Background: an optimization exercise with open tools, aiming at small area, a short achievable clock period and few clock cycles per item. Do not read the settings as production practice.
RTL that was checked went through simulation tests only; none was proved equivalent to the original.
Some runs may be left out. An edit can pass the tests and still lose a function that they never use.
No functional check of the RTL was part of run 8.

$ cat design/flow/design.v
module mul_fa (input wire a, input wire b, input wire c, output wire s, output wire co);
    assign s = a ^ b ^ c;
    assign co = (a & b) | (a & c) | (b & c);
endmodule
module mul_ha (input wire a, input wire b, output wire s, output wire co);
    assign s = a ^ b;
    assign co = a & b;
endmodule
module mul (
    input wire clk,
    input wire reset,
    input wire rd_en,
    input wire wr_en,
    input wire [31:0] wr_data_1,
    input wire [31:0] wr_data_2,
    output wire [63:0] rd_data,
    output reg wr_ready,
    output reg rd_ready,
    output reg rd_val
);
    reg sk_v, v1, v2;
    reg [31:0] sk_a, sk_b;
    reg [31:0] a1_n;
    reg [15:0] e1_n, e2_n, en;
    reg d16;                  
    wire [15:0] e1 = ~e1_n;
    wire [15:0] e2 = ~e2_n;
    reg [177:0] cs2;       
    reg [63:0] p3;
    wire wfire = wr_en & wr_ready;
    wire en3 = ~rd_ready | rd_en;
    wire en2 = ~v2 | en3;
    wire en1 = ~v1 | en2;
    wire [31:0] b_in = sk_v ? sk_b : wr_data_2;
    wire [33:0] b_ext = {1'b0, b_in, 1'b0};
    reg [15:0] b_one, b_two, b_neg;
    integer k;
    always @(*)
        for (k = 0; k < 16; k = k + 1) begin
            b_one[k] = b_ext[2 * k + 1] ^ b_ext[2 * k];
            b_two[k] = (b_ext[2 * k + 2] & ~b_ext[2 * k + 1] & ~b_ext[2 * k])
                     | (~b_ext[2 * k + 2] & b_ext[2 * k + 1] & b_ext[2 * k]);
            b_neg[k] = b_ext[2 * k + 2];
        end
    wire [31:0] a = ~a1_n;
    wire t0 = ((e1[0] & a[0])) ^ en[0];
    wire t1 = ((e1[0] & a[1]) | (e2[0] & a[0])) ^ en[0];
    wire t2 = ((e1[0] & a[2]) | (e2[0] & a[1])) ^ en[0];
    wire t3 = ((e1[0] & a[3]) | (e2[0] & a[2])) ^ en[0];
    wire t4 = ((e1[0] & a[4]) | (e2[0] & a[3])) ^ en[0];
    wire t5 = ((e1[0] & a[5]) | (e2[0] & a[4])) ^ en[0];
    wire t6 = ((e1[0] & a[6]) | (e2[0] & a[5])) ^ en[0];
    wire t7 = ((e1[0] & a[7]) | (e2[0] & a[6])) ^ en[0];
    wire t8 = ((e1[0] & a[8]) | (e2[0] & a[7])) ^ en[0];
    wire t9 = ((e1[0] & a[9]) | (e2[0] & a[8])) ^ en[0];
    wire t10 = ((e1[0] & a[10]) | (e2[0] & a[9])) ^ en[0];
    wire t11 = ((e1[0] & a[11]) | (e2[0] & a[10])) ^ en[0];
    wire t12 = ((e1[0] & a[12]) | (e2[0] & a[11])) ^ en[0];
    wire t13 = ((e1[0] & a[13]) | (e2[0] & a[12])) ^ en[0];
    wire t14 = ((e1[0] & a[14]) | (e2[0] & a[13])) ^ en[0];
    wire t15 = ((e1[0] & a[15]) | (e2[0] & a[14])) ^ en[0];
    wire t16 = ((e1[0] & a[16]) | (e2[0] & a[15])) ^ en[0];
    wire t17 = ((e1[0] & a[17]) | (e2[0] & a[16])) ^ en[0];
    wire t18 = ((e1[0] & a[18]) | (e2[0] & a[17])) ^ en[0];
    wire t19 = ((e1[0] & a[19]) | (e2[0] & a[18])) ^ en[0];
    wire t20 = ((e1[0] & a[20]) | (e2[0] & a[19])) ^ en[0];
    wire t21 = ((e1[0] & a[21]) | (e2[0] & a[20])) ^ en[0];
    wire t22 = ((e1[0] & a[22]) | (e2[0] & a[21])) ^ en[0];
    wire t23 = ((e1[0] & a[23]) | (e2[0] & a[22])) ^ en[0];
    wire t24 = ((e1[0] & a[24]) | (e2[0] & a[23])) ^ en[0];
    wire t25 = ((e1[0] & a[25]) | (e2[0] & a[24])) ^ en[0];
    wire t26 = ((e1[0] & a[26]) | (e2[0] & a[25])) ^ en[0];
    wire t27 = ((e1[0] & a[27]) | (e2[0] & a[26])) ^ en[0];
    wire t28 = ((e1[0] & a[28]) | (e2[0] & a[27])) ^ en[0];
    wire t29 = ((e1[0] & a[29]) | (e2[0] & a[28])) ^ en[0];
    wire t30 = ((e1[0] & a[30]) | (e2[0] & a[29])) ^ en[0];
    wire t31 = ((e1[0] & a[31]) | (e2[0] & a[30])) ^ en[0];
    wire t32 = ((e2[0] & a[31])) ^ en[0];
    wire t33 = en[0];
    wire t34 = ~en[0];
    wire t35 = ((e1[1] & a[0])) ^ en[1];
    wire t36 = ((e1[1] & a[1]) | (e2[1] & a[0])) ^ en[1];
    wire t37 = ((e1[1] & a[2]) | (e2[1] & a[1])) ^ en[1];
    wire t38 = ((e1[1] & a[3]) | (e2[1] & a[2])) ^ en[1];
    wire t39 = ((e1[1] & a[4]) | (e2[1] & a[3])) ^ en[1];
    wire t40 = ((e1[1] & a[5]) | (e2[1] & a[4])) ^ en[1];
    wire t41 = ((e1[1] & a[6]) | (e2[1] & a[5])) ^ en[1];
    wire t42 = ((e1[1] & a[7]) | (e2[1] & a[6])) ^ en[1];
    wire t43 = ((e1[1] & a[8]) | (e2[1] & a[7])) ^ en[1];
    wire t44 = ((e1[1] & a[9]) | (e2[1] & a[8])) ^ en[1];
    wire t45 = ((e1[1] & a[10]) | (e2[1] & a[9])) ^ en[1];
    wire t46 = ((e1[1] & a[11]) | (e2[1] & a[10])) ^ en[1];
    wire t47 = ((e1[1] & a[12]) | (e2[1] & a[11])) ^ en[1];
    wire t48 = ((e1[1] & a[13]) | (e2[1] & a[12])) ^ en[1];
    wire t49 = ((e1[1] & a[14]) | (e2[1] & a[13])) ^ en[1];
    wire t50 = ((e1[1] & a[15]) | (e2[1] & a[14])) ^ en[1];
    wire t51 = ((e1[1] & a[16]) | (e2[1] & a[15])) ^ en[1];
    wire t52 = ((e1[1] & a[17]) | (e2[1] & a[16])) ^ en[1];
    wire t53 = ((e1[1] & a[18]) | (e2[1] & a[17])) ^ en[1];
    wire t54 = ((e1[1] & a[19]) | (e2[1] & a[18])) ^ en[1];
    wire t55 = ((e1[1] & a[20]) | (e2[1] & a[19])) ^ en[1];
    wire t56 = ((e1[1] & a[21]) | (e2[1] & a[20])) ^ en[1];
    wire t57 = ((e1[1] & a[22]) | (e2[1] & a[21])) ^ en[1];
    wire t58 = ((e1[1] & a[23]) | (e2[1] & a[22])) ^ en[1];
    wire t59 = ((e1[1] & a[24]) | (e2[1] & a[23])) ^ en[1];
    wire t60 = ((e1[1] & a[25]) | (e2[1] & a[24])) ^ en[1];
    wire t61 = ((e1[1] & a[26]) | (e2[1] & a[25])) ^ en[1];
    wire t62 = ((e1[1] & a[27]) | (e2[1] & a[26])) ^ en[1];
    wire t63 = ((e1[1] & a[28]) | (e2[1] & a[27])) ^ en[1];
    wire t64 = ((e1[1] & a[29]) | (e2[1] & a[28])) ^ en[1];
    wire t65 = ((e1[1] & a[30]) | (e2[1] & a[29])) ^ en[1];
    wire t66 = ((e1[1] & a[31]) | (e2[1] & a[30])) ^ en[1];
    wire t67 = ((e2[1] & a[31])) ^ en[1];
    wire t68 = en[1];
    wire t69 = ~en[1];
    wire t70 = ((e1[2] & a[0])) ^ en[2];
    wire t71 = ((e1[2] & a[1]) | (e2[2] & a[0])) ^ en[2];
    wire t72 = ((e1[2] & a[2]) | (e2[2] & a[1])) ^ en[2];
    wire t73 = ((e1[2] & a[3]) | (e2[2] & a[2])) ^ en[2];
    wire t74 = ((e1[2] & a[4]) | (e2[2] & a[3])) ^ en[2];
    wire t75 = ((e1[2] & a[5]) | (e2[2] & a[4])) ^ en[2];
    wire t76 = ((e1[2] & a[6]) | (e2[2] & a[5])) ^ en[2];
    wire t77 = ((e1[2] & a[7]) | (e2[2] & a[6])) ^ en[2];
    wire t78 = ((e1[2] & a[8]) | (e2[2] & a[7])) ^ en[2];
    wire t79 = ((e1[2] & a[9]) | (e2[2] & a[8])) ^ en[2];
    wire t80 = ((e1[2] & a[10]) | (e2[2] & a[9])) ^ en[2];
    wire t81 = ((e1[2] & a[11]) | (e2[2] & a[10])) ^ en[2];
    wire t82 = ((e1[2] & a[12]) | (e2[2] & a[11])) ^ en[2];
    wire t83 = ((e1[2] & a[13]) | (e2[2] & a[12])) ^ en[2];
    wire t84 = ((e1[2] & a[14]) | (e2[2] & a[13])) ^ en[2];
    wire t85 = ((e1[2] & a[15]) | (e2[2] & a[14])) ^ en[2];
    wire t86 = ((e1[2] & a[16]) | (e2[2] & a[15])) ^ en[2];
    wire t87 = ((e1[2] & a[17]) | (e2[2] & a[16])) ^ en[2];
    wire t88 = ((e1[2] & a[18]) | (e2[2] & a[17])) ^ en[2];
    wire t89 = ((e1[2] & a[19]) | (e2[2] & a[18])) ^ en[2];
    wire t90 = ((e1[2] & a[20]) | (e2[2] & a[19])) ^ en[2];
    wire t91 = ((e1[2] & a[21]) | (e2[2] & a[20])) ^ en[2];
    wire t92 = ((e1[2] & a[22]) | (e2[2] & a[21])) ^ en[2];
    wire t93 = ((e1[2] & a[23]) | (e2[2] & a[22])) ^ en[2];
    wire t94 = ((e1[2] & a[24]) | (e2[2] & a[23])) ^ en[2];
    wire t95 = ((e1[2] & a[25]) | (e2[2] & a[24])) ^ en[2];
    wire t96 = ((e1[2] & a[26]) | (e2[2] & a[25])) ^ en[2];
    wire t97 = ((e1[2] & a[27]) | (e2[2] & a[26])) ^ en[2];
    wire t98 = ((e1[2] & a[28]) | (e2[2] & a[27])) ^ en[2];
    wire t99 = ((e1[2] & a[29]) | (e2[2] & a[28])) ^ en[2];
    wire t100 = ((e1[2] & a[30]) | (e2[2] & a[29])) ^ en[2];
    wire t101 = ((e1[2] & a[31]) | (e2[2] & a[30])) ^ en[2];
    wire t102 = ((e2[2] & a[31])) ^ en[2];
    wire t103 = en[2];
    wire t104 = ~en[2];
    wire t105 = ((e1[3] & a[0])) ^ en[3];
    wire t106 = ((e1[3] & a[1]) | (e2[3] & a[0])) ^ en[3];
    wire t107 = ((e1[3] & a[2]) | (e2[3] & a[1])) ^ en[3];
    wire t108 = ((e1[3] & a[3]) | (e2[3] & a[2])) ^ en[3];
    wire t109 = ((e1[3] & a[4]) | (e2[3] & a[3])) ^ en[3];
    wire t110 = ((e1[3] & a[5]) | (e2[3] & a[4])) ^ en[3];
    wire t111 = ((e1[3] & a[6]) | (e2[3] & a[5])) ^ en[3];
    wire t112 = ((e1[3] & a[7]) | (e2[3] & a[6])) ^ en[3];
    wire t113 = ((e1[3] & a[8]) | (e2[3] & a[7])) ^ en[3];
    wire t114 = ((e1[3] & a[9]) | (e2[3] & a[8])) ^ en[3];
    wire t115 = ((e1[3] & a[10]) | (e2[3] & a[9])) ^ en[3];
    wire t116 = ((e1[3] & a[11]) | (e2[3] & a[10])) ^ en[3];
    wire t117 = ((e1[3] & a[12]) | (e2[3] & a[11])) ^ en[3];
    wire t118 = ((e1[3] & a[13]) | (e2[3] & a[12])) ^ en[3];
    wire t119 = ((e1[3] & a[14]) | (e2[3] & a[13])) ^ en[3];
    wire t120 = ((e1[3] & a[15]) | (e2[3] & a[14])) ^ en[3];
    wire t121 = ((e1[3] & a[16]) | (e2[3] & a[15])) ^ en[3];
    wire t122 = ((e1[3] & a[17]) | (e2[3] & a[16])) ^ en[3];
    wire t123 = ((e1[3] & a[18]) | (e2[3] & a[17])) ^ en[3];
    wire t124 = ((e1[3] & a[19]) | (e2[3] & a[18])) ^ en[3];
    wire t125 = ((e1[3] & a[20]) | (e2[3] & a[19])) ^ en[3];
    wire t126 = ((e1[3] & a[21]) | (e2[3] & a[20])) ^ en[3];
    wire t127 = ((e1[3] & a[22]) | (e2[3] & a[21])) ^ en[3];
    wire t128 = ((e1[3] & a[23]) | (e2[3] & a[22])) ^ en[3];
    wire t129 = ((e1[3] & a[24]) | (e2[3] & a[23])) ^ en[3];
    wire t130 = ((e1[3] & a[25]) | (e2[3] & a[24])) ^ en[3];
    wire t131 = ((e1[3] & a[26]) | (e2[3] & a[25])) ^ en[3];
    wire t132 = ((e1[3] & a[27]) | (e2[3] & a[26])) ^ en[3];
    wire t133 = ((e1[3] & a[28]) | (e2[3] & a[27])) ^ en[3];
    wire t134 = ((e1[3] & a[29]) | (e2[3] & a[28])) ^ en[3];
    wire t135 = ((e1[3] & a[30]) | (e2[3] & a[29])) ^ en[3];
    wire t136 = ((e1[3] & a[31]) | (e2[3] & a[30])) ^ en[3];
    wire t137 = ((e2[3] & a[31])) ^ en[3];
    wire t138 = en[3];
    wire t139 = ~en[3];
    wire t140 = ((e1[4] & a[0])) ^ en[4];
    wire t141 = ((e1[4] & a[1]) | (e2[4] & a[0])) ^ en[4];
    wire t142 = ((e1[4] & a[2]) | (e2[4] & a[1])) ^ en[4];
    wire t143 = ((e1[4] & a[3]) | (e2[4] & a[2])) ^ en[4];
    wire t144 = ((e1[4] & a[4]) | (e2[4] & a[3])) ^ en[4];
    wire t145 = ((e1[4] & a[5]) | (e2[4] & a[4])) ^ en[4];
    wire t146 = ((e1[4] & a[6]) | (e2[4] & a[5])) ^ en[4];
    wire t147 = ((e1[4] & a[7]) | (e2[4] & a[6])) ^ en[4];
    wire t148 = ((e1[4] & a[8]) | (e2[4] & a[7])) ^ en[4];
    wire t149 = ((e1[4] & a[9]) | (e2[4] & a[8])) ^ en[4];
    wire t150 = ((e1[4] & a[10]) | (e2[4] & a[9])) ^ en[4];
    wire t151 = ((e1[4] & a[11]) | (e2[4] & a[10])) ^ en[4];
    wire t152 = ((e1[4] & a[12]) | (e2[4] & a[11])) ^ en[4];
    wire t153 = ((e1[4] & a[13]) | (e2[4] & a[12])) ^ en[4];
    wire t154 = ((e1[4] & a[14]) | (e2[4] & a[13])) ^ en[4];
    wire t155 = ((e1[4] & a[15]) | (e2[4] & a[14])) ^ en[4];
    wire t156 = ((e1[4] & a[16]) | (e2[4] & a[15])) ^ en[4];
    wire t157 = ((e1[4] & a[17]) | (e2[4] & a[16])) ^ en[4];
    wire t158 = ((e1[4] & a[18]) | (e2[4] & a[17])) ^ en[4];
    wire t159 = ((e1[4] & a[19]) | (e2[4] & a[18])) ^ en[4];
    wire t160 = ((e1[4] & a[20]) | (e2[4] & a[19])) ^ en[4];
    wire t161 = ((e1[4] & a[21]) | (e2[4] & a[20])) ^ en[4];
    wire t162 = ((e1[4] & a[22]) | (e2[4] & a[21])) ^ en[4];
    wire t163 = ((e1[4] & a[23]) | (e2[4] & a[22])) ^ en[4];
    wire t164 = ((e1[4] & a[24]) | (e2[4] & a[23])) ^ en[4];
    wire t165 = ((e1[4] & a[25]) | (e2[4] & a[24])) ^ en[4];
    wire t166 = ((e1[4] & a[26]) | (e2[4] & a[25])) ^ en[4];
    wire t167 = ((e1[4] & a[27]) | (e2[4] & a[26])) ^ en[4];
    wire t168 = ((e1[4] & a[28]) | (e2[4] & a[27])) ^ en[4];
    wire t169 = ((e1[4] & a[29]) | (e2[4] & a[28])) ^ en[4];
    wire t170 = ((e1[4] & a[30]) | (e2[4] & a[29])) ^ en[4];
    wire t171 = ((e1[4] & a[31]) | (e2[4] & a[30])) ^ en[4];
    wire t172 = ((e2[4] & a[31])) ^ en[4];
    wire t173 = en[4];
    wire t174 = ~en[4];
    wire t175 = ((e1[5] & a[0])) ^ en[5];
    wire t176 = ((e1[5] & a[1]) | (e2[5] & a[0])) ^ en[5];
    wire t177 = ((e1[5] & a[2]) | (e2[5] & a[1])) ^ en[5];
    wire t178 = ((e1[5] & a[3]) | (e2[5] & a[2])) ^ en[5];
    wire t179 = ((e1[5] & a[4]) | (e2[5] & a[3])) ^ en[5];
    wire t180 = ((e1[5] & a[5]) | (e2[5] & a[4])) ^ en[5];
    wire t181 = ((e1[5] & a[6]) | (e2[5] & a[5])) ^ en[5];
    wire t182 = ((e1[5] & a[7]) | (e2[5] & a[6])) ^ en[5];
    wire t183 = ((e1[5] & a[8]) | (e2[5] & a[7])) ^ en[5];
    wire t184 = ((e1[5] & a[9]) | (e2[5] & a[8])) ^ en[5];
    wire t185 = ((e1[5] & a[10]) | (e2[5] & a[9])) ^ en[5];
    wire t186 = ((e1[5] & a[11]) | (e2[5] & a[10])) ^ en[5];
    wire t187 = ((e1[5] & a[12]) | (e2[5] & a[11])) ^ en[5];
    wire t188 = ((e1[5] & a[13]) | (e2[5] & a[12])) ^ en[5];
    wire t189 = ((e1[5] & a[14]) | (e2[5] & a[13])) ^ en[5];
    wire t190 = ((e1[5] & a[15]) | (e2[5] & a[14])) ^ en[5];
    wire t191 = ((e1[5] & a[16]) | (e2[5] & a[15])) ^ en[5];
    wire t192 = ((e1[5] & a[17]) | (e2[5] & a[16])) ^ en[5];
    wire t193 = ((e1[5] & a[18]) | (e2[5] & a[17])) ^ en[5];
    wire t194 = ((e1[5] & a[19]) | (e2[5] & a[18])) ^ en[5];
    wire t195 = ((e1[5] & a[20]) | (e2[5] & a[19])) ^ en[5];
    wire t196 = ((e1[5] & a[21]) | (e2[5] & a[20])) ^ en[5];
    wire t197 = ((e1[5] & a[22]) | (e2[5] & a[21])) ^ en[5];
    wire t198 = ((e1[5] & a[23]) | (e2[5] & a[22])) ^ en[5];
    wire t199 = ((e1[5] & a[24]) | (e2[5] & a[23])) ^ en[5];
    wire t200 = ((e1[5] & a[25]) | (e2[5] & a[24])) ^ en[5];
    wire t201 = ((e1[5] & a[26]) | (e2[5] & a[25])) ^ en[5];
    wire t202 = ((e1[5] & a[27]) | (e2[5] & a[26])) ^ en[5];
    wire t203 = ((e1[5] & a[28]) | (e2[5] & a[27])) ^ en[5];
    wire t204 = ((e1[5] & a[29]) | (e2[5] & a[28])) ^ en[5];
    wire t205 = ((e1[5] & a[30]) | (e2[5] & a[29])) ^ en[5];
    wire t206 = ((e1[5] & a[31]) | (e2[5] & a[30])) ^ en[5];
    wire t207 = ((e2[5] & a[31])) ^ en[5];
    wire t208 = en[5];
    wire t209 = ~en[5];
    wire t210 = ((e1[6] & a[0])) ^ en[6];
    wire t211 = ((e1[6] & a[1]) | (e2[6] & a[0])) ^ en[6];
    wire t212 = ((e1[6] & a[2]) | (e2[6] & a[1])) ^ en[6];
    wire t213 = ((e1[6] & a[3]) | (e2[6] & a[2])) ^ en[6];
    wire t214 = ((e1[6] & a[4]) | (e2[6] & a[3])) ^ en[6];
    wire t215 = ((e1[6] & a[5]) | (e2[6] & a[4])) ^ en[6];
    wire t216 = ((e1[6] & a[6]) | (e2[6] & a[5])) ^ en[6];
    wire t217 = ((e1[6] & a[7]) | (e2[6] & a[6])) ^ en[6];
    wire t218 = ((e1[6] & a[8]) | (e2[6] & a[7])) ^ en[6];
    wire t219 = ((e1[6] & a[9]) | (e2[6] & a[8])) ^ en[6];
    wire t220 = ((e1[6] & a[10]) | (e2[6] & a[9])) ^ en[6];
    wire t221 = ((e1[6] & a[11]) | (e2[6] & a[10])) ^ en[6];
    wire t222 = ((e1[6] & a[12]) | (e2[6] & a[11])) ^ en[6];
    wire t223 = ((e1[6] & a[13]) | (e2[6] & a[12])) ^ en[6];
    wire t224 = ((e1[6] & a[14]) | (e2[6] & a[13])) ^ en[6];
    wire t225 = ((e1[6] & a[15]) | (e2[6] & a[14])) ^ en[6];
    wire t226 = ((e1[6] & a[16]) | (e2[6] & a[15])) ^ en[6];
    wire t227 = ((e1[6] & a[17]) | (e2[6] & a[16])) ^ en[6];
    wire t228 = ((e1[6] & a[18]) | (e2[6] & a[17])) ^ en[6];
    wire t229 = ((e1[6] & a[19]) | (e2[6] & a[18])) ^ en[6];
    wire t230 = ((e1[6] & a[20]) | (e2[6] & a[19])) ^ en[6];
    wire t231 = ((e1[6] & a[21]) | (e2[6] & a[20])) ^ en[6];
    wire t232 = ((e1[6] & a[22]) | (e2[6] & a[21])) ^ en[6];
    wire t233 = ((e1[6] & a[23]) | (e2[6] & a[22])) ^ en[6];
    wire t234 = ((e1[6] & a[24]) | (e2[6] & a[23])) ^ en[6];
    wire t235 = ((e1[6] & a[25]) | (e2[6] & a[24])) ^ en[6];
    wire t236 = ((e1[6] & a[26]) | (e2[6] & a[25])) ^ en[6];
    wire t237 = ((e1[6] & a[27]) | (e2[6] & a[26])) ^ en[6];
    wire t238 = ((e1[6] & a[28]) | (e2[6] & a[27])) ^ en[6];
    wire t239 = ((e1[6] & a[29]) | (e2[6] & a[28])) ^ en[6];
    wire t240 = ((e1[6] & a[30]) | (e2[6] & a[29])) ^ en[6];
    wire t241 = ((e1[6] & a[31]) | (e2[6] & a[30])) ^ en[6];
    wire t242 = ((e2[6] & a[31])) ^ en[6];
    wire t243 = en[6];
    wire t244 = ~en[6];
    wire t245 = ((e1[7] & a[0])) ^ en[7];
    wire t246 = ((e1[7] & a[1]) | (e2[7] & a[0])) ^ en[7];
    wire t247 = ((e1[7] & a[2]) | (e2[7] & a[1])) ^ en[7];
    wire t248 = ((e1[7] & a[3]) | (e2[7] & a[2])) ^ en[7];
    wire t249 = ((e1[7] & a[4]) | (e2[7] & a[3])) ^ en[7];
    wire t250 = ((e1[7] & a[5]) | (e2[7] & a[4])) ^ en[7];
    wire t251 = ((e1[7] & a[6]) | (e2[7] & a[5])) ^ en[7];
    wire t252 = ((e1[7] & a[7]) | (e2[7] & a[6])) ^ en[7];
    wire t253 = ((e1[7] & a[8]) | (e2[7] & a[7])) ^ en[7];
    wire t254 = ((e1[7] & a[9]) | (e2[7] & a[8])) ^ en[7];
    wire t255 = ((e1[7] & a[10]) | (e2[7] & a[9])) ^ en[7];
    wire t256 = ((e1[7] & a[11]) | (e2[7] & a[10])) ^ en[7];
    wire t257 = ((e1[7] & a[12]) | (e2[7] & a[11])) ^ en[7];
    wire t258 = ((e1[7] & a[13]) | (e2[7] & a[12])) ^ en[7];
    wire t259 = ((e1[7] & a[14]) | (e2[7] & a[13])) ^ en[7];
    wire t260 = ((e1[7] & a[15]) | (e2[7] & a[14])) ^ en[7];
    wire t261 = ((e1[7] & a[16]) | (e2[7] & a[15])) ^ en[7];
    wire t262 = ((e1[7] & a[17]) | (e2[7] & a[16])) ^ en[7];
    wire t263 = ((e1[7] & a[18]) | (e2[7] & a[17])) ^ en[7];
    wire t264 = ((e1[7] & a[19]) | (e2[7] & a[18])) ^ en[7];
    wire t265 = ((e1[7] & a[20]) | (e2[7] & a[19])) ^ en[7];
    wire t266 = ((e1[7] & a[21]) | (e2[7] & a[20])) ^ en[7];
    wire t267 = ((e1[7] & a[22]) | (e2[7] & a[21])) ^ en[7];
    wire t268 = ((e1[7] & a[23]) | (e2[7] & a[22])) ^ en[7];
    wire t269 = ((e1[7] & a[24]) | (e2[7] & a[23])) ^ en[7];
    wire t270 = ((e1[7] & a[25]) | (e2[7] & a[24])) ^ en[7];
    wire t271 = ((e1[7] & a[26]) | (e2[7] & a[25])) ^ en[7];
    wire t272 = ((e1[7] & a[27]) | (e2[7] & a[26])) ^ en[7];
    wire t273 = ((e1[7] & a[28]) | (e2[7] & a[27])) ^ en[7];
    wire t274 = ((e1[7] & a[29]) | (e2[7] & a[28])) ^ en[7];
    wire t275 = ((e1[7] & a[30]) | (e2[7] & a[29])) ^ en[7];
    wire t276 = ((e1[7] & a[31]) | (e2[7] & a[30])) ^ en[7];
    wire t277 = ((e2[7] & a[31])) ^ en[7];
    wire t278 = en[7];
    wire t279 = ~en[7];
    wire t280 = ((e1[8] & a[0])) ^ en[8];
    wire t281 = ((e1[8] & a[1]) | (e2[8] & a[0])) ^ en[8];
    wire t282 = ((e1[8] & a[2]) | (e2[8] & a[1])) ^ en[8];
    wire t283 = ((e1[8] & a[3]) | (e2[8] & a[2])) ^ en[8];
    wire t284 = ((e1[8] & a[4]) | (e2[8] & a[3])) ^ en[8];
    wire t285 = ((e1[8] & a[5]) | (e2[8] & a[4])) ^ en[8];
    wire t286 = ((e1[8] & a[6]) | (e2[8] & a[5])) ^ en[8];
    wire t287 = ((e1[8] & a[7]) | (e2[8] & a[6])) ^ en[8];
    wire t288 = ((e1[8] & a[8]) | (e2[8] & a[7])) ^ en[8];
    wire t289 = ((e1[8] & a[9]) | (e2[8] & a[8])) ^ en[8];
    wire t290 = ((e1[8] & a[10]) | (e2[8] & a[9])) ^ en[8];
    wire t291 = ((e1[8] & a[11]) | (e2[8] & a[10])) ^ en[8];
    wire t292 = ((e1[8] & a[12]) | (e2[8] & a[11])) ^ en[8];
    wire t293 = ((e1[8] & a[13]) | (e2[8] & a[12])) ^ en[8];
    wire t294 = ((e1[8] & a[14]) | (e2[8] & a[13])) ^ en[8];
    wire t295 = ((e1[8] & a[15]) | (e2[8] & a[14])) ^ en[8];
    wire t296 = ((e1[8] & a[16]) | (e2[8] & a[15])) ^ en[8];
    wire t297 = ((e1[8] & a[17]) | (e2[8] & a[16])) ^ en[8];
    wire t298 = ((e1[8] & a[18]) | (e2[8] & a[17])) ^ en[8];
    wire t299 = ((e1[8] & a[19]) | (e2[8] & a[18])) ^ en[8];
    wire t300 = ((e1[8] & a[20]) | (e2[8] & a[19])) ^ en[8];
    wire t301 = ((e1[8] & a[21]) | (e2[8] & a[20])) ^ en[8];
    wire t302 = ((e1[8] & a[22]) | (e2[8] & a[21])) ^ en[8];
    wire t303 = ((e1[8] & a[23]) | (e2[8] & a[22])) ^ en[8];
    wire t304 = ((e1[8] & a[24]) | (e2[8] & a[23])) ^ en[8];
    wire t305 = ((e1[8] & a[25]) | (e2[8] & a[24])) ^ en[8];
    wire t306 = ((e1[8] & a[26]) | (e2[8] & a[25])) ^ en[8];
    wire t307 = ((e1[8] & a[27]) | (e2[8] & a[26])) ^ en[8];
    wire t308 = ((e1[8] & a[28]) | (e2[8] & a[27])) ^ en[8];
    wire t309 = ((e1[8] & a[29]) | (e2[8] & a[28])) ^ en[8];
    wire t310 = ((e1[8] & a[30]) | (e2[8] & a[29])) ^ en[8];
    wire t311 = ((e1[8] & a[31]) | (e2[8] & a[30])) ^ en[8];
    wire t312 = ((e2[8] & a[31])) ^ en[8];
    wire t313 = en[8];
    wire t314 = ~en[8];
    wire t315 = ((e1[9] & a[0])) ^ en[9];
    wire t316 = ((e1[9] & a[1]) | (e2[9] & a[0])) ^ en[9];
    wire t317 = ((e1[9] & a[2]) | (e2[9] & a[1])) ^ en[9];
    wire t318 = ((e1[9] & a[3]) | (e2[9] & a[2])) ^ en[9];
    wire t319 = ((e1[9] & a[4]) | (e2[9] & a[3])) ^ en[9];
    wire t320 = ((e1[9] & a[5]) | (e2[9] & a[4])) ^ en[9];
    wire t321 = ((e1[9] & a[6]) | (e2[9] & a[5])) ^ en[9];
    wire t322 = ((e1[9] & a[7]) | (e2[9] & a[6])) ^ en[9];
    wire t323 = ((e1[9] & a[8]) | (e2[9] & a[7])) ^ en[9];
    wire t324 = ((e1[9] & a[9]) | (e2[9] & a[8])) ^ en[9];
    wire t325 = ((e1[9] & a[10]) | (e2[9] & a[9])) ^ en[9];
    wire t326 = ((e1[9] & a[11]) | (e2[9] & a[10])) ^ en[9];
    wire t327 = ((e1[9] & a[12]) | (e2[9] & a[11])) ^ en[9];
    wire t328 = ((e1[9] & a[13]) | (e2[9] & a[12])) ^ en[9];
    wire t329 = ((e1[9] & a[14]) | (e2[9] & a[13])) ^ en[9];
    wire t330 = ((e1[9] & a[15]) | (e2[9] & a[14])) ^ en[9];
    wire t331 = ((e1[9] & a[16]) | (e2[9] & a[15])) ^ en[9];
    wire t332 = ((e1[9] & a[17]) | (e2[9] & a[16])) ^ en[9];
    wire t333 = ((e1[9] & a[18]) | (e2[9] & a[17])) ^ en[9];
    wire t334 = ((e1[9] & a[19]) | (e2[9] & a[18])) ^ en[9];
    wire t335 = ((e1[9] & a[20]) | (e2[9] & a[19])) ^ en[9];
    wire t336 = ((e1[9] & a[21]) | (e2[9] & a[20])) ^ en[9];
    wire t337 = ((e1[9] & a[22]) | (e2[9] & a[21])) ^ en[9];
    wire t338 = ((e1[9] & a[23]) | (e2[9] & a[22])) ^ en[9];
    wire t339 = ((e1[9] & a[24]) | (e2[9] & a[23])) ^ en[9];
    wire t340 = ((e1[9] & a[25]) | (e2[9] & a[24])) ^ en[9];
    wire t341 = ((e1[9] & a[26]) | (e2[9] & a[25])) ^ en[9];
    wire t342 = ((e1[9] & a[27]) | (e2[9] & a[26])) ^ en[9];
    wire t343 = ((e1[9] & a[28]) | (e2[9] & a[27])) ^ en[9];
    wire t344 = ((e1[9] & a[29]) | (e2[9] & a[28])) ^ en[9];
    wire t345 = ((e1[9] & a[30]) | (e2[9] & a[29])) ^ en[9];
    wire t346 = ((e1[9] & a[31]) | (e2[9] & a[30])) ^ en[9];
    wire t347 = ((e2[9] & a[31])) ^ en[9];
    wire t348 = en[9];
    wire t349 = ~en[9];
    wire t350 = ((e1[10] & a[0])) ^ en[10];
    wire t351 = ((e1[10] & a[1]) | (e2[10] & a[0])) ^ en[10];
    wire t352 = ((e1[10] & a[2]) | (e2[10] & a[1])) ^ en[10];
    wire t353 = ((e1[10] & a[3]) | (e2[10] & a[2])) ^ en[10];
    wire t354 = ((e1[10] & a[4]) | (e2[10] & a[3])) ^ en[10];
    wire t355 = ((e1[10] & a[5]) | (e2[10] & a[4])) ^ en[10];
    wire t356 = ((e1[10] & a[6]) | (e2[10] & a[5])) ^ en[10];
    wire t357 = ((e1[10] & a[7]) | (e2[10] & a[6])) ^ en[10];
    wire t358 = ((e1[10] & a[8]) | (e2[10] & a[7])) ^ en[10];
    wire t359 = ((e1[10] & a[9]) | (e2[10] & a[8])) ^ en[10];
    wire t360 = ((e1[10] & a[10]) | (e2[10] & a[9])) ^ en[10];
    wire t361 = ((e1[10] & a[11]) | (e2[10] & a[10])) ^ en[10];
    wire t362 = ((e1[10] & a[12]) | (e2[10] & a[11])) ^ en[10];
    wire t363 = ((e1[10] & a[13]) | (e2[10] & a[12])) ^ en[10];
    wire t364 = ((e1[10] & a[14]) | (e2[10] & a[13])) ^ en[10];
    wire t365 = ((e1[10] & a[15]) | (e2[10] & a[14])) ^ en[10];
    wire t366 = ((e1[10] & a[16]) | (e2[10] & a[15])) ^ en[10];
    wire t367 = ((e1[10] & a[17]) | (e2[10] & a[16])) ^ en[10];
    wire t368 = ((e1[10] & a[18]) | (e2[10] & a[17])) ^ en[10];
    wire t369 = ((e1[10] & a[19]) | (e2[10] & a[18])) ^ en[10];
    wire t370 = ((e1[10] & a[20]) | (e2[10] & a[19])) ^ en[10];
    wire t371 = ((e1[10] & a[21]) | (e2[10] & a[20])) ^ en[10];
    wire t372 = ((e1[10] & a[22]) | (e2[10] & a[21])) ^ en[10];
    wire t373 = ((e1[10] & a[23]) | (e2[10] & a[22])) ^ en[10];
    wire t374 = ((e1[10] & a[24]) | (e2[10] & a[23])) ^ en[10];
    wire t375 = ((e1[10] & a[25]) | (e2[10] & a[24])) ^ en[10];
    wire t376 = ((e1[10] & a[26]) | (e2[10] & a[25])) ^ en[10];
    wire t377 = ((e1[10] & a[27]) | (e2[10] & a[26])) ^ en[10];
    wire t378 = ((e1[10] & a[28]) | (e2[10] & a[27])) ^ en[10];
    wire t379 = ((e1[10] & a[29]) | (e2[10] & a[28])) ^ en[10];
    wire t380 = ((e1[10] & a[30]) | (e2[10] & a[29])) ^ en[10];
    wire t381 = ((e1[10] & a[31]) | (e2[10] & a[30])) ^ en[10];
    wire t382 = ((e2[10] & a[31])) ^ en[10];
    wire t383 = en[10];
    wire t384 = ~en[10];
    wire t385 = ((e1[11] & a[0])) ^ en[11];
    wire t386 = ((e1[11] & a[1]) | (e2[11] & a[0])) ^ en[11];
    wire t387 = ((e1[11] & a[2]) | (e2[11] & a[1])) ^ en[11];
    wire t388 = ((e1[11] & a[3]) | (e2[11] & a[2])) ^ en[11];
    wire t389 = ((e1[11] & a[4]) | (e2[11] & a[3])) ^ en[11];
    wire t390 = ((e1[11] & a[5]) | (e2[11] & a[4])) ^ en[11];
    wire t391 = ((e1[11] & a[6]) | (e2[11] & a[5])) ^ en[11];
    wire t392 = ((e1[11] & a[7]) | (e2[11] & a[6])) ^ en[11];
    wire t393 = ((e1[11] & a[8]) | (e2[11] & a[7])) ^ en[11];
    wire t394 = ((e1[11] & a[9]) | (e2[11] & a[8])) ^ en[11];
    wire t395 = ((e1[11] & a[10]) | (e2[11] & a[9])) ^ en[11];
    wire t396 = ((e1[11] & a[11]) | (e2[11] & a[10])) ^ en[11];
    wire t397 = ((e1[11] & a[12]) | (e2[11] & a[11])) ^ en[11];
    wire t398 = ((e1[11] & a[13]) | (e2[11] & a[12])) ^ en[11];
    wire t399 = ((e1[11] & a[14]) | (e2[11] & a[13])) ^ en[11];
    wire t400 = ((e1[11] & a[15]) | (e2[11] & a[14])) ^ en[11];
    wire t401 = ((e1[11] & a[16]) | (e2[11] & a[15])) ^ en[11];
    wire t402 = ((e1[11] & a[17]) | (e2[11] & a[16])) ^ en[11];
    wire t403 = ((e1[11] & a[18]) | (e2[11] & a[17])) ^ en[11];
    wire t404 = ((e1[11] & a[19]) | (e2[11] & a[18])) ^ en[11];
    wire t405 = ((e1[11] & a[20]) | (e2[11] & a[19])) ^ en[11];
    wire t406 = ((e1[11] & a[21]) | (e2[11] & a[20])) ^ en[11];
    wire t407 = ((e1[11] & a[22]) | (e2[11] & a[21])) ^ en[11];
    wire t408 = ((e1[11] & a[23]) | (e2[11] & a[22])) ^ en[11];
    wire t409 = ((e1[11] & a[24]) | (e2[11] & a[23])) ^ en[11];
    wire t410 = ((e1[11] & a[25]) | (e2[11] & a[24])) ^ en[11];
    wire t411 = ((e1[11] & a[26]) | (e2[11] & a[25])) ^ en[11];
    wire t412 = ((e1[11] & a[27]) | (e2[11] & a[26])) ^ en[11];
    wire t413 = ((e1[11] & a[28]) | (e2[11] & a[27])) ^ en[11];
    wire t414 = ((e1[11] & a[29]) | (e2[11] & a[28])) ^ en[11];
    wire t415 = ((e1[11] & a[30]) | (e2[11] & a[29])) ^ en[11];
    wire t416 = ((e1[11] & a[31]) | (e2[11] & a[30])) ^ en[11];
    wire t417 = ((e2[11] & a[31])) ^ en[11];
    wire t418 = en[11];
    wire t419 = ~en[11];
    wire t420 = ((e1[12] & a[0])) ^ en[12];
    wire t421 = ((e1[12] & a[1]) | (e2[12] & a[0])) ^ en[12];
    wire t422 = ((e1[12] & a[2]) | (e2[12] & a[1])) ^ en[12];
    wire t423 = ((e1[12] & a[3]) | (e2[12] & a[2])) ^ en[12];
    wire t424 = ((e1[12] & a[4]) | (e2[12] & a[3])) ^ en[12];
    wire t425 = ((e1[12] & a[5]) | (e2[12] & a[4])) ^ en[12];
    wire t426 = ((e1[12] & a[6]) | (e2[12] & a[5])) ^ en[12];
    wire t427 = ((e1[12] & a[7]) | (e2[12] & a[6])) ^ en[12];
    wire t428 = ((e1[12] & a[8]) | (e2[12] & a[7])) ^ en[12];
    wire t429 = ((e1[12] & a[9]) | (e2[12] & a[8])) ^ en[12];
    wire t430 = ((e1[12] & a[10]) | (e2[12] & a[9])) ^ en[12];
    wire t431 = ((e1[12] & a[11]) | (e2[12] & a[10])) ^ en[12];
    wire t432 = ((e1[12] & a[12]) | (e2[12] & a[11])) ^ en[12];
    wire t433 = ((e1[12] & a[13]) | (e2[12] & a[12])) ^ en[12];
    wire t434 = ((e1[12] & a[14]) | (e2[12] & a[13])) ^ en[12];
    wire t435 = ((e1[12] & a[15]) | (e2[12] & a[14])) ^ en[12];
    wire t436 = ((e1[12] & a[16]) | (e2[12] & a[15])) ^ en[12];
    wire t437 = ((e1[12] & a[17]) | (e2[12] & a[16])) ^ en[12];
    wire t438 = ((e1[12] & a[18]) | (e2[12] & a[17])) ^ en[12];
    wire t439 = ((e1[12] & a[19]) | (e2[12] & a[18])) ^ en[12];
    wire t440 = ((e1[12] & a[20]) | (e2[12] & a[19])) ^ en[12];
    wire t441 = ((e1[12] & a[21]) | (e2[12] & a[20])) ^ en[12];
    wire t442 = ((e1[12] & a[22]) | (e2[12] & a[21])) ^ en[12];
    wire t443 = ((e1[12] & a[23]) | (e2[12] & a[22])) ^ en[12];
    wire t444 = ((e1[12] & a[24]) | (e2[12] & a[23])) ^ en[12];
    wire t445 = ((e1[12] & a[25]) | (e2[12] & a[24])) ^ en[12];
    wire t446 = ((e1[12] & a[26]) | (e2[12] & a[25])) ^ en[12];
    wire t447 = ((e1[12] & a[27]) | (e2[12] & a[26])) ^ en[12];
    wire t448 = ((e1[12] & a[28]) | (e2[12] & a[27])) ^ en[12];
    wire t449 = ((e1[12] & a[29]) | (e2[12] & a[28])) ^ en[12];
    wire t450 = ((e1[12] & a[30]) | (e2[12] & a[29])) ^ en[12];
    wire t451 = ((e1[12] & a[31]) | (e2[12] & a[30])) ^ en[12];
    wire t452 = ((e2[12] & a[31])) ^ en[12];
    wire t453 = en[12];
    wire t454 = ~en[12];
    wire t455 = ((e1[13] & a[0])) ^ en[13];
    wire t456 = ((e1[13] & a[1]) | (e2[13] & a[0])) ^ en[13];
    wire t457 = ((e1[13] & a[2]) | (e2[13] & a[1])) ^ en[13];
    wire t458 = ((e1[13] & a[3]) | (e2[13] & a[2])) ^ en[13];
    wire t459 = ((e1[13] & a[4]) | (e2[13] & a[3])) ^ en[13];
    wire t460 = ((e1[13] & a[5]) | (e2[13] & a[4])) ^ en[13];
    wire t461 = ((e1[13] & a[6]) | (e2[13] & a[5])) ^ en[13];
    wire t462 = ((e1[13] & a[7]) | (e2[13] & a[6])) ^ en[13];
    wire t463 = ((e1[13] & a[8]) | (e2[13] & a[7])) ^ en[13];
    wire t464 = ((e1[13] & a[9]) | (e2[13] & a[8])) ^ en[13];
    wire t465 = ((e1[13] & a[10]) | (e2[13] & a[9])) ^ en[13];
    wire t466 = ((e1[13] & a[11]) | (e2[13] & a[10])) ^ en[13];
    wire t467 = ((e1[13] & a[12]) | (e2[13] & a[11])) ^ en[13];
    wire t468 = ((e1[13] & a[13]) | (e2[13] & a[12])) ^ en[13];
    wire t469 = ((e1[13] & a[14]) | (e2[13] & a[13])) ^ en[13];
    wire t470 = ((e1[13] & a[15]) | (e2[13] & a[14])) ^ en[13];
    wire t471 = ((e1[13] & a[16]) | (e2[13] & a[15])) ^ en[13];
    wire t472 = ((e1[13] & a[17]) | (e2[13] & a[16])) ^ en[13];
    wire t473 = ((e1[13] & a[18]) | (e2[13] & a[17])) ^ en[13];
    wire t474 = ((e1[13] & a[19]) | (e2[13] & a[18])) ^ en[13];
    wire t475 = ((e1[13] & a[20]) | (e2[13] & a[19])) ^ en[13];
    wire t476 = ((e1[13] & a[21]) | (e2[13] & a[20])) ^ en[13];
    wire t477 = ((e1[13] & a[22]) | (e2[13] & a[21])) ^ en[13];
    wire t478 = ((e1[13] & a[23]) | (e2[13] & a[22])) ^ en[13];
    wire t479 = ((e1[13] & a[24]) | (e2[13] & a[23])) ^ en[13];
    wire t480 = ((e1[13] & a[25]) | (e2[13] & a[24])) ^ en[13];
    wire t481 = ((e1[13] & a[26]) | (e2[13] & a[25])) ^ en[13];
    wire t482 = ((e1[13] & a[27]) | (e2[13] & a[26])) ^ en[13];
    wire t483 = ((e1[13] & a[28]) | (e2[13] & a[27])) ^ en[13];
    wire t484 = ((e1[13] & a[29]) | (e2[13] & a[28])) ^ en[13];
    wire t485 = ((e1[13] & a[30]) | (e2[13] & a[29])) ^ en[13];
    wire t486 = ((e1[13] & a[31]) | (e2[13] & a[30])) ^ en[13];
    wire t487 = ((e2[13] & a[31])) ^ en[13];
    wire t488 = en[13];
    wire t489 = ~en[13];
    wire t490 = ((e1[14] & a[0])) ^ en[14];
    wire t491 = ((e1[14] & a[1]) | (e2[14] & a[0])) ^ en[14];
    wire t492 = ((e1[14] & a[2]) | (e2[14] & a[1])) ^ en[14];
    wire t493 = ((e1[14] & a[3]) | (e2[14] & a[2])) ^ en[14];
    wire t494 = ((e1[14] & a[4]) | (e2[14] & a[3])) ^ en[14];
    wire t495 = ((e1[14] & a[5]) | (e2[14] & a[4])) ^ en[14];
    wire t496 = ((e1[14] & a[6]) | (e2[14] & a[5])) ^ en[14];
    wire t497 = ((e1[14] & a[7]) | (e2[14] & a[6])) ^ en[14];
    wire t498 = ((e1[14] & a[8]) | (e2[14] & a[7])) ^ en[14];
    wire t499 = ((e1[14] & a[9]) | (e2[14] & a[8])) ^ en[14];
    wire t500 = ((e1[14] & a[10]) | (e2[14] & a[9])) ^ en[14];
    wire t501 = ((e1[14] & a[11]) | (e2[14] & a[10])) ^ en[14];
    wire t502 = ((e1[14] & a[12]) | (e2[14] & a[11])) ^ en[14];
    wire t503 = ((e1[14] & a[13]) | (e2[14] & a[12])) ^ en[14];
    wire t504 = ((e1[14] & a[14]) | (e2[14] & a[13])) ^ en[14];
    wire t505 = ((e1[14] & a[15]) | (e2[14] & a[14])) ^ en[14];
    wire t506 = ((e1[14] & a[16]) | (e2[14] & a[15])) ^ en[14];
    wire t507 = ((e1[14] & a[17]) | (e2[14] & a[16])) ^ en[14];
    wire t508 = ((e1[14] & a[18]) | (e2[14] & a[17])) ^ en[14];
    wire t509 = ((e1[14] & a[19]) | (e2[14] & a[18])) ^ en[14];
    wire t510 = ((e1[14] & a[20]) | (e2[14] & a[19])) ^ en[14];
    wire t511 = ((e1[14] & a[21]) | (e2[14] & a[20])) ^ en[14];
    wire t512 = ((e1[14] & a[22]) | (e2[14] & a[21])) ^ en[14];
    wire t513 = ((e1[14] & a[23]) | (e2[14] & a[22])) ^ en[14];
    wire t514 = ((e1[14] & a[24]) | (e2[14] & a[23])) ^ en[14];
    wire t515 = ((e1[14] & a[25]) | (e2[14] & a[24])) ^ en[14];
    wire t516 = ((e1[14] & a[26]) | (e2[14] & a[25])) ^ en[14];
    wire t517 = ((e1[14] & a[27]) | (e2[14] & a[26])) ^ en[14];
    wire t518 = ((e1[14] & a[28]) | (e2[14] & a[27])) ^ en[14];
    wire t519 = ((e1[14] & a[29]) | (e2[14] & a[28])) ^ en[14];
    wire t520 = ((e1[14] & a[30]) | (e2[14] & a[29])) ^ en[14];
    wire t521 = ((e1[14] & a[31]) | (e2[14] & a[30])) ^ en[14];
    wire t522 = ((e2[14] & a[31])) ^ en[14];
    wire t523 = en[14];
    wire t524 = ~en[14];
    wire t525 = ((e1[15] & a[0])) ^ en[15];
    wire t526 = ((e1[15] & a[1]) | (e2[15] & a[0])) ^ en[15];
    wire t527 = ((e1[15] & a[2]) | (e2[15] & a[1])) ^ en[15];
    wire t528 = ((e1[15] & a[3]) | (e2[15] & a[2])) ^ en[15];
    wire t529 = ((e1[15] & a[4]) | (e2[15] & a[3])) ^ en[15];
    wire t530 = ((e1[15] & a[5]) | (e2[15] & a[4])) ^ en[15];
    wire t531 = ((e1[15] & a[6]) | (e2[15] & a[5])) ^ en[15];
    wire t532 = ((e1[15] & a[7]) | (e2[15] & a[6])) ^ en[15];
    wire t533 = ((e1[15] & a[8]) | (e2[15] & a[7])) ^ en[15];
    wire t534 = ((e1[15] & a[9]) | (e2[15] & a[8])) ^ en[15];
    wire t535 = ((e1[15] & a[10]) | (e2[15] & a[9])) ^ en[15];
    wire t536 = ((e1[15] & a[11]) | (e2[15] & a[10])) ^ en[15];
    wire t537 = ((e1[15] & a[12]) | (e2[15] & a[11])) ^ en[15];
    wire t538 = ((e1[15] & a[13]) | (e2[15] & a[12])) ^ en[15];
    wire t539 = ((e1[15] & a[14]) | (e2[15] & a[13])) ^ en[15];
    wire t540 = ((e1[15] & a[15]) | (e2[15] & a[14])) ^ en[15];
    wire t541 = ((e1[15] & a[16]) | (e2[15] & a[15])) ^ en[15];
    wire t542 = ((e1[15] & a[17]) | (e2[15] & a[16])) ^ en[15];
    wire t543 = ((e1[15] & a[18]) | (e2[15] & a[17])) ^ en[15];
    wire t544 = ((e1[15] & a[19]) | (e2[15] & a[18])) ^ en[15];
    wire t545 = ((e1[15] & a[20]) | (e2[15] & a[19])) ^ en[15];
    wire t546 = ((e1[15] & a[21]) | (e2[15] & a[20])) ^ en[15];
    wire t547 = ((e1[15] & a[22]) | (e2[15] & a[21])) ^ en[15];
    wire t548 = ((e1[15] & a[23]) | (e2[15] & a[22])) ^ en[15];
    wire t549 = ((e1[15] & a[24]) | (e2[15] & a[23])) ^ en[15];
    wire t550 = ((e1[15] & a[25]) | (e2[15] & a[24])) ^ en[15];
    wire t551 = ((e1[15] & a[26]) | (e2[15] & a[25])) ^ en[15];
    wire t552 = ((e1[15] & a[27]) | (e2[15] & a[26])) ^ en[15];
    wire t553 = ((e1[15] & a[28]) | (e2[15] & a[27])) ^ en[15];
    wire t554 = ((e1[15] & a[29]) | (e2[15] & a[28])) ^ en[15];
    wire t555 = ((e1[15] & a[30]) | (e2[15] & a[29])) ^ en[15];
    wire t556 = ((e1[15] & a[31]) | (e2[15] & a[30])) ^ en[15];
    wire t557 = ((e2[15] & a[31])) ^ en[15];
    wire t558 = en[15];
    wire t559 = ~en[15];
    wire t560 = a[0] & d16;
    wire t561 = a[1] & d16;
    wire t562 = a[2] & d16;
    wire t563 = a[3] & d16;
    wire t564 = a[4] & d16;
    wire t565 = a[5] & d16;
    wire t566 = a[6] & d16;
    wire t567 = a[7] & d16;
    wire t568 = a[8] & d16;
    wire t569 = a[9] & d16;
    wire t570 = a[10] & d16;
    wire t571 = a[11] & d16;
    wire t572 = a[12] & d16;
    wire t573 = a[13] & d16;
    wire t574 = a[14] & d16;
    wire t575 = a[15] & d16;
    wire t576 = a[16] & d16;
    wire t577 = a[17] & d16;
    wire t578 = a[18] & d16;
    wire t579 = a[19] & d16;
    wire t580 = a[20] & d16;
    wire t581 = a[21] & d16;
    wire t582 = a[22] & d16;
    wire t583 = a[23] & d16;
    wire t584 = a[24] & d16;
    wire t585 = a[25] & d16;
    wire t586 = a[26] & d16;
    wire t587 = a[27] & d16;
    wire t588 = a[28] & d16;
    wire t589 = a[29] & d16;
    wire t590 = a[30] & d16;
    wire t591 = a[31] & d16;
    wire t592, t593;
    mul_ha u594 (t453, t24, t592, t593);
    wire t594, t595;
    mul_ha u596 (t25, t58, t594, t595);
    wire t596, t597;
    mul_fa u598 (t488, t26, t59, t596, t597);
    wire t598, t599;
    mul_ha u600 (t92, t125, t598, t599);
    wire t600, t601;
    mul_fa u602 (t27, t60, t93, t600, t601);
    wire t602, t603;
    mul_ha u604 (t126, t159, t602, t603);
    wire t604, t605;
    mul_fa u606 (t523, t28, t61, t604, t605);
    wire t606, t607;
    mul_fa u608 (t94, t127, t160, t606, t607);
    wire t608, t609;
    mul_ha u610 (t193, t226, t608, t609);
    wire t610, t611;
    mul_fa u612 (t29, t62, t95, t610, t611);
    wire t612, t613;
    mul_fa u614 (t128, t161, t194, t612, t613);
    wire t614, t615;
    mul_ha u616 (t227, t260, t614, t615);
    wire t616, t617;
    mul_fa u618 (t558, t30, t63, t616, t617);
    wire t618, t619;
    mul_fa u620 (t96, t129, t162, t618, t619);
    wire t620, t621;
    mul_fa u622 (t195, t228, t261, t620, t621);
    wire t622, t623;
    mul_ha u624 (t294, t327, t622, t623);
    wire t624, t625;
    mul_fa u626 (t31, t64, t97, t624, t625);
    wire t626, t627;
    mul_fa u628 (t130, t163, t196, t626, t627);
    wire t628, t629;
    mul_fa u630 (t229, t262, t295, t628, t629);
    wire t630, t631;
    mul_ha u632 (t328, t361, t630, t631);
    wire t632, t633;
    mul_fa u634 (t560, t32, t65, t632, t633);
    wire t634, t635;
    mul_fa u636 (t98, t131, t164, t634, t635);
    wire t636, t637;
    mul_fa u638 (t197, t230, t263, t636, t637);
    wire t638, t639;
    mul_fa u640 (t296, t329, t362, t638, t639);
    wire t640 = ~(t34 ^ t561);
    wire t641 = t34 | t561;
    wire t642, t643;
    mul_fa u644 (t66, t99, t132, t642, t643);
    wire t644, t645;
    mul_fa u646 (t165, t198, t231, t644, t645);
    wire t646, t647;
    mul_fa u648 (t264, t297, t330, t646, t647);
    wire t648, t649;
    mul_ha u650 (t363, t396, t648, t649);
    wire t650 = ~(t562 ^ t67);
    wire t651 = t562 | t67;
    wire t652, t653;
    mul_fa u654 (t100, t133, t166, t652, t653);
    wire t654, t655;
    mul_fa u656 (t199, t232, t265, t654, t655);
    wire t656, t657;
    mul_fa u658 (t298, t331, t364, t656, t657);
    wire t658, t659;
    mul_ha u660 (t397, t430, t658, t659);
    wire t660, t661;
    mul_fa u662 (t69, t563, t101, t660, t661);
    wire t662, t663;
    mul_fa u664 (t134, t167, t200, t662, t663);
    wire t664, t665;
    mul_fa u666 (t233, t266, t299, t664, t665);
    wire t666, t667;
    mul_fa u668 (t332, t365, t398, t666, t667);
    wire t668 = ~(t564 ^ t102);
    wire t669 = t564 | t102;
    wire t670, t671;
    mul_fa u672 (t135, t168, t201, t670, t671);
    wire t672, t673;
    mul_fa u674 (t234, t267, t300, t672, t673);
    wire t674, t675;
    mul_ha u676 (t333, t366, t674, t675);
    wire t676, t677;
    mul_fa u678 (t104, t565, t136, t676, t677);
    wire t678, t679;
    mul_fa u680 (t169, t202, t235, t678, t679);
    wire t680, t681;
    mul_fa u682 (t268, t301, t334, t680, t681);
    wire t682 = ~(t566 ^ t137);
    wire t683 = t566 | t137;
    wire t684, t685;
    mul_fa u686 (t170, t203, t236, t684, t685);
    wire t686, t687;
    mul_ha u688 (t269, t302, t686, t687);
    wire t688, t689;
    mul_fa u690 (t139, t567, t171, t688, t689);
    wire t690, t691;
    mul_fa u692 (t204, t237, t270, t690, t691);
    wire t692 = ~(t568 ^ t172);
    wire t693 = t568 | t172;
    wire t694, t695;
    mul_ha u696 (t205, t238, t694, t695);
    wire t696, t697;
    mul_fa u698 (t174, t569, t206, t696, t697);
    wire t698 = ~t570;
    wire t699, t700;
    mul_fa u701 (t68, t2, t35, t699, t700);
    wire t701, t702;
    mul_fa u703 (t3, t36, t700, t701, t702);
    wire t703, t704;
    mul_fa u705 (t103, t37, t4, t703, t704);
    wire t705, t706;
    mul_fa u707 (t70, t703, t702, t705, t706);
    wire t707, t708;
    mul_fa u709 (t38, t5, t71, t707, t708);
    wire t709, t710;
    mul_fa u711 (t704, t707, t706, t709, t710);
    wire t711, t712;
    mul_fa u713 (t138, t105, t39, t711, t712);
    wire t713, t714;
    mul_fa u715 (t6, t72, t708, t713, t714);
    wire t715, t716;
    mul_fa u717 (t106, t40, t7, t715, t716);
    wire t717, t718;
    mul_fa u719 (t73, t712, t715, t717, t718);
    wire t719, t720;
    mul_fa u721 (t173, t107, t140, t719, t720);
    wire t721, t722;
    mul_fa u723 (t41, t74, t8, t721, t722);
    wire t723, t724;
    mul_fa u725 (t716, t719, t721, t723, t724);
    wire t725, t726;
    mul_fa u727 (t108, t141, t42, t725, t726);
    wire t727, t728;
    mul_fa u729 (t75, t9, t720, t727, t728);
    wire t729, t730;
    mul_fa u731 (t722, t725, t724, t729, t730);
    wire t731, t732;
    mul_fa u733 (t208, t10, t109, t731, t732);
    wire t733, t734;
    mul_fa u735 (t142, t175, t43, t733, t734);
    wire t735, t736;
    mul_fa u737 (t76, t726, t731, t735, t736);
    wire t737, t738;
    mul_fa u739 (t733, t728, t735, t737, t738);
    wire t739, t740;
    mul_fa u741 (t11, t110, t143, t739, t740);
    wire t741, t742;
    mul_fa u743 (t176, t44, t77, t741, t742);
    wire t743, t744;
    mul_fa u745 (t732, t734, t739, t743, t744);
    wire t745, t746;
    mul_fa u747 (t741, t736, t743, t745, t746);
    wire t747, t748;
    mul_fa u749 (t243, t111, t12, t747, t748);
    wire t749, t750;
    mul_fa u751 (t144, t177, t210, t749, t750);
    wire t751, t752;
    mul_fa u753 (t45, t78, t740, t751, t752);
    wire t753, t754;
    mul_fa u755 (t742, t747, t749, t753, t754);
    wire t755, t756;
    mul_fa u757 (t744, t751, t753, t755, t756);
    wire t757, t758;
    mul_fa u759 (t112, t13, t145, t757, t758);
    wire t759, t760;
    mul_fa u761 (t178, t211, t46, t759, t760);
    wire t761, t762;
    mul_fa u763 (t79, t748, t750, t761, t762);
    wire t763, t764;
    mul_fa u765 (t757, t759, t752, t763, t764);
    wire t765, t766;
    mul_fa u767 (t754, t761, t763, t765, t766);
    wire t767, t768;
    mul_fa u769 (t278, t113, t14, t767, t768);
    wire t769, t770;
    mul_fa u771 (t146, t179, t212, t769, t770);
    wire t771, t772;
    mul_fa u773 (t245, t47, t80, t771, t772);
    wire t773, t774;
    mul_fa u775 (t758, t760, t767, t773, t774);
    wire t775, t776;
    mul_fa u777 (t769, t771, t762, t775, t776);
    wire t777, t778;
    mul_fa u779 (t773, t764, t775, t777, t778);
    wire t779, t780;
    mul_fa u781 (t114, t147, t15, t779, t780);
    wire t781, t782;
    mul_fa u783 (t180, t213, t246, t781, t782);
    wire t783, t784;
    mul_fa u785 (t48, t81, t768, t783, t784);
    wire t785, t786;
    mul_fa u787 (t770, t772, t779, t785, t786);
    wire t787, t788;
    mul_fa u789 (t781, t774, t783, t787, t788);
    wire t789, t790;
    mul_fa u791 (t785, t776, t787, t789, t790);
    wire t791, t792;
    mul_fa u793 (t313, t115, t148, t791, t792);
    wire t793, t794;
    mul_fa u795 (t16, t181, t214, t793, t794);
    wire t795, t796;
    mul_fa u797 (t247, t280, t49, t795, t796);
    wire t797, t798;
    mul_fa u799 (t82, t780, t782, t797, t798);
    wire t799, t800;
    mul_fa u801 (t791, t793, t795, t799, t800);
    wire t801, t802;
    mul_fa u803 (t784, t786, t797, t801, t802);
    wire t803, t804;
    mul_fa u805 (t799, t788, t801, t803, t804);
    wire t805, t806;
    mul_fa u807 (t116, t149, t17, t805, t806);
    wire t807, t808;
    mul_fa u809 (t182, t215, t248, t807, t808);
    wire t809, t810;
    mul_fa u811 (t281, t50, t83, t809, t810);
    wire t811, t812;
    mul_fa u813 (t792, t794, t796, t811, t812);
    wire t813, t814;
    mul_fa u815 (t805, t807, t809, t813, t814);
    wire t815, t816;
    mul_fa u817 (t798, t800, t811, t815, t816);
    wire t817, t818;
    mul_fa u819 (t813, t802, t815, t817, t818);
    wire t819, t820;
    mul_fa u821 (t348, t117, t150, t819, t820);
    wire t821, t822;
    mul_fa u823 (t18, t183, t216, t821, t822);
    wire t823, t824;
    mul_fa u825 (t249, t282, t315, t823, t824);
    wire t825, t826;
    mul_fa u827 (t51, t84, t806, t825, t826);
    wire t827, t828;
    mul_fa u829 (t808, t810, t819, t827, t828);
    wire t829, t830;
    mul_fa u831 (t821, t823, t812, t829, t830);
    wire t831, t832;
    mul_fa u833 (t814, t825, t827, t831, t832);
    wire t833, t834;
    mul_fa u835 (t816, t829, t831, t833, t834);
    wire t835, t836;
    mul_fa u837 (t118, t151, t184, t835, t836);
    wire t837, t838;
    mul_fa u839 (t19, t217, t250, t837, t838);
    wire t839, t840;
    mul_fa u841 (t283, t316, t52, t839, t840);
    wire t841, t842;
    mul_fa u843 (t85, t820, t822, t841, t842);
    wire t843, t844;
    mul_fa u845 (t824, t835, t837, t843, t844);
    wire t845, t846;
    mul_fa u847 (t839, t826, t828, t845, t846);
    wire t847, t848;
    mul_fa u849 (t841, t843, t830, t847, t848);
    wire t849, t850;
    mul_fa u851 (t383, t119, t152, t849, t850);
    wire t851, t852;
    mul_fa u853 (t185, t20, t218, t851, t852);
    wire t853, t854;
    mul_fa u855 (t251, t284, t317, t853, t854);
    wire t855, t856;
    mul_fa u857 (t350, t53, t86, t855, t856);
    wire t857, t858;
    mul_fa u859 (t836, t838, t840, t857, t858);
    wire t859, t860;
    mul_fa u861 (t849, t851, t853, t859, t860);
    wire t861, t862;
    mul_fa u863 (t855, t842, t844, t861, t862);
    wire t863, t864;
    mul_fa u865 (t857, t859, t846, t863, t864);
    wire t865, t866;
    mul_fa u867 (t120, t153, t186, t865, t866);
    wire t867, t868;
    mul_fa u869 (t21, t219, t252, t867, t868);
    wire t869, t870;
    mul_fa u871 (t285, t318, t351, t869, t870);
    wire t871, t872;
    mul_fa u873 (t54, t87, t850, t871, t872);
    wire t873, t874;
    mul_fa u875 (t852, t854, t856, t873, t874);
    wire t875, t876;
    mul_fa u877 (t865, t867, t869, t875, t876);
    wire t877, t878;
    mul_fa u879 (t858, t860, t871, t877, t878);
    wire t879, t880;
    mul_fa u881 (t873, t875, t862, t879, t880);
    wire t881, t882;
    mul_fa u883 (t418, t121, t154, t881, t882);
    wire t883, t884;
    mul_fa u885 (t187, t22, t220, t883, t884);
    wire t885, t886;
    mul_fa u887 (t253, t286, t319, t885, t886);
    wire t887, t888;
    mul_fa u889 (t352, t385, t55, t887, t888);
    wire t889, t890;
    mul_fa u891 (t88, t866, t868, t889, t890);
    wire t891, t892;
    mul_fa u893 (t870, t881, t883, t891, t892);
    wire t893, t894;
    mul_fa u895 (t885, t887, t872, t893, t894);
    wire t895, t896;
    mul_fa u897 (t874, t876, t889, t895, t896);
    wire t897, t898;
    mul_fa u899 (t891, t878, t893, t897, t898);
    wire t899, t900;
    mul_fa u901 (t122, t155, t188, t899, t900);
    wire t901, t902;
    mul_fa u903 (t221, t23, t254, t901, t902);
    wire t903, t904;
    mul_fa u905 (t287, t320, t353, t903, t904);
    wire t905, t906;
    mul_fa u907 (t386, t56, t89, t905, t906);
    wire t907, t908;
    mul_fa u909 (t882, t884, t886, t907, t908);
    wire t909, t910;
    mul_fa u911 (t888, t899, t901, t909, t910);
    wire t911, t912;
    mul_fa u913 (t903, t905, t890, t911, t912);
    wire t913, t914;
    mul_fa u915 (t892, t907, t909, t913, t914);
    wire t915, t916;
    mul_fa u917 (t894, t896, t911, t915, t916);
    wire t917, t918;
    mul_fa u919 (t123, t156, t189, t917, t918);
    wire t919, t920;
    mul_fa u921 (t222, t255, t288, t919, t920);
    wire t921, t922;
    mul_fa u923 (t321, t354, t387, t921, t922);
    wire t923, t924;
    mul_fa u925 (t420, t57, t90, t923, t924);
    wire t925, t926;
    mul_fa u927 (t900, t902, t904, t925, t926);
    wire t927, t928;
    mul_fa u929 (t906, t917, t919, t927, t928);
    wire t929, t930;
    mul_fa u931 (t921, t923, t592, t929, t930);
    wire t931, t932;
    mul_fa u933 (t908, t910, t925, t931, t932);
    wire t933, t934;
    mul_fa u935 (t927, t929, t912, t933, t934);
    wire t935, t936;
    mul_fa u937 (t124, t157, t190, t935, t936);
    wire t937, t938;
    mul_fa u939 (t223, t256, t289, t937, t938);
    wire t939, t940;
    mul_fa u941 (t322, t355, t388, t939, t940);
    wire t941, t942;
    mul_fa u943 (t421, t91, t918, t941, t942);
    wire t943, t944;
    mul_fa u945 (t920, t922, t924, t943, t944);
    wire t945, t946;
    mul_fa u947 (t935, t937, t939, t945, t946);
    wire t947, t948;
    mul_fa u949 (t593, t594, t926, t947, t948);
    wire t949, t950;
    mul_fa u951 (t928, t941, t943, t949, t950);
    wire t951, t952;
    mul_fa u953 (t945, t930, t932, t951, t952);
    wire t953, t954;
    mul_fa u955 (t158, t191, t224, t953, t954);
    wire t955, t956;
    mul_fa u957 (t257, t290, t323, t955, t956);
    wire t957, t958;
    mul_fa u959 (t356, t389, t422, t957, t958);
    wire t959, t960;
    mul_fa u961 (t455, t936, t938, t959, t960);
    wire t961, t962;
    mul_fa u963 (t940, t596, t953, t961, t962);
    wire t963, t964;
    mul_fa u965 (t955, t957, t595, t963, t964);
    wire t965, t966;
    mul_fa u967 (t598, t942, t944, t965, t966);
    wire t967, t968;
    mul_fa u969 (t946, t959, t961, t967, t968);
    wire t969, t970;
    mul_fa u971 (t963, t948, t950, t969, t970);
    wire t971, t972;
    mul_fa u973 (t192, t225, t258, t971, t972);
    wire t973, t974;
    mul_fa u975 (t291, t324, t357, t973, t974);
    wire t975, t976;
    mul_fa u977 (t390, t423, t456, t975, t976);
    wire t977, t978;
    mul_fa u979 (t597, t954, t956, t977, t978);
    wire t979, t980;
    mul_fa u981 (t958, t600, t971, t979, t980);
    wire t981, t982;
    mul_fa u983 (t973, t975, t599, t981, t982);
    wire t983, t984;
    mul_fa u985 (t602, t960, t962, t983, t984);
    wire t985, t986;
    mul_fa u987 (t977, t964, t979, t985, t986);
    wire t987, t988;
    mul_fa u989 (t981, t966, t983, t987, t988);
    wire t989, t990;
    mul_fa u991 (t259, t292, t325, t989, t990);
    wire t991, t992;
    mul_fa u993 (t358, t391, t424, t991, t992);
    wire t993, t994;
    mul_fa u995 (t457, t490, t601, t993, t994);
    wire t995, t996;
    mul_fa u997 (t972, t974, t976, t995, t996);
    wire t997, t998;
    mul_fa u999 (t604, t606, t989, t997, t998);
    wire t999, t1000;
    mul_fa u1001 (t991, t603, t608, t999, t1000);
    wire t1001, t1002;
    mul_fa u1003 (t978, t980, t993, t1001, t1002);
    wire t1003, t1004;
    mul_fa u1005 (t995, t982, t997, t1003, t1004);
    wire t1005, t1006;
    mul_fa u1007 (t999, t984, t1001, t1005, t1006);
    wire t1007, t1008;
    mul_fa u1009 (t293, t326, t359, t1007, t1008);
    wire t1009, t1010;
    mul_fa u1011 (t392, t425, t458, t1009, t1010);
    wire t1011, t1012;
    mul_fa u1013 (t491, t605, t607, t1011, t1012);
    wire t1013, t1014;
    mul_fa u1015 (t990, t992, t1007, t1013, t1014);
    wire t1015, t1016;
    mul_fa u1017 (t1009, t610, t612, t1015, t1016);
    wire t1017, t1018;
    mul_fa u1019 (t609, t614, t994, t1017, t1018);
    wire t1019, t1020;
    mul_fa u1021 (t996, t998, t1011, t1019, t1020);
    wire t1021, t1022;
    mul_fa u1023 (t1013, t1015, t1000, t1021, t1022);
    wire t1023, t1024;
    mul_fa u1025 (t1002, t1017, t1004, t1023, t1024);
    wire t1025, t1026;
    mul_fa u1027 (t360, t393, t426, t1025, t1026);
    wire t1027, t1028;
    mul_fa u1029 (t459, t492, t525, t1027, t1028);
    wire t1029, t1030;
    mul_fa u1031 (t1008, t1010, t611, t1029, t1030);
    wire t1031, t1032;
    mul_fa u1033 (t613, t1025, t1027, t1031, t1032);
    wire t1033, t1034;
    mul_fa u1035 (t616, t618, t620, t1033, t1034);
    wire t1035, t1036;
    mul_fa u1037 (t615, t622, t1012, t1035, t1036);
    wire t1037, t1038;
    mul_fa u1039 (t1014, t1016, t1029, t1037, t1038);
    wire t1039, t1040;
    mul_fa u1041 (t1031, t1033, t1018, t1039, t1040);
    wire t1041, t1042;
    mul_fa u1043 (t1020, t1035, t1037, t1041, t1042);
    wire t1043, t1044;
    mul_fa u1045 (t394, t427, t460, t1043, t1044);
    wire t1045, t1046;
    mul_fa u1047 (t493, t526, t1026, t1045, t1046);
    wire t1047, t1048;
    mul_fa u1049 (t1028, t617, t619, t1047, t1048);
    wire t1049, t1050;
    mul_fa u1051 (t621, t1043, t624, t1049, t1050);
    wire t1051, t1052;
    mul_fa u1053 (t626, t628, t623, t1051, t1052);
    wire t1053, t1054;
    mul_fa u1055 (t630, t1030, t1032, t1053, t1054);
    wire t1055, t1056;
    mul_fa u1057 (t1034, t1045, t1047, t1055, t1056);
    wire t1057, t1058;
    mul_fa u1059 (t1049, t1051, t1036, t1057, t1058);
    wire t1059, t1060;
    mul_fa u1061 (t1038, t1053, t1055, t1059, t1060);
    wire t1061, t1062;
    mul_fa u1063 (t395, t428, t461, t1061, t1062);
    wire t1063, t1064;
    mul_fa u1065 (t494, t527, t1044, t1063, t1064);
    wire t1065, t1066;
    mul_fa u1067 (t625, t627, t629, t1065, t1066);
    wire t1067, t1068;
    mul_fa u1069 (t1061, t632, t634, t1067, t1068);
    wire t1069, t1070;
    mul_fa u1071 (t636, t638, t631, t1069, t1070);
    wire t1071, t1072;
    mul_fa u1073 (t1046, t1048, t1050, t1071, t1072);
    wire t1073, t1074;
    mul_fa u1075 (t1063, t1065, t1052, t1073, t1074);
    wire t1075, t1076;
    mul_fa u1077 (t1067, t1069, t1054, t1075, t1076);
    wire t1077, t1078;
    mul_fa u1079 (t1056, t1071, t1073, t1077, t1078);
    wire t1079, t1080;
    mul_fa u1081 (t429, t462, t495, t1079, t1080);
    wire t1081, t1082;
    mul_fa u1083 (t528, t640, t1062, t1081, t1082);
    wire t1083, t1084;
    mul_fa u1085 (t633, t635, t637, t1083, t1084);
    wire t1085, t1086;
    mul_fa u1087 (t639, t1079, t642, t1085, t1086);
    wire t1087, t1088;
    mul_fa u1089 (t644, t646, t648, t1087, t1088);
    wire t1089, t1090;
    mul_fa u1091 (t1064, t1066, t1068, t1089, t1090);
    wire t1091, t1092;
    mul_fa u1093 (t1081, t1083, t1070, t1091, t1092);
    wire t1093, t1094;
    mul_fa u1095 (t1085, t1087, t1072, t1093, t1094);
    wire t1095, t1096;
    mul_fa u1097 (t1074, t1089, t1091, t1095, t1096);
    wire t1097, t1098;
    mul_fa u1099 (t463, t496, t529, t1097, t1098);
    wire t1099, t1100;
    mul_fa u1101 (t641, t1080, t643, t1099, t1100);
    wire t1101, t1102;
    mul_fa u1103 (t645, t647, t1097, t1101, t1102);
    wire t1103, t1104;
    mul_fa u1105 (t650, t652, t654, t1103, t1104);
    wire t1105, t1106;
    mul_fa u1107 (t656, t649, t658, t1105, t1106);
    wire t1107, t1108;
    mul_fa u1109 (t1082, t1084, t1086, t1107, t1108);
    wire t1109, t1110;
    mul_fa u1111 (t1099, t1101, t1103, t1109, t1110);
    wire t1111, t1112;
    mul_fa u1113 (t1088, t1105, t1090, t1111, t1112);
    wire t1113, t1114;
    mul_fa u1115 (t1092, t1107, t1109, t1113, t1114);
    wire t1115, t1116;
    mul_fa u1117 (t431, t464, t497, t1115, t1116);
    wire t1117, t1118;
    mul_fa u1119 (t530, t1098, t651, t1117, t1118);
    wire t1119, t1120;
    mul_fa u1121 (t653, t655, t657, t1119, t1120);
    wire t1121, t1122;
    mul_fa u1123 (t1115, t660, t662, t1121, t1122);
    wire t1123, t1124;
    mul_fa u1125 (t664, t666, t659, t1123, t1124);
    wire t1125, t1126;
    mul_fa u1127 (t1100, t1102, t1104, t1125, t1126);
    wire t1127, t1128;
    mul_fa u1129 (t1117, t1119, t1121, t1127, t1128);
    wire t1129, t1130;
    mul_fa u1131 (t1123, t1106, t1108, t1129, t1130);
    wire t1131, t1132;
    mul_fa u1133 (t1125, t1110, t1127, t1131, t1132);
    wire t1133, t1134;
    mul_fa u1135 (t399, t432, t465, t1133, t1134);
    wire t1135, t1136;
    mul_fa u1137 (t498, t531, t1116, t1135, t1136);
    wire t1137, t1138;
    mul_fa u1139 (t661, t663, t665, t1137, t1138);
    wire t1139, t1140;
    mul_fa u1141 (t667, t1133, t668, t1139, t1140);
    wire t1141, t1142;
    mul_fa u1143 (t670, t672, t674, t1141, t1142);
    wire t1143, t1144;
    mul_fa u1145 (t1118, t1120, t1122, t1143, t1144);
    wire t1145, t1146;
    mul_fa u1147 (t1135, t1137, t1124, t1145, t1146);
    wire t1147, t1148;
    mul_fa u1149 (t1139, t1141, t1126, t1147, t1148);
    wire t1149, t1150;
    mul_fa u1151 (t1143, t1128, t1145, t1149, t1150);
    wire t1151, t1152;
    mul_fa u1153 (t367, t400, t433, t1151, t1152);
    wire t1153, t1154;
    mul_fa u1155 (t466, t499, t532, t1153, t1154);
    wire t1155, t1156;
    mul_fa u1157 (t1134, t669, t671, t1155, t1156);
    wire t1157, t1158;
    mul_fa u1159 (t673, t1151, t1153, t1157, t1158);
    wire t1159, t1160;
    mul_fa u1161 (t676, t678, t680, t1159, t1160);
    wire t1161, t1162;
    mul_fa u1163 (t675, t1136, t1138, t1161, t1162);
    wire t1163, t1164;
    mul_fa u1165 (t1140, t1155, t1157, t1163, t1164);
    wire t1165, t1166;
    mul_fa u1167 (t1159, t1142, t1144, t1165, t1166);
    wire t1167, t1168;
    mul_fa u1169 (t1161, t1146, t1163, t1167, t1168);
    wire t1169, t1170;
    mul_fa u1171 (t335, t368, t401, t1169, t1170);
    wire t1171, t1172;
    mul_fa u1173 (t434, t467, t500, t1171, t1172);
    wire t1173, t1174;
    mul_fa u1175 (t533, t1152, t1154, t1173, t1174);
    wire t1175, t1176;
    mul_fa u1177 (t677, t679, t681, t1175, t1176);
    wire t1177, t1178;
    mul_fa u1179 (t1169, t1171, t682, t1177, t1178);
    wire t1179, t1180;
    mul_fa u1181 (t684, t686, t1156, t1179, t1180);
    wire t1181, t1182;
    mul_fa u1183 (t1158, t1160, t1173, t1181, t1182);
    wire t1183, t1184;
    mul_fa u1185 (t1175, t1177, t1162, t1183, t1184);
    wire t1185, t1186;
    mul_fa u1187 (t1179, t1164, t1181, t1185, t1186);
    wire t1187, t1188;
    mul_fa u1189 (t303, t336, t369, t1187, t1188);
    wire t1189, t1190;
    mul_fa u1191 (t402, t435, t468, t1189, t1190);
    wire t1191, t1192;
    mul_fa u1193 (t501, t534, t1170, t1191, t1192);
    wire t1193, t1194;
    mul_fa u1195 (t1172, t683, t685, t1193, t1194);
    wire t1195, t1196;
    mul_fa u1197 (t1187, t1189, t688, t1195, t1196);
    wire t1197, t1198;
    mul_fa u1199 (t690, t687, t1174, t1197, t1198);
    wire t1199, t1200;
    mul_fa u1201 (t1176, t1178, t1191, t1199, t1200);
    wire t1201, t1202;
    mul_fa u1203 (t1193, t1195, t1180, t1201, t1202);
    wire t1203, t1204;
    mul_fa u1205 (t1182, t1197, t1199, t1203, t1204);
    wire t1205, t1206;
    mul_fa u1207 (t271, t304, t337, t1205, t1206);
    wire t1207, t1208;
    mul_fa u1209 (t370, t403, t436, t1207, t1208);
    wire t1209, t1210;
    mul_fa u1211 (t469, t502, t535, t1209, t1210);
    wire t1211, t1212;
    mul_fa u1213 (t1188, t1190, t689, t1211, t1212);
    wire t1213, t1214;
    mul_fa u1215 (t691, t1205, t1207, t1213, t1214);
    wire t1215, t1216;
    mul_fa u1217 (t1209, t692, t694, t1215, t1216);
    wire t1217, t1218;
    mul_fa u1219 (t1192, t1194, t1196, t1217, t1218);
    wire t1219, t1220;
    mul_fa u1221 (t1211, t1213, t1215, t1219, t1220);
    wire t1221, t1222;
    mul_fa u1223 (t1198, t1200, t1217, t1221, t1222);
    wire t1223, t1224;
    mul_fa u1225 (t239, t272, t305, t1223, t1224);
    wire t1225, t1226;
    mul_fa u1227 (t338, t371, t404, t1225, t1226);
    wire t1227, t1228;
    mul_fa u1229 (t437, t470, t503, t1227, t1228);
    wire t1229, t1230;
    mul_fa u1231 (t536, t1206, t1208, t1229, t1230);
    wire t1231, t1232;
    mul_fa u1233 (t1210, t693, t1223, t1231, t1232);
    wire t1233, t1234;
    mul_fa u1235 (t1225, t1227, t696, t1233, t1234);
    wire t1235, t1236;
    mul_fa u1237 (t695, t1212, t1214, t1235, t1236);
    wire t1237, t1238;
    mul_fa u1239 (t1229, t1231, t1233, t1237, t1238);
    wire t1239, t1240;
    mul_fa u1241 (t1216, t1218, t1235, t1239, t1240);
    wire t1241, t1242;
    mul_fa u1243 (t207, t240, t273, t1241, t1242);
    wire t1243, t1244;
    mul_fa u1245 (t306, t339, t372, t1243, t1244);
    wire t1245, t1246;
    mul_fa u1247 (t405, t438, t471, t1245, t1246);
    wire t1247, t1248;
    mul_fa u1249 (t504, t537, t698, t1247, t1248);
    wire t1249, t1250;
    mul_fa u1251 (t1224, t1226, t1228, t1249, t1250);
    wire t1251, t1252;
    mul_fa u1253 (t697, t1241, t1243, t1251, t1252);
    wire t1253, t1254;
    mul_fa u1255 (t1245, t1247, t1230, t1253, t1254);
    wire t1255, t1256;
    mul_fa u1257 (t1232, t1234, t1249, t1255, t1256);
    wire t1257, t1258;
    mul_fa u1259 (t1251, t1236, t1253, t1257, t1258);
    wire t1259, t1260;
    mul_fa u1261 (t209, t571, t241, t1259, t1260);
    wire t1261, t1262;
    mul_fa u1263 (t274, t307, t340, t1261, t1262);
    wire t1263, t1264;
    mul_fa u1265 (t373, t406, t439, t1263, t1264);
    wire t1265, t1266;
    mul_fa u1267 (t472, t505, t538, t1265, t1266);
    wire t1267, t1268;
    mul_fa u1269 (t570, t1242, t1244, t1267, t1268);
    wire t1269, t1270;
    mul_fa u1271 (t1246, t1259, t1261, t1269, t1270);
    wire t1271, t1272;
    mul_fa u1273 (t1263, t1265, t1248, t1271, t1272);
    wire t1273, t1274;
    mul_fa u1275 (t1250, t1252, t1267, t1273, t1274);
    wire t1275, t1276;
    mul_fa u1277 (t1269, t1271, t1254, t1275, t1276);
    wire t1277 = ~(t572 ^ t242);
    wire t1278 = t572 | t242;
    wire t1279, t1280;
    mul_fa u1281 (t275, t308, t341, t1279, t1280);
    wire t1281, t1282;
    mul_fa u1283 (t374, t407, t440, t1281, t1282);
    wire t1283, t1284;
    mul_fa u1285 (t473, t506, t539, t1283, t1284);
    wire t1285, t1286;
    mul_fa u1287 (t1260, t1262, t1264, t1285, t1286);
    wire t1287, t1288;
    mul_fa u1289 (t1266, t1277, t1279, t1287, t1288);
    wire t1289, t1290;
    mul_fa u1291 (t1281, t1283, t1268, t1289, t1290);
    wire t1291, t1292;
    mul_fa u1293 (t1270, t1285, t1287, t1291, t1292);
    wire t1293, t1294;
    mul_fa u1295 (t1272, t1274, t1289, t1293, t1294);
    wire t1295, t1296;
    mul_fa u1297 (t244, t573, t276, t1295, t1296);
    wire t1297, t1298;
    mul_fa u1299 (t309, t342, t375, t1297, t1298);
    wire t1299, t1300;
    mul_fa u1301 (t408, t441, t474, t1299, t1300);
    wire t1301, t1302;
    mul_fa u1303 (t507, t540, t1278, t1301, t1302);
    wire t1303, t1304;
    mul_fa u1305 (t1280, t1282, t1284, t1303, t1304);
    wire t1305, t1306;
    mul_fa u1307 (t1295, t1297, t1299, t1305, t1306);
    wire t1307, t1308;
    mul_fa u1309 (t1286, t1288, t1301, t1307, t1308);
    wire t1309, t1310;
    mul_fa u1311 (t1303, t1305, t1290, t1309, t1310);
    wire t1311 = ~(t574 ^ t277);
    wire t1312 = t574 | t277;
    wire t1313, t1314;
    mul_fa u1315 (t310, t343, t376, t1313, t1314);
    wire t1315, t1316;
    mul_fa u1317 (t409, t442, t475, t1315, t1316);
    wire t1317, t1318;
    mul_fa u1319 (t508, t541, t1296, t1317, t1318);
    wire t1319, t1320;
    mul_fa u1321 (t1298, t1300, t1311, t1319, t1320);
    wire t1321, t1322;
    mul_fa u1323 (t1313, t1315, t1302, t1321, t1322);
    wire t1323, t1324;
    mul_fa u1325 (t1304, t1306, t1317, t1323, t1324);
    wire t1325, t1326;
    mul_fa u1327 (t1319, t1308, t1321, t1325, t1326);
    wire t1327, t1328;
    mul_fa u1329 (t279, t575, t311, t1327, t1328);
    wire t1329, t1330;
    mul_fa u1331 (t344, t377, t410, t1329, t1330);
    wire t1331, t1332;
    mul_fa u1333 (t443, t476, t509, t1331, t1332);
    wire t1333, t1334;
    mul_fa u1335 (t542, t1312, t1314, t1333, t1334);
    wire t1335, t1336;
    mul_fa u1337 (t1316, t1327, t1329, t1335, t1336);
    wire t1337, t1338;
    mul_fa u1339 (t1331, t1318, t1320, t1337, t1338);
    wire t1339, t1340;
    mul_fa u1341 (t1333, t1335, t1322, t1339, t1340);
    wire t1341 = ~(t576 ^ t312);
    wire t1342 = t576 | t312;
    wire t1343, t1344;
    mul_fa u1345 (t345, t378, t411, t1343, t1344);
    wire t1345, t1346;
    mul_fa u1347 (t444, t477, t510, t1345, t1346);
    wire t1347, t1348;
    mul_fa u1349 (t543, t1328, t1330, t1347, t1348);
    wire t1349, t1350;
    mul_fa u1351 (t1332, t1341, t1343, t1349, t1350);
    wire t1351, t1352;
    mul_fa u1353 (t1345, t1334, t1336, t1351, t1352);
    wire t1353, t1354;
    mul_fa u1355 (t1347, t1349, t1338, t1353, t1354);
    wire t1355, t1356;
    mul_fa u1357 (t314, t577, t346, t1355, t1356);
    wire t1357, t1358;
    mul_fa u1359 (t379, t412, t445, t1357, t1358);
    wire t1359, t1360;
    mul_fa u1361 (t478, t511, t544, t1359, t1360);
    wire t1361, t1362;
    mul_fa u1363 (t1342, t1344, t1346, t1361, t1362);
    wire t1363, t1364;
    mul_fa u1365 (t1355, t1357, t1359, t1363, t1364);
    wire t1365, t1366;
    mul_fa u1367 (t1348, t1350, t1361, t1365, t1366);
    wire t1367, t1368;
    mul_fa u1369 (t1363, t1352, t1365, t1367, t1368);
    wire t1369 = ~(t578 ^ t347);
    wire t1370 = t578 | t347;
    wire t1371, t1372;
    mul_fa u1373 (t380, t413, t446, t1371, t1372);
    wire t1373, t1374;
    mul_fa u1375 (t479, t512, t545, t1373, t1374);
    wire t1375, t1376;
    mul_fa u1377 (t1356, t1358, t1360, t1375, t1376);
    wire t1377, t1378;
    mul_fa u1379 (t1369, t1371, t1373, t1377, t1378);
    wire t1379, t1380;
    mul_fa u1381 (t1362, t1364, t1375, t1379, t1380);
    wire t1381, t1382;
    mul_fa u1383 (t1377, t1366, t1379, t1381, t1382);
    wire t1383, t1384;
    mul_fa u1385 (t349, t579, t381, t1383, t1384);
    wire t1385, t1386;
    mul_fa u1387 (t414, t447, t480, t1385, t1386);
    wire t1387, t1388;
    mul_fa u1389 (t513, t546, t1370, t1387, t1388);
    wire t1389, t1390;
    mul_fa u1391 (t1372, t1374, t1383, t1389, t1390);
    wire t1391, t1392;
    mul_fa u1393 (t1385, t1376, t1378, t1391, t1392);
    wire t1393, t1394;
    mul_fa u1395 (t1387, t1389, t1380, t1393, t1394);
    wire t1395 = ~(t580 ^ t382);
    wire t1396 = t580 | t382;
    wire t1397, t1398;
    mul_fa u1399 (t415, t448, t481, t1397, t1398);
    wire t1399, t1400;
    mul_fa u1401 (t514, t547, t1384, t1399, t1400);
    wire t1401, t1402;
    mul_fa u1403 (t1386, t1395, t1397, t1401, t1402);
    wire t1403, t1404;
    mul_fa u1405 (t1388, t1390, t1399, t1403, t1404);
    wire t1405, t1406;
    mul_fa u1407 (t1401, t1392, t1403, t1405, t1406);
    wire t1407, t1408;
    mul_fa u1409 (t384, t581, t416, t1407, t1408);
    wire t1409, t1410;
    mul_fa u1411 (t449, t482, t515, t1409, t1410);
    wire t1411, t1412;
    mul_fa u1413 (t548, t1396, t1398, t1411, t1412);
    wire t1413, t1414;
    mul_fa u1415 (t1407, t1409, t1400, t1413, t1414);
    wire t1415, t1416;
    mul_fa u1417 (t1402, t1411, t1404, t1415, t1416);
    wire t1417 = ~(t582 ^ t417);
    wire t1418 = t582 | t417;
    wire t1419, t1420;
    mul_fa u1421 (t450, t483, t516, t1419, t1420);
    wire t1421, t1422;
    mul_fa u1423 (t549, t1408, t1410, t1421, t1422);
    wire t1423, t1424;
    mul_fa u1425 (t1417, t1419, t1412, t1423, t1424);
    wire t1425, t1426;
    mul_fa u1427 (t1421, t1414, t1423, t1425, t1426);
    wire t1427, t1428;
    mul_fa u1429 (t419, t583, t451, t1427, t1428);
    wire t1429, t1430;
    mul_fa u1431 (t484, t517, t550, t1429, t1430);
    wire t1431, t1432;
    mul_fa u1433 (t1418, t1420, t1427, t1431, t1432);
    wire t1433, t1434;
    mul_fa u1435 (t1429, t1422, t1431, t1433, t1434);
    wire t1435 = ~(t584 ^ t452);
    wire t1436 = t584 | t452;
    wire t1437, t1438;
    mul_fa u1439 (t485, t518, t551, t1437, t1438);
    wire t1439, t1440;
    mul_fa u1441 (t1428, t1430, t1435, t1439, t1440);
    wire t1441, t1442;
    mul_fa u1443 (t1437, t1432, t1439, t1441, t1442);
    wire t1443, t1444;
    mul_fa u1445 (t454, t585, t486, t1443, t1444);
    wire t1445, t1446;
    mul_fa u1447 (t519, t552, t1436, t1445, t1446);
    wire t1447, t1448;
    mul_fa u1449 (t1438, t1443, t1440, t1447, t1448);
    wire t1449, t1450;
    mul_fa u1451 (t1445, t1447, t1442, t1449, t1450);
    wire t1451 = ~(t586 ^ t487);
    wire t1452 = t586 | t487;
    wire t1453, t1454;
    mul_fa u1455 (t520, t553, t1444, t1453, t1454);
    wire t1455, t1456;
    mul_fa u1457 (t1451, t1446, t1453, t1455, t1456);
    wire t1457, t1458;
    mul_fa u1459 (t489, t587, t521, t1457, t1458);
    wire t1459, t1460;
    mul_fa u1461 (t554, t1452, t1457, t1459, t1460);
    wire t1461, t1462;
    mul_fa u1463 (t1454, t1459, t1456, t1461, t1462);
    wire t1463 = ~(t588 ^ t522);
    wire t1464 = t588 | t522;
    wire t1465, t1466;
    mul_fa u1467 (t555, t1458, t1463, t1465, t1466);
    wire t1467, t1468;
    mul_fa u1469 (t524, t589, t556, t1467, t1468);
    wire t1469, t1470;
    mul_fa u1471 (t1464, t1467, t1466, t1469, t1470);
    wire t1471 = ~(t590 ^ t557);
    wire t1472 = t590 | t557;
    wire t1473, t1474;
    mul_fa u1475 (t1468, t1471, t1470, t1473, t1474);
    wire t1475, t1476;
    mul_fa u1477 (t559, t591, t1472, t1475, t1476);
    wire [177:0] cs = {t1474, t1475, t1473, t1469, t1462, t1465, t1460, t1461, t1450, t1455, t1448, t1449, t1441, t1434, t1426, t1433, t1424, t1425, t1416, t1415, t1406, t1413, t1405, t1394, t1393, t1382, t1391, t1381, t1368, t1367, t1354, t1353, t1340, t1351, t1326, t1339, t1337, t1324, t1325, t1310, t1323, t1294, t1309, t1307, t1292, t1293, t1276, t1291, t1258, t1275, t1273, t1256, t1257, t1240, t1255, t1238, t1239, t1222, t1220, t1237, t1221, t1204, t1202, t1219, t1203, t1186, t1201, t1184, t1185, t1168, t1183, t1166, t1167, t1150, t1165, t1148, t1149, t1132, t1147, t1130, t1131, t1114, t1129, t1112, t1113, t1096, t1111, t1094, t1095, t1078, t1093, t1076, t1077, t1075, t1060, t1058, t1059, t1042, t1057, t1040, t1041, t1024, t1039, t1022, t1023, t1006, t1021, t1019, t1005, t988, t1003, t986, t987, t970, t985, t968, t969, t952, t967, t965, t951, t934, t949, t947, t916, t933, t931, t914, t915, t898, t913, t897, t880, t895, t879, t864, t877, t863, t848, t861, t834, t847, t832, t845, t833, t818, t817, t804, t803, t790, t789, t778, t777, t766, t765, t756, t755, t746, t745, t738, t737, t730, t729, t727, t723, t718, t717, t714, t710, t713, t711, t709, t705, t701, t699, t1, t0, t33};
    wire sk_v_n = en1 ? (sk_v & wfire) : (sk_v | wfire);
    wire v1_n = en1 ? (sk_v | wfire) : v1;
    wire v2_n = en2 ? v1 : v2;
    wire v3_n = en3 ? v2 : rd_ready;
    always @(posedge clk) begin
        if (reset) begin
            sk_v <= 1'b0;
            v1 <= 1'b0;
            v2 <= 1'b0;
            rd_ready <= 1'b0;
            wr_ready <= 1'b1;
            rd_val <= 1'b0;
        end else begin
            sk_v <= sk_v_n;
            v1 <= v1_n;
            v2 <= v2_n;
            rd_ready <= v3_n;
            wr_ready <= ~(sk_v_n & v1_n & v2_n & v3_n);
            if (rd_en)
                rd_val <= rd_ready;
        end
    end
    always @(posedge clk) begin
        if (wfire) begin
            sk_a <= wr_data_1;
            sk_b <= wr_data_2;
        end
        if (en1) begin
            a1_n <= ~(sk_v ? sk_a : wr_data_1);
            e1_n <= ~b_one;
            e2_n <= ~b_two;
            en <= b_neg;
            d16 <= b_in[31];
        end
        if (en2) begin
            cs2 <= cs;
        end
        if (en3)
            p3 <= ps;
    end
    wire t1477, t1478;
    mul_ha u1479 (cs2[34], cs2[35], t1477, t1478);
    wire t1479, t1480;
    mul_ha u1481 (cs2[38], cs2[39], t1479, t1480);
    wire t1481, t1482;
    mul_ha u1483 (cs2[41], cs2[42], t1481, t1482);
    wire t1483, t1484;
    mul_ha u1485 (cs2[44], cs2[45], t1483, t1484);
    wire t1485, t1486;
    mul_ha u1487 (cs2[47], cs2[48], t1485, t1486);
    wire t1487, t1488;
    mul_fa u1489 (cs2[50], cs2[51], cs2[52], t1487, t1488);
    wire t1489, t1490;
    mul_fa u1491 (cs2[54], cs2[55], cs2[56], t1489, t1490);
    wire t1491, t1492;
    mul_fa u1493 (cs2[58], cs2[59], cs2[60], t1491, t1492);
    wire t1493, t1494;
    mul_fa u1495 (cs2[62], cs2[63], cs2[64], t1493, t1494);
    wire t1495, t1496;
    mul_fa u1497 (cs2[66], cs2[67], cs2[68], t1495, t1496);
    wire t1497, t1498;
    mul_fa u1499 (cs2[70], cs2[71], cs2[72], t1497, t1498);
    wire t1499, t1500;
    mul_fa u1501 (cs2[74], cs2[75], cs2[76], t1499, t1500);
    wire t1501, t1502;
    mul_fa u1503 (cs2[78], cs2[79], cs2[80], t1501, t1502);
    wire t1503, t1504;
    mul_fa u1505 (cs2[82], cs2[83], cs2[84], t1503, t1504);
    wire t1505, t1506;
    mul_fa u1507 (cs2[86], cs2[87], cs2[88], t1505, t1506);
    wire t1507, t1508;
    mul_fa u1509 (cs2[90], cs2[91], cs2[92], t1507, t1508);
    wire t1509, t1510;
    mul_fa u1511 (cs2[94], cs2[95], cs2[96], t1509, t1510);
    wire t1511, t1512;
    mul_fa u1513 (cs2[98], cs2[99], cs2[100], t1511, t1512);
    wire t1513, t1514;
    mul_fa u1515 (cs2[102], cs2[103], cs2[104], t1513, t1514);
    wire t1515, t1516;
    mul_fa u1517 (cs2[106], cs2[107], cs2[108], t1515, t1516);
    wire t1517, t1518;
    mul_fa u1519 (cs2[110], cs2[111], cs2[112], t1517, t1518);
    wire t1519, t1520;
    mul_fa u1521 (cs2[114], cs2[115], cs2[116], t1519, t1520);
    wire t1521, t1522;
    mul_fa u1523 (cs2[118], cs2[119], cs2[120], t1521, t1522);
    wire t1523, t1524;
    mul_fa u1525 (cs2[122], cs2[123], cs2[124], t1523, t1524);
    wire t1525, t1526;
    mul_fa u1527 (cs2[126], cs2[127], cs2[128], t1525, t1526);
    wire t1527, t1528;
    mul_ha u1529 (cs2[130], cs2[131], t1527, t1528);
    wire t1529, t1530;
    mul_fa u1531 (cs2[133], cs2[134], cs2[135], t1529, t1530);
    wire t1531, t1532;
    mul_ha u1533 (cs2[137], cs2[138], t1531, t1532);
    wire t1533, t1534;
    mul_fa u1535 (cs2[140], cs2[141], cs2[142], t1533, t1534);
    wire t1535, t1536;
    mul_ha u1537 (cs2[144], cs2[145], t1535, t1536);
    wire t1537, t1538;
    mul_ha u1539 (cs2[7], cs2[8], t1537, t1538);
    wire t1539, t1540;
    mul_ha u1541 (cs2[10], cs2[11], t1539, t1540);
    wire t1541, t1542;
    mul_ha u1543 (cs2[12], cs2[13], t1541, t1542);
    wire t1543, t1544;
    mul_ha u1545 (cs2[14], cs2[15], t1543, t1544);
    wire t1545, t1546;
    mul_ha u1547 (cs2[16], cs2[17], t1545, t1546);
    wire t1547, t1548;
    mul_ha u1549 (cs2[18], cs2[19], t1547, t1548);
    wire t1549, t1550;
    mul_ha u1551 (cs2[20], cs2[21], t1549, t1550);
    wire t1551, t1552;
    mul_ha u1553 (cs2[22], cs2[23], t1551, t1552);
    wire t1553, t1554;
    mul_ha u1555 (cs2[24], cs2[25], t1553, t1554);
    wire t1555, t1556;
    mul_ha u1557 (cs2[26], cs2[27], t1555, t1556);
    wire t1557, t1558;
    mul_ha u1559 (cs2[28], cs2[29], t1557, t1558);
    wire t1559, t1560;
    mul_ha u1561 (cs2[30], cs2[31], t1559, t1560);
    wire t1561, t1562;
    mul_ha u1563 (cs2[32], cs2[33], t1561, t1562);
    wire t1563, t1564;
    mul_fa u1565 (cs2[36], cs2[37], t1477, t1563, t1564);
    wire t1565, t1566;
    mul_fa u1567 (cs2[40], t1478, t1479, t1565, t1566);
    wire t1567, t1568;
    mul_fa u1569 (cs2[43], t1480, t1481, t1567, t1568);
    wire t1569, t1570;
    mul_fa u1571 (cs2[46], t1482, t1483, t1569, t1570);
    wire t1571, t1572;
    mul_fa u1573 (cs2[49], t1484, t1485, t1571, t1572);
    wire t1573, t1574;
    mul_fa u1575 (cs2[53], t1487, t1486, t1573, t1574);
    wire t1575, t1576;
    mul_fa u1577 (cs2[57], t1488, t1489, t1575, t1576);
    wire t1577, t1578;
    mul_fa u1579 (cs2[61], t1490, t1491, t1577, t1578);
    wire t1579, t1580;
    mul_fa u1581 (cs2[65], t1492, t1493, t1579, t1580);
    wire t1581, t1582;
    mul_fa u1583 (cs2[69], t1494, t1495, t1581, t1582);
    wire t1583, t1584;
    mul_fa u1585 (cs2[73], t1496, t1497, t1583, t1584);
    wire t1585, t1586;
    mul_fa u1587 (cs2[77], t1498, t1499, t1585, t1586);
    wire t1587, t1588;
    mul_fa u1589 (cs2[81], t1500, t1501, t1587, t1588);
    wire t1589, t1590;
    mul_fa u1591 (cs2[85], t1502, t1503, t1589, t1590);
    wire t1591, t1592;
    mul_fa u1593 (cs2[89], t1504, t1505, t1591, t1592);
    wire t1593, t1594;
    mul_fa u1595 (cs2[93], t1506, t1507, t1593, t1594);
    wire t1595, t1596;
    mul_fa u1597 (cs2[97], t1508, t1509, t1595, t1596);
    wire t1597, t1598;
    mul_fa u1599 (cs2[101], t1510, t1511, t1597, t1598);
    wire t1599, t1600;
    mul_fa u1601 (cs2[105], t1512, t1513, t1599, t1600);
    wire t1601, t1602;
    mul_fa u1603 (cs2[109], t1514, t1515, t1601, t1602);
    wire t1603, t1604;
    mul_fa u1605 (cs2[113], t1516, t1517, t1603, t1604);
    wire t1605, t1606;
    mul_fa u1607 (cs2[117], t1518, t1519, t1605, t1606);
    wire t1607, t1608;
    mul_fa u1609 (cs2[121], t1520, t1521, t1607, t1608);
    wire t1609, t1610;
    mul_fa u1611 (cs2[125], t1522, t1523, t1609, t1610);
    wire t1611, t1612;
    mul_fa u1613 (cs2[129], t1524, t1525, t1611, t1612);
    wire t1613, t1614;
    mul_fa u1615 (cs2[132], t1526, t1527, t1613, t1614);
    wire t1615, t1616;
    mul_fa u1617 (cs2[136], t1529, t1528, t1615, t1616);
    wire t1617, t1618;
    mul_fa u1619 (cs2[139], t1530, t1531, t1617, t1618);
    wire t1619, t1620;
    mul_fa u1621 (cs2[143], t1533, t1532, t1619, t1620);
    wire t1621, t1622;
    mul_fa u1623 (cs2[146], t1534, t1535, t1621, t1622);
    wire t1623, t1624;
    mul_fa u1625 (cs2[147], cs2[148], t1536, t1623, t1624);
    wire t1625, t1626;
    mul_ha u1627 (cs2[149], cs2[150], t1625, t1626);
    wire t1627, t1628;
    mul_fa u1629 (cs2[151], cs2[152], cs2[153], t1627, t1628);
    wire t1629, t1630;
    mul_ha u1631 (cs2[154], cs2[155], t1629, t1630);
    wire t1631, t1632;
    mul_fa u1633 (cs2[156], cs2[157], cs2[158], t1631, t1632);
    wire t1633, t1634;
    mul_ha u1635 (cs2[159], cs2[160], t1633, t1634);
    wire t1635, t1636;
    mul_fa u1637 (cs2[161], cs2[162], cs2[163], t1635, t1636);
    wire t1637, t1638;
    mul_ha u1639 (cs2[164], cs2[165], t1637, t1638);
    wire t1639, t1640;
    mul_ha u1641 (cs2[167], cs2[168], t1639, t1640);
    wire t1641, t1642;
    mul_ha u1643 (cs2[171], cs2[172], t1641, t1642);
    wire [63:0] x3 = {cs2[176], cs2[175], t1642, t1641, t1640, t1639, t1638, t1636, t1634, t1632, t1630, t1628, t1626, t1624, t1622, t1620, t1618, t1616, t1614, t1612, t1610, t1608, t1606, t1604, t1602, t1600, t1598, t1596, t1594, t1592, t1590, t1588, t1586, t1584, t1582, t1580, t1578, t1576, t1574, t1572, t1570, t1568, t1566, t1564, t1562, t1560, t1558, t1556, t1554, t1552, t1550, t1548, t1546, t1544, t1542, t1540, t1538, t1537, cs2[6], cs2[5], cs2[4], cs2[3], cs2[2], cs2[0]};
    wire [63:0] y3 = {cs2[177], 1'b0, cs2[174], cs2[173], cs2[170], cs2[169], cs2[166], t1637, t1635, t1633, t1631, t1629, t1627, t1625, t1623, t1621, t1619, t1617, t1615, t1613, t1611, t1609, t1607, t1605, t1603, t1601, t1599, t1597, t1595, t1593, t1591, t1589, t1587, t1585, t1583, t1581, t1579, t1577, t1575, t1573, t1571, t1569, t1567, t1565, t1563, t1561, t1559, t1557, t1555, t1553, t1551, t1549, t1547, t1545, t1543, t1541, t1539, cs2[9], 1'b0, 1'b0, 1'b0, 1'b0, 1'b0, cs2[1]};
    wire cg0_0 = x3[0] & y3[0];
    wire cp0_0 = x3[0] ^ y3[0];
    wire cg1_1 = x3[1] & y3[1];
    wire cp1_1 = x3[1] ^ y3[1];
    wire cg2_2 = x3[2] & y3[2];
    wire cp2_2 = x3[2] ^ y3[2];
    wire cg3_3 = x3[3] & y3[3];
    wire cp3_3 = x3[3] ^ y3[3];
    wire cg4_4 = x3[4] & y3[4];
    wire cp4_4 = x3[4] ^ y3[4];
    wire cg5_5 = x3[5] & y3[5];
    wire cp5_5 = x3[5] ^ y3[5];
    wire cg6_6 = x3[6] & y3[6];
    wire cp6_6 = x3[6] ^ y3[6];
    wire cg7_7 = x3[7] & y3[7];
    wire cp7_7 = x3[7] ^ y3[7];
    wire cg8_8 = x3[8] & y3[8];
    wire cp8_8 = x3[8] ^ y3[8];
    wire cg9_9 = x3[9] & y3[9];
    wire cp9_9 = x3[9] ^ y3[9];
    wire cg10_10 = x3[10] & y3[10];
    wire cp10_10 = x3[10] ^ y3[10];
    wire cg11_11 = x3[11] & y3[11];
    wire cp11_11 = x3[11] ^ y3[11];
    wire cg12_12 = x3[12] & y3[12];
    wire cp12_12 = x3[12] ^ y3[12];
    wire cg13_13 = x3[13] & y3[13];
    wire cp13_13 = x3[13] ^ y3[13];
    wire cg14_14 = x3[14] & y3[14];
    wire cp14_14 = x3[14] ^ y3[14];
    wire cg15_15 = x3[15] & y3[15];
    wire cp15_15 = x3[15] ^ y3[15];
    wire cg16_16 = x3[16] & y3[16];
    wire cp16_16 = x3[16] ^ y3[16];
    wire cg17_17 = x3[17] & y3[17];
    wire cp17_17 = x3[17] ^ y3[17];
    wire cg18_18 = x3[18] & y3[18];
    wire cp18_18 = x3[18] ^ y3[18];
    wire cg19_19 = x3[19] & y3[19];
    wire cp19_19 = x3[19] ^ y3[19];
    wire cg20_20 = x3[20] & y3[20];
    wire cp20_20 = x3[20] ^ y3[20];
    wire cg21_21 = x3[21] & y3[21];
    wire cp21_21 = x3[21] ^ y3[21];
    wire cg22_22 = x3[22] & y3[22];
    wire cp22_22 = x3[22] ^ y3[22];
    wire cg23_23 = x3[23] & y3[23];
    wire cp23_23 = x3[23] ^ y3[23];
    wire cg24_24 = x3[24] & y3[24];
    wire cp24_24 = x3[24] ^ y3[24];
    wire cg25_25 = x3[25] & y3[25];
    wire cp25_25 = x3[25] ^ y3[25];
    wire cg26_26 = x3[26] & y3[26];
    wire cp26_26 = x3[26] ^ y3[26];
    wire cg27_27 = x3[27] & y3[27];
    wire cp27_27 = x3[27] ^ y3[27];
    wire cg28_28 = x3[28] & y3[28];
    wire cp28_28 = x3[28] ^ y3[28];
    wire cg29_29 = x3[29] & y3[29];
    wire cp29_29 = x3[29] ^ y3[29];
    wire cg30_30 = x3[30] & y3[30];
    wire cp30_30 = x3[30] ^ y3[30];
    wire cg31_31 = x3[31] & y3[31];
    wire cp31_31 = x3[31] ^ y3[31];
    wire cg32_32 = x3[32] & y3[32];
    wire cp32_32 = x3[32] ^ y3[32];
    wire cg33_33 = x3[33] & y3[33];
    wire cp33_33 = x3[33] ^ y3[33];
    wire cg34_34 = x3[34] & y3[34];
    wire cp34_34 = x3[34] ^ y3[34];
    wire cg35_35 = x3[35] & y3[35];
    wire cp35_35 = x3[35] ^ y3[35];
    wire cg36_36 = x3[36] & y3[36];
    wire cp36_36 = x3[36] ^ y3[36];
    wire cg37_37 = x3[37] & y3[37];
    wire cp37_37 = x3[37] ^ y3[37];
    wire cg38_38 = x3[38] & y3[38];
    wire cp38_38 = x3[38] ^ y3[38];
    wire cg39_39 = x3[39] & y3[39];
    wire cp39_39 = x3[39] ^ y3[39];
    wire cg40_40 = x3[40] & y3[40];
    wire cp40_40 = x3[40] ^ y3[40];
    wire cg41_41 = x3[41] & y3[41];
    wire cp41_41 = x3[41] ^ y3[41];
    wire cg42_42 = x3[42] & y3[42];
    wire cp42_42 = x3[42] ^ y3[42];
    wire cg43_43 = x3[43] & y3[43];
    wire cp43_43 = x3[43] ^ y3[43];
    wire cg44_44 = x3[44] & y3[44];
    wire cp44_44 = x3[44] ^ y3[44];
    wire cg45_45 = x3[45] & y3[45];
    wire cp45_45 = x3[45] ^ y3[45];
    wire cg46_46 = x3[46] & y3[46];
    wire cp46_46 = x3[46] ^ y3[46];
    wire cg47_47 = x3[47] & y3[47];
    wire cp47_47 = x3[47] ^ y3[47];
    wire cg48_48 = x3[48] & y3[48];
    wire cp48_48 = x3[48] ^ y3[48];
    wire cg49_49 = x3[49] & y3[49];
    wire cp49_49 = x3[49] ^ y3[49];
    wire cg50_50 = x3[50] & y3[50];
    wire cp50_50 = x3[50] ^ y3[50];
    wire cg51_51 = x3[51] & y3[51];
    wire cp51_51 = x3[51] ^ y3[51];
    wire cg52_52 = x3[52] & y3[52];
    wire cp52_52 = x3[52] ^ y3[52];
    wire cg53_53 = x3[53] & y3[53];
    wire cp53_53 = x3[53] ^ y3[53];
    wire cg54_54 = x3[54] & y3[54];
    wire cp54_54 = x3[54] ^ y3[54];
    wire cg55_55 = x3[55] & y3[55];
    wire cp55_55 = x3[55] ^ y3[55];
    wire cg56_56 = x3[56] & y3[56];
    wire cp56_56 = x3[56] ^ y3[56];
    wire cg57_57 = x3[57] & y3[57];
    wire cp57_57 = x3[57] ^ y3[57];
    wire cg58_58 = x3[58] & y3[58];
    wire cp58_58 = x3[58] ^ y3[58];
    wire cg59_59 = x3[59] & y3[59];
    wire cp59_59 = x3[59] ^ y3[59];
    wire cg60_60 = x3[60] & y3[60];
    wire cp60_60 = x3[60] ^ y3[60];
    wire cg61_61 = x3[61] & y3[61];
    wire cp61_61 = x3[61] ^ y3[61];
    wire cg62_62 = x3[62] & y3[62];
    wire cp62_62 = x3[62] ^ y3[62];
    wire cg63_63 = x3[63] & y3[63];
    wire cp63_63 = x3[63] ^ y3[63];
    wire cg1_0 = cg1_1 | (cp1_1 & cg0_0);
    wire cg3_2 = cg3_3 | (cp3_3 & cg2_2);
    wire cp3_2 = cp3_3 & cp2_2;
    wire cg5_4 = cg5_5 | (cp5_5 & cg4_4);
    wire cp5_4 = cp5_5 & cp4_4;
    wire cg7_6 = cg7_7 | (cp7_7 & cg6_6);
    wire cp7_6 = cp7_7 & cp6_6;
    wire cg9_8 = cg9_9 | (cp9_9 & cg8_8);
    wire cp9_8 = cp9_9 & cp8_8;
    wire cg11_10 = cg11_11 | (cp11_11 & cg10_10);
    wire cp11_10 = cp11_11 & cp10_10;
    wire cg13_12 = cg13_13 | (cp13_13 & cg12_12);
    wire cp13_12 = cp13_13 & cp12_12;
    wire cg15_14 = cg15_15 | (cp15_15 & cg14_14);
    wire cp15_14 = cp15_15 & cp14_14;
    wire cg17_16 = cg17_17 | (cp17_17 & cg16_16);
    wire cp17_16 = cp17_17 & cp16_16;
    wire cg19_18 = cg19_19 | (cp19_19 & cg18_18);
    wire cp19_18 = cp19_19 & cp18_18;
    wire cg21_20 = cg21_21 | (cp21_21 & cg20_20);
    wire cp21_20 = cp21_21 & cp20_20;
    wire cg23_22 = cg23_23 | (cp23_23 & cg22_22);
    wire cp23_22 = cp23_23 & cp22_22;
    wire cg25_24 = cg25_25 | (cp25_25 & cg24_24);
    wire cp25_24 = cp25_25 & cp24_24;
    wire cg27_26 = cg27_27 | (cp27_27 & cg26_26);
    wire cp27_26 = cp27_27 & cp26_26;
    wire cg29_28 = cg29_29 | (cp29_29 & cg28_28);
    wire cp29_28 = cp29_29 & cp28_28;
    wire cg31_30 = cg31_31 | (cp31_31 & cg30_30);
    wire cp31_30 = cp31_31 & cp30_30;
    wire cg33_32 = cg33_33 | (cp33_33 & cg32_32);
    wire cp33_32 = cp33_33 & cp32_32;
    wire cg35_34 = cg35_35 | (cp35_35 & cg34_34);
    wire cp35_34 = cp35_35 & cp34_34;
    wire cg37_36 = cg37_37 | (cp37_37 & cg36_36);
    wire cp37_36 = cp37_37 & cp36_36;
    wire cg39_38 = cg39_39 | (cp39_39 & cg38_38);
    wire cp39_38 = cp39_39 & cp38_38;
    wire cg41_40 = cg41_41 | (cp41_41 & cg40_40);
    wire cp41_40 = cp41_41 & cp40_40;
    wire cg43_42 = cg43_43 | (cp43_43 & cg42_42);
    wire cp43_42 = cp43_43 & cp42_42;
    wire cg45_44 = cg45_45 | (cp45_45 & cg44_44);
    wire cp45_44 = cp45_45 & cp44_44;
    wire cg47_46 = cg47_47 | (cp47_47 & cg46_46);
    wire cp47_46 = cp47_47 & cp46_46;
    wire cg49_48 = cg49_49 | (cp49_49 & cg48_48);
    wire cp49_48 = cp49_49 & cp48_48;
    wire cg51_50 = cg51_51 | (cp51_51 & cg50_50);
    wire cp51_50 = cp51_51 & cp50_50;
    wire cg53_52 = cg53_53 | (cp53_53 & cg52_52);
    wire cp53_52 = cp53_53 & cp52_52;
    wire cg55_54 = cg55_55 | (cp55_55 & cg54_54);
    wire cp55_54 = cp55_55 & cp54_54;
    wire cg57_56 = cg57_57 | (cp57_57 & cg56_56);
    wire cp57_56 = cp57_57 & cp56_56;
    wire cg59_58 = cg59_59 | (cp59_59 & cg58_58);
    wire cp59_58 = cp59_59 & cp58_58;
    wire cg61_60 = cg61_61 | (cp61_61 & cg60_60);
    wire cp61_60 = cp61_61 & cp60_60;
    wire cg63_62 = cg63_63 | (cp63_63 & cg62_62);
    wire cp63_62 = cp63_63 & cp62_62;
    wire cg2_0 = cg2_2 | (cp2_2 & cg1_0);
    wire cg3_0 = cg3_2 | (cp3_2 & cg1_0);
    wire cg6_4 = cg6_6 | (cp6_6 & cg5_4);
    wire cp6_4 = cp6_6 & cp5_4;
    wire cg7_4 = cg7_6 | (cp7_6 & cg5_4);
    wire cp7_4 = cp7_6 & cp5_4;
    wire cg10_8 = cg10_10 | (cp10_10 & cg9_8);
    wire cp10_8 = cp10_10 & cp9_8;
    wire cg11_8 = cg11_10 | (cp11_10 & cg9_8);
    wire cp11_8 = cp11_10 & cp9_8;
    wire cg14_12 = cg14_14 | (cp14_14 & cg13_12);
    wire cp14_12 = cp14_14 & cp13_12;
    wire cg15_12 = cg15_14 | (cp15_14 & cg13_12);
    wire cp15_12 = cp15_14 & cp13_12;
    wire cg18_16 = cg18_18 | (cp18_18 & cg17_16);
    wire cp18_16 = cp18_18 & cp17_16;
    wire cg19_16 = cg19_18 | (cp19_18 & cg17_16);
    wire cp19_16 = cp19_18 & cp17_16;
    wire cg22_20 = cg22_22 | (cp22_22 & cg21_20);
    wire cp22_20 = cp22_22 & cp21_20;
    wire cg23_20 = cg23_22 | (cp23_22 & cg21_20);
    wire cp23_20 = cp23_22 & cp21_20;
    wire cg26_24 = cg26_26 | (cp26_26 & cg25_24);
    wire cp26_24 = cp26_26 & cp25_24;
    wire cg27_24 = cg27_26 | (cp27_26 & cg25_24);
    wire cp27_24 = cp27_26 & cp25_24;
    wire cg30_28 = cg30_30 | (cp30_30 & cg29_28);
    wire cp30_28 = cp30_30 & cp29_28;
    wire cg31_28 = cg31_30 | (cp31_30 & cg29_28);
    wire cp31_28 = cp31_30 & cp29_28;
    wire cg34_32 = cg34_34 | (cp34_34 & cg33_32);
    wire cp34_32 = cp34_34 & cp33_32;
    wire cg35_32 = cg35_34 | (cp35_34 & cg33_32);
    wire cp35_32 = cp35_34 & cp33_32;
    wire cg38_36 = cg38_38 | (cp38_38 & cg37_36);
    wire cp38_36 = cp38_38 & cp37_36;
    wire cg39_36 = cg39_38 | (cp39_38 & cg37_36);
    wire cp39_36 = cp39_38 & cp37_36;
    wire cg42_40 = cg42_42 | (cp42_42 & cg41_40);
    wire cp42_40 = cp42_42 & cp41_40;
    wire cg43_40 = cg43_42 | (cp43_42 & cg41_40);
    wire cp43_40 = cp43_42 & cp41_40;
    wire cg46_44 = cg46_46 | (cp46_46 & cg45_44);
    wire cp46_44 = cp46_46 & cp45_44;
    wire cg47_44 = cg47_46 | (cp47_46 & cg45_44);
    wire cp47_44 = cp47_46 & cp45_44;
    wire cg50_48 = cg50_50 | (cp50_50 & cg49_48);
    wire cp50_48 = cp50_50 & cp49_48;
    wire cg51_48 = cg51_50 | (cp51_50 & cg49_48);
    wire cp51_48 = cp51_50 & cp49_48;
    wire cg54_52 = cg54_54 | (cp54_54 & cg53_52);
    wire cp54_52 = cp54_54 & cp53_52;
    wire cg55_52 = cg55_54 | (cp55_54 & cg53_52);
    wire cp55_52 = cp55_54 & cp53_52;
    wire cg58_56 = cg58_58 | (cp58_58 & cg57_56);
    wire cp58_56 = cp58_58 & cp57_56;
    wire cg59_56 = cg59_58 | (cp59_58 & cg57_56);
    wire cp59_56 = cp59_58 & cp57_56;
    wire cg62_60 = cg62_62 | (cp62_62 & cg61_60);
    wire cp62_60 = cp62_62 & cp61_60;
    wire cg63_60 = cg63_62 | (cp63_62 & cg61_60);
    wire cp63_60 = cp63_62 & cp61_60;
    wire cg4_0 = cg4_4 | (cp4_4 & cg3_0);
    wire cg5_0 = cg5_4 | (cp5_4 & cg3_0);
    wire cg6_0 = cg6_4 | (cp6_4 & cg3_0);
    wire cg7_0 = cg7_4 | (cp7_4 & cg3_0);
    wire cg12_8 = cg12_12 | (cp12_12 & cg11_8);
    wire cp12_8 = cp12_12 & cp11_8;
    wire cg13_8 = cg13_12 | (cp13_12 & cg11_8);
    wire cp13_8 = cp13_12 & cp11_8;
    wire cg14_8 = cg14_12 | (cp14_12 & cg11_8);
    wire cp14_8 = cp14_12 & cp11_8;
    wire cg15_8 = cg15_12 | (cp15_12 & cg11_8);
    wire cp15_8 = cp15_12 & cp11_8;
    wire cg20_16 = cg20_20 | (cp20_20 & cg19_16);
    wire cp20_16 = cp20_20 & cp19_16;
    wire cg21_16 = cg21_20 | (cp21_20 & cg19_16);
    wire cp21_16 = cp21_20 & cp19_16;
    wire cg22_16 = cg22_20 | (cp22_20 & cg19_16);
    wire cp22_16 = cp22_20 & cp19_16;
    wire cg23_16 = cg23_20 | (cp23_20 & cg19_16);
    wire cp23_16 = cp23_20 & cp19_16;
    wire cg28_24 = cg28_28 | (cp28_28 & cg27_24);
    wire cp28_24 = cp28_28 & cp27_24;
    wire cg29_24 = cg29_28 | (cp29_28 & cg27_24);
    wire cp29_24 = cp29_28 & cp27_24;
    wire cg30_24 = cg30_28 | (cp30_28 & cg27_24);
    wire cp30_24 = cp30_28 & cp27_24;
    wire cg31_24 = cg31_28 | (cp31_28 & cg27_24);
    wire cp31_24 = cp31_28 & cp27_24;
    wire cg36_32 = cg36_36 | (cp36_36 & cg35_32);
    wire cp36_32 = cp36_36 & cp35_32;
    wire cg37_32 = cg37_36 | (cp37_36 & cg35_32);
    wire cp37_32 = cp37_36 & cp35_32;
    wire cg38_32 = cg38_36 | (cp38_36 & cg35_32);
    wire cp38_32 = cp38_36 & cp35_32;
    wire cg39_32 = cg39_36 | (cp39_36 & cg35_32);
    wire cp39_32 = cp39_36 & cp35_32;
    wire cg44_40 = cg44_44 | (cp44_44 & cg43_40);
    wire cp44_40 = cp44_44 & cp43_40;
    wire cg45_40 = cg45_44 | (cp45_44 & cg43_40);
    wire cp45_40 = cp45_44 & cp43_40;
    wire cg46_40 = cg46_44 | (cp46_44 & cg43_40);
    wire cp46_40 = cp46_44 & cp43_40;
    wire cg47_40 = cg47_44 | (cp47_44 & cg43_40);
    wire cp47_40 = cp47_44 & cp43_40;
    wire cg52_48 = cg52_52 | (cp52_52 & cg51_48);
    wire cp52_48 = cp52_52 & cp51_48;
    wire cg53_48 = cg53_52 | (cp53_52 & cg51_48);
    wire cp53_48 = cp53_52 & cp51_48;
    wire cg54_48 = cg54_52 | (cp54_52 & cg51_48);
    wire cp54_48 = cp54_52 & cp51_48;
    wire cg55_48 = cg55_52 | (cp55_52 & cg51_48);
    wire cp55_48 = cp55_52 & cp51_48;
    wire cg60_56 = cg60_60 | (cp60_60 & cg59_56);
    wire cp60_56 = cp60_60 & cp59_56;
    wire cg61_56 = cg61_60 | (cp61_60 & cg59_56);
    wire cp61_56 = cp61_60 & cp59_56;
    wire cg62_56 = cg62_60 | (cp62_60 & cg59_56);
    wire cp62_56 = cp62_60 & cp59_56;
    wire cg63_56 = cg63_60 | (cp63_60 & cg59_56);
    wire cp63_56 = cp63_60 & cp59_56;
    wire cg8_0 = cg8_8 | (cp8_8 & cg7_0);
    wire cg9_0 = cg9_8 | (cp9_8 & cg7_0);
    wire cg10_0 = cg10_8 | (cp10_8 & cg7_0);
    wire cg11_0 = cg11_8 | (cp11_8 & cg7_0);
    wire cg12_0 = cg12_8 | (cp12_8 & cg7_0);
    wire cg13_0 = cg13_8 | (cp13_8 & cg7_0);
    wire cg14_0 = cg14_8 | (cp14_8 & cg7_0);
    wire cg15_0 = cg15_8 | (cp15_8 & cg7_0);
    wire cg24_16 = cg24_24 | (cp24_24 & cg23_16);
    wire cp24_16 = cp24_24 & cp23_16;
    wire cg25_16 = cg25_24 | (cp25_24 & cg23_16);
    wire cp25_16 = cp25_24 & cp23_16;
    wire cg26_16 = cg26_24 | (cp26_24 & cg23_16);
    wire cp26_16 = cp26_24 & cp23_16;
    wire cg27_16 = cg27_24 | (cp27_24 & cg23_16);
    wire cp27_16 = cp27_24 & cp23_16;
    wire cg28_16 = cg28_24 | (cp28_24 & cg23_16);
    wire cp28_16 = cp28_24 & cp23_16;
    wire cg29_16 = cg29_24 | (cp29_24 & cg23_16);
    wire cp29_16 = cp29_24 & cp23_16;
    wire cg30_16 = cg30_24 | (cp30_24 & cg23_16);
    wire cp30_16 = cp30_24 & cp23_16;
    wire cg31_16 = cg31_24 | (cp31_24 & cg23_16);
    wire cp31_16 = cp31_24 & cp23_16;
    wire cg40_32 = cg40_40 | (cp40_40 & cg39_32);
    wire cp40_32 = cp40_40 & cp39_32;
    wire cg41_32 = cg41_40 | (cp41_40 & cg39_32);
    wire cp41_32 = cp41_40 & cp39_32;
    wire cg42_32 = cg42_40 | (cp42_40 & cg39_32);
    wire cp42_32 = cp42_40 & cp39_32;
    wire cg43_32 = cg43_40 | (cp43_40 & cg39_32);
    wire cp43_32 = cp43_40 & cp39_32;
    wire cg44_32 = cg44_40 | (cp44_40 & cg39_32);
    wire cp44_32 = cp44_40 & cp39_32;
    wire cg45_32 = cg45_40 | (cp45_40 & cg39_32);
    wire cp45_32 = cp45_40 & cp39_32;
    wire cg46_32 = cg46_40 | (cp46_40 & cg39_32);
    wire cp46_32 = cp46_40 & cp39_32;
    wire cg47_32 = cg47_40 | (cp47_40 & cg39_32);
    wire cp47_32 = cp47_40 & cp39_32;
    wire cg56_48 = cg56_56 | (cp56_56 & cg55_48);
    wire cp56_48 = cp56_56 & cp55_48;
    wire cg57_48 = cg57_56 | (cp57_56 & cg55_48);
    wire cp57_48 = cp57_56 & cp55_48;
    wire cg58_48 = cg58_56 | (cp58_56 & cg55_48);
    wire cp58_48 = cp58_56 & cp55_48;
    wire cg59_48 = cg59_56 | (cp59_56 & cg55_48);
    wire cp59_48 = cp59_56 & cp55_48;
    wire cg60_48 = cg60_56 | (cp60_56 & cg55_48);
    wire cp60_48 = cp60_56 & cp55_48;
    wire cg61_48 = cg61_56 | (cp61_56 & cg55_48);
    wire cp61_48 = cp61_56 & cp55_48;
    wire cg62_48 = cg62_56 | (cp62_56 & cg55_48);
    wire cp62_48 = cp62_56 & cp55_48;
    wire cg63_48 = cg63_56 | (cp63_56 & cg55_48);
    wire cp63_48 = cp63_56 & cp55_48;
    wire cg16_0 = cg16_16 | (cp16_16 & cg15_0);
    wire cg17_0 = cg17_16 | (cp17_16 & cg15_0);
    wire cg18_0 = cg18_16 | (cp18_16 & cg15_0);
    wire cg19_0 = cg19_16 | (cp19_16 & cg15_0);
    wire cg20_0 = cg20_16 | (cp20_16 & cg15_0);
    wire cg21_0 = cg21_16 | (cp21_16 & cg15_0);
    wire cg22_0 = cg22_16 | (cp22_16 & cg15_0);
    wire cg23_0 = cg23_16 | (cp23_16 & cg15_0);
    wire cg24_0 = cg24_16 | (cp24_16 & cg15_0);
    wire cg25_0 = cg25_16 | (cp25_16 & cg15_0);
    wire cg26_0 = cg26_16 | (cp26_16 & cg15_0);
    wire cg27_0 = cg27_16 | (cp27_16 & cg15_0);
    wire cg28_0 = cg28_16 | (cp28_16 & cg15_0);
    wire cg29_0 = cg29_16 | (cp29_16 & cg15_0);
    wire cg30_0 = cg30_16 | (cp30_16 & cg15_0);
    wire cg31_0 = cg31_16 | (cp31_16 & cg15_0);
    wire cg48_32 = cg48_48 | (cp48_48 & cg47_32);
    wire cp48_32 = cp48_48 & cp47_32;
    wire cg49_32 = cg49_48 | (cp49_48 & cg47_32);
    wire cp49_32 = cp49_48 & cp47_32;
    wire cg50_32 = cg50_48 | (cp50_48 & cg47_32);
    wire cp50_32 = cp50_48 & cp47_32;
    wire cg51_32 = cg51_48 | (cp51_48 & cg47_32);
    wire cp51_32 = cp51_48 & cp47_32;
    wire cg52_32 = cg52_48 | (cp52_48 & cg47_32);
    wire cp52_32 = cp52_48 & cp47_32;
    wire cg53_32 = cg53_48 | (cp53_48 & cg47_32);
    wire cp53_32 = cp53_48 & cp47_32;
    wire cg54_32 = cg54_48 | (cp54_48 & cg47_32);
    wire cp54_32 = cp54_48 & cp47_32;
    wire cg55_32 = cg55_48 | (cp55_48 & cg47_32);
    wire cp55_32 = cp55_48 & cp47_32;
    wire cg56_32 = cg56_48 | (cp56_48 & cg47_32);
    wire cp56_32 = cp56_48 & cp47_32;
    wire cg57_32 = cg57_48 | (cp57_48 & cg47_32);
    wire cp57_32 = cp57_48 & cp47_32;
    wire cg58_32 = cg58_48 | (cp58_48 & cg47_32);
    wire cp58_32 = cp58_48 & cp47_32;
    wire cg59_32 = cg59_48 | (cp59_48 & cg47_32);
    wire cp59_32 = cp59_48 & cp47_32;
    wire cg60_32 = cg60_48 | (cp60_48 & cg47_32);
    wire cp60_32 = cp60_48 & cp47_32;
    wire cg61_32 = cg61_48 | (cp61_48 & cg47_32);
    wire cp61_32 = cp61_48 & cp47_32;
    wire cg62_32 = cg62_48 | (cp62_48 & cg47_32);
    wire cp62_32 = cp62_48 & cp47_32;
    wire cg63_32 = cg63_48 | (cp63_48 & cg47_32);
    wire cp63_32 = cp63_48 & cp47_32;
    wire cg32_0 = cg32_32 | (cp32_32 & cg31_0);
    wire cg33_0 = cg33_32 | (cp33_32 & cg31_0);
    wire cg34_0 = cg34_32 | (cp34_32 & cg31_0);
    wire cg35_0 = cg35_32 | (cp35_32 & cg31_0);
    wire cg36_0 = cg36_32 | (cp36_32 & cg31_0);
    wire cg37_0 = cg37_32 | (cp37_32 & cg31_0);
    wire cg38_0 = cg38_32 | (cp38_32 & cg31_0);
    wire cg39_0 = cg39_32 | (cp39_32 & cg31_0);
    wire cg40_0 = cg40_32 | (cp40_32 & cg31_0);
    wire cg41_0 = cg41_32 | (cp41_32 & cg31_0);
    wire cg42_0 = cg42_32 | (cp42_32 & cg31_0);
    wire cg43_0 = cg43_32 | (cp43_32 & cg31_0);
    wire cg44_0 = cg44_32 | (cp44_32 & cg31_0);
    wire cg45_0 = cg45_32 | (cp45_32 & cg31_0);
    wire cg46_0 = cg46_32 | (cp46_32 & cg31_0);
    wire cg47_0 = cg47_32 | (cp47_32 & cg31_0);
    wire cg48_0 = cg48_32 | (cp48_32 & cg31_0);
    wire cg49_0 = cg49_32 | (cp49_32 & cg31_0);
    wire cg50_0 = cg50_32 | (cp50_32 & cg31_0);
    wire cg51_0 = cg51_32 | (cp51_32 & cg31_0);
    wire cg52_0 = cg52_32 | (cp52_32 & cg31_0);
    wire cg53_0 = cg53_32 | (cp53_32 & cg31_0);
    wire cg54_0 = cg54_32 | (cp54_32 & cg31_0);
    wire cg55_0 = cg55_32 | (cp55_32 & cg31_0);
    wire cg56_0 = cg56_32 | (cp56_32 & cg31_0);
    wire cg57_0 = cg57_32 | (cp57_32 & cg31_0);
    wire cg58_0 = cg58_32 | (cp58_32 & cg31_0);
    wire cg59_0 = cg59_32 | (cp59_32 & cg31_0);
    wire cg60_0 = cg60_32 | (cp60_32 & cg31_0);
    wire cg61_0 = cg61_32 | (cp61_32 & cg31_0);
    wire cg62_0 = cg62_32 | (cp62_32 & cg31_0);
    wire cg63_0 = cg63_32 | (cp63_32 & cg31_0);
    wire [63:0] ps;
    assign ps[0] = cp0_0;
    assign ps[1] = cp1_1 ^ cg0_0;
    assign ps[2] = cp2_2 ^ cg1_0;
    assign ps[3] = cp3_3 ^ cg2_0;
    assign ps[4] = cp4_4 ^ cg3_0;
    assign ps[5] = cp5_5 ^ cg4_0;
    assign ps[6] = cp6_6 ^ cg5_0;
    assign ps[7] = cp7_7 ^ cg6_0;
    assign ps[8] = cp8_8 ^ cg7_0;
    assign ps[9] = cp9_9 ^ cg8_0;
    assign ps[10] = cp10_10 ^ cg9_0;
    assign ps[11] = cp11_11 ^ cg10_0;
    assign ps[12] = cp12_12 ^ cg11_0;
    assign ps[13] = cp13_13 ^ cg12_0;
    assign ps[14] = cp14_14 ^ cg13_0;
    assign ps[15] = cp15_15 ^ cg14_0;
    assign ps[16] = cp16_16 ^ cg15_0;
    assign ps[17] = cp17_17 ^ cg16_0;
    assign ps[18] = cp18_18 ^ cg17_0;
    assign ps[19] = cp19_19 ^ cg18_0;
    assign ps[20] = cp20_20 ^ cg19_0;
    assign ps[21] = cp21_21 ^ cg20_0;
    assign ps[22] = cp22_22 ^ cg21_0;
    assign ps[23] = cp23_23 ^ cg22_0;
    assign ps[24] = cp24_24 ^ cg23_0;
    assign ps[25] = cp25_25 ^ cg24_0;
    assign ps[26] = cp26_26 ^ cg25_0;
    assign ps[27] = cp27_27 ^ cg26_0;
    assign ps[28] = cp28_28 ^ cg27_0;
    assign ps[29] = cp29_29 ^ cg28_0;
    assign ps[30] = cp30_30 ^ cg29_0;
    assign ps[31] = cp31_31 ^ cg30_0;
    assign ps[32] = cp32_32 ^ cg31_0;
    assign ps[33] = cp33_33 ^ cg32_0;
    assign ps[34] = cp34_34 ^ cg33_0;
    assign ps[35] = cp35_35 ^ cg34_0;
    assign ps[36] = cp36_36 ^ cg35_0;
    assign ps[37] = cp37_37 ^ cg36_0;
    assign ps[38] = cp38_38 ^ cg37_0;
    assign ps[39] = cp39_39 ^ cg38_0;
    assign ps[40] = cp40_40 ^ cg39_0;
    assign ps[41] = cp41_41 ^ cg40_0;
    assign ps[42] = cp42_42 ^ cg41_0;
    assign ps[43] = cp43_43 ^ cg42_0;
    assign ps[44] = cp44_44 ^ cg43_0;
    assign ps[45] = cp45_45 ^ cg44_0;
    assign ps[46] = cp46_46 ^ cg45_0;
    assign ps[47] = cp47_47 ^ cg46_0;
    assign ps[48] = cp48_48 ^ cg47_0;
    assign ps[49] = cp49_49 ^ cg48_0;
    assign ps[50] = cp50_50 ^ cg49_0;
    assign ps[51] = cp51_51 ^ cg50_0;
    assign ps[52] = cp52_52 ^ cg51_0;
    assign ps[53] = cp53_53 ^ cg52_0;
    assign ps[54] = cp54_54 ^ cg53_0;
    assign ps[55] = cp55_55 ^ cg54_0;
    assign ps[56] = cp56_56 ^ cg55_0;
    assign ps[57] = cp57_57 ^ cg56_0;
    assign ps[58] = cp58_58 ^ cg57_0;
    assign ps[59] = cp59_59 ^ cg58_0;
    assign ps[60] = cp60_60 ^ cg59_0;
    assign ps[61] = cp61_61 ^ cg60_0;
    assign ps[62] = cp62_62 ^ cg61_0;
    assign ps[63] = cp63_63 ^ cg62_0;
    assign rd_data = p3;
endmodule
$ cat design/flow/flow/run.sh
#!/bin/bash
set -euo pipefail
MARGIN=7.5
bash standard.sh SETUP_SLACK_MARGIN=$MARGIN \
  "BUFFER_PORTS_ARGS=-buffer_cell sky130_fd_sc_hd__buf_2" \
  finish > standard_flow.log 2>&1
$ cat design/flow/standard.sh
#!/bin/bash
# synth_recipe.tcl (not shown) runs the flow's synth.tcl, then flattens the netlist and writes it again
# the make line also repeats each setting of config.mk as NAME=value (left out here)
make -C /OpenROAD-flow-scripts/flow DESIGN_CONFIG=/design/flow/config.mk WORK_HOME=/design/flow/orfs CLKGATE_MAP_FILE= SYNTH_SCRIPT=/design/flow/synth_recipe.tcl "${@:-finish}"
$ cat design/flow/config.mk
export PLATFORM = sky130hd
export DESIGN_NAME = mul
export DESIGN_NICKNAME = mul
export VERILOG_FILES = /design/flow/design.v
export SDC_FILE = /design/flow/constraint.sdc
export NUM_CORES = 4
export LEC_CHECK = 0
export ABC_AREA = 1
export CAP_MARGIN = 20
export CORE_MARGIN = 2
export CORE_UTILIZATION = 40
export CTS_CLUSTER_DIAMETER = 110
export CTS_CLUSTER_SIZE = 22
export SLEW_MARGIN = 20
export SYNTH_HIERARCHICAL = 1
export TNS_END_PERCENT = 10
$ cat design/flow/constraint.sdc
create_clock -name core_clock -period 11.0 [get_ports {clk}]
set_input_delay 2.2000 -clock core_clock [delete_from_list [all_inputs] [get_ports {clk}]]
set_output_delay 2.2000 -clock core_clock [all_outputs]
set_load 0.01 [all_outputs]
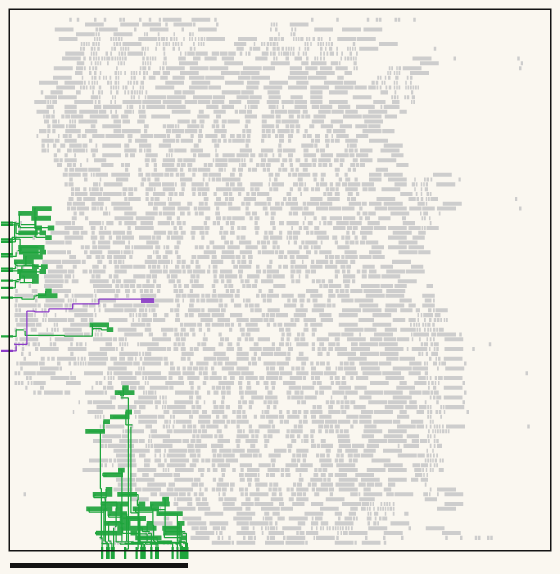
Figure 1: run 1, wires at chosen ports, followed through buffers.
Scale bar: 100 um.
- green: wr_data_1 (bits 32; direction input; end cells 64; buffers 32; wire 1300 um)
- purple: wr_ready (bits 1; direction output; end cells 1; buffers 1; wire 111 um)

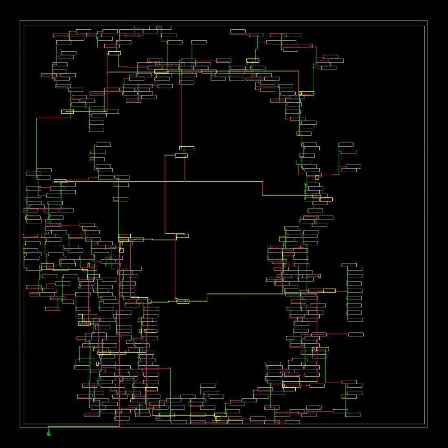
Figure 2: run 1, clock wiring as the flow saved it.
Fin Clk Skew: 0.02874 ns
seq_cells: 392

==> metrics.csv, run 1 <==
stage,metric,value,unit
outcome,status,no timing/DRC/antenna violations,
critical_path,R2R cell count,6,
synthesis,post-synthesis cell type count,34,
layout,clock buffers,30,
layout,most frequent cells in the layout,"540 x xor2_1, 496 x o22ai_1, 472 x fa_1",
cts,postcts setup bufs,4,
layout,Non-CTS buffers,244,
sta,setup TNS,0,ns
synthesis,combinational family with the most area after synthesis,adder cells,
sta,Tcrit/Tclk final,32.42,%
layout,"commonest non-fill, non-tap cell in the layout",xor2_1,
synthesis,Synth Instances,3235,
synthesis,mux cell area share after synthesis,1.369,%
synthesis,Syn. warnings,7,
synthesis,Synth area leader,edfxtp_1,
synthesis,ys async rst share,0,%
layout,top cell category,multi-input combinational cells,
critical_path,crit path from,rd_ready,
critical_path,reg2reg start,en[4],
critical_path,Startpoint Class,flip-flop,
sta,Final Slew Violations,0,
layout,Clock buf/inv share,1.673,%
layout,layout cells sized above 1,11.10,%
place,worst slack at placement,5.651,ns
synthesis,number of synthesized flops with an enable pin,386,
critical_path,Levels on crit path,1,
synthesis,"top cells by count, synth","540 x xor2_1, 496 x o22ai_1, 473 x fa_1, 386 x edfxtp_1, 316 x nand2_1",
global_routing,vias in the first global route,26580,
place,placed insts,4316,
cts,clk sinks,392,
route,metal3 WL,13.29,mm
cts,cts hold-fix bufs,0,
critical_path,critical path data required time,8.80,ns
layout,final net count,3860,
critical_path,Crit-path slowest cell,dfxtp_4,
cts,Skew-Pair Late Insertion Delay,0.62,ns
floorplan,core footprint,88650,um^2
layout,comb_multi_in,2348,
cts,CTS tree,built,
global_routing,initial antenna violation count,1,
critical_path,Buf/Inv on CP,1,
route,Pre-antenna DRT Iters,8,
floorplan,num rows,109,
route,M1 WL,42.95,mm
run,max cap viols,0,
cts,H-tree levels,1,
global_routing,layer with the highest usage,met2,
synthesis,syn_nets,3891,
sta,setup ws final,7.433,ns
critical_path,critical setup path kind,reg2out,
cts,CTS Root Cell,clkbuf_16,
layout,"Cell Count, Final, Fillers Out",4383,
synthesis,Compound-Gate Fraction of Synth Area,10.20,%
layout,area of the multi-input gates,22390,um^2
critical_path,capture point of the worst path,rd_ready,
global_routing,largest net degree at the start of global routing,70,
place,global placement routability congestion,0.8806,
layout,Inverters,196,
sta,final setup violating endpoints,0,
layout,FILL cells,8373,
sta,Hold Fails Final Rpt,0,
synthesis,most frequent cell after synthesis,xor2_1,
place,DP Area,37470,um^2
layout,fin util,43.71,%
layout,Area Growth Syn to Fin,8.139,%
min_path,Worst Hold Path Cells,2,
min_path,HP Start,rd_val,
sta,normalized max-slew margin,33.99,%
route,drt wl/cell,25.38,um
route,# DRC,0,
critical_path,"setup slack, reg-to-reg",7.48,ns
synthesis,adder-cell share of the synthesized area,30.44,%
min_path,hold crit path type,reg2reg,
critical_path,critical path cell sequence,buf_2,
layout,Biggest register,cs2,
global_routing,met3 Use GR,6.511,%
min_path,Hold EP,rd_val,
layout,ant diodes,2,
critical_path,Worst path max stage delay,0.56,ns
sta,Max Freq,0.2804,GHz
layout,max FFs per register,178,
floorplan,die height,303.3,um
global_routing,first-pass GRT wire length,165.0,mm
route,Detailed Route Iter0 Violations,3115,
layout,Storage cell area,11720,um^2
synthesis,simple-gate portion of the synthesized area,6.418,%
layout,buffering overhead,4.608,%
synthesis,mapped cell area,35830,um^2
global_routing,remaining global-route overflow,0,
layout,fraction of area in multi-input gates,57.77,%
global_routing,GR Util met1,31.22,%
Testbench counts for the RTL of run 1, summed over its fixed seeds: cycles 536, items 512.
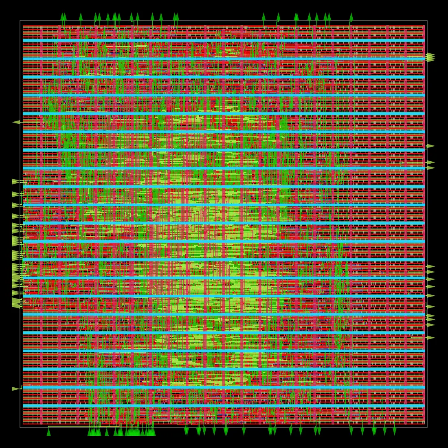
Figure 3: run 1, top view of the die.
WL final: 111.2 mm
design area: 38750 um^2

Figure 4. Cell classes on the final placement (run 1).
Fill, decap, tap and diode cells in gray.
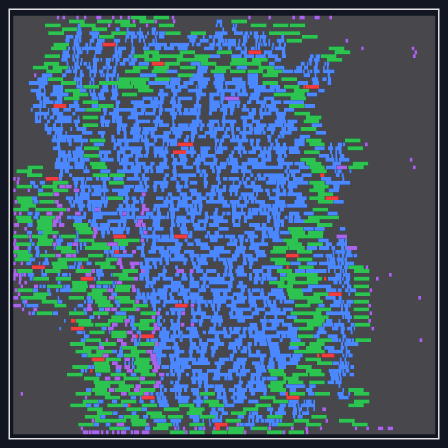

==> run 2, diff against run 1 <==
--- a/design/flow/config.mk
+++ b/design/flow/config.mk
@@ -14,3 +14,3 @@
 export SLEW_MARGIN = 20
 export SYNTH_HIERARCHICAL = 1
-export TNS_END_PERCENT = 10
+export TNS_END_PERCENT = 0
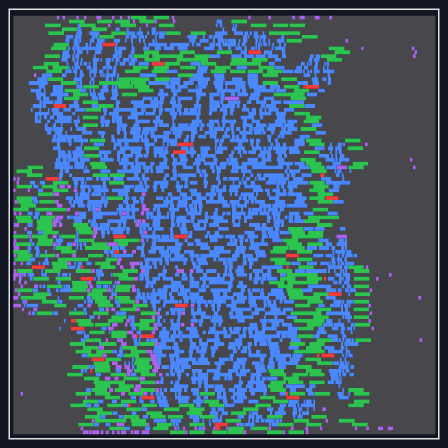
Figure 5: run 2, cell classes on the final placement.
Fill, decap, tap and diode cells in gray.
- green: sequential cells (cells 392; share of their area 32%)
- red: clock drivers and dummy loads (cells 36; share of their area 1.7%)
- blue: combinational and other logic (cells 2544; share of their area 62%)
- purple: remaining buffers and delay cells (cells 243; share of their area 4.4%)

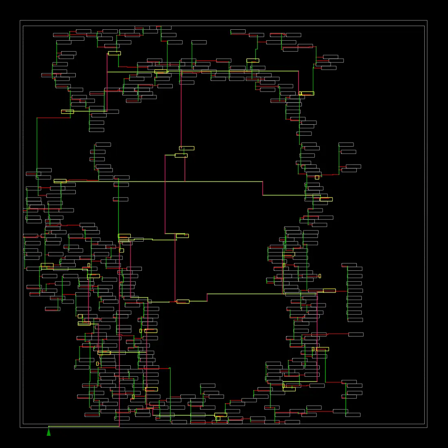
Figure 6: run 2, clock wiring as the flow saved it.
Fin Clk Skew: 0.03154 ns
Skew-Pair Late Insertion Delay: 0.62 ns

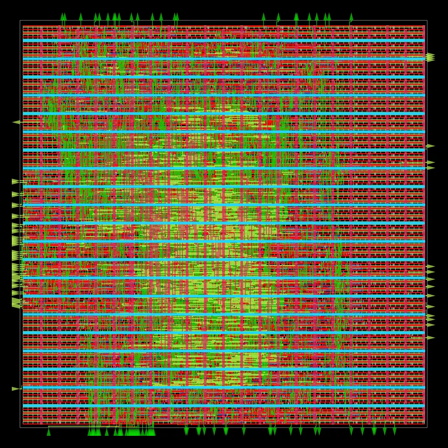
Figure 7: run 2, top view of the die.
Cell Count, Final, Fillers Out: 4381
DIE AREA: 91990 um^2
die height: 303.3 um
fin util: 43.52%

==> run 2 against run 1 <==
  * Core utilization decreased by 0.19 points
  * First-iteration DRC count decreased by 0.80%
  * Die area unchanged
  * Clock-buffer cell count unchanged
  * Highest routed layer unchanged
  * Still clean
==> metrics.csv, run 2 <==
stage,metric,value,unit
layout,buffering overhead,4.274,%
layout,Storage cell area,11720,um^2
synthesis,mapped cell area,35830,um^2
critical_path,R2R cell count,7,
cts,CTS tree,built,
floorplan,core footprint,88650,um^2
synthesis,syn_nets,3891,
layout,final net count,3859,
layout,Clock buf/inv share,1.680,%
synthesis,most frequent cell after synthesis,xor2_1,
layout,design area,38580,um^2
route,drt wl/cell,25.35,um
critical_path,critical path data required time,11.34,ns
cts,CTS Root Cell,clkbuf_16,
global_routing,remaining global-route overflow,0,
synthesis,Compound-Gate Fraction of Synth Area,10.20,%
synthesis,Syn. warnings,7,
min_path,Hold EP,rd_val,
critical_path,Startpoint Class,flip-flop,
sta,Max Freq,0.2779,GHz
layout,layout cells sized above 1,10.95,%
route,M1 WL,43.07,mm
cts,postcts setup bufs,4,
critical_path,Worst path max stage delay,0.70,ns
synthesis,Synth area leader,edfxtp_1,
layout,ant diodes,1,
layout,area of the multi-input gates,22360,um^2
synthesis,number of synthesized flops with an enable pin,386,
layout,Non-CTS buffers,243,
route,WL final,111.1,mm
critical_path,"setup slack, reg-to-reg",7.40,ns
cts,cts hold-fix bufs,0,
critical_path,critical path cell sequence,"buf_4, o22ai_1, xor2_1, fa_1, fa_1, fa_1, fa_1",
layout,"commonest non-fill, non-tap cell in the layout",xor2_1,
layout,Biggest register,cs2,
layout,fraction of area in multi-input gates,57.95,%
route,# DRC,0,
synthesis,post-synthesis cell type count,34,
global_routing,layer with the highest usage,met2,
place,placed insts,4316,
min_path,hold crit path type,reg2reg,
synthesis,"top cells by count, synth","540 x xor2_1, 496 x o22ai_1, 473 x fa_1, 386 x edfxtp_1, 316 x nand2_1",
cts,H-tree levels,1,
critical_path,Worst R2R End,cs2[81],
layout,comb_multi_in,2348,
critical_path,Crit-path slowest cell,fa_1,
min_path,HP Start,rd_val,
critical_path,Buf/Inv on CP,1,
global_routing,largest net degree at the start of global routing,70,
layout,clock buffers,30,
route,Detailed Route Iter0 Violations,3090,
global_routing,initial antenna violation count,1,
sta,setup TNS,0,ns
global_routing,vias in the first global route,26580,
sta,normalized max-slew margin,36.16,%
route,metal3 WL,13.22,mm
global_routing,met3 Use GR,6.511,%
run,max cap viols,0,
synthesis,adder-cell share of the synthesized area,30.44,%
outcome,status,no timing/DRC/antenna violations,
sta,Hold Fails Final Rpt,0,
synthesis,mux cell area share after synthesis,1.369,%
critical_path,capture point of the worst path,cs2[81],
global_routing,first-pass GRT wire length,165.0,mm
place,worst slack at placement,5.651,ns
layout,max FFs per register,178,
layout,most frequent cells in the layout,"540 x xor2_1, 496 x o22ai_1, 473 x fa_1",
synthesis,Synth Instances,3235,
layout,FILL cells,8387,
sta,Tcrit/Tclk final,32.71,%
sta,final setup violating endpoints,0,
place,global placement routability congestion,0.8806,
floorplan,tap cell count,1165,
floorplan,num rows,109,
synthesis,simple-gate portion of the synthesized area,6.418,%
global_routing,GR Util met1,31.22,%
layout,top cell category,multi-input combinational cells,
synthesis,ys async rst share,0,%
critical_path,reg2reg start,a1_n[17],
place,DP Area,37470,um^2
route,Pre-antenna DRT Iters,7,
sta,Final Slew Violations,0,
synthesis,combinational family with the most area after synthesis,adder cells,
cts,clk sinks,392,
critical_path,crit path from,a1_n[17],
critical_path,critical setup path kind,reg2reg,
Figure 8. The metal 1 layer (run 2).
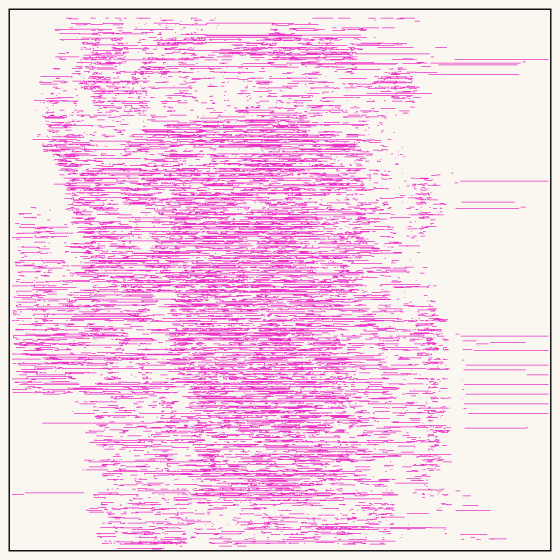

==> run 3, diff against run 2 <==
--- a/design/flow/config.mk
+++ b/design/flow/config.mk
@@ -12,5 +12,5 @@
 export CTS_CLUSTER_DIAMETER = 110
 export CTS_CLUSTER_SIZE = 22
+export PLACE_DENSITY = 0.75
 export SLEW_MARGIN = 20
 export SYNTH_HIERARCHICAL = 1
-export TNS_END_PERCENT = 0
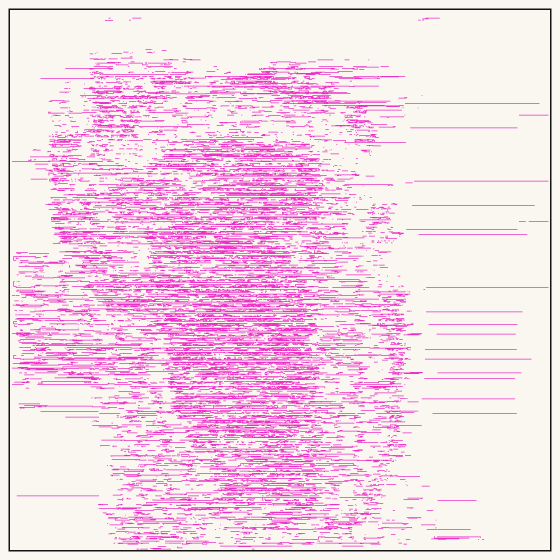
Figure 9: run 3, the metal 1 layer.
- main direction: horizontal
- longest straight run: 75.4 um

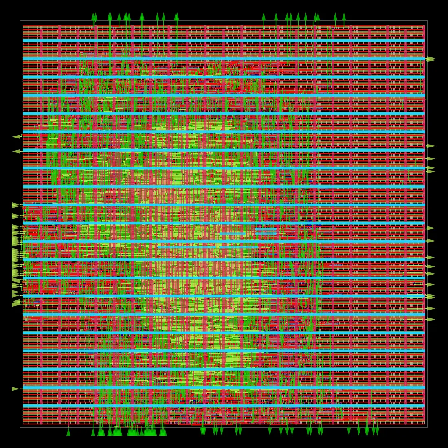
Figure 10: run 3, top view of the die.
num rows: 109
I/O pin total: 135
Cell Count, Final, Fillers Out: 4378
fin util: 43.81%

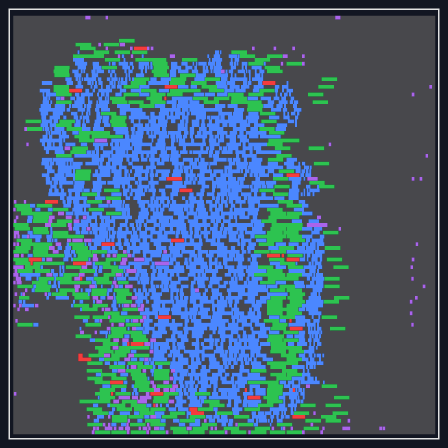
Figure 11: run 3, cell classes on the final placement.
Fill, decap, tap and diode cells in gray.
- purple: remaining buffers and delay cells (cells 239; share of their area 4.8%)
- red: clock drivers and dummy loads (cells 35; share of their area 1.7%)
- blue: combinational and other logic (cells 2544; share of their area 62%)
- green: sequential cells (cells 392; share of their area 31%)

==> run 3 against run 2 <==
  * Still clean
  * Core utilization increased by 0.29 points
  * Final cell count about the same
  * Critical endpoint unchanged
==> metrics.csv, run 3 <==
stage,metric,value,unit
route,drt wl/cell,24.56,um
cts,CTS tree,built,
route,Pre-antenna DRT Iters,8,
critical_path,Levels on crit path,6,
critical_path,critical path cell sequence,"buf_4, xor2_1, fa_1, fa_1, fa_1, fa_1",
layout,area of the multi-input gates,22470,um^2
sta,final setup violating endpoints,0,
synthesis,adder-cell share of the synthesized area,30.44,%
sta,Hold Fails Final Rpt,0,
outcome,status,no timing/DRC/antenna violations,
place,placed insts,4315,
sta,normalized max-slew margin,41.71,%
min_path,hold crit path type,reg2reg,
synthesis,mux cell area share after synthesis,1.369,%
critical_path,Startpoint Class,flip-flop,
layout,Non-CTS buffers,239,
route,metal3 WL,14.95,mm
min_path,Hold EP,rd_val,
cts,CTS Root Cell,clkbuf_16,
layout,seq_cells,392,
synthesis,syn_nets,3891,
route,Detailed Route Iter0 Violations,4167,
synthesis,ys async rst share,0,%
layout,fraction of area in multi-input gates,57.87,%
critical_path,critical path data required time,11.31,ns
sta,setup ws final,7.462,ns
synthesis,combinational family with the most area after synthesis,adder cells,
critical_path,crit path from,en[4],
global_routing,GR Util met1,27.35,%
layout,final net count,3855,
global_routing,first-pass GRT wire length,162.1,mm
critical_path,"setup slack, reg-to-reg",7.46,ns
global_routing,remaining global-route overflow,0,
critical_path,capture point of the worst path,cs2[81],
sta,Fin Clk Skew,0.02202,ns
synthesis,number of synthesized flops with an enable pin,386,
route,M1 WL,37.36,mm
min_path,Worst Hold Path Cells,2,
layout,layout cells sized above 1,11.37,%
sta,Tcrit/Tclk final,32.16,%
layout,Biggest register,cs2,
layout,ant diodes,3,
global_routing,vias in the first global route,28510,
global_routing,met3 Use GR,8.546,%
floorplan,tap cell count,1165,
synthesis,simple-gate portion of the synthesized area,6.418,%
route,# DRC,0,
floorplan,die height,303.3,um
floorplan,core footprint,88650,um^2
critical_path,reg2reg start,en[4],
critical_path,critical setup path kind,reg2reg,
layout,comb_multi_in,2347,
synthesis,mapped cell area,35830,um^2
synthesis,Compound-Gate Fraction of Synth Area,10.20,%
place,global placement routability congestion,0.9316,
Figure 12. Wires at chosen ports, followed through buffers (run 3).
Scale bar: 100 um.
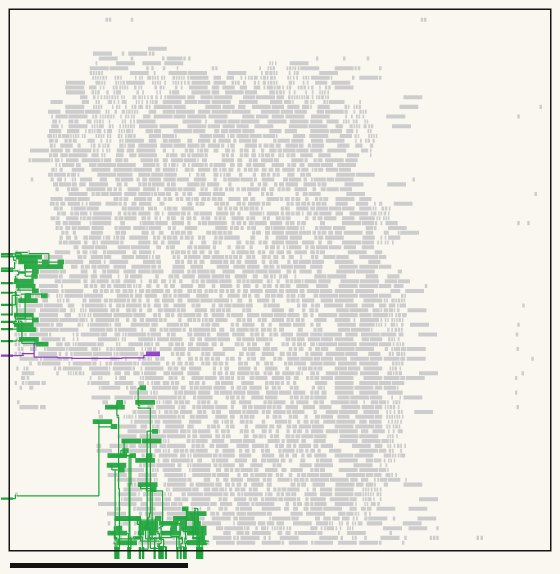

==> run 4, diff against run 3 <==
--- a/design/flow/config.mk
+++ b/design/flow/config.mk
@@ -12,5 +12,5 @@
 export CTS_CLUSTER_DIAMETER = 110
 export CTS_CLUSTER_SIZE = 22
-export PLACE_DENSITY = 0.75
+export PLACE_DENSITY = 0.5
 export SLEW_MARGIN = 20
 export SYNTH_HIERARCHICAL = 1
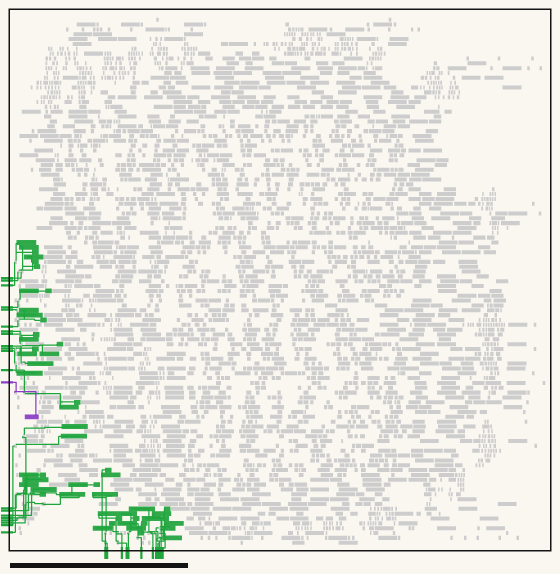
Figure 13: run 4, wires at chosen ports, followed through buffers.
Scale bar: 100 um.
- green: wr_data_1 (bits 32; direction input; end cells 64; buffers 32; wire 1190 um)
- purple: wr_ready (bits 1; direction output; end cells 1; buffers 1; wire 34.4 um)

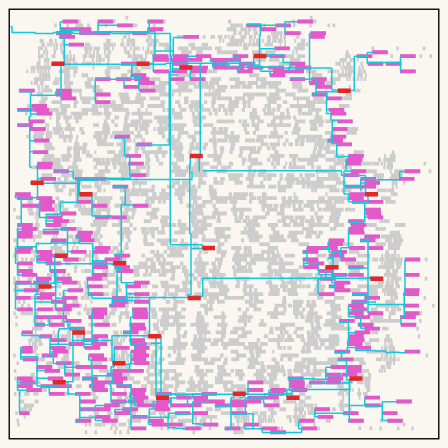
Figure 14: run 4, clock distribution.
- cyan: clock wires (length 5590 um)
- magenta: flip-flops (count 392)
- red: clock drivers (count 24)
- routed clock nets: 25
- flops lie: spread over the die

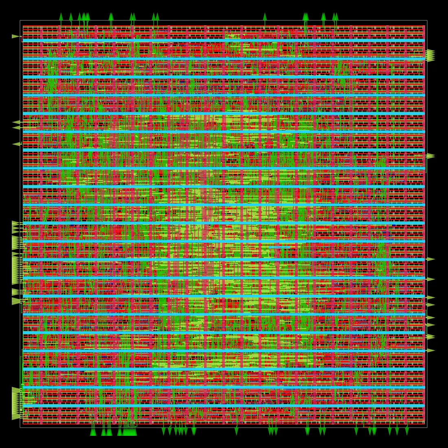
Figure 15: run 4, top view of the die.
Die X-Extent: 303.3 um
WL final: 118.4 mm
Cell Count, Final, Fillers Out: 4380
fin util: 44.18%
design area: 39170 um^2

==> run 4 against run 3 <==
  * First-iteration DRC count decreased by 35%
  * Hold slack improved by 0.0050 ns
  * Final cell count about the same
  * Critical path depth increased by 1
  * Clock-buffer cell count increased by 2
  * Synthesized cell count unchanged
  * Area after synthesis unchanged
  * Routed wire length increased by 10%
==> metrics.csv, run 4 <==
stage,metric,value,unit
global_routing,layer with the highest usage,met2,
place,DP Area,37480,um^2
layout,fraction of area in multi-input gates,57.51,%
route,# DRC,0,
critical_path,critical path cell sequence,"buf_6, o22ai_1, xor2_1, fa_1, fa_1, fa_2, fa_1",
route,drt wl/cell,27.04,um
synthesis,number of synthesized flops with an enable pin,386,
critical_path,R2R cell count,7,
floorplan,core footprint,88650,um^2
global_routing,largest net degree at the start of global routing,71,
layout,top cell category,multi-input combinational cells,
sta,Hold Fails Final Rpt,0,
synthesis,Compound-Gate Fraction of Synth Area,10.20,%
floorplan,I/O pin total,135,
layout,FILL cells,8289,
cts,cts hold-fix bufs,0,
cts,postcts setup bufs,8,
critical_path,"setup slack, reg-to-reg",7.50,ns
global_routing,first-pass GRT wire length,177.0,mm
synthesis,Syn. warnings,7,
global_routing,remaining global-route overflow,0,
synthesis,mapped cell area,35830,um^2
cts,clk sinks,392,
layout,buffering overhead,4.923,%
global_routing,vias in the first global route,28070,
layout,"commonest non-fill, non-tap cell in the layout",xor2_1,
sta,normalized max-slew margin,33.83,%
layout,Clock buf/inv share,1.996,%
layout,Area Growth Syn to Fin,9.313,%
critical_path,critical path data required time,11.37,ns
sta,final setup violating endpoints,0,
synthesis,Synth Instances,3235,
synthesis,syn_nets,3891,
global_routing,initial antenna violation count,3,
synthesis,most frequent cell after synthesis,xor2_1,
synthesis,"top cells by count, synth","540 x xor2_1, 496 x o22ai_1, 473 x fa_1, 386 x edfxtp_1, 316 x nand2_1",
cts,CTS tree,built,
cts,H-tree levels,1,
critical_path,Crit-path slowest cell,fa_2,
critical_path,reg2reg start,a1_n[10],
critical_path,Startpoint Class,flip-flop,
place,global placement routability congestion,0.8749,
synthesis,simple-gate portion of the synthesized area,6.418,%
global_routing,met3 Use GR,6.011,%
critical_path,crit path from,a1_n[10],
min_path,hold crit path type,reg2reg,
layout,most frequent cells in the layout,"540 x xor2_1, 489 x o22ai_1, 468 x fa_1",
critical_path,Worst path max stage delay,0.68,ns
run,max cap viols,0,
layout,Biggest register,cs2,
synthesis,adder-cell share of the synthesized area,30.44,%
sta,Tcrit/Tclk final,31.78,%
route,M1 WL,47.76,mm
synthesis,mux cell area share after synthesis,1.369,%
layout,ant diodes,0,
sta,Max Freq,0.2861,GHz
min_path,Worst Hold Path Cells,2,
global_routing,GR Util met1,34.30,%
layout,final net count,3855,
cts,CTS Root Cell,clkbuf_16,
sta,fin crit period,3.495,ns
synthesis,"Seq/Total Area, Yosys",32.68,%
floorplan,tap cell count,1165,
layout,Non-CTS buffers,238,
floorplan,num rows,109,
critical_path,Worst R2R End,cs2[31],
layout,comb_multi_in,2347,
synthesis,post-synthesis cell type count,34,
min_path,Hold EP,rd_val,
layout,Storage cell area,11720,um^2
outcome,status,no timing/DRC/antenna violations,
route,metal3 WL,12.41,mm
sta,setup TNS,0,ns
synthesis,Synth area leader,edfxtp_1,
route,Pre-antenna DRT Iters,7,
critical_path,Buf/Inv on CP,1,
sta,Final Slew Violations,0,
route,Detailed Route Iter0 Violations,2703,
layout,max FFs per register,178,
min_path,HP Start,rd_val,
cts,cts repair resizes,56,
critical_path,Levels on crit path,7,
floorplan,DIE AREA,91990,um^2
layout,layout cells sized above 1,11.98,%
cts,Skew-Pair Late Insertion Delay,0.63,ns
place,worst slack at placement,5.968,ns
place,placed insts,4316,
critical_path,capture point of the worst path,cs2[31],
layout,seq_cells,392,
Figure 16. Cell classes on the final placement (run 4).
Fill, decap, tap and diode cells in gray.
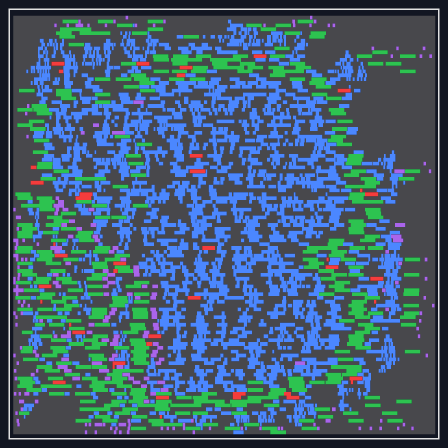

==> run 5, diff against run 4 <==
--- a/design/flow/config.mk
+++ b/design/flow/config.mk
@@ -12,5 +12,4 @@
 export CTS_CLUSTER_DIAMETER = 110
 export CTS_CLUSTER_SIZE = 22
-export PLACE_DENSITY = 0.5
 export SLEW_MARGIN = 20
 export SYNTH_HIERARCHICAL = 1
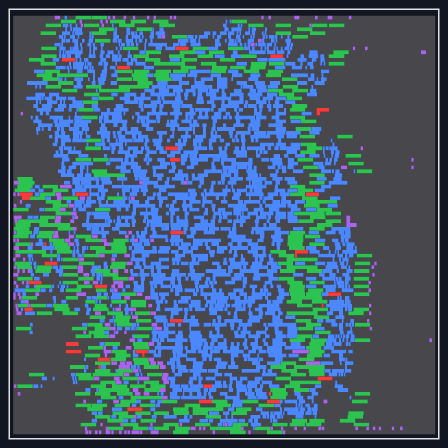
Figure 17: run 5, cell classes on the final placement.
Fill, decap, tap and diode cells in gray.
- red: clock drivers and dummy loads (cells 37; share of their area 1.9%)
- blue: combinational and other logic (cells 2545; share of their area 62%)
- green: sequential cells (cells 392; share of their area 31%)
- purple: remaining buffers and delay cells (cells 236; share of their area 4.8%)

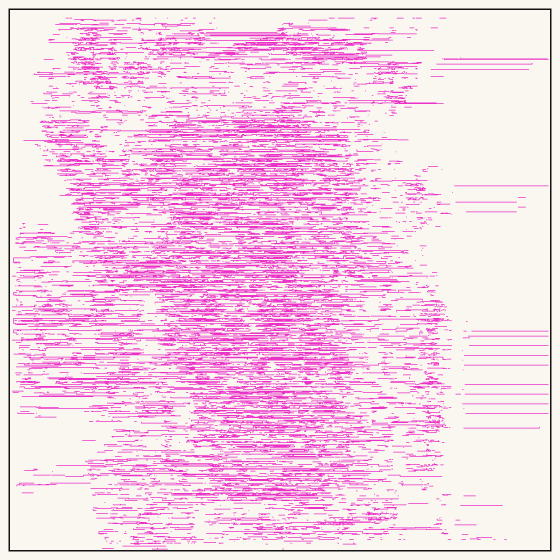
Figure 18: run 5, the metal 1 layer.
- main direction: horizontal
- longest straight run: 62.6 um

==> run 5 against run 4 <==
  * Global-route usage fell by 1.6 points
  * Die area did not move
  * Final cell count barely moved
  * Critical path depth did not move
  * Clock-buffer cell count fell by 2
  * Sequential cell count did not move
  * Non-clock buffer count fell by 2
  * Maximum frequency rose by 0.92%
  * Clock skew fell by 0.0095 ns
  * Sequential share of layout area rose by 0.21 points
  * Largest cell class unchanged
==> metrics.csv, run 5 <==
stage,metric,value,unit
layout,Storage cell area,11720,um^2
route,Detailed Route Iter0 Violations,2868,
layout,final net count,3854,
synthesis,post-synth top area share,32.35,%
sta,Max Freq,0.2887,GHz
global_routing,first-pass GRT wire length,166.5,mm
route,Pre-antenna DRT Iters,6,
critical_path,crit path from,a1_n[19],
cts,H-tree levels,1,
floorplan,tap cell count,1165,
place,DP Area,37460,um^2
min_path,Worst Hold Path Cells,2,
synthesis,simple-gate portion of the synthesized area,6.418,%
synthesis,ranking of synthesized cells by area,"edfxtp_1 32%, fa_1 26%, xor2_1 13%",
min_path,Hold EP,rd_val,
layout,FILL cells,8241,
place,worst slack at placement,5.703,ns
synthesis,adder-cell share of the synthesized area,30.44,%
route,WL final,110.5,mm
synthesis,ys async rst share,0,%
layout,Area Growth Syn to Fin,8.559,%
cts,CTS tree,built,
sta,unrepaired setup endpoints after global routing,yes,
global_routing,remaining global-route overflow,0,
layout,seq_cells,392,
global_routing,met3 Use GR,6.682,%
synthesis,Compound-Gate Fraction of Synth Area,10.20,%
synthesis,"top cells by count, synth","540 x xor2_1, 496 x o22ai_1, 473 x fa_1, 386 x edfxtp_1, 316 x nand2_1",
layout,most frequent cells in the layout,"540 x xor2_1, 496 x o22ai_1, 471 x fa_1",
critical_path,Worst path max stage delay,0.67,ns
global_routing,largest net degree at the start of global routing,67,
min_path,hold crit path type,reg2reg,
global_routing,vias in the first global route,26900,
synthesis,mapped cell area,35830,um^2
floorplan,die height,303.3,um
synthesis,number of synthesized flops with an enable pin,386,
sta,final setup violating endpoints,0,
critical_path,"setup slack, reg-to-reg",7.54,ns
global_routing,initial antenna violation count,2,
sta,setup TNS,0,ns
place,global placement routability congestion,0.8742,
layout,design area,38900,um^2
synthesis,most frequent cell after synthesis,xor2_1,
cts,cts hold-fix bufs,0,
critical_path,Crit-path slowest cell,fa_1,
layout,comb_multi_in,2349,
critical_path,critical path cell sequence,"buf_6, o22ai_1, xor2_1, fa_1, fa_1, fa_1, fa_1",
layout,buffering overhead,4.587,%
sta,Hold Fails Final Rpt,0,
critical_path,critical path data required time,11.33,ns
layout,max FFs per register,178,
critical_path,Buf/Inv on CP,1,
synthesis,mux cell area share after synthesis,1.369,%
synthesis,Syn. warnings,7,
layout,Inverters,196,
synthesis,Synth Instances,3235,
floorplan,DIE AREA,91990,um^2
global_routing,GR Util met1,31.07,%
layout,area of the multi-input gates,22470,um^2
cts,cts repair resizes,24,
layout,top cell category,multi-input combinational cells,
critical_path,Levels on crit path,7,
layout,"commonest non-fill, non-tap cell in the layout",xor2_1,
run,max cap viols,0,
critical_path,critical setup path kind,reg2reg,
sta,normalized max-slew margin,31.19,%
place,placed insts,4314,
layout,"Cell Count, Final, Fillers Out",4378,
layout,Non-CTS buffers,236,
cts,CTS Root Cell,clkbuf_16,
layout,clock buffers,31,
synthesis,syn_nets,3891,
critical_path,"most used cell, CP",fa_1,
layout,fin util,43.88,%
route,metal3 WL,12.73,mm
critical_path,Worst R2R End,cs2[65],
critical_path,capture point of the worst path,cs2[65],
route,M1 WL,43.22,mm
floorplan,Die X-Extent,303.3,um
synthesis,combinational family with the most area after synthesis,adder cells,
critical_path,Startpoint Class,flip-flop,
global_routing,layer with the highest usage,met2,
cts,postcts setup bufs,10,
synthesis,post-synthesis cell type count,34,
floorplan,num rows,109,
sta,fin crit period,3.463,ns
layout,Clock buf/inv share,1.830,%
floorplan,I/O pin total,135,
sta,setup ws final,7.537,ns
layout,ant diodes,3,
synthesis,"Seq/Total Area, Yosys",32.68,%
layout,Biggest register,cs2,
outcome,status,no timing/DRC/antenna violations,
critical_path,R2R cell count,7,
layout,layout cells sized above 1,11.34,%
sta,Tcrit/Tclk final,31.49,%
place,PortBufs,134,
min_path,HP Start,rd_val,
route,drt wl/cell,25.25,um
synthesis,Synth area leader,edfxtp_1,
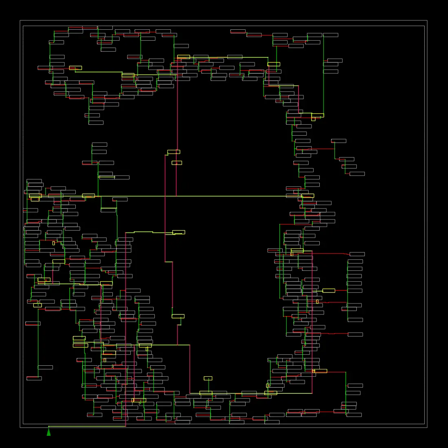
Figure 19: run 5, clock wiring as the flow saved it.
clk sinks: 392
Skew-Pair Late Insertion Delay: 0.61 ns
Fin Clk Skew: 0.02967 ns

Figure 20. Clock distribution (run 5).
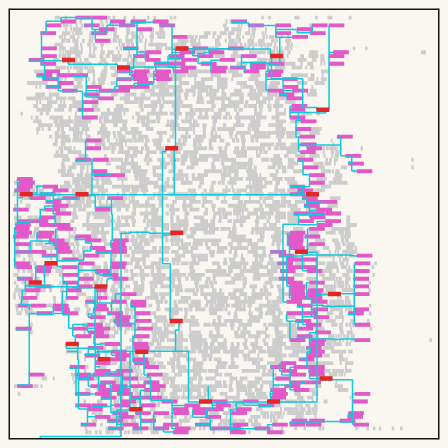

==> run 6, diff against run 5 <==
--- a/design/flow/config.mk
+++ b/design/flow/config.mk
@@ -7,9 +7,9 @@
 export LEC_CHECK = 0
 export ABC_AREA = 1
-export CAP_MARGIN = 20
+export CAP_MARGIN = 5
 export CORE_MARGIN = 2
 export CORE_UTILIZATION = 40
 export CTS_CLUSTER_DIAMETER = 110
 export CTS_CLUSTER_SIZE = 22
-export SLEW_MARGIN = 20
+export SLEW_MARGIN = 5
 export SYNTH_HIERARCHICAL = 1
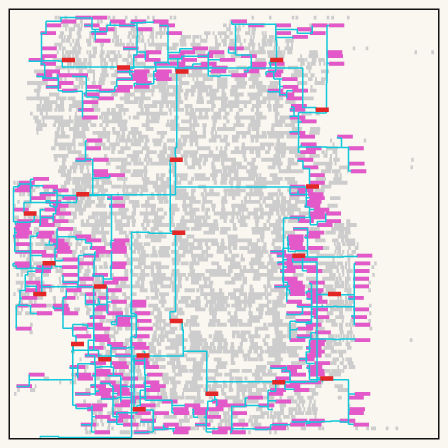
Figure 21: run 6, clock distribution.
- magenta: flip-flops (count 392)
- cyan: clock wires (length 5170 um)
- red: clock drivers (count 23)
- routed clock nets: 24
- flops lie: spread over the die

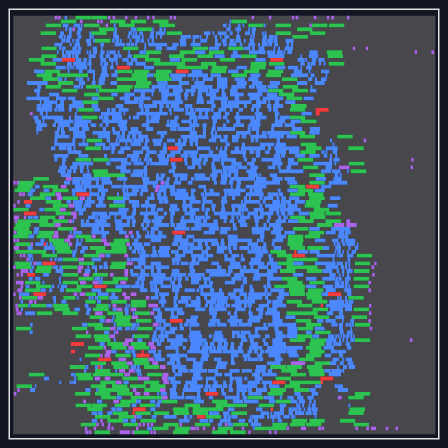
Figure 22: run 6, cell classes on the final placement.
Fill, decap, tap and diode cells in gray.
- red: clock drivers and dummy loads (cells 37; share of their area 1.8%)
- blue: combinational and other logic (cells 2548; share of their area 62%)
- green: sequential cells (cells 392; share of their area 31%)
- purple: remaining buffers and delay cells (cells 229; share of their area 4.5%)

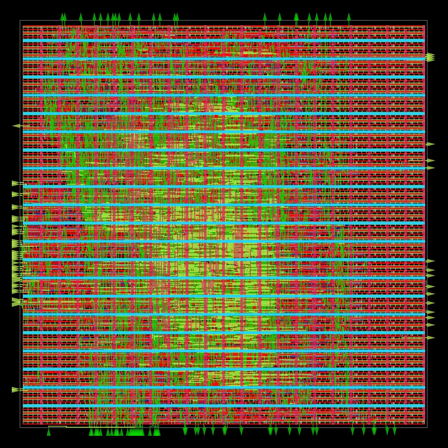
Figure 23: run 6, top view of the die.
WL final: 111.1 mm
design area: 38820 um^2

==> run 6 against run 5 <==
  * Global-route usage grew 0.094 points
  * Design area decreased by 0.19%
  * Register-to-register slack worse by 0.02 ns
  * Area after synthesis is the same
  * Critical path depth unchanged
  * Non-clock buffer count down 7
  * Via count is 0.38% lower
  * Core utilization is 0.083 points lower
  * Sequential share of layout area increased by 0.057 points
  * Synthesized cell count unchanged
==> metrics.csv, run 6 <==
stage,metric,value,unit
critical_path,critical path data required time,11.31,ns
synthesis,mux cell area share after synthesis,1.369,%
critical_path,crit path from,a1_n[17],
outcome,status,no timing/DRC/antenna violations,
synthesis,"Seq/Total Area, Yosys",32.68,%
layout,clock buffers,31,
synthesis,mapped cell area,35830,um^2
critical_path,reg2reg start,a1_n[17],
route,Detailed Route Iter0 Violations,2887,
sta,Tcrit/Tclk final,31.66,%
place,placed insts,4313,
critical_path,Crit-path slowest cell,fa_1,
cts,postcts setup bufs,8,
sta,Final Slew Violations,0,
run,max cap viols,0,
synthesis,syn_nets,3891,
global_routing,first-pass GRT wire length,167.4,mm
layout,most frequent cells in the layout,"540 x xor2_1, 495 x o22ai_1, 470 x fa_1",
layout,"commonest non-fill, non-tap cell in the layout",xor2_1,
cts,CTS Root Cell,clkbuf_16,
sta,Hold Fails Final Rpt,0,
place,global placement routability congestion,0.8742,
critical_path,"setup slack, reg-to-reg",7.52,ns
layout,fraction of area in multi-input gates,58.00,%
critical_path,critical setup path kind,reg2reg,
floorplan,tap cell count,1165,
sta,normalized max-slew margin,2.055,%
sta,final setup violating endpoints,0,
layout,"Cell Count, Final, Fillers Out",4372,
layout,comb_multi_in,2352,
floorplan,DIE AREA,91990,um^2
layout,top cell category,multi-input combinational cells,
critical_path,Worst path max stage delay,0.58,ns
layout,seq_cells,392,
synthesis,Synth area leader,edfxtp_1,
global_routing,met3 Use GR,6.889,%
route,drt wl/cell,25.42,um
layout,final net count,3850,
place,DP Area,37440,um^2
critical_path,Worst R2R End,cs2[69],
global_routing,largest net degree at the start of global routing,81,
synthesis,post-synth top area share,32.35,%
cts,Skew-Pair Late Insertion Delay,0.60,ns
layout,fin util,43.80,%
route,Pre-antenna DRT Iters,6,
layout,Area Growth Syn to Fin,8.352,%
sta,unrepaired setup endpoints after global routing,no,
layout,FILL cells,8235,
layout,max FFs per register,178,
layout,ant diodes,1,
synthesis,Compound-Gate Fraction of Synth Area,10.20,%
sta,fin crit period,3.483,ns
synthesis,"top cells by count, synth","540 x xor2_1, 496 x o22ai_1, 473 x fa_1, 386 x edfxtp_1, 316 x nand2_1",
min_path,Worst Hold Path Cells,2,
synthesis,Syn. warnings,7,
route,# DRC,0,
Figure 24. Wires at chosen ports, followed through buffers (run 6).
Scale bar: 100 um.
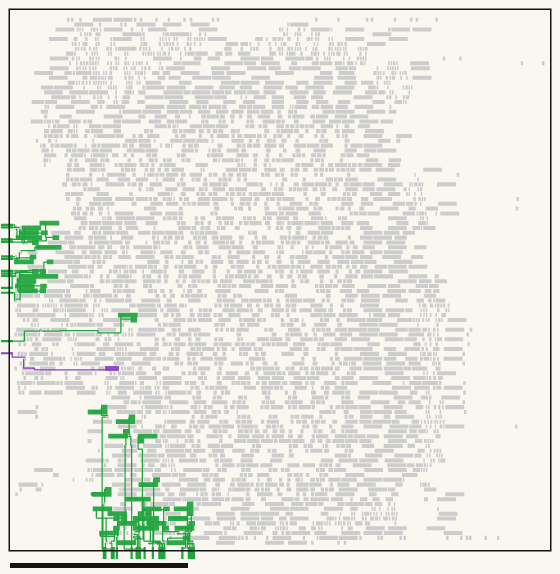

==> run 7, diff against run 6 <==
==> design/flow/config.mk (replaced) <==
export PLATFORM = sky130hd
export DESIGN_NAME = mul
export DESIGN_NICKNAME = mul
export VERILOG_FILES = /design/flow/design.v
export SDC_FILE = /design/flow/constraint.sdc
export NUM_CORES = 4
export LEC_CHECK = 0
export ABC_AREA = 1
export CAP_MARGIN = 20
export CORE_MARGIN = 2
export CORE_UTILIZATION = 40
export CTS_CLUSTER_DIAMETER = 100
export CTS_CLUSTER_SIZE = 20
export SLEW_MARGIN = 20
export SYNTH_HIERARCHICAL = 1
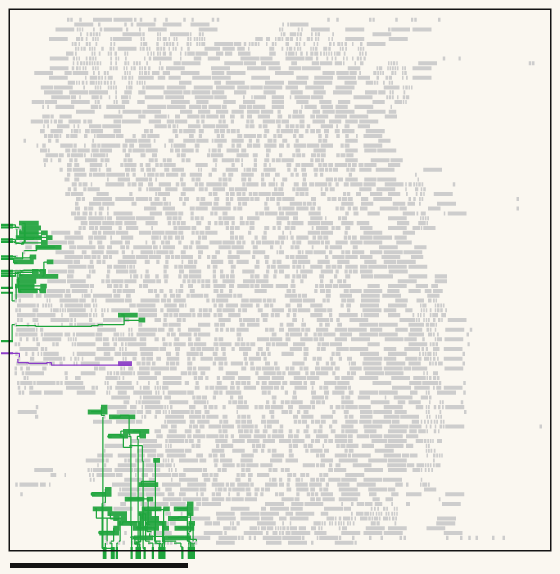
Figure 25: run 7, wires at chosen ports, followed through buffers.
Scale bar: 100 um.
- green: wr_data_1 (bits 32; direction input; end cells 64; buffers 32; wire 1260 um)
- purple: wr_ready (bits 1; direction output; end cells 1; buffers 1; wire 74.9 um)

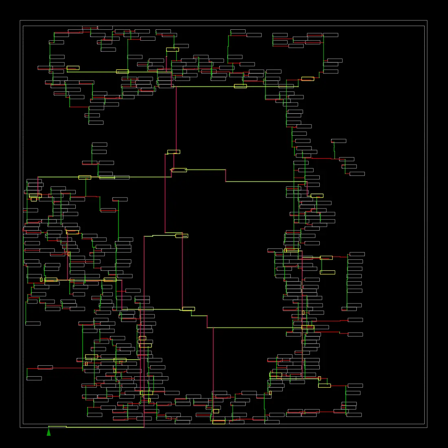
Figure 26: run 7, clock wiring as the flow saved it.
Fin Clk Skew: 0.03105 ns

==> run 7 against run 6 <==
  * Final cell count increased by 0.16%
  * Core utilization increased by 0.13 points
  * Register-to-register slack about the same
  * Clock skew increased by 0.0014 ns
  * Critical path type unchanged
  * Area after synthesis unchanged
  * Critical path depth unchanged
  * Design area increased by 0.29%
  * Maximum frequency decreased by 0.24%
  * Hold slack got worse by 0.0029 ns
==> metrics.csv, run 7 <==
stage,metric,value,unit
outcome,status,no timing/DRC/antenna violations,
place,DP Area,37460,um^2
cts,postcts setup bufs,12,
layout,final net count,3857,
sta,fin crit period,3.491,ns
route,metal3 WL,13.87,mm
critical_path,critical path cell sequence,"buf_4, o22ai_1, xor2_1, fa_1, fa_1, fa_2, fa_1",
synthesis,ranking of synthesized cells by area,"edfxtp_1 32%, fa_1 26%, xor2_1 13%",
layout,clock buffers,33,
critical_path,Startpoint Class,flip-flop,
sta,setup TNS,0,ns
synthesis,Synth area leader,edfxtp_1,
global_routing,first-pass GRT wire length,166.7,mm
critical_path,Crit-path slowest cell,fa_2,
sta,unrepaired setup endpoints after global routing,no,
synthesis,number of synthesized flops with an enable pin,386,
layout,comb_multi_in,2349,
layout,Storage cell area,11720,um^2
floorplan,tap cell count,1165,
route,Detailed Route Iter0 Violations,2808,
global_routing,vias in the first global route,27020,
route,drt wl/cell,25.27,um
floorplan,DIE AREA,91990,um^2
layout,Non-CTS buffers,238,
critical_path,"setup slack, reg-to-reg",7.51,ns
min_path,hold crit path type,reg2reg,
layout,most frequent cells in the layout,"540 x xor2_1, 496 x o22ai_1, 472 x fa_1",
place,PortBufs,134,
critical_path,capture point of the worst path,cs2[81],
layout,Biggest register,cs2,
sta,Final Slew Violations,0,
min_path,Hold EP,rd_val,
floorplan,I/O pin total,135,
cts,CTS tree,built,
synthesis,Synth Instances,3235,
critical_path,critical setup path kind,reg2reg,
critical_path,critical path data required time,11.36,ns
global_routing,largest net degree at the start of global routing,81,
synthesis,mapped cell area,35830,um^2
sta,final setup violating endpoints,0,
synthesis,ys async rst share,0,%
place,placed insts,4314,
layout,Area Growth Syn to Fin,8.667,%
layout,buffering overhead,4.647,%
synthesis,adder-cell share of the synthesized area,30.44,%
critical_path,"most used cell, CP",fa_1,
place,global placement routability congestion,0.8742,
sta,Tcrit/Tclk final,31.74,%
layout,seq_cells,392,
floorplan,num rows,109,
layout,area of the multi-input gates,22470,um^2
route,# DRC,0,
synthesis,"Seq/Total Area, Yosys",32.68,%
min_path,HP Start,rd_val,
global_routing,GR Util met1,31.08,%
global_routing,met3 Use GR,6.968,%
sta,normalized max-slew margin,31.05,%
cts,H-tree levels,1,
global_routing,layer with the highest usage,met2,
synthesis,most frequent cell after synthesis,xor2_1,
layout,ant diodes,1,
synthesis,simple-gate portion of the synthesized area,6.418,%
layout,Clock buf/inv share,1.880,%
layout,layout cells sized above 1,11.33,%
layout,max FFs per register,178,
sta,Hold Fails Final Rpt,0,
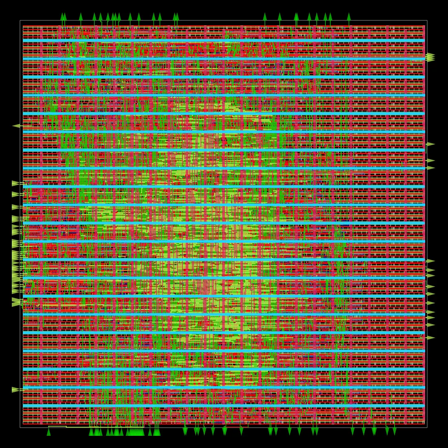
Figure 27: run 7, top view of the die.
Cell Count, Final, Fillers Out: 4379
design area: 38940 um^2
fin util: 43.92%

Figure 28. Cell classes on the final placement (run 7).
Fill, decap, tap and diode cells in gray.
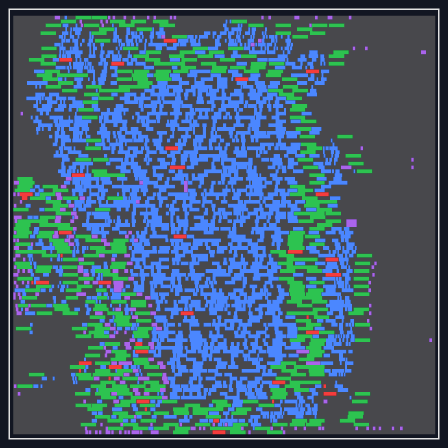

## Run 8: large edit since run 7, in outline
design/flow/design.v: 2247 -> 1748 lines; modules unchanged: 0
  mul_simple: new, 1685 lines
  mul: edited, 2239 -> 63 lines
  removed: mul_fa, mul_ha
==> module mul as of run 8 <==
module mul (
    input wire clk,
    input wire reset,
    input wire rd_en,
    input wire wr_en,
    input wire [31:0] wr_data_1,
    input wire [31:0] wr_data_2,
    output wire [63:0] rd_data,
    output reg wr_ready,
    output reg rd_ready,
    output reg rd_val
);
    reg sk_v, v1, v2;
    reg [31:0] sk_a, sk_b;
    reg [31:0] a1, b1;
    reg [63:0] x2, y2;
    reg [63:0] p3;
    wire wfire = wr_en & wr_ready;
    wire en3 = ~rd_ready | rd_en;
    wire en2 = ~v2 | en3;
    wire en1 = ~v1 | en2;
    wire [63:0] x, y;
    mul_simple tree (.a(a1), .b(b1), .x(x), .y(y));
    wire sk_v_n = en1 ? (sk_v & wfire) : (sk_v | wfire);
    wire v1_n = en1 ? (sk_v | wfire) : v1;
    wire v2_n = en2 ? v1 : v2;
    wire v3_n = en3 ? v2 : rd_ready;
    always @(posedge clk) begin
        if (reset) begin
            sk_v <= 1'b0;
            v1 <= 1'b0;
            v2 <= 1'b0;
            rd_ready <= 1'b0;
            wr_ready <= 1'b1;
            rd_val <= 1'b0;
        end else begin
            sk_v <= sk_v_n;
            v1 <= v1_n;
            v2 <= v2_n;
            rd_ready <= v3_n;
            wr_ready <= ~(sk_v_n & v1_n & v2_n & v3_n);
            if (rd_en)
                rd_val <= rd_ready;
        end
    end
    always @(posedge clk) begin
        if (wfire & (sk_v | ~en1)) begin
            sk_a <= wr_data_1;
            sk_b <= wr_data_2;
        end
        if (en1) begin
            a1 <= sk_v ? sk_a : wr_data_1;
            b1 <= sk_v ? sk_b : wr_data_2;
        end
        if (en2) begin
            x2 <= x;
            y2 <= y;
        end
        if (en3)
            p3 <= x2 + y2;
    end
    assign rd_data = p3;
endmodule
==> design/flow/run.sh (new file) <==
#!/bin/bash
# synth_recipe.tcl (not shown) runs the flow's synth.tcl, then flattens the netlist and writes it again
# the make line also repeats each setting of config.mk as NAME=value (left out here)
make -C /OpenROAD-flow-scripts/flow DESIGN_CONFIG=/design/flow/config.mk WORK_HOME=/design/flow/orfs CLKGATE_MAP_FILE= SYNTH_SCRIPT=/design/flow/synth_recipe.tcl finish
==> design/flow/config.mk (replaced) <==
export PLATFORM = sky130hd
export DESIGN_NAME = mul
export DESIGN_NICKNAME = mul
export VERILOG_FILES = /design/flow/design.v
export SDC_FILE = /design/flow/constraint.sdc
export NUM_CORES = 4
export LEC_CHECK = 0
export CAP_MARGIN = 20
export CORE_MARGIN = 2
export CORE_UTILIZATION = 40
export SLEW_MARGIN = 20
removed: design/flow/flow/run.sh
removed: design/flow/standard.sh
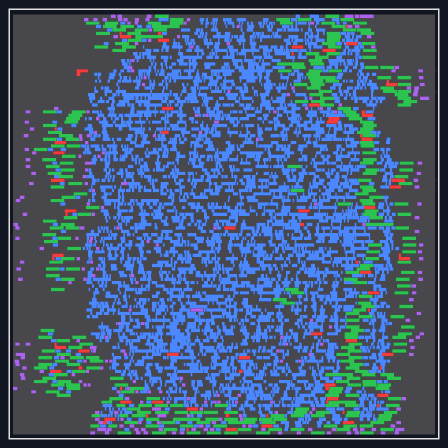
Figure 29: run 8, cell classes on the final placement.
Fill, decap, tap and diode cells in gray.
- red: clock drivers and dummy loads (cells 75; share of their area 2.8%)
- blue: combinational and other logic (cells 4613; share of their area 71%)
- green: sequential cells (cells 325; share of their area 21%)
- purple: remaining buffers and delay cells (cells 266; share of their area 5.1%)

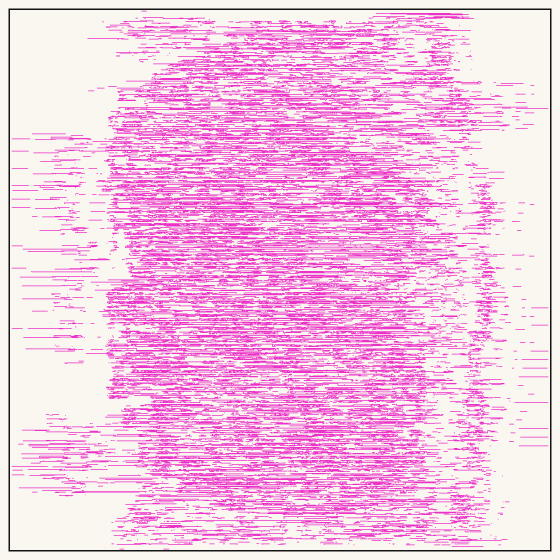
Figure 30: run 8, the metal 1 layer.
- main direction: horizontal
- wire length on this layer: 70.4 mm

==> run 8 against run 7 <==
  * Global-route usage is 4.1 points higher
  * Setup slack worse by 2.7 ns
  * Routed wire length rose by 51%
  * Critical path depth increased by 9
  * Critical endpoint is now y2[36]
==> metrics.csv, run 8 <==
stage,metric,value,unit
outcome,status,no timing/DRC/antenna violations,
cts,CTS tree,built,
critical_path,Worst path max stage delay,0.93,ns
sta,Tcrit/Tclk final,56.19,%
floorplan,Die X-Extent,340.9,um
min_path,hold crit path type,reg2reg,
route,WL final,167.1,mm
synthesis,ranking of synthesized cells by area,"edfxtp_1 21%, fa_1 21%, a21oi_1 6.4%",
synthesis,simple-gate portion of the synthesized area,11.52,%
synthesis,Synth Instances,5617,
critical_path,crit path from,b1[17],
layout,Clock buf/inv share,2.671,%
layout,Non-CTS buffers,266,
min_path,Hold EP,rd_val,
floorplan,DIE AREA,116200,um^2
layout,fin util,43.10,%
critical_path,capture point of the worst path,y2[36],
place,PortBufs,134,
synthesis,number of synthesized flops with an enable pin,319,
route,drt wl/cell,24.64,um
route,Detailed Route Iter0 Violations,6379,
place,placed insts,6703,
critical_path,Startpoint Class,flip-flop,
layout,area of the multi-input gates,31090,um^2
layout,"Cell Count, Final, Fillers Out",6779,
critical_path,R2R cell count,16,
critical_path,Crit-path slowest cell,nor2_1,
place,DP Area,47180,um^2
place,worst slack at placement,5.046,ns
floorplan,die height,340.9,um
synthesis,mux cell area share after synthesis,1.653,%
global_routing,largest net degree at the start of global routing,186,
critical_path,"most used cell, CP",fa_1,
synthesis,"top cells by count, synth","583 x a21oi_1, 556 x inv_1, 534 x nor2_1, 518 x clkbuf_1, 468 x fa_1",
layout,Area Growth Syn to Fin,6.801,%
floorplan,core footprint,112500,um^2
global_routing,first-pass GRT wire length,251.8,mm
layout,buffering overhead,4.933,%
layout,comb_multi_in,4044,
global_routing,met3 Use GR,8.573,%
cts,CTS Root Cell,clkbuf_16,
critical_path,critical path data required time,11.33,ns
layout,layout cells sized above 1,5.418,%
layout,final net count,5898,
synthesis,mapped cell area,45400,um^2
global_routing,initial antenna violation count,10,
route,metal3 WL,23.10,mm
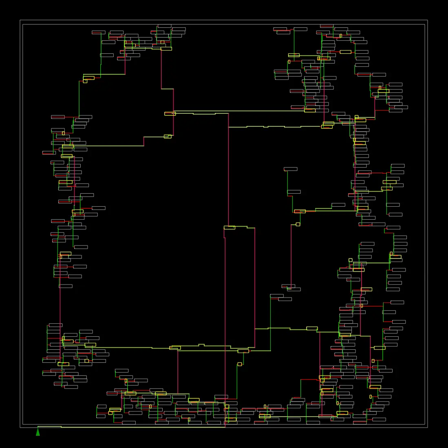
Figure 31: run 8, clock wiring as the flow saved it.
total CTS buffers: 41
seq_cells: 325


==> screenshots <==
Clock distribution.
image #1
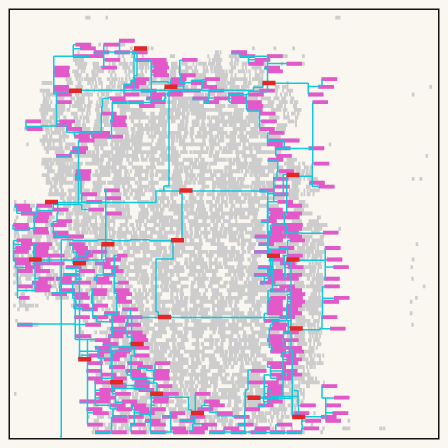
image #2
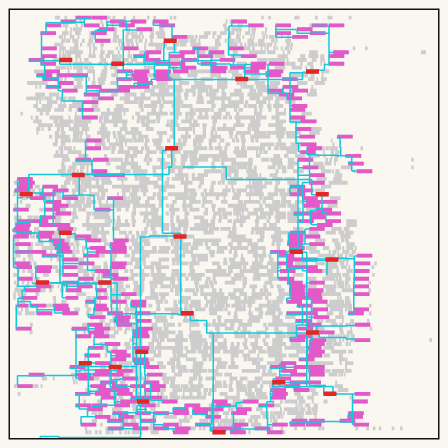
image #3
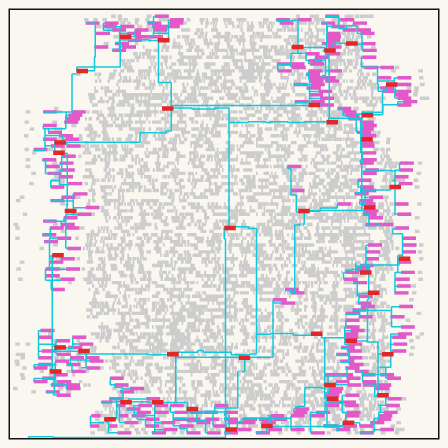
The one with the fewest sequential cells is image #3.
| picture | from |
|---|---|
| image #1 | run 3 |
| image #3 | run 8 |
| image #2 | run 7 |

==> static timing again, ports no longer ideal <==
Ports are ideal in the flow. The routed layouts listed here were re-timed in OpenROAD. Step 1 sets driving cells, clkbuf_16 on the clock port and buf_2 on the other inputs (assumed; they add their load-dependent delay and slew). Step 2 adds t to the input delays and takes it off the output delays; t is the mean of the earliest and latest rising clock arrival at the registers after step 1. Input paths then give back, and output paths get back, about the clock's delay inside the block. Slacks: ideal / step 1 / step 2; pairs: ideal / step 1.
run | shift t [ns] | setup WS [ns] | clock arrival spread, ns
run 1 | 0.667 | 7.433 / 7.370 / 6.992 | 0.030 / 0.029
run 2 | 0.669 | 7.402 / 7.374 / 7.011 | 0.032 / 0.032
run 3 | 0.651 | 7.462 / 7.462 / 7.220 | 0.022 / 0.023
run 4 | 0.684 | 7.505 / 7.505 / 6.998 | 0.042 / 0.041
run 5 | 0.653 | 7.537 / 7.537 / 7.040 | 0.031 / 0.031
run 6 | 0.655 | 7.517 / 7.517 / 6.969 | 0.031 / 0.031
run 7 | 0.658 | 7.509 / 7.509 / 7.047 | 0.034 / 0.034
run 8 | 0.685 | 4.819 / 4.819 / 4.819 | 0.039 / 0.039
After both steps every run listed still meets setup and hold. For run 6, which loses most, drivers alone change the setup slack by 0.000 ns; drivers and shift together by -0.548 ns.
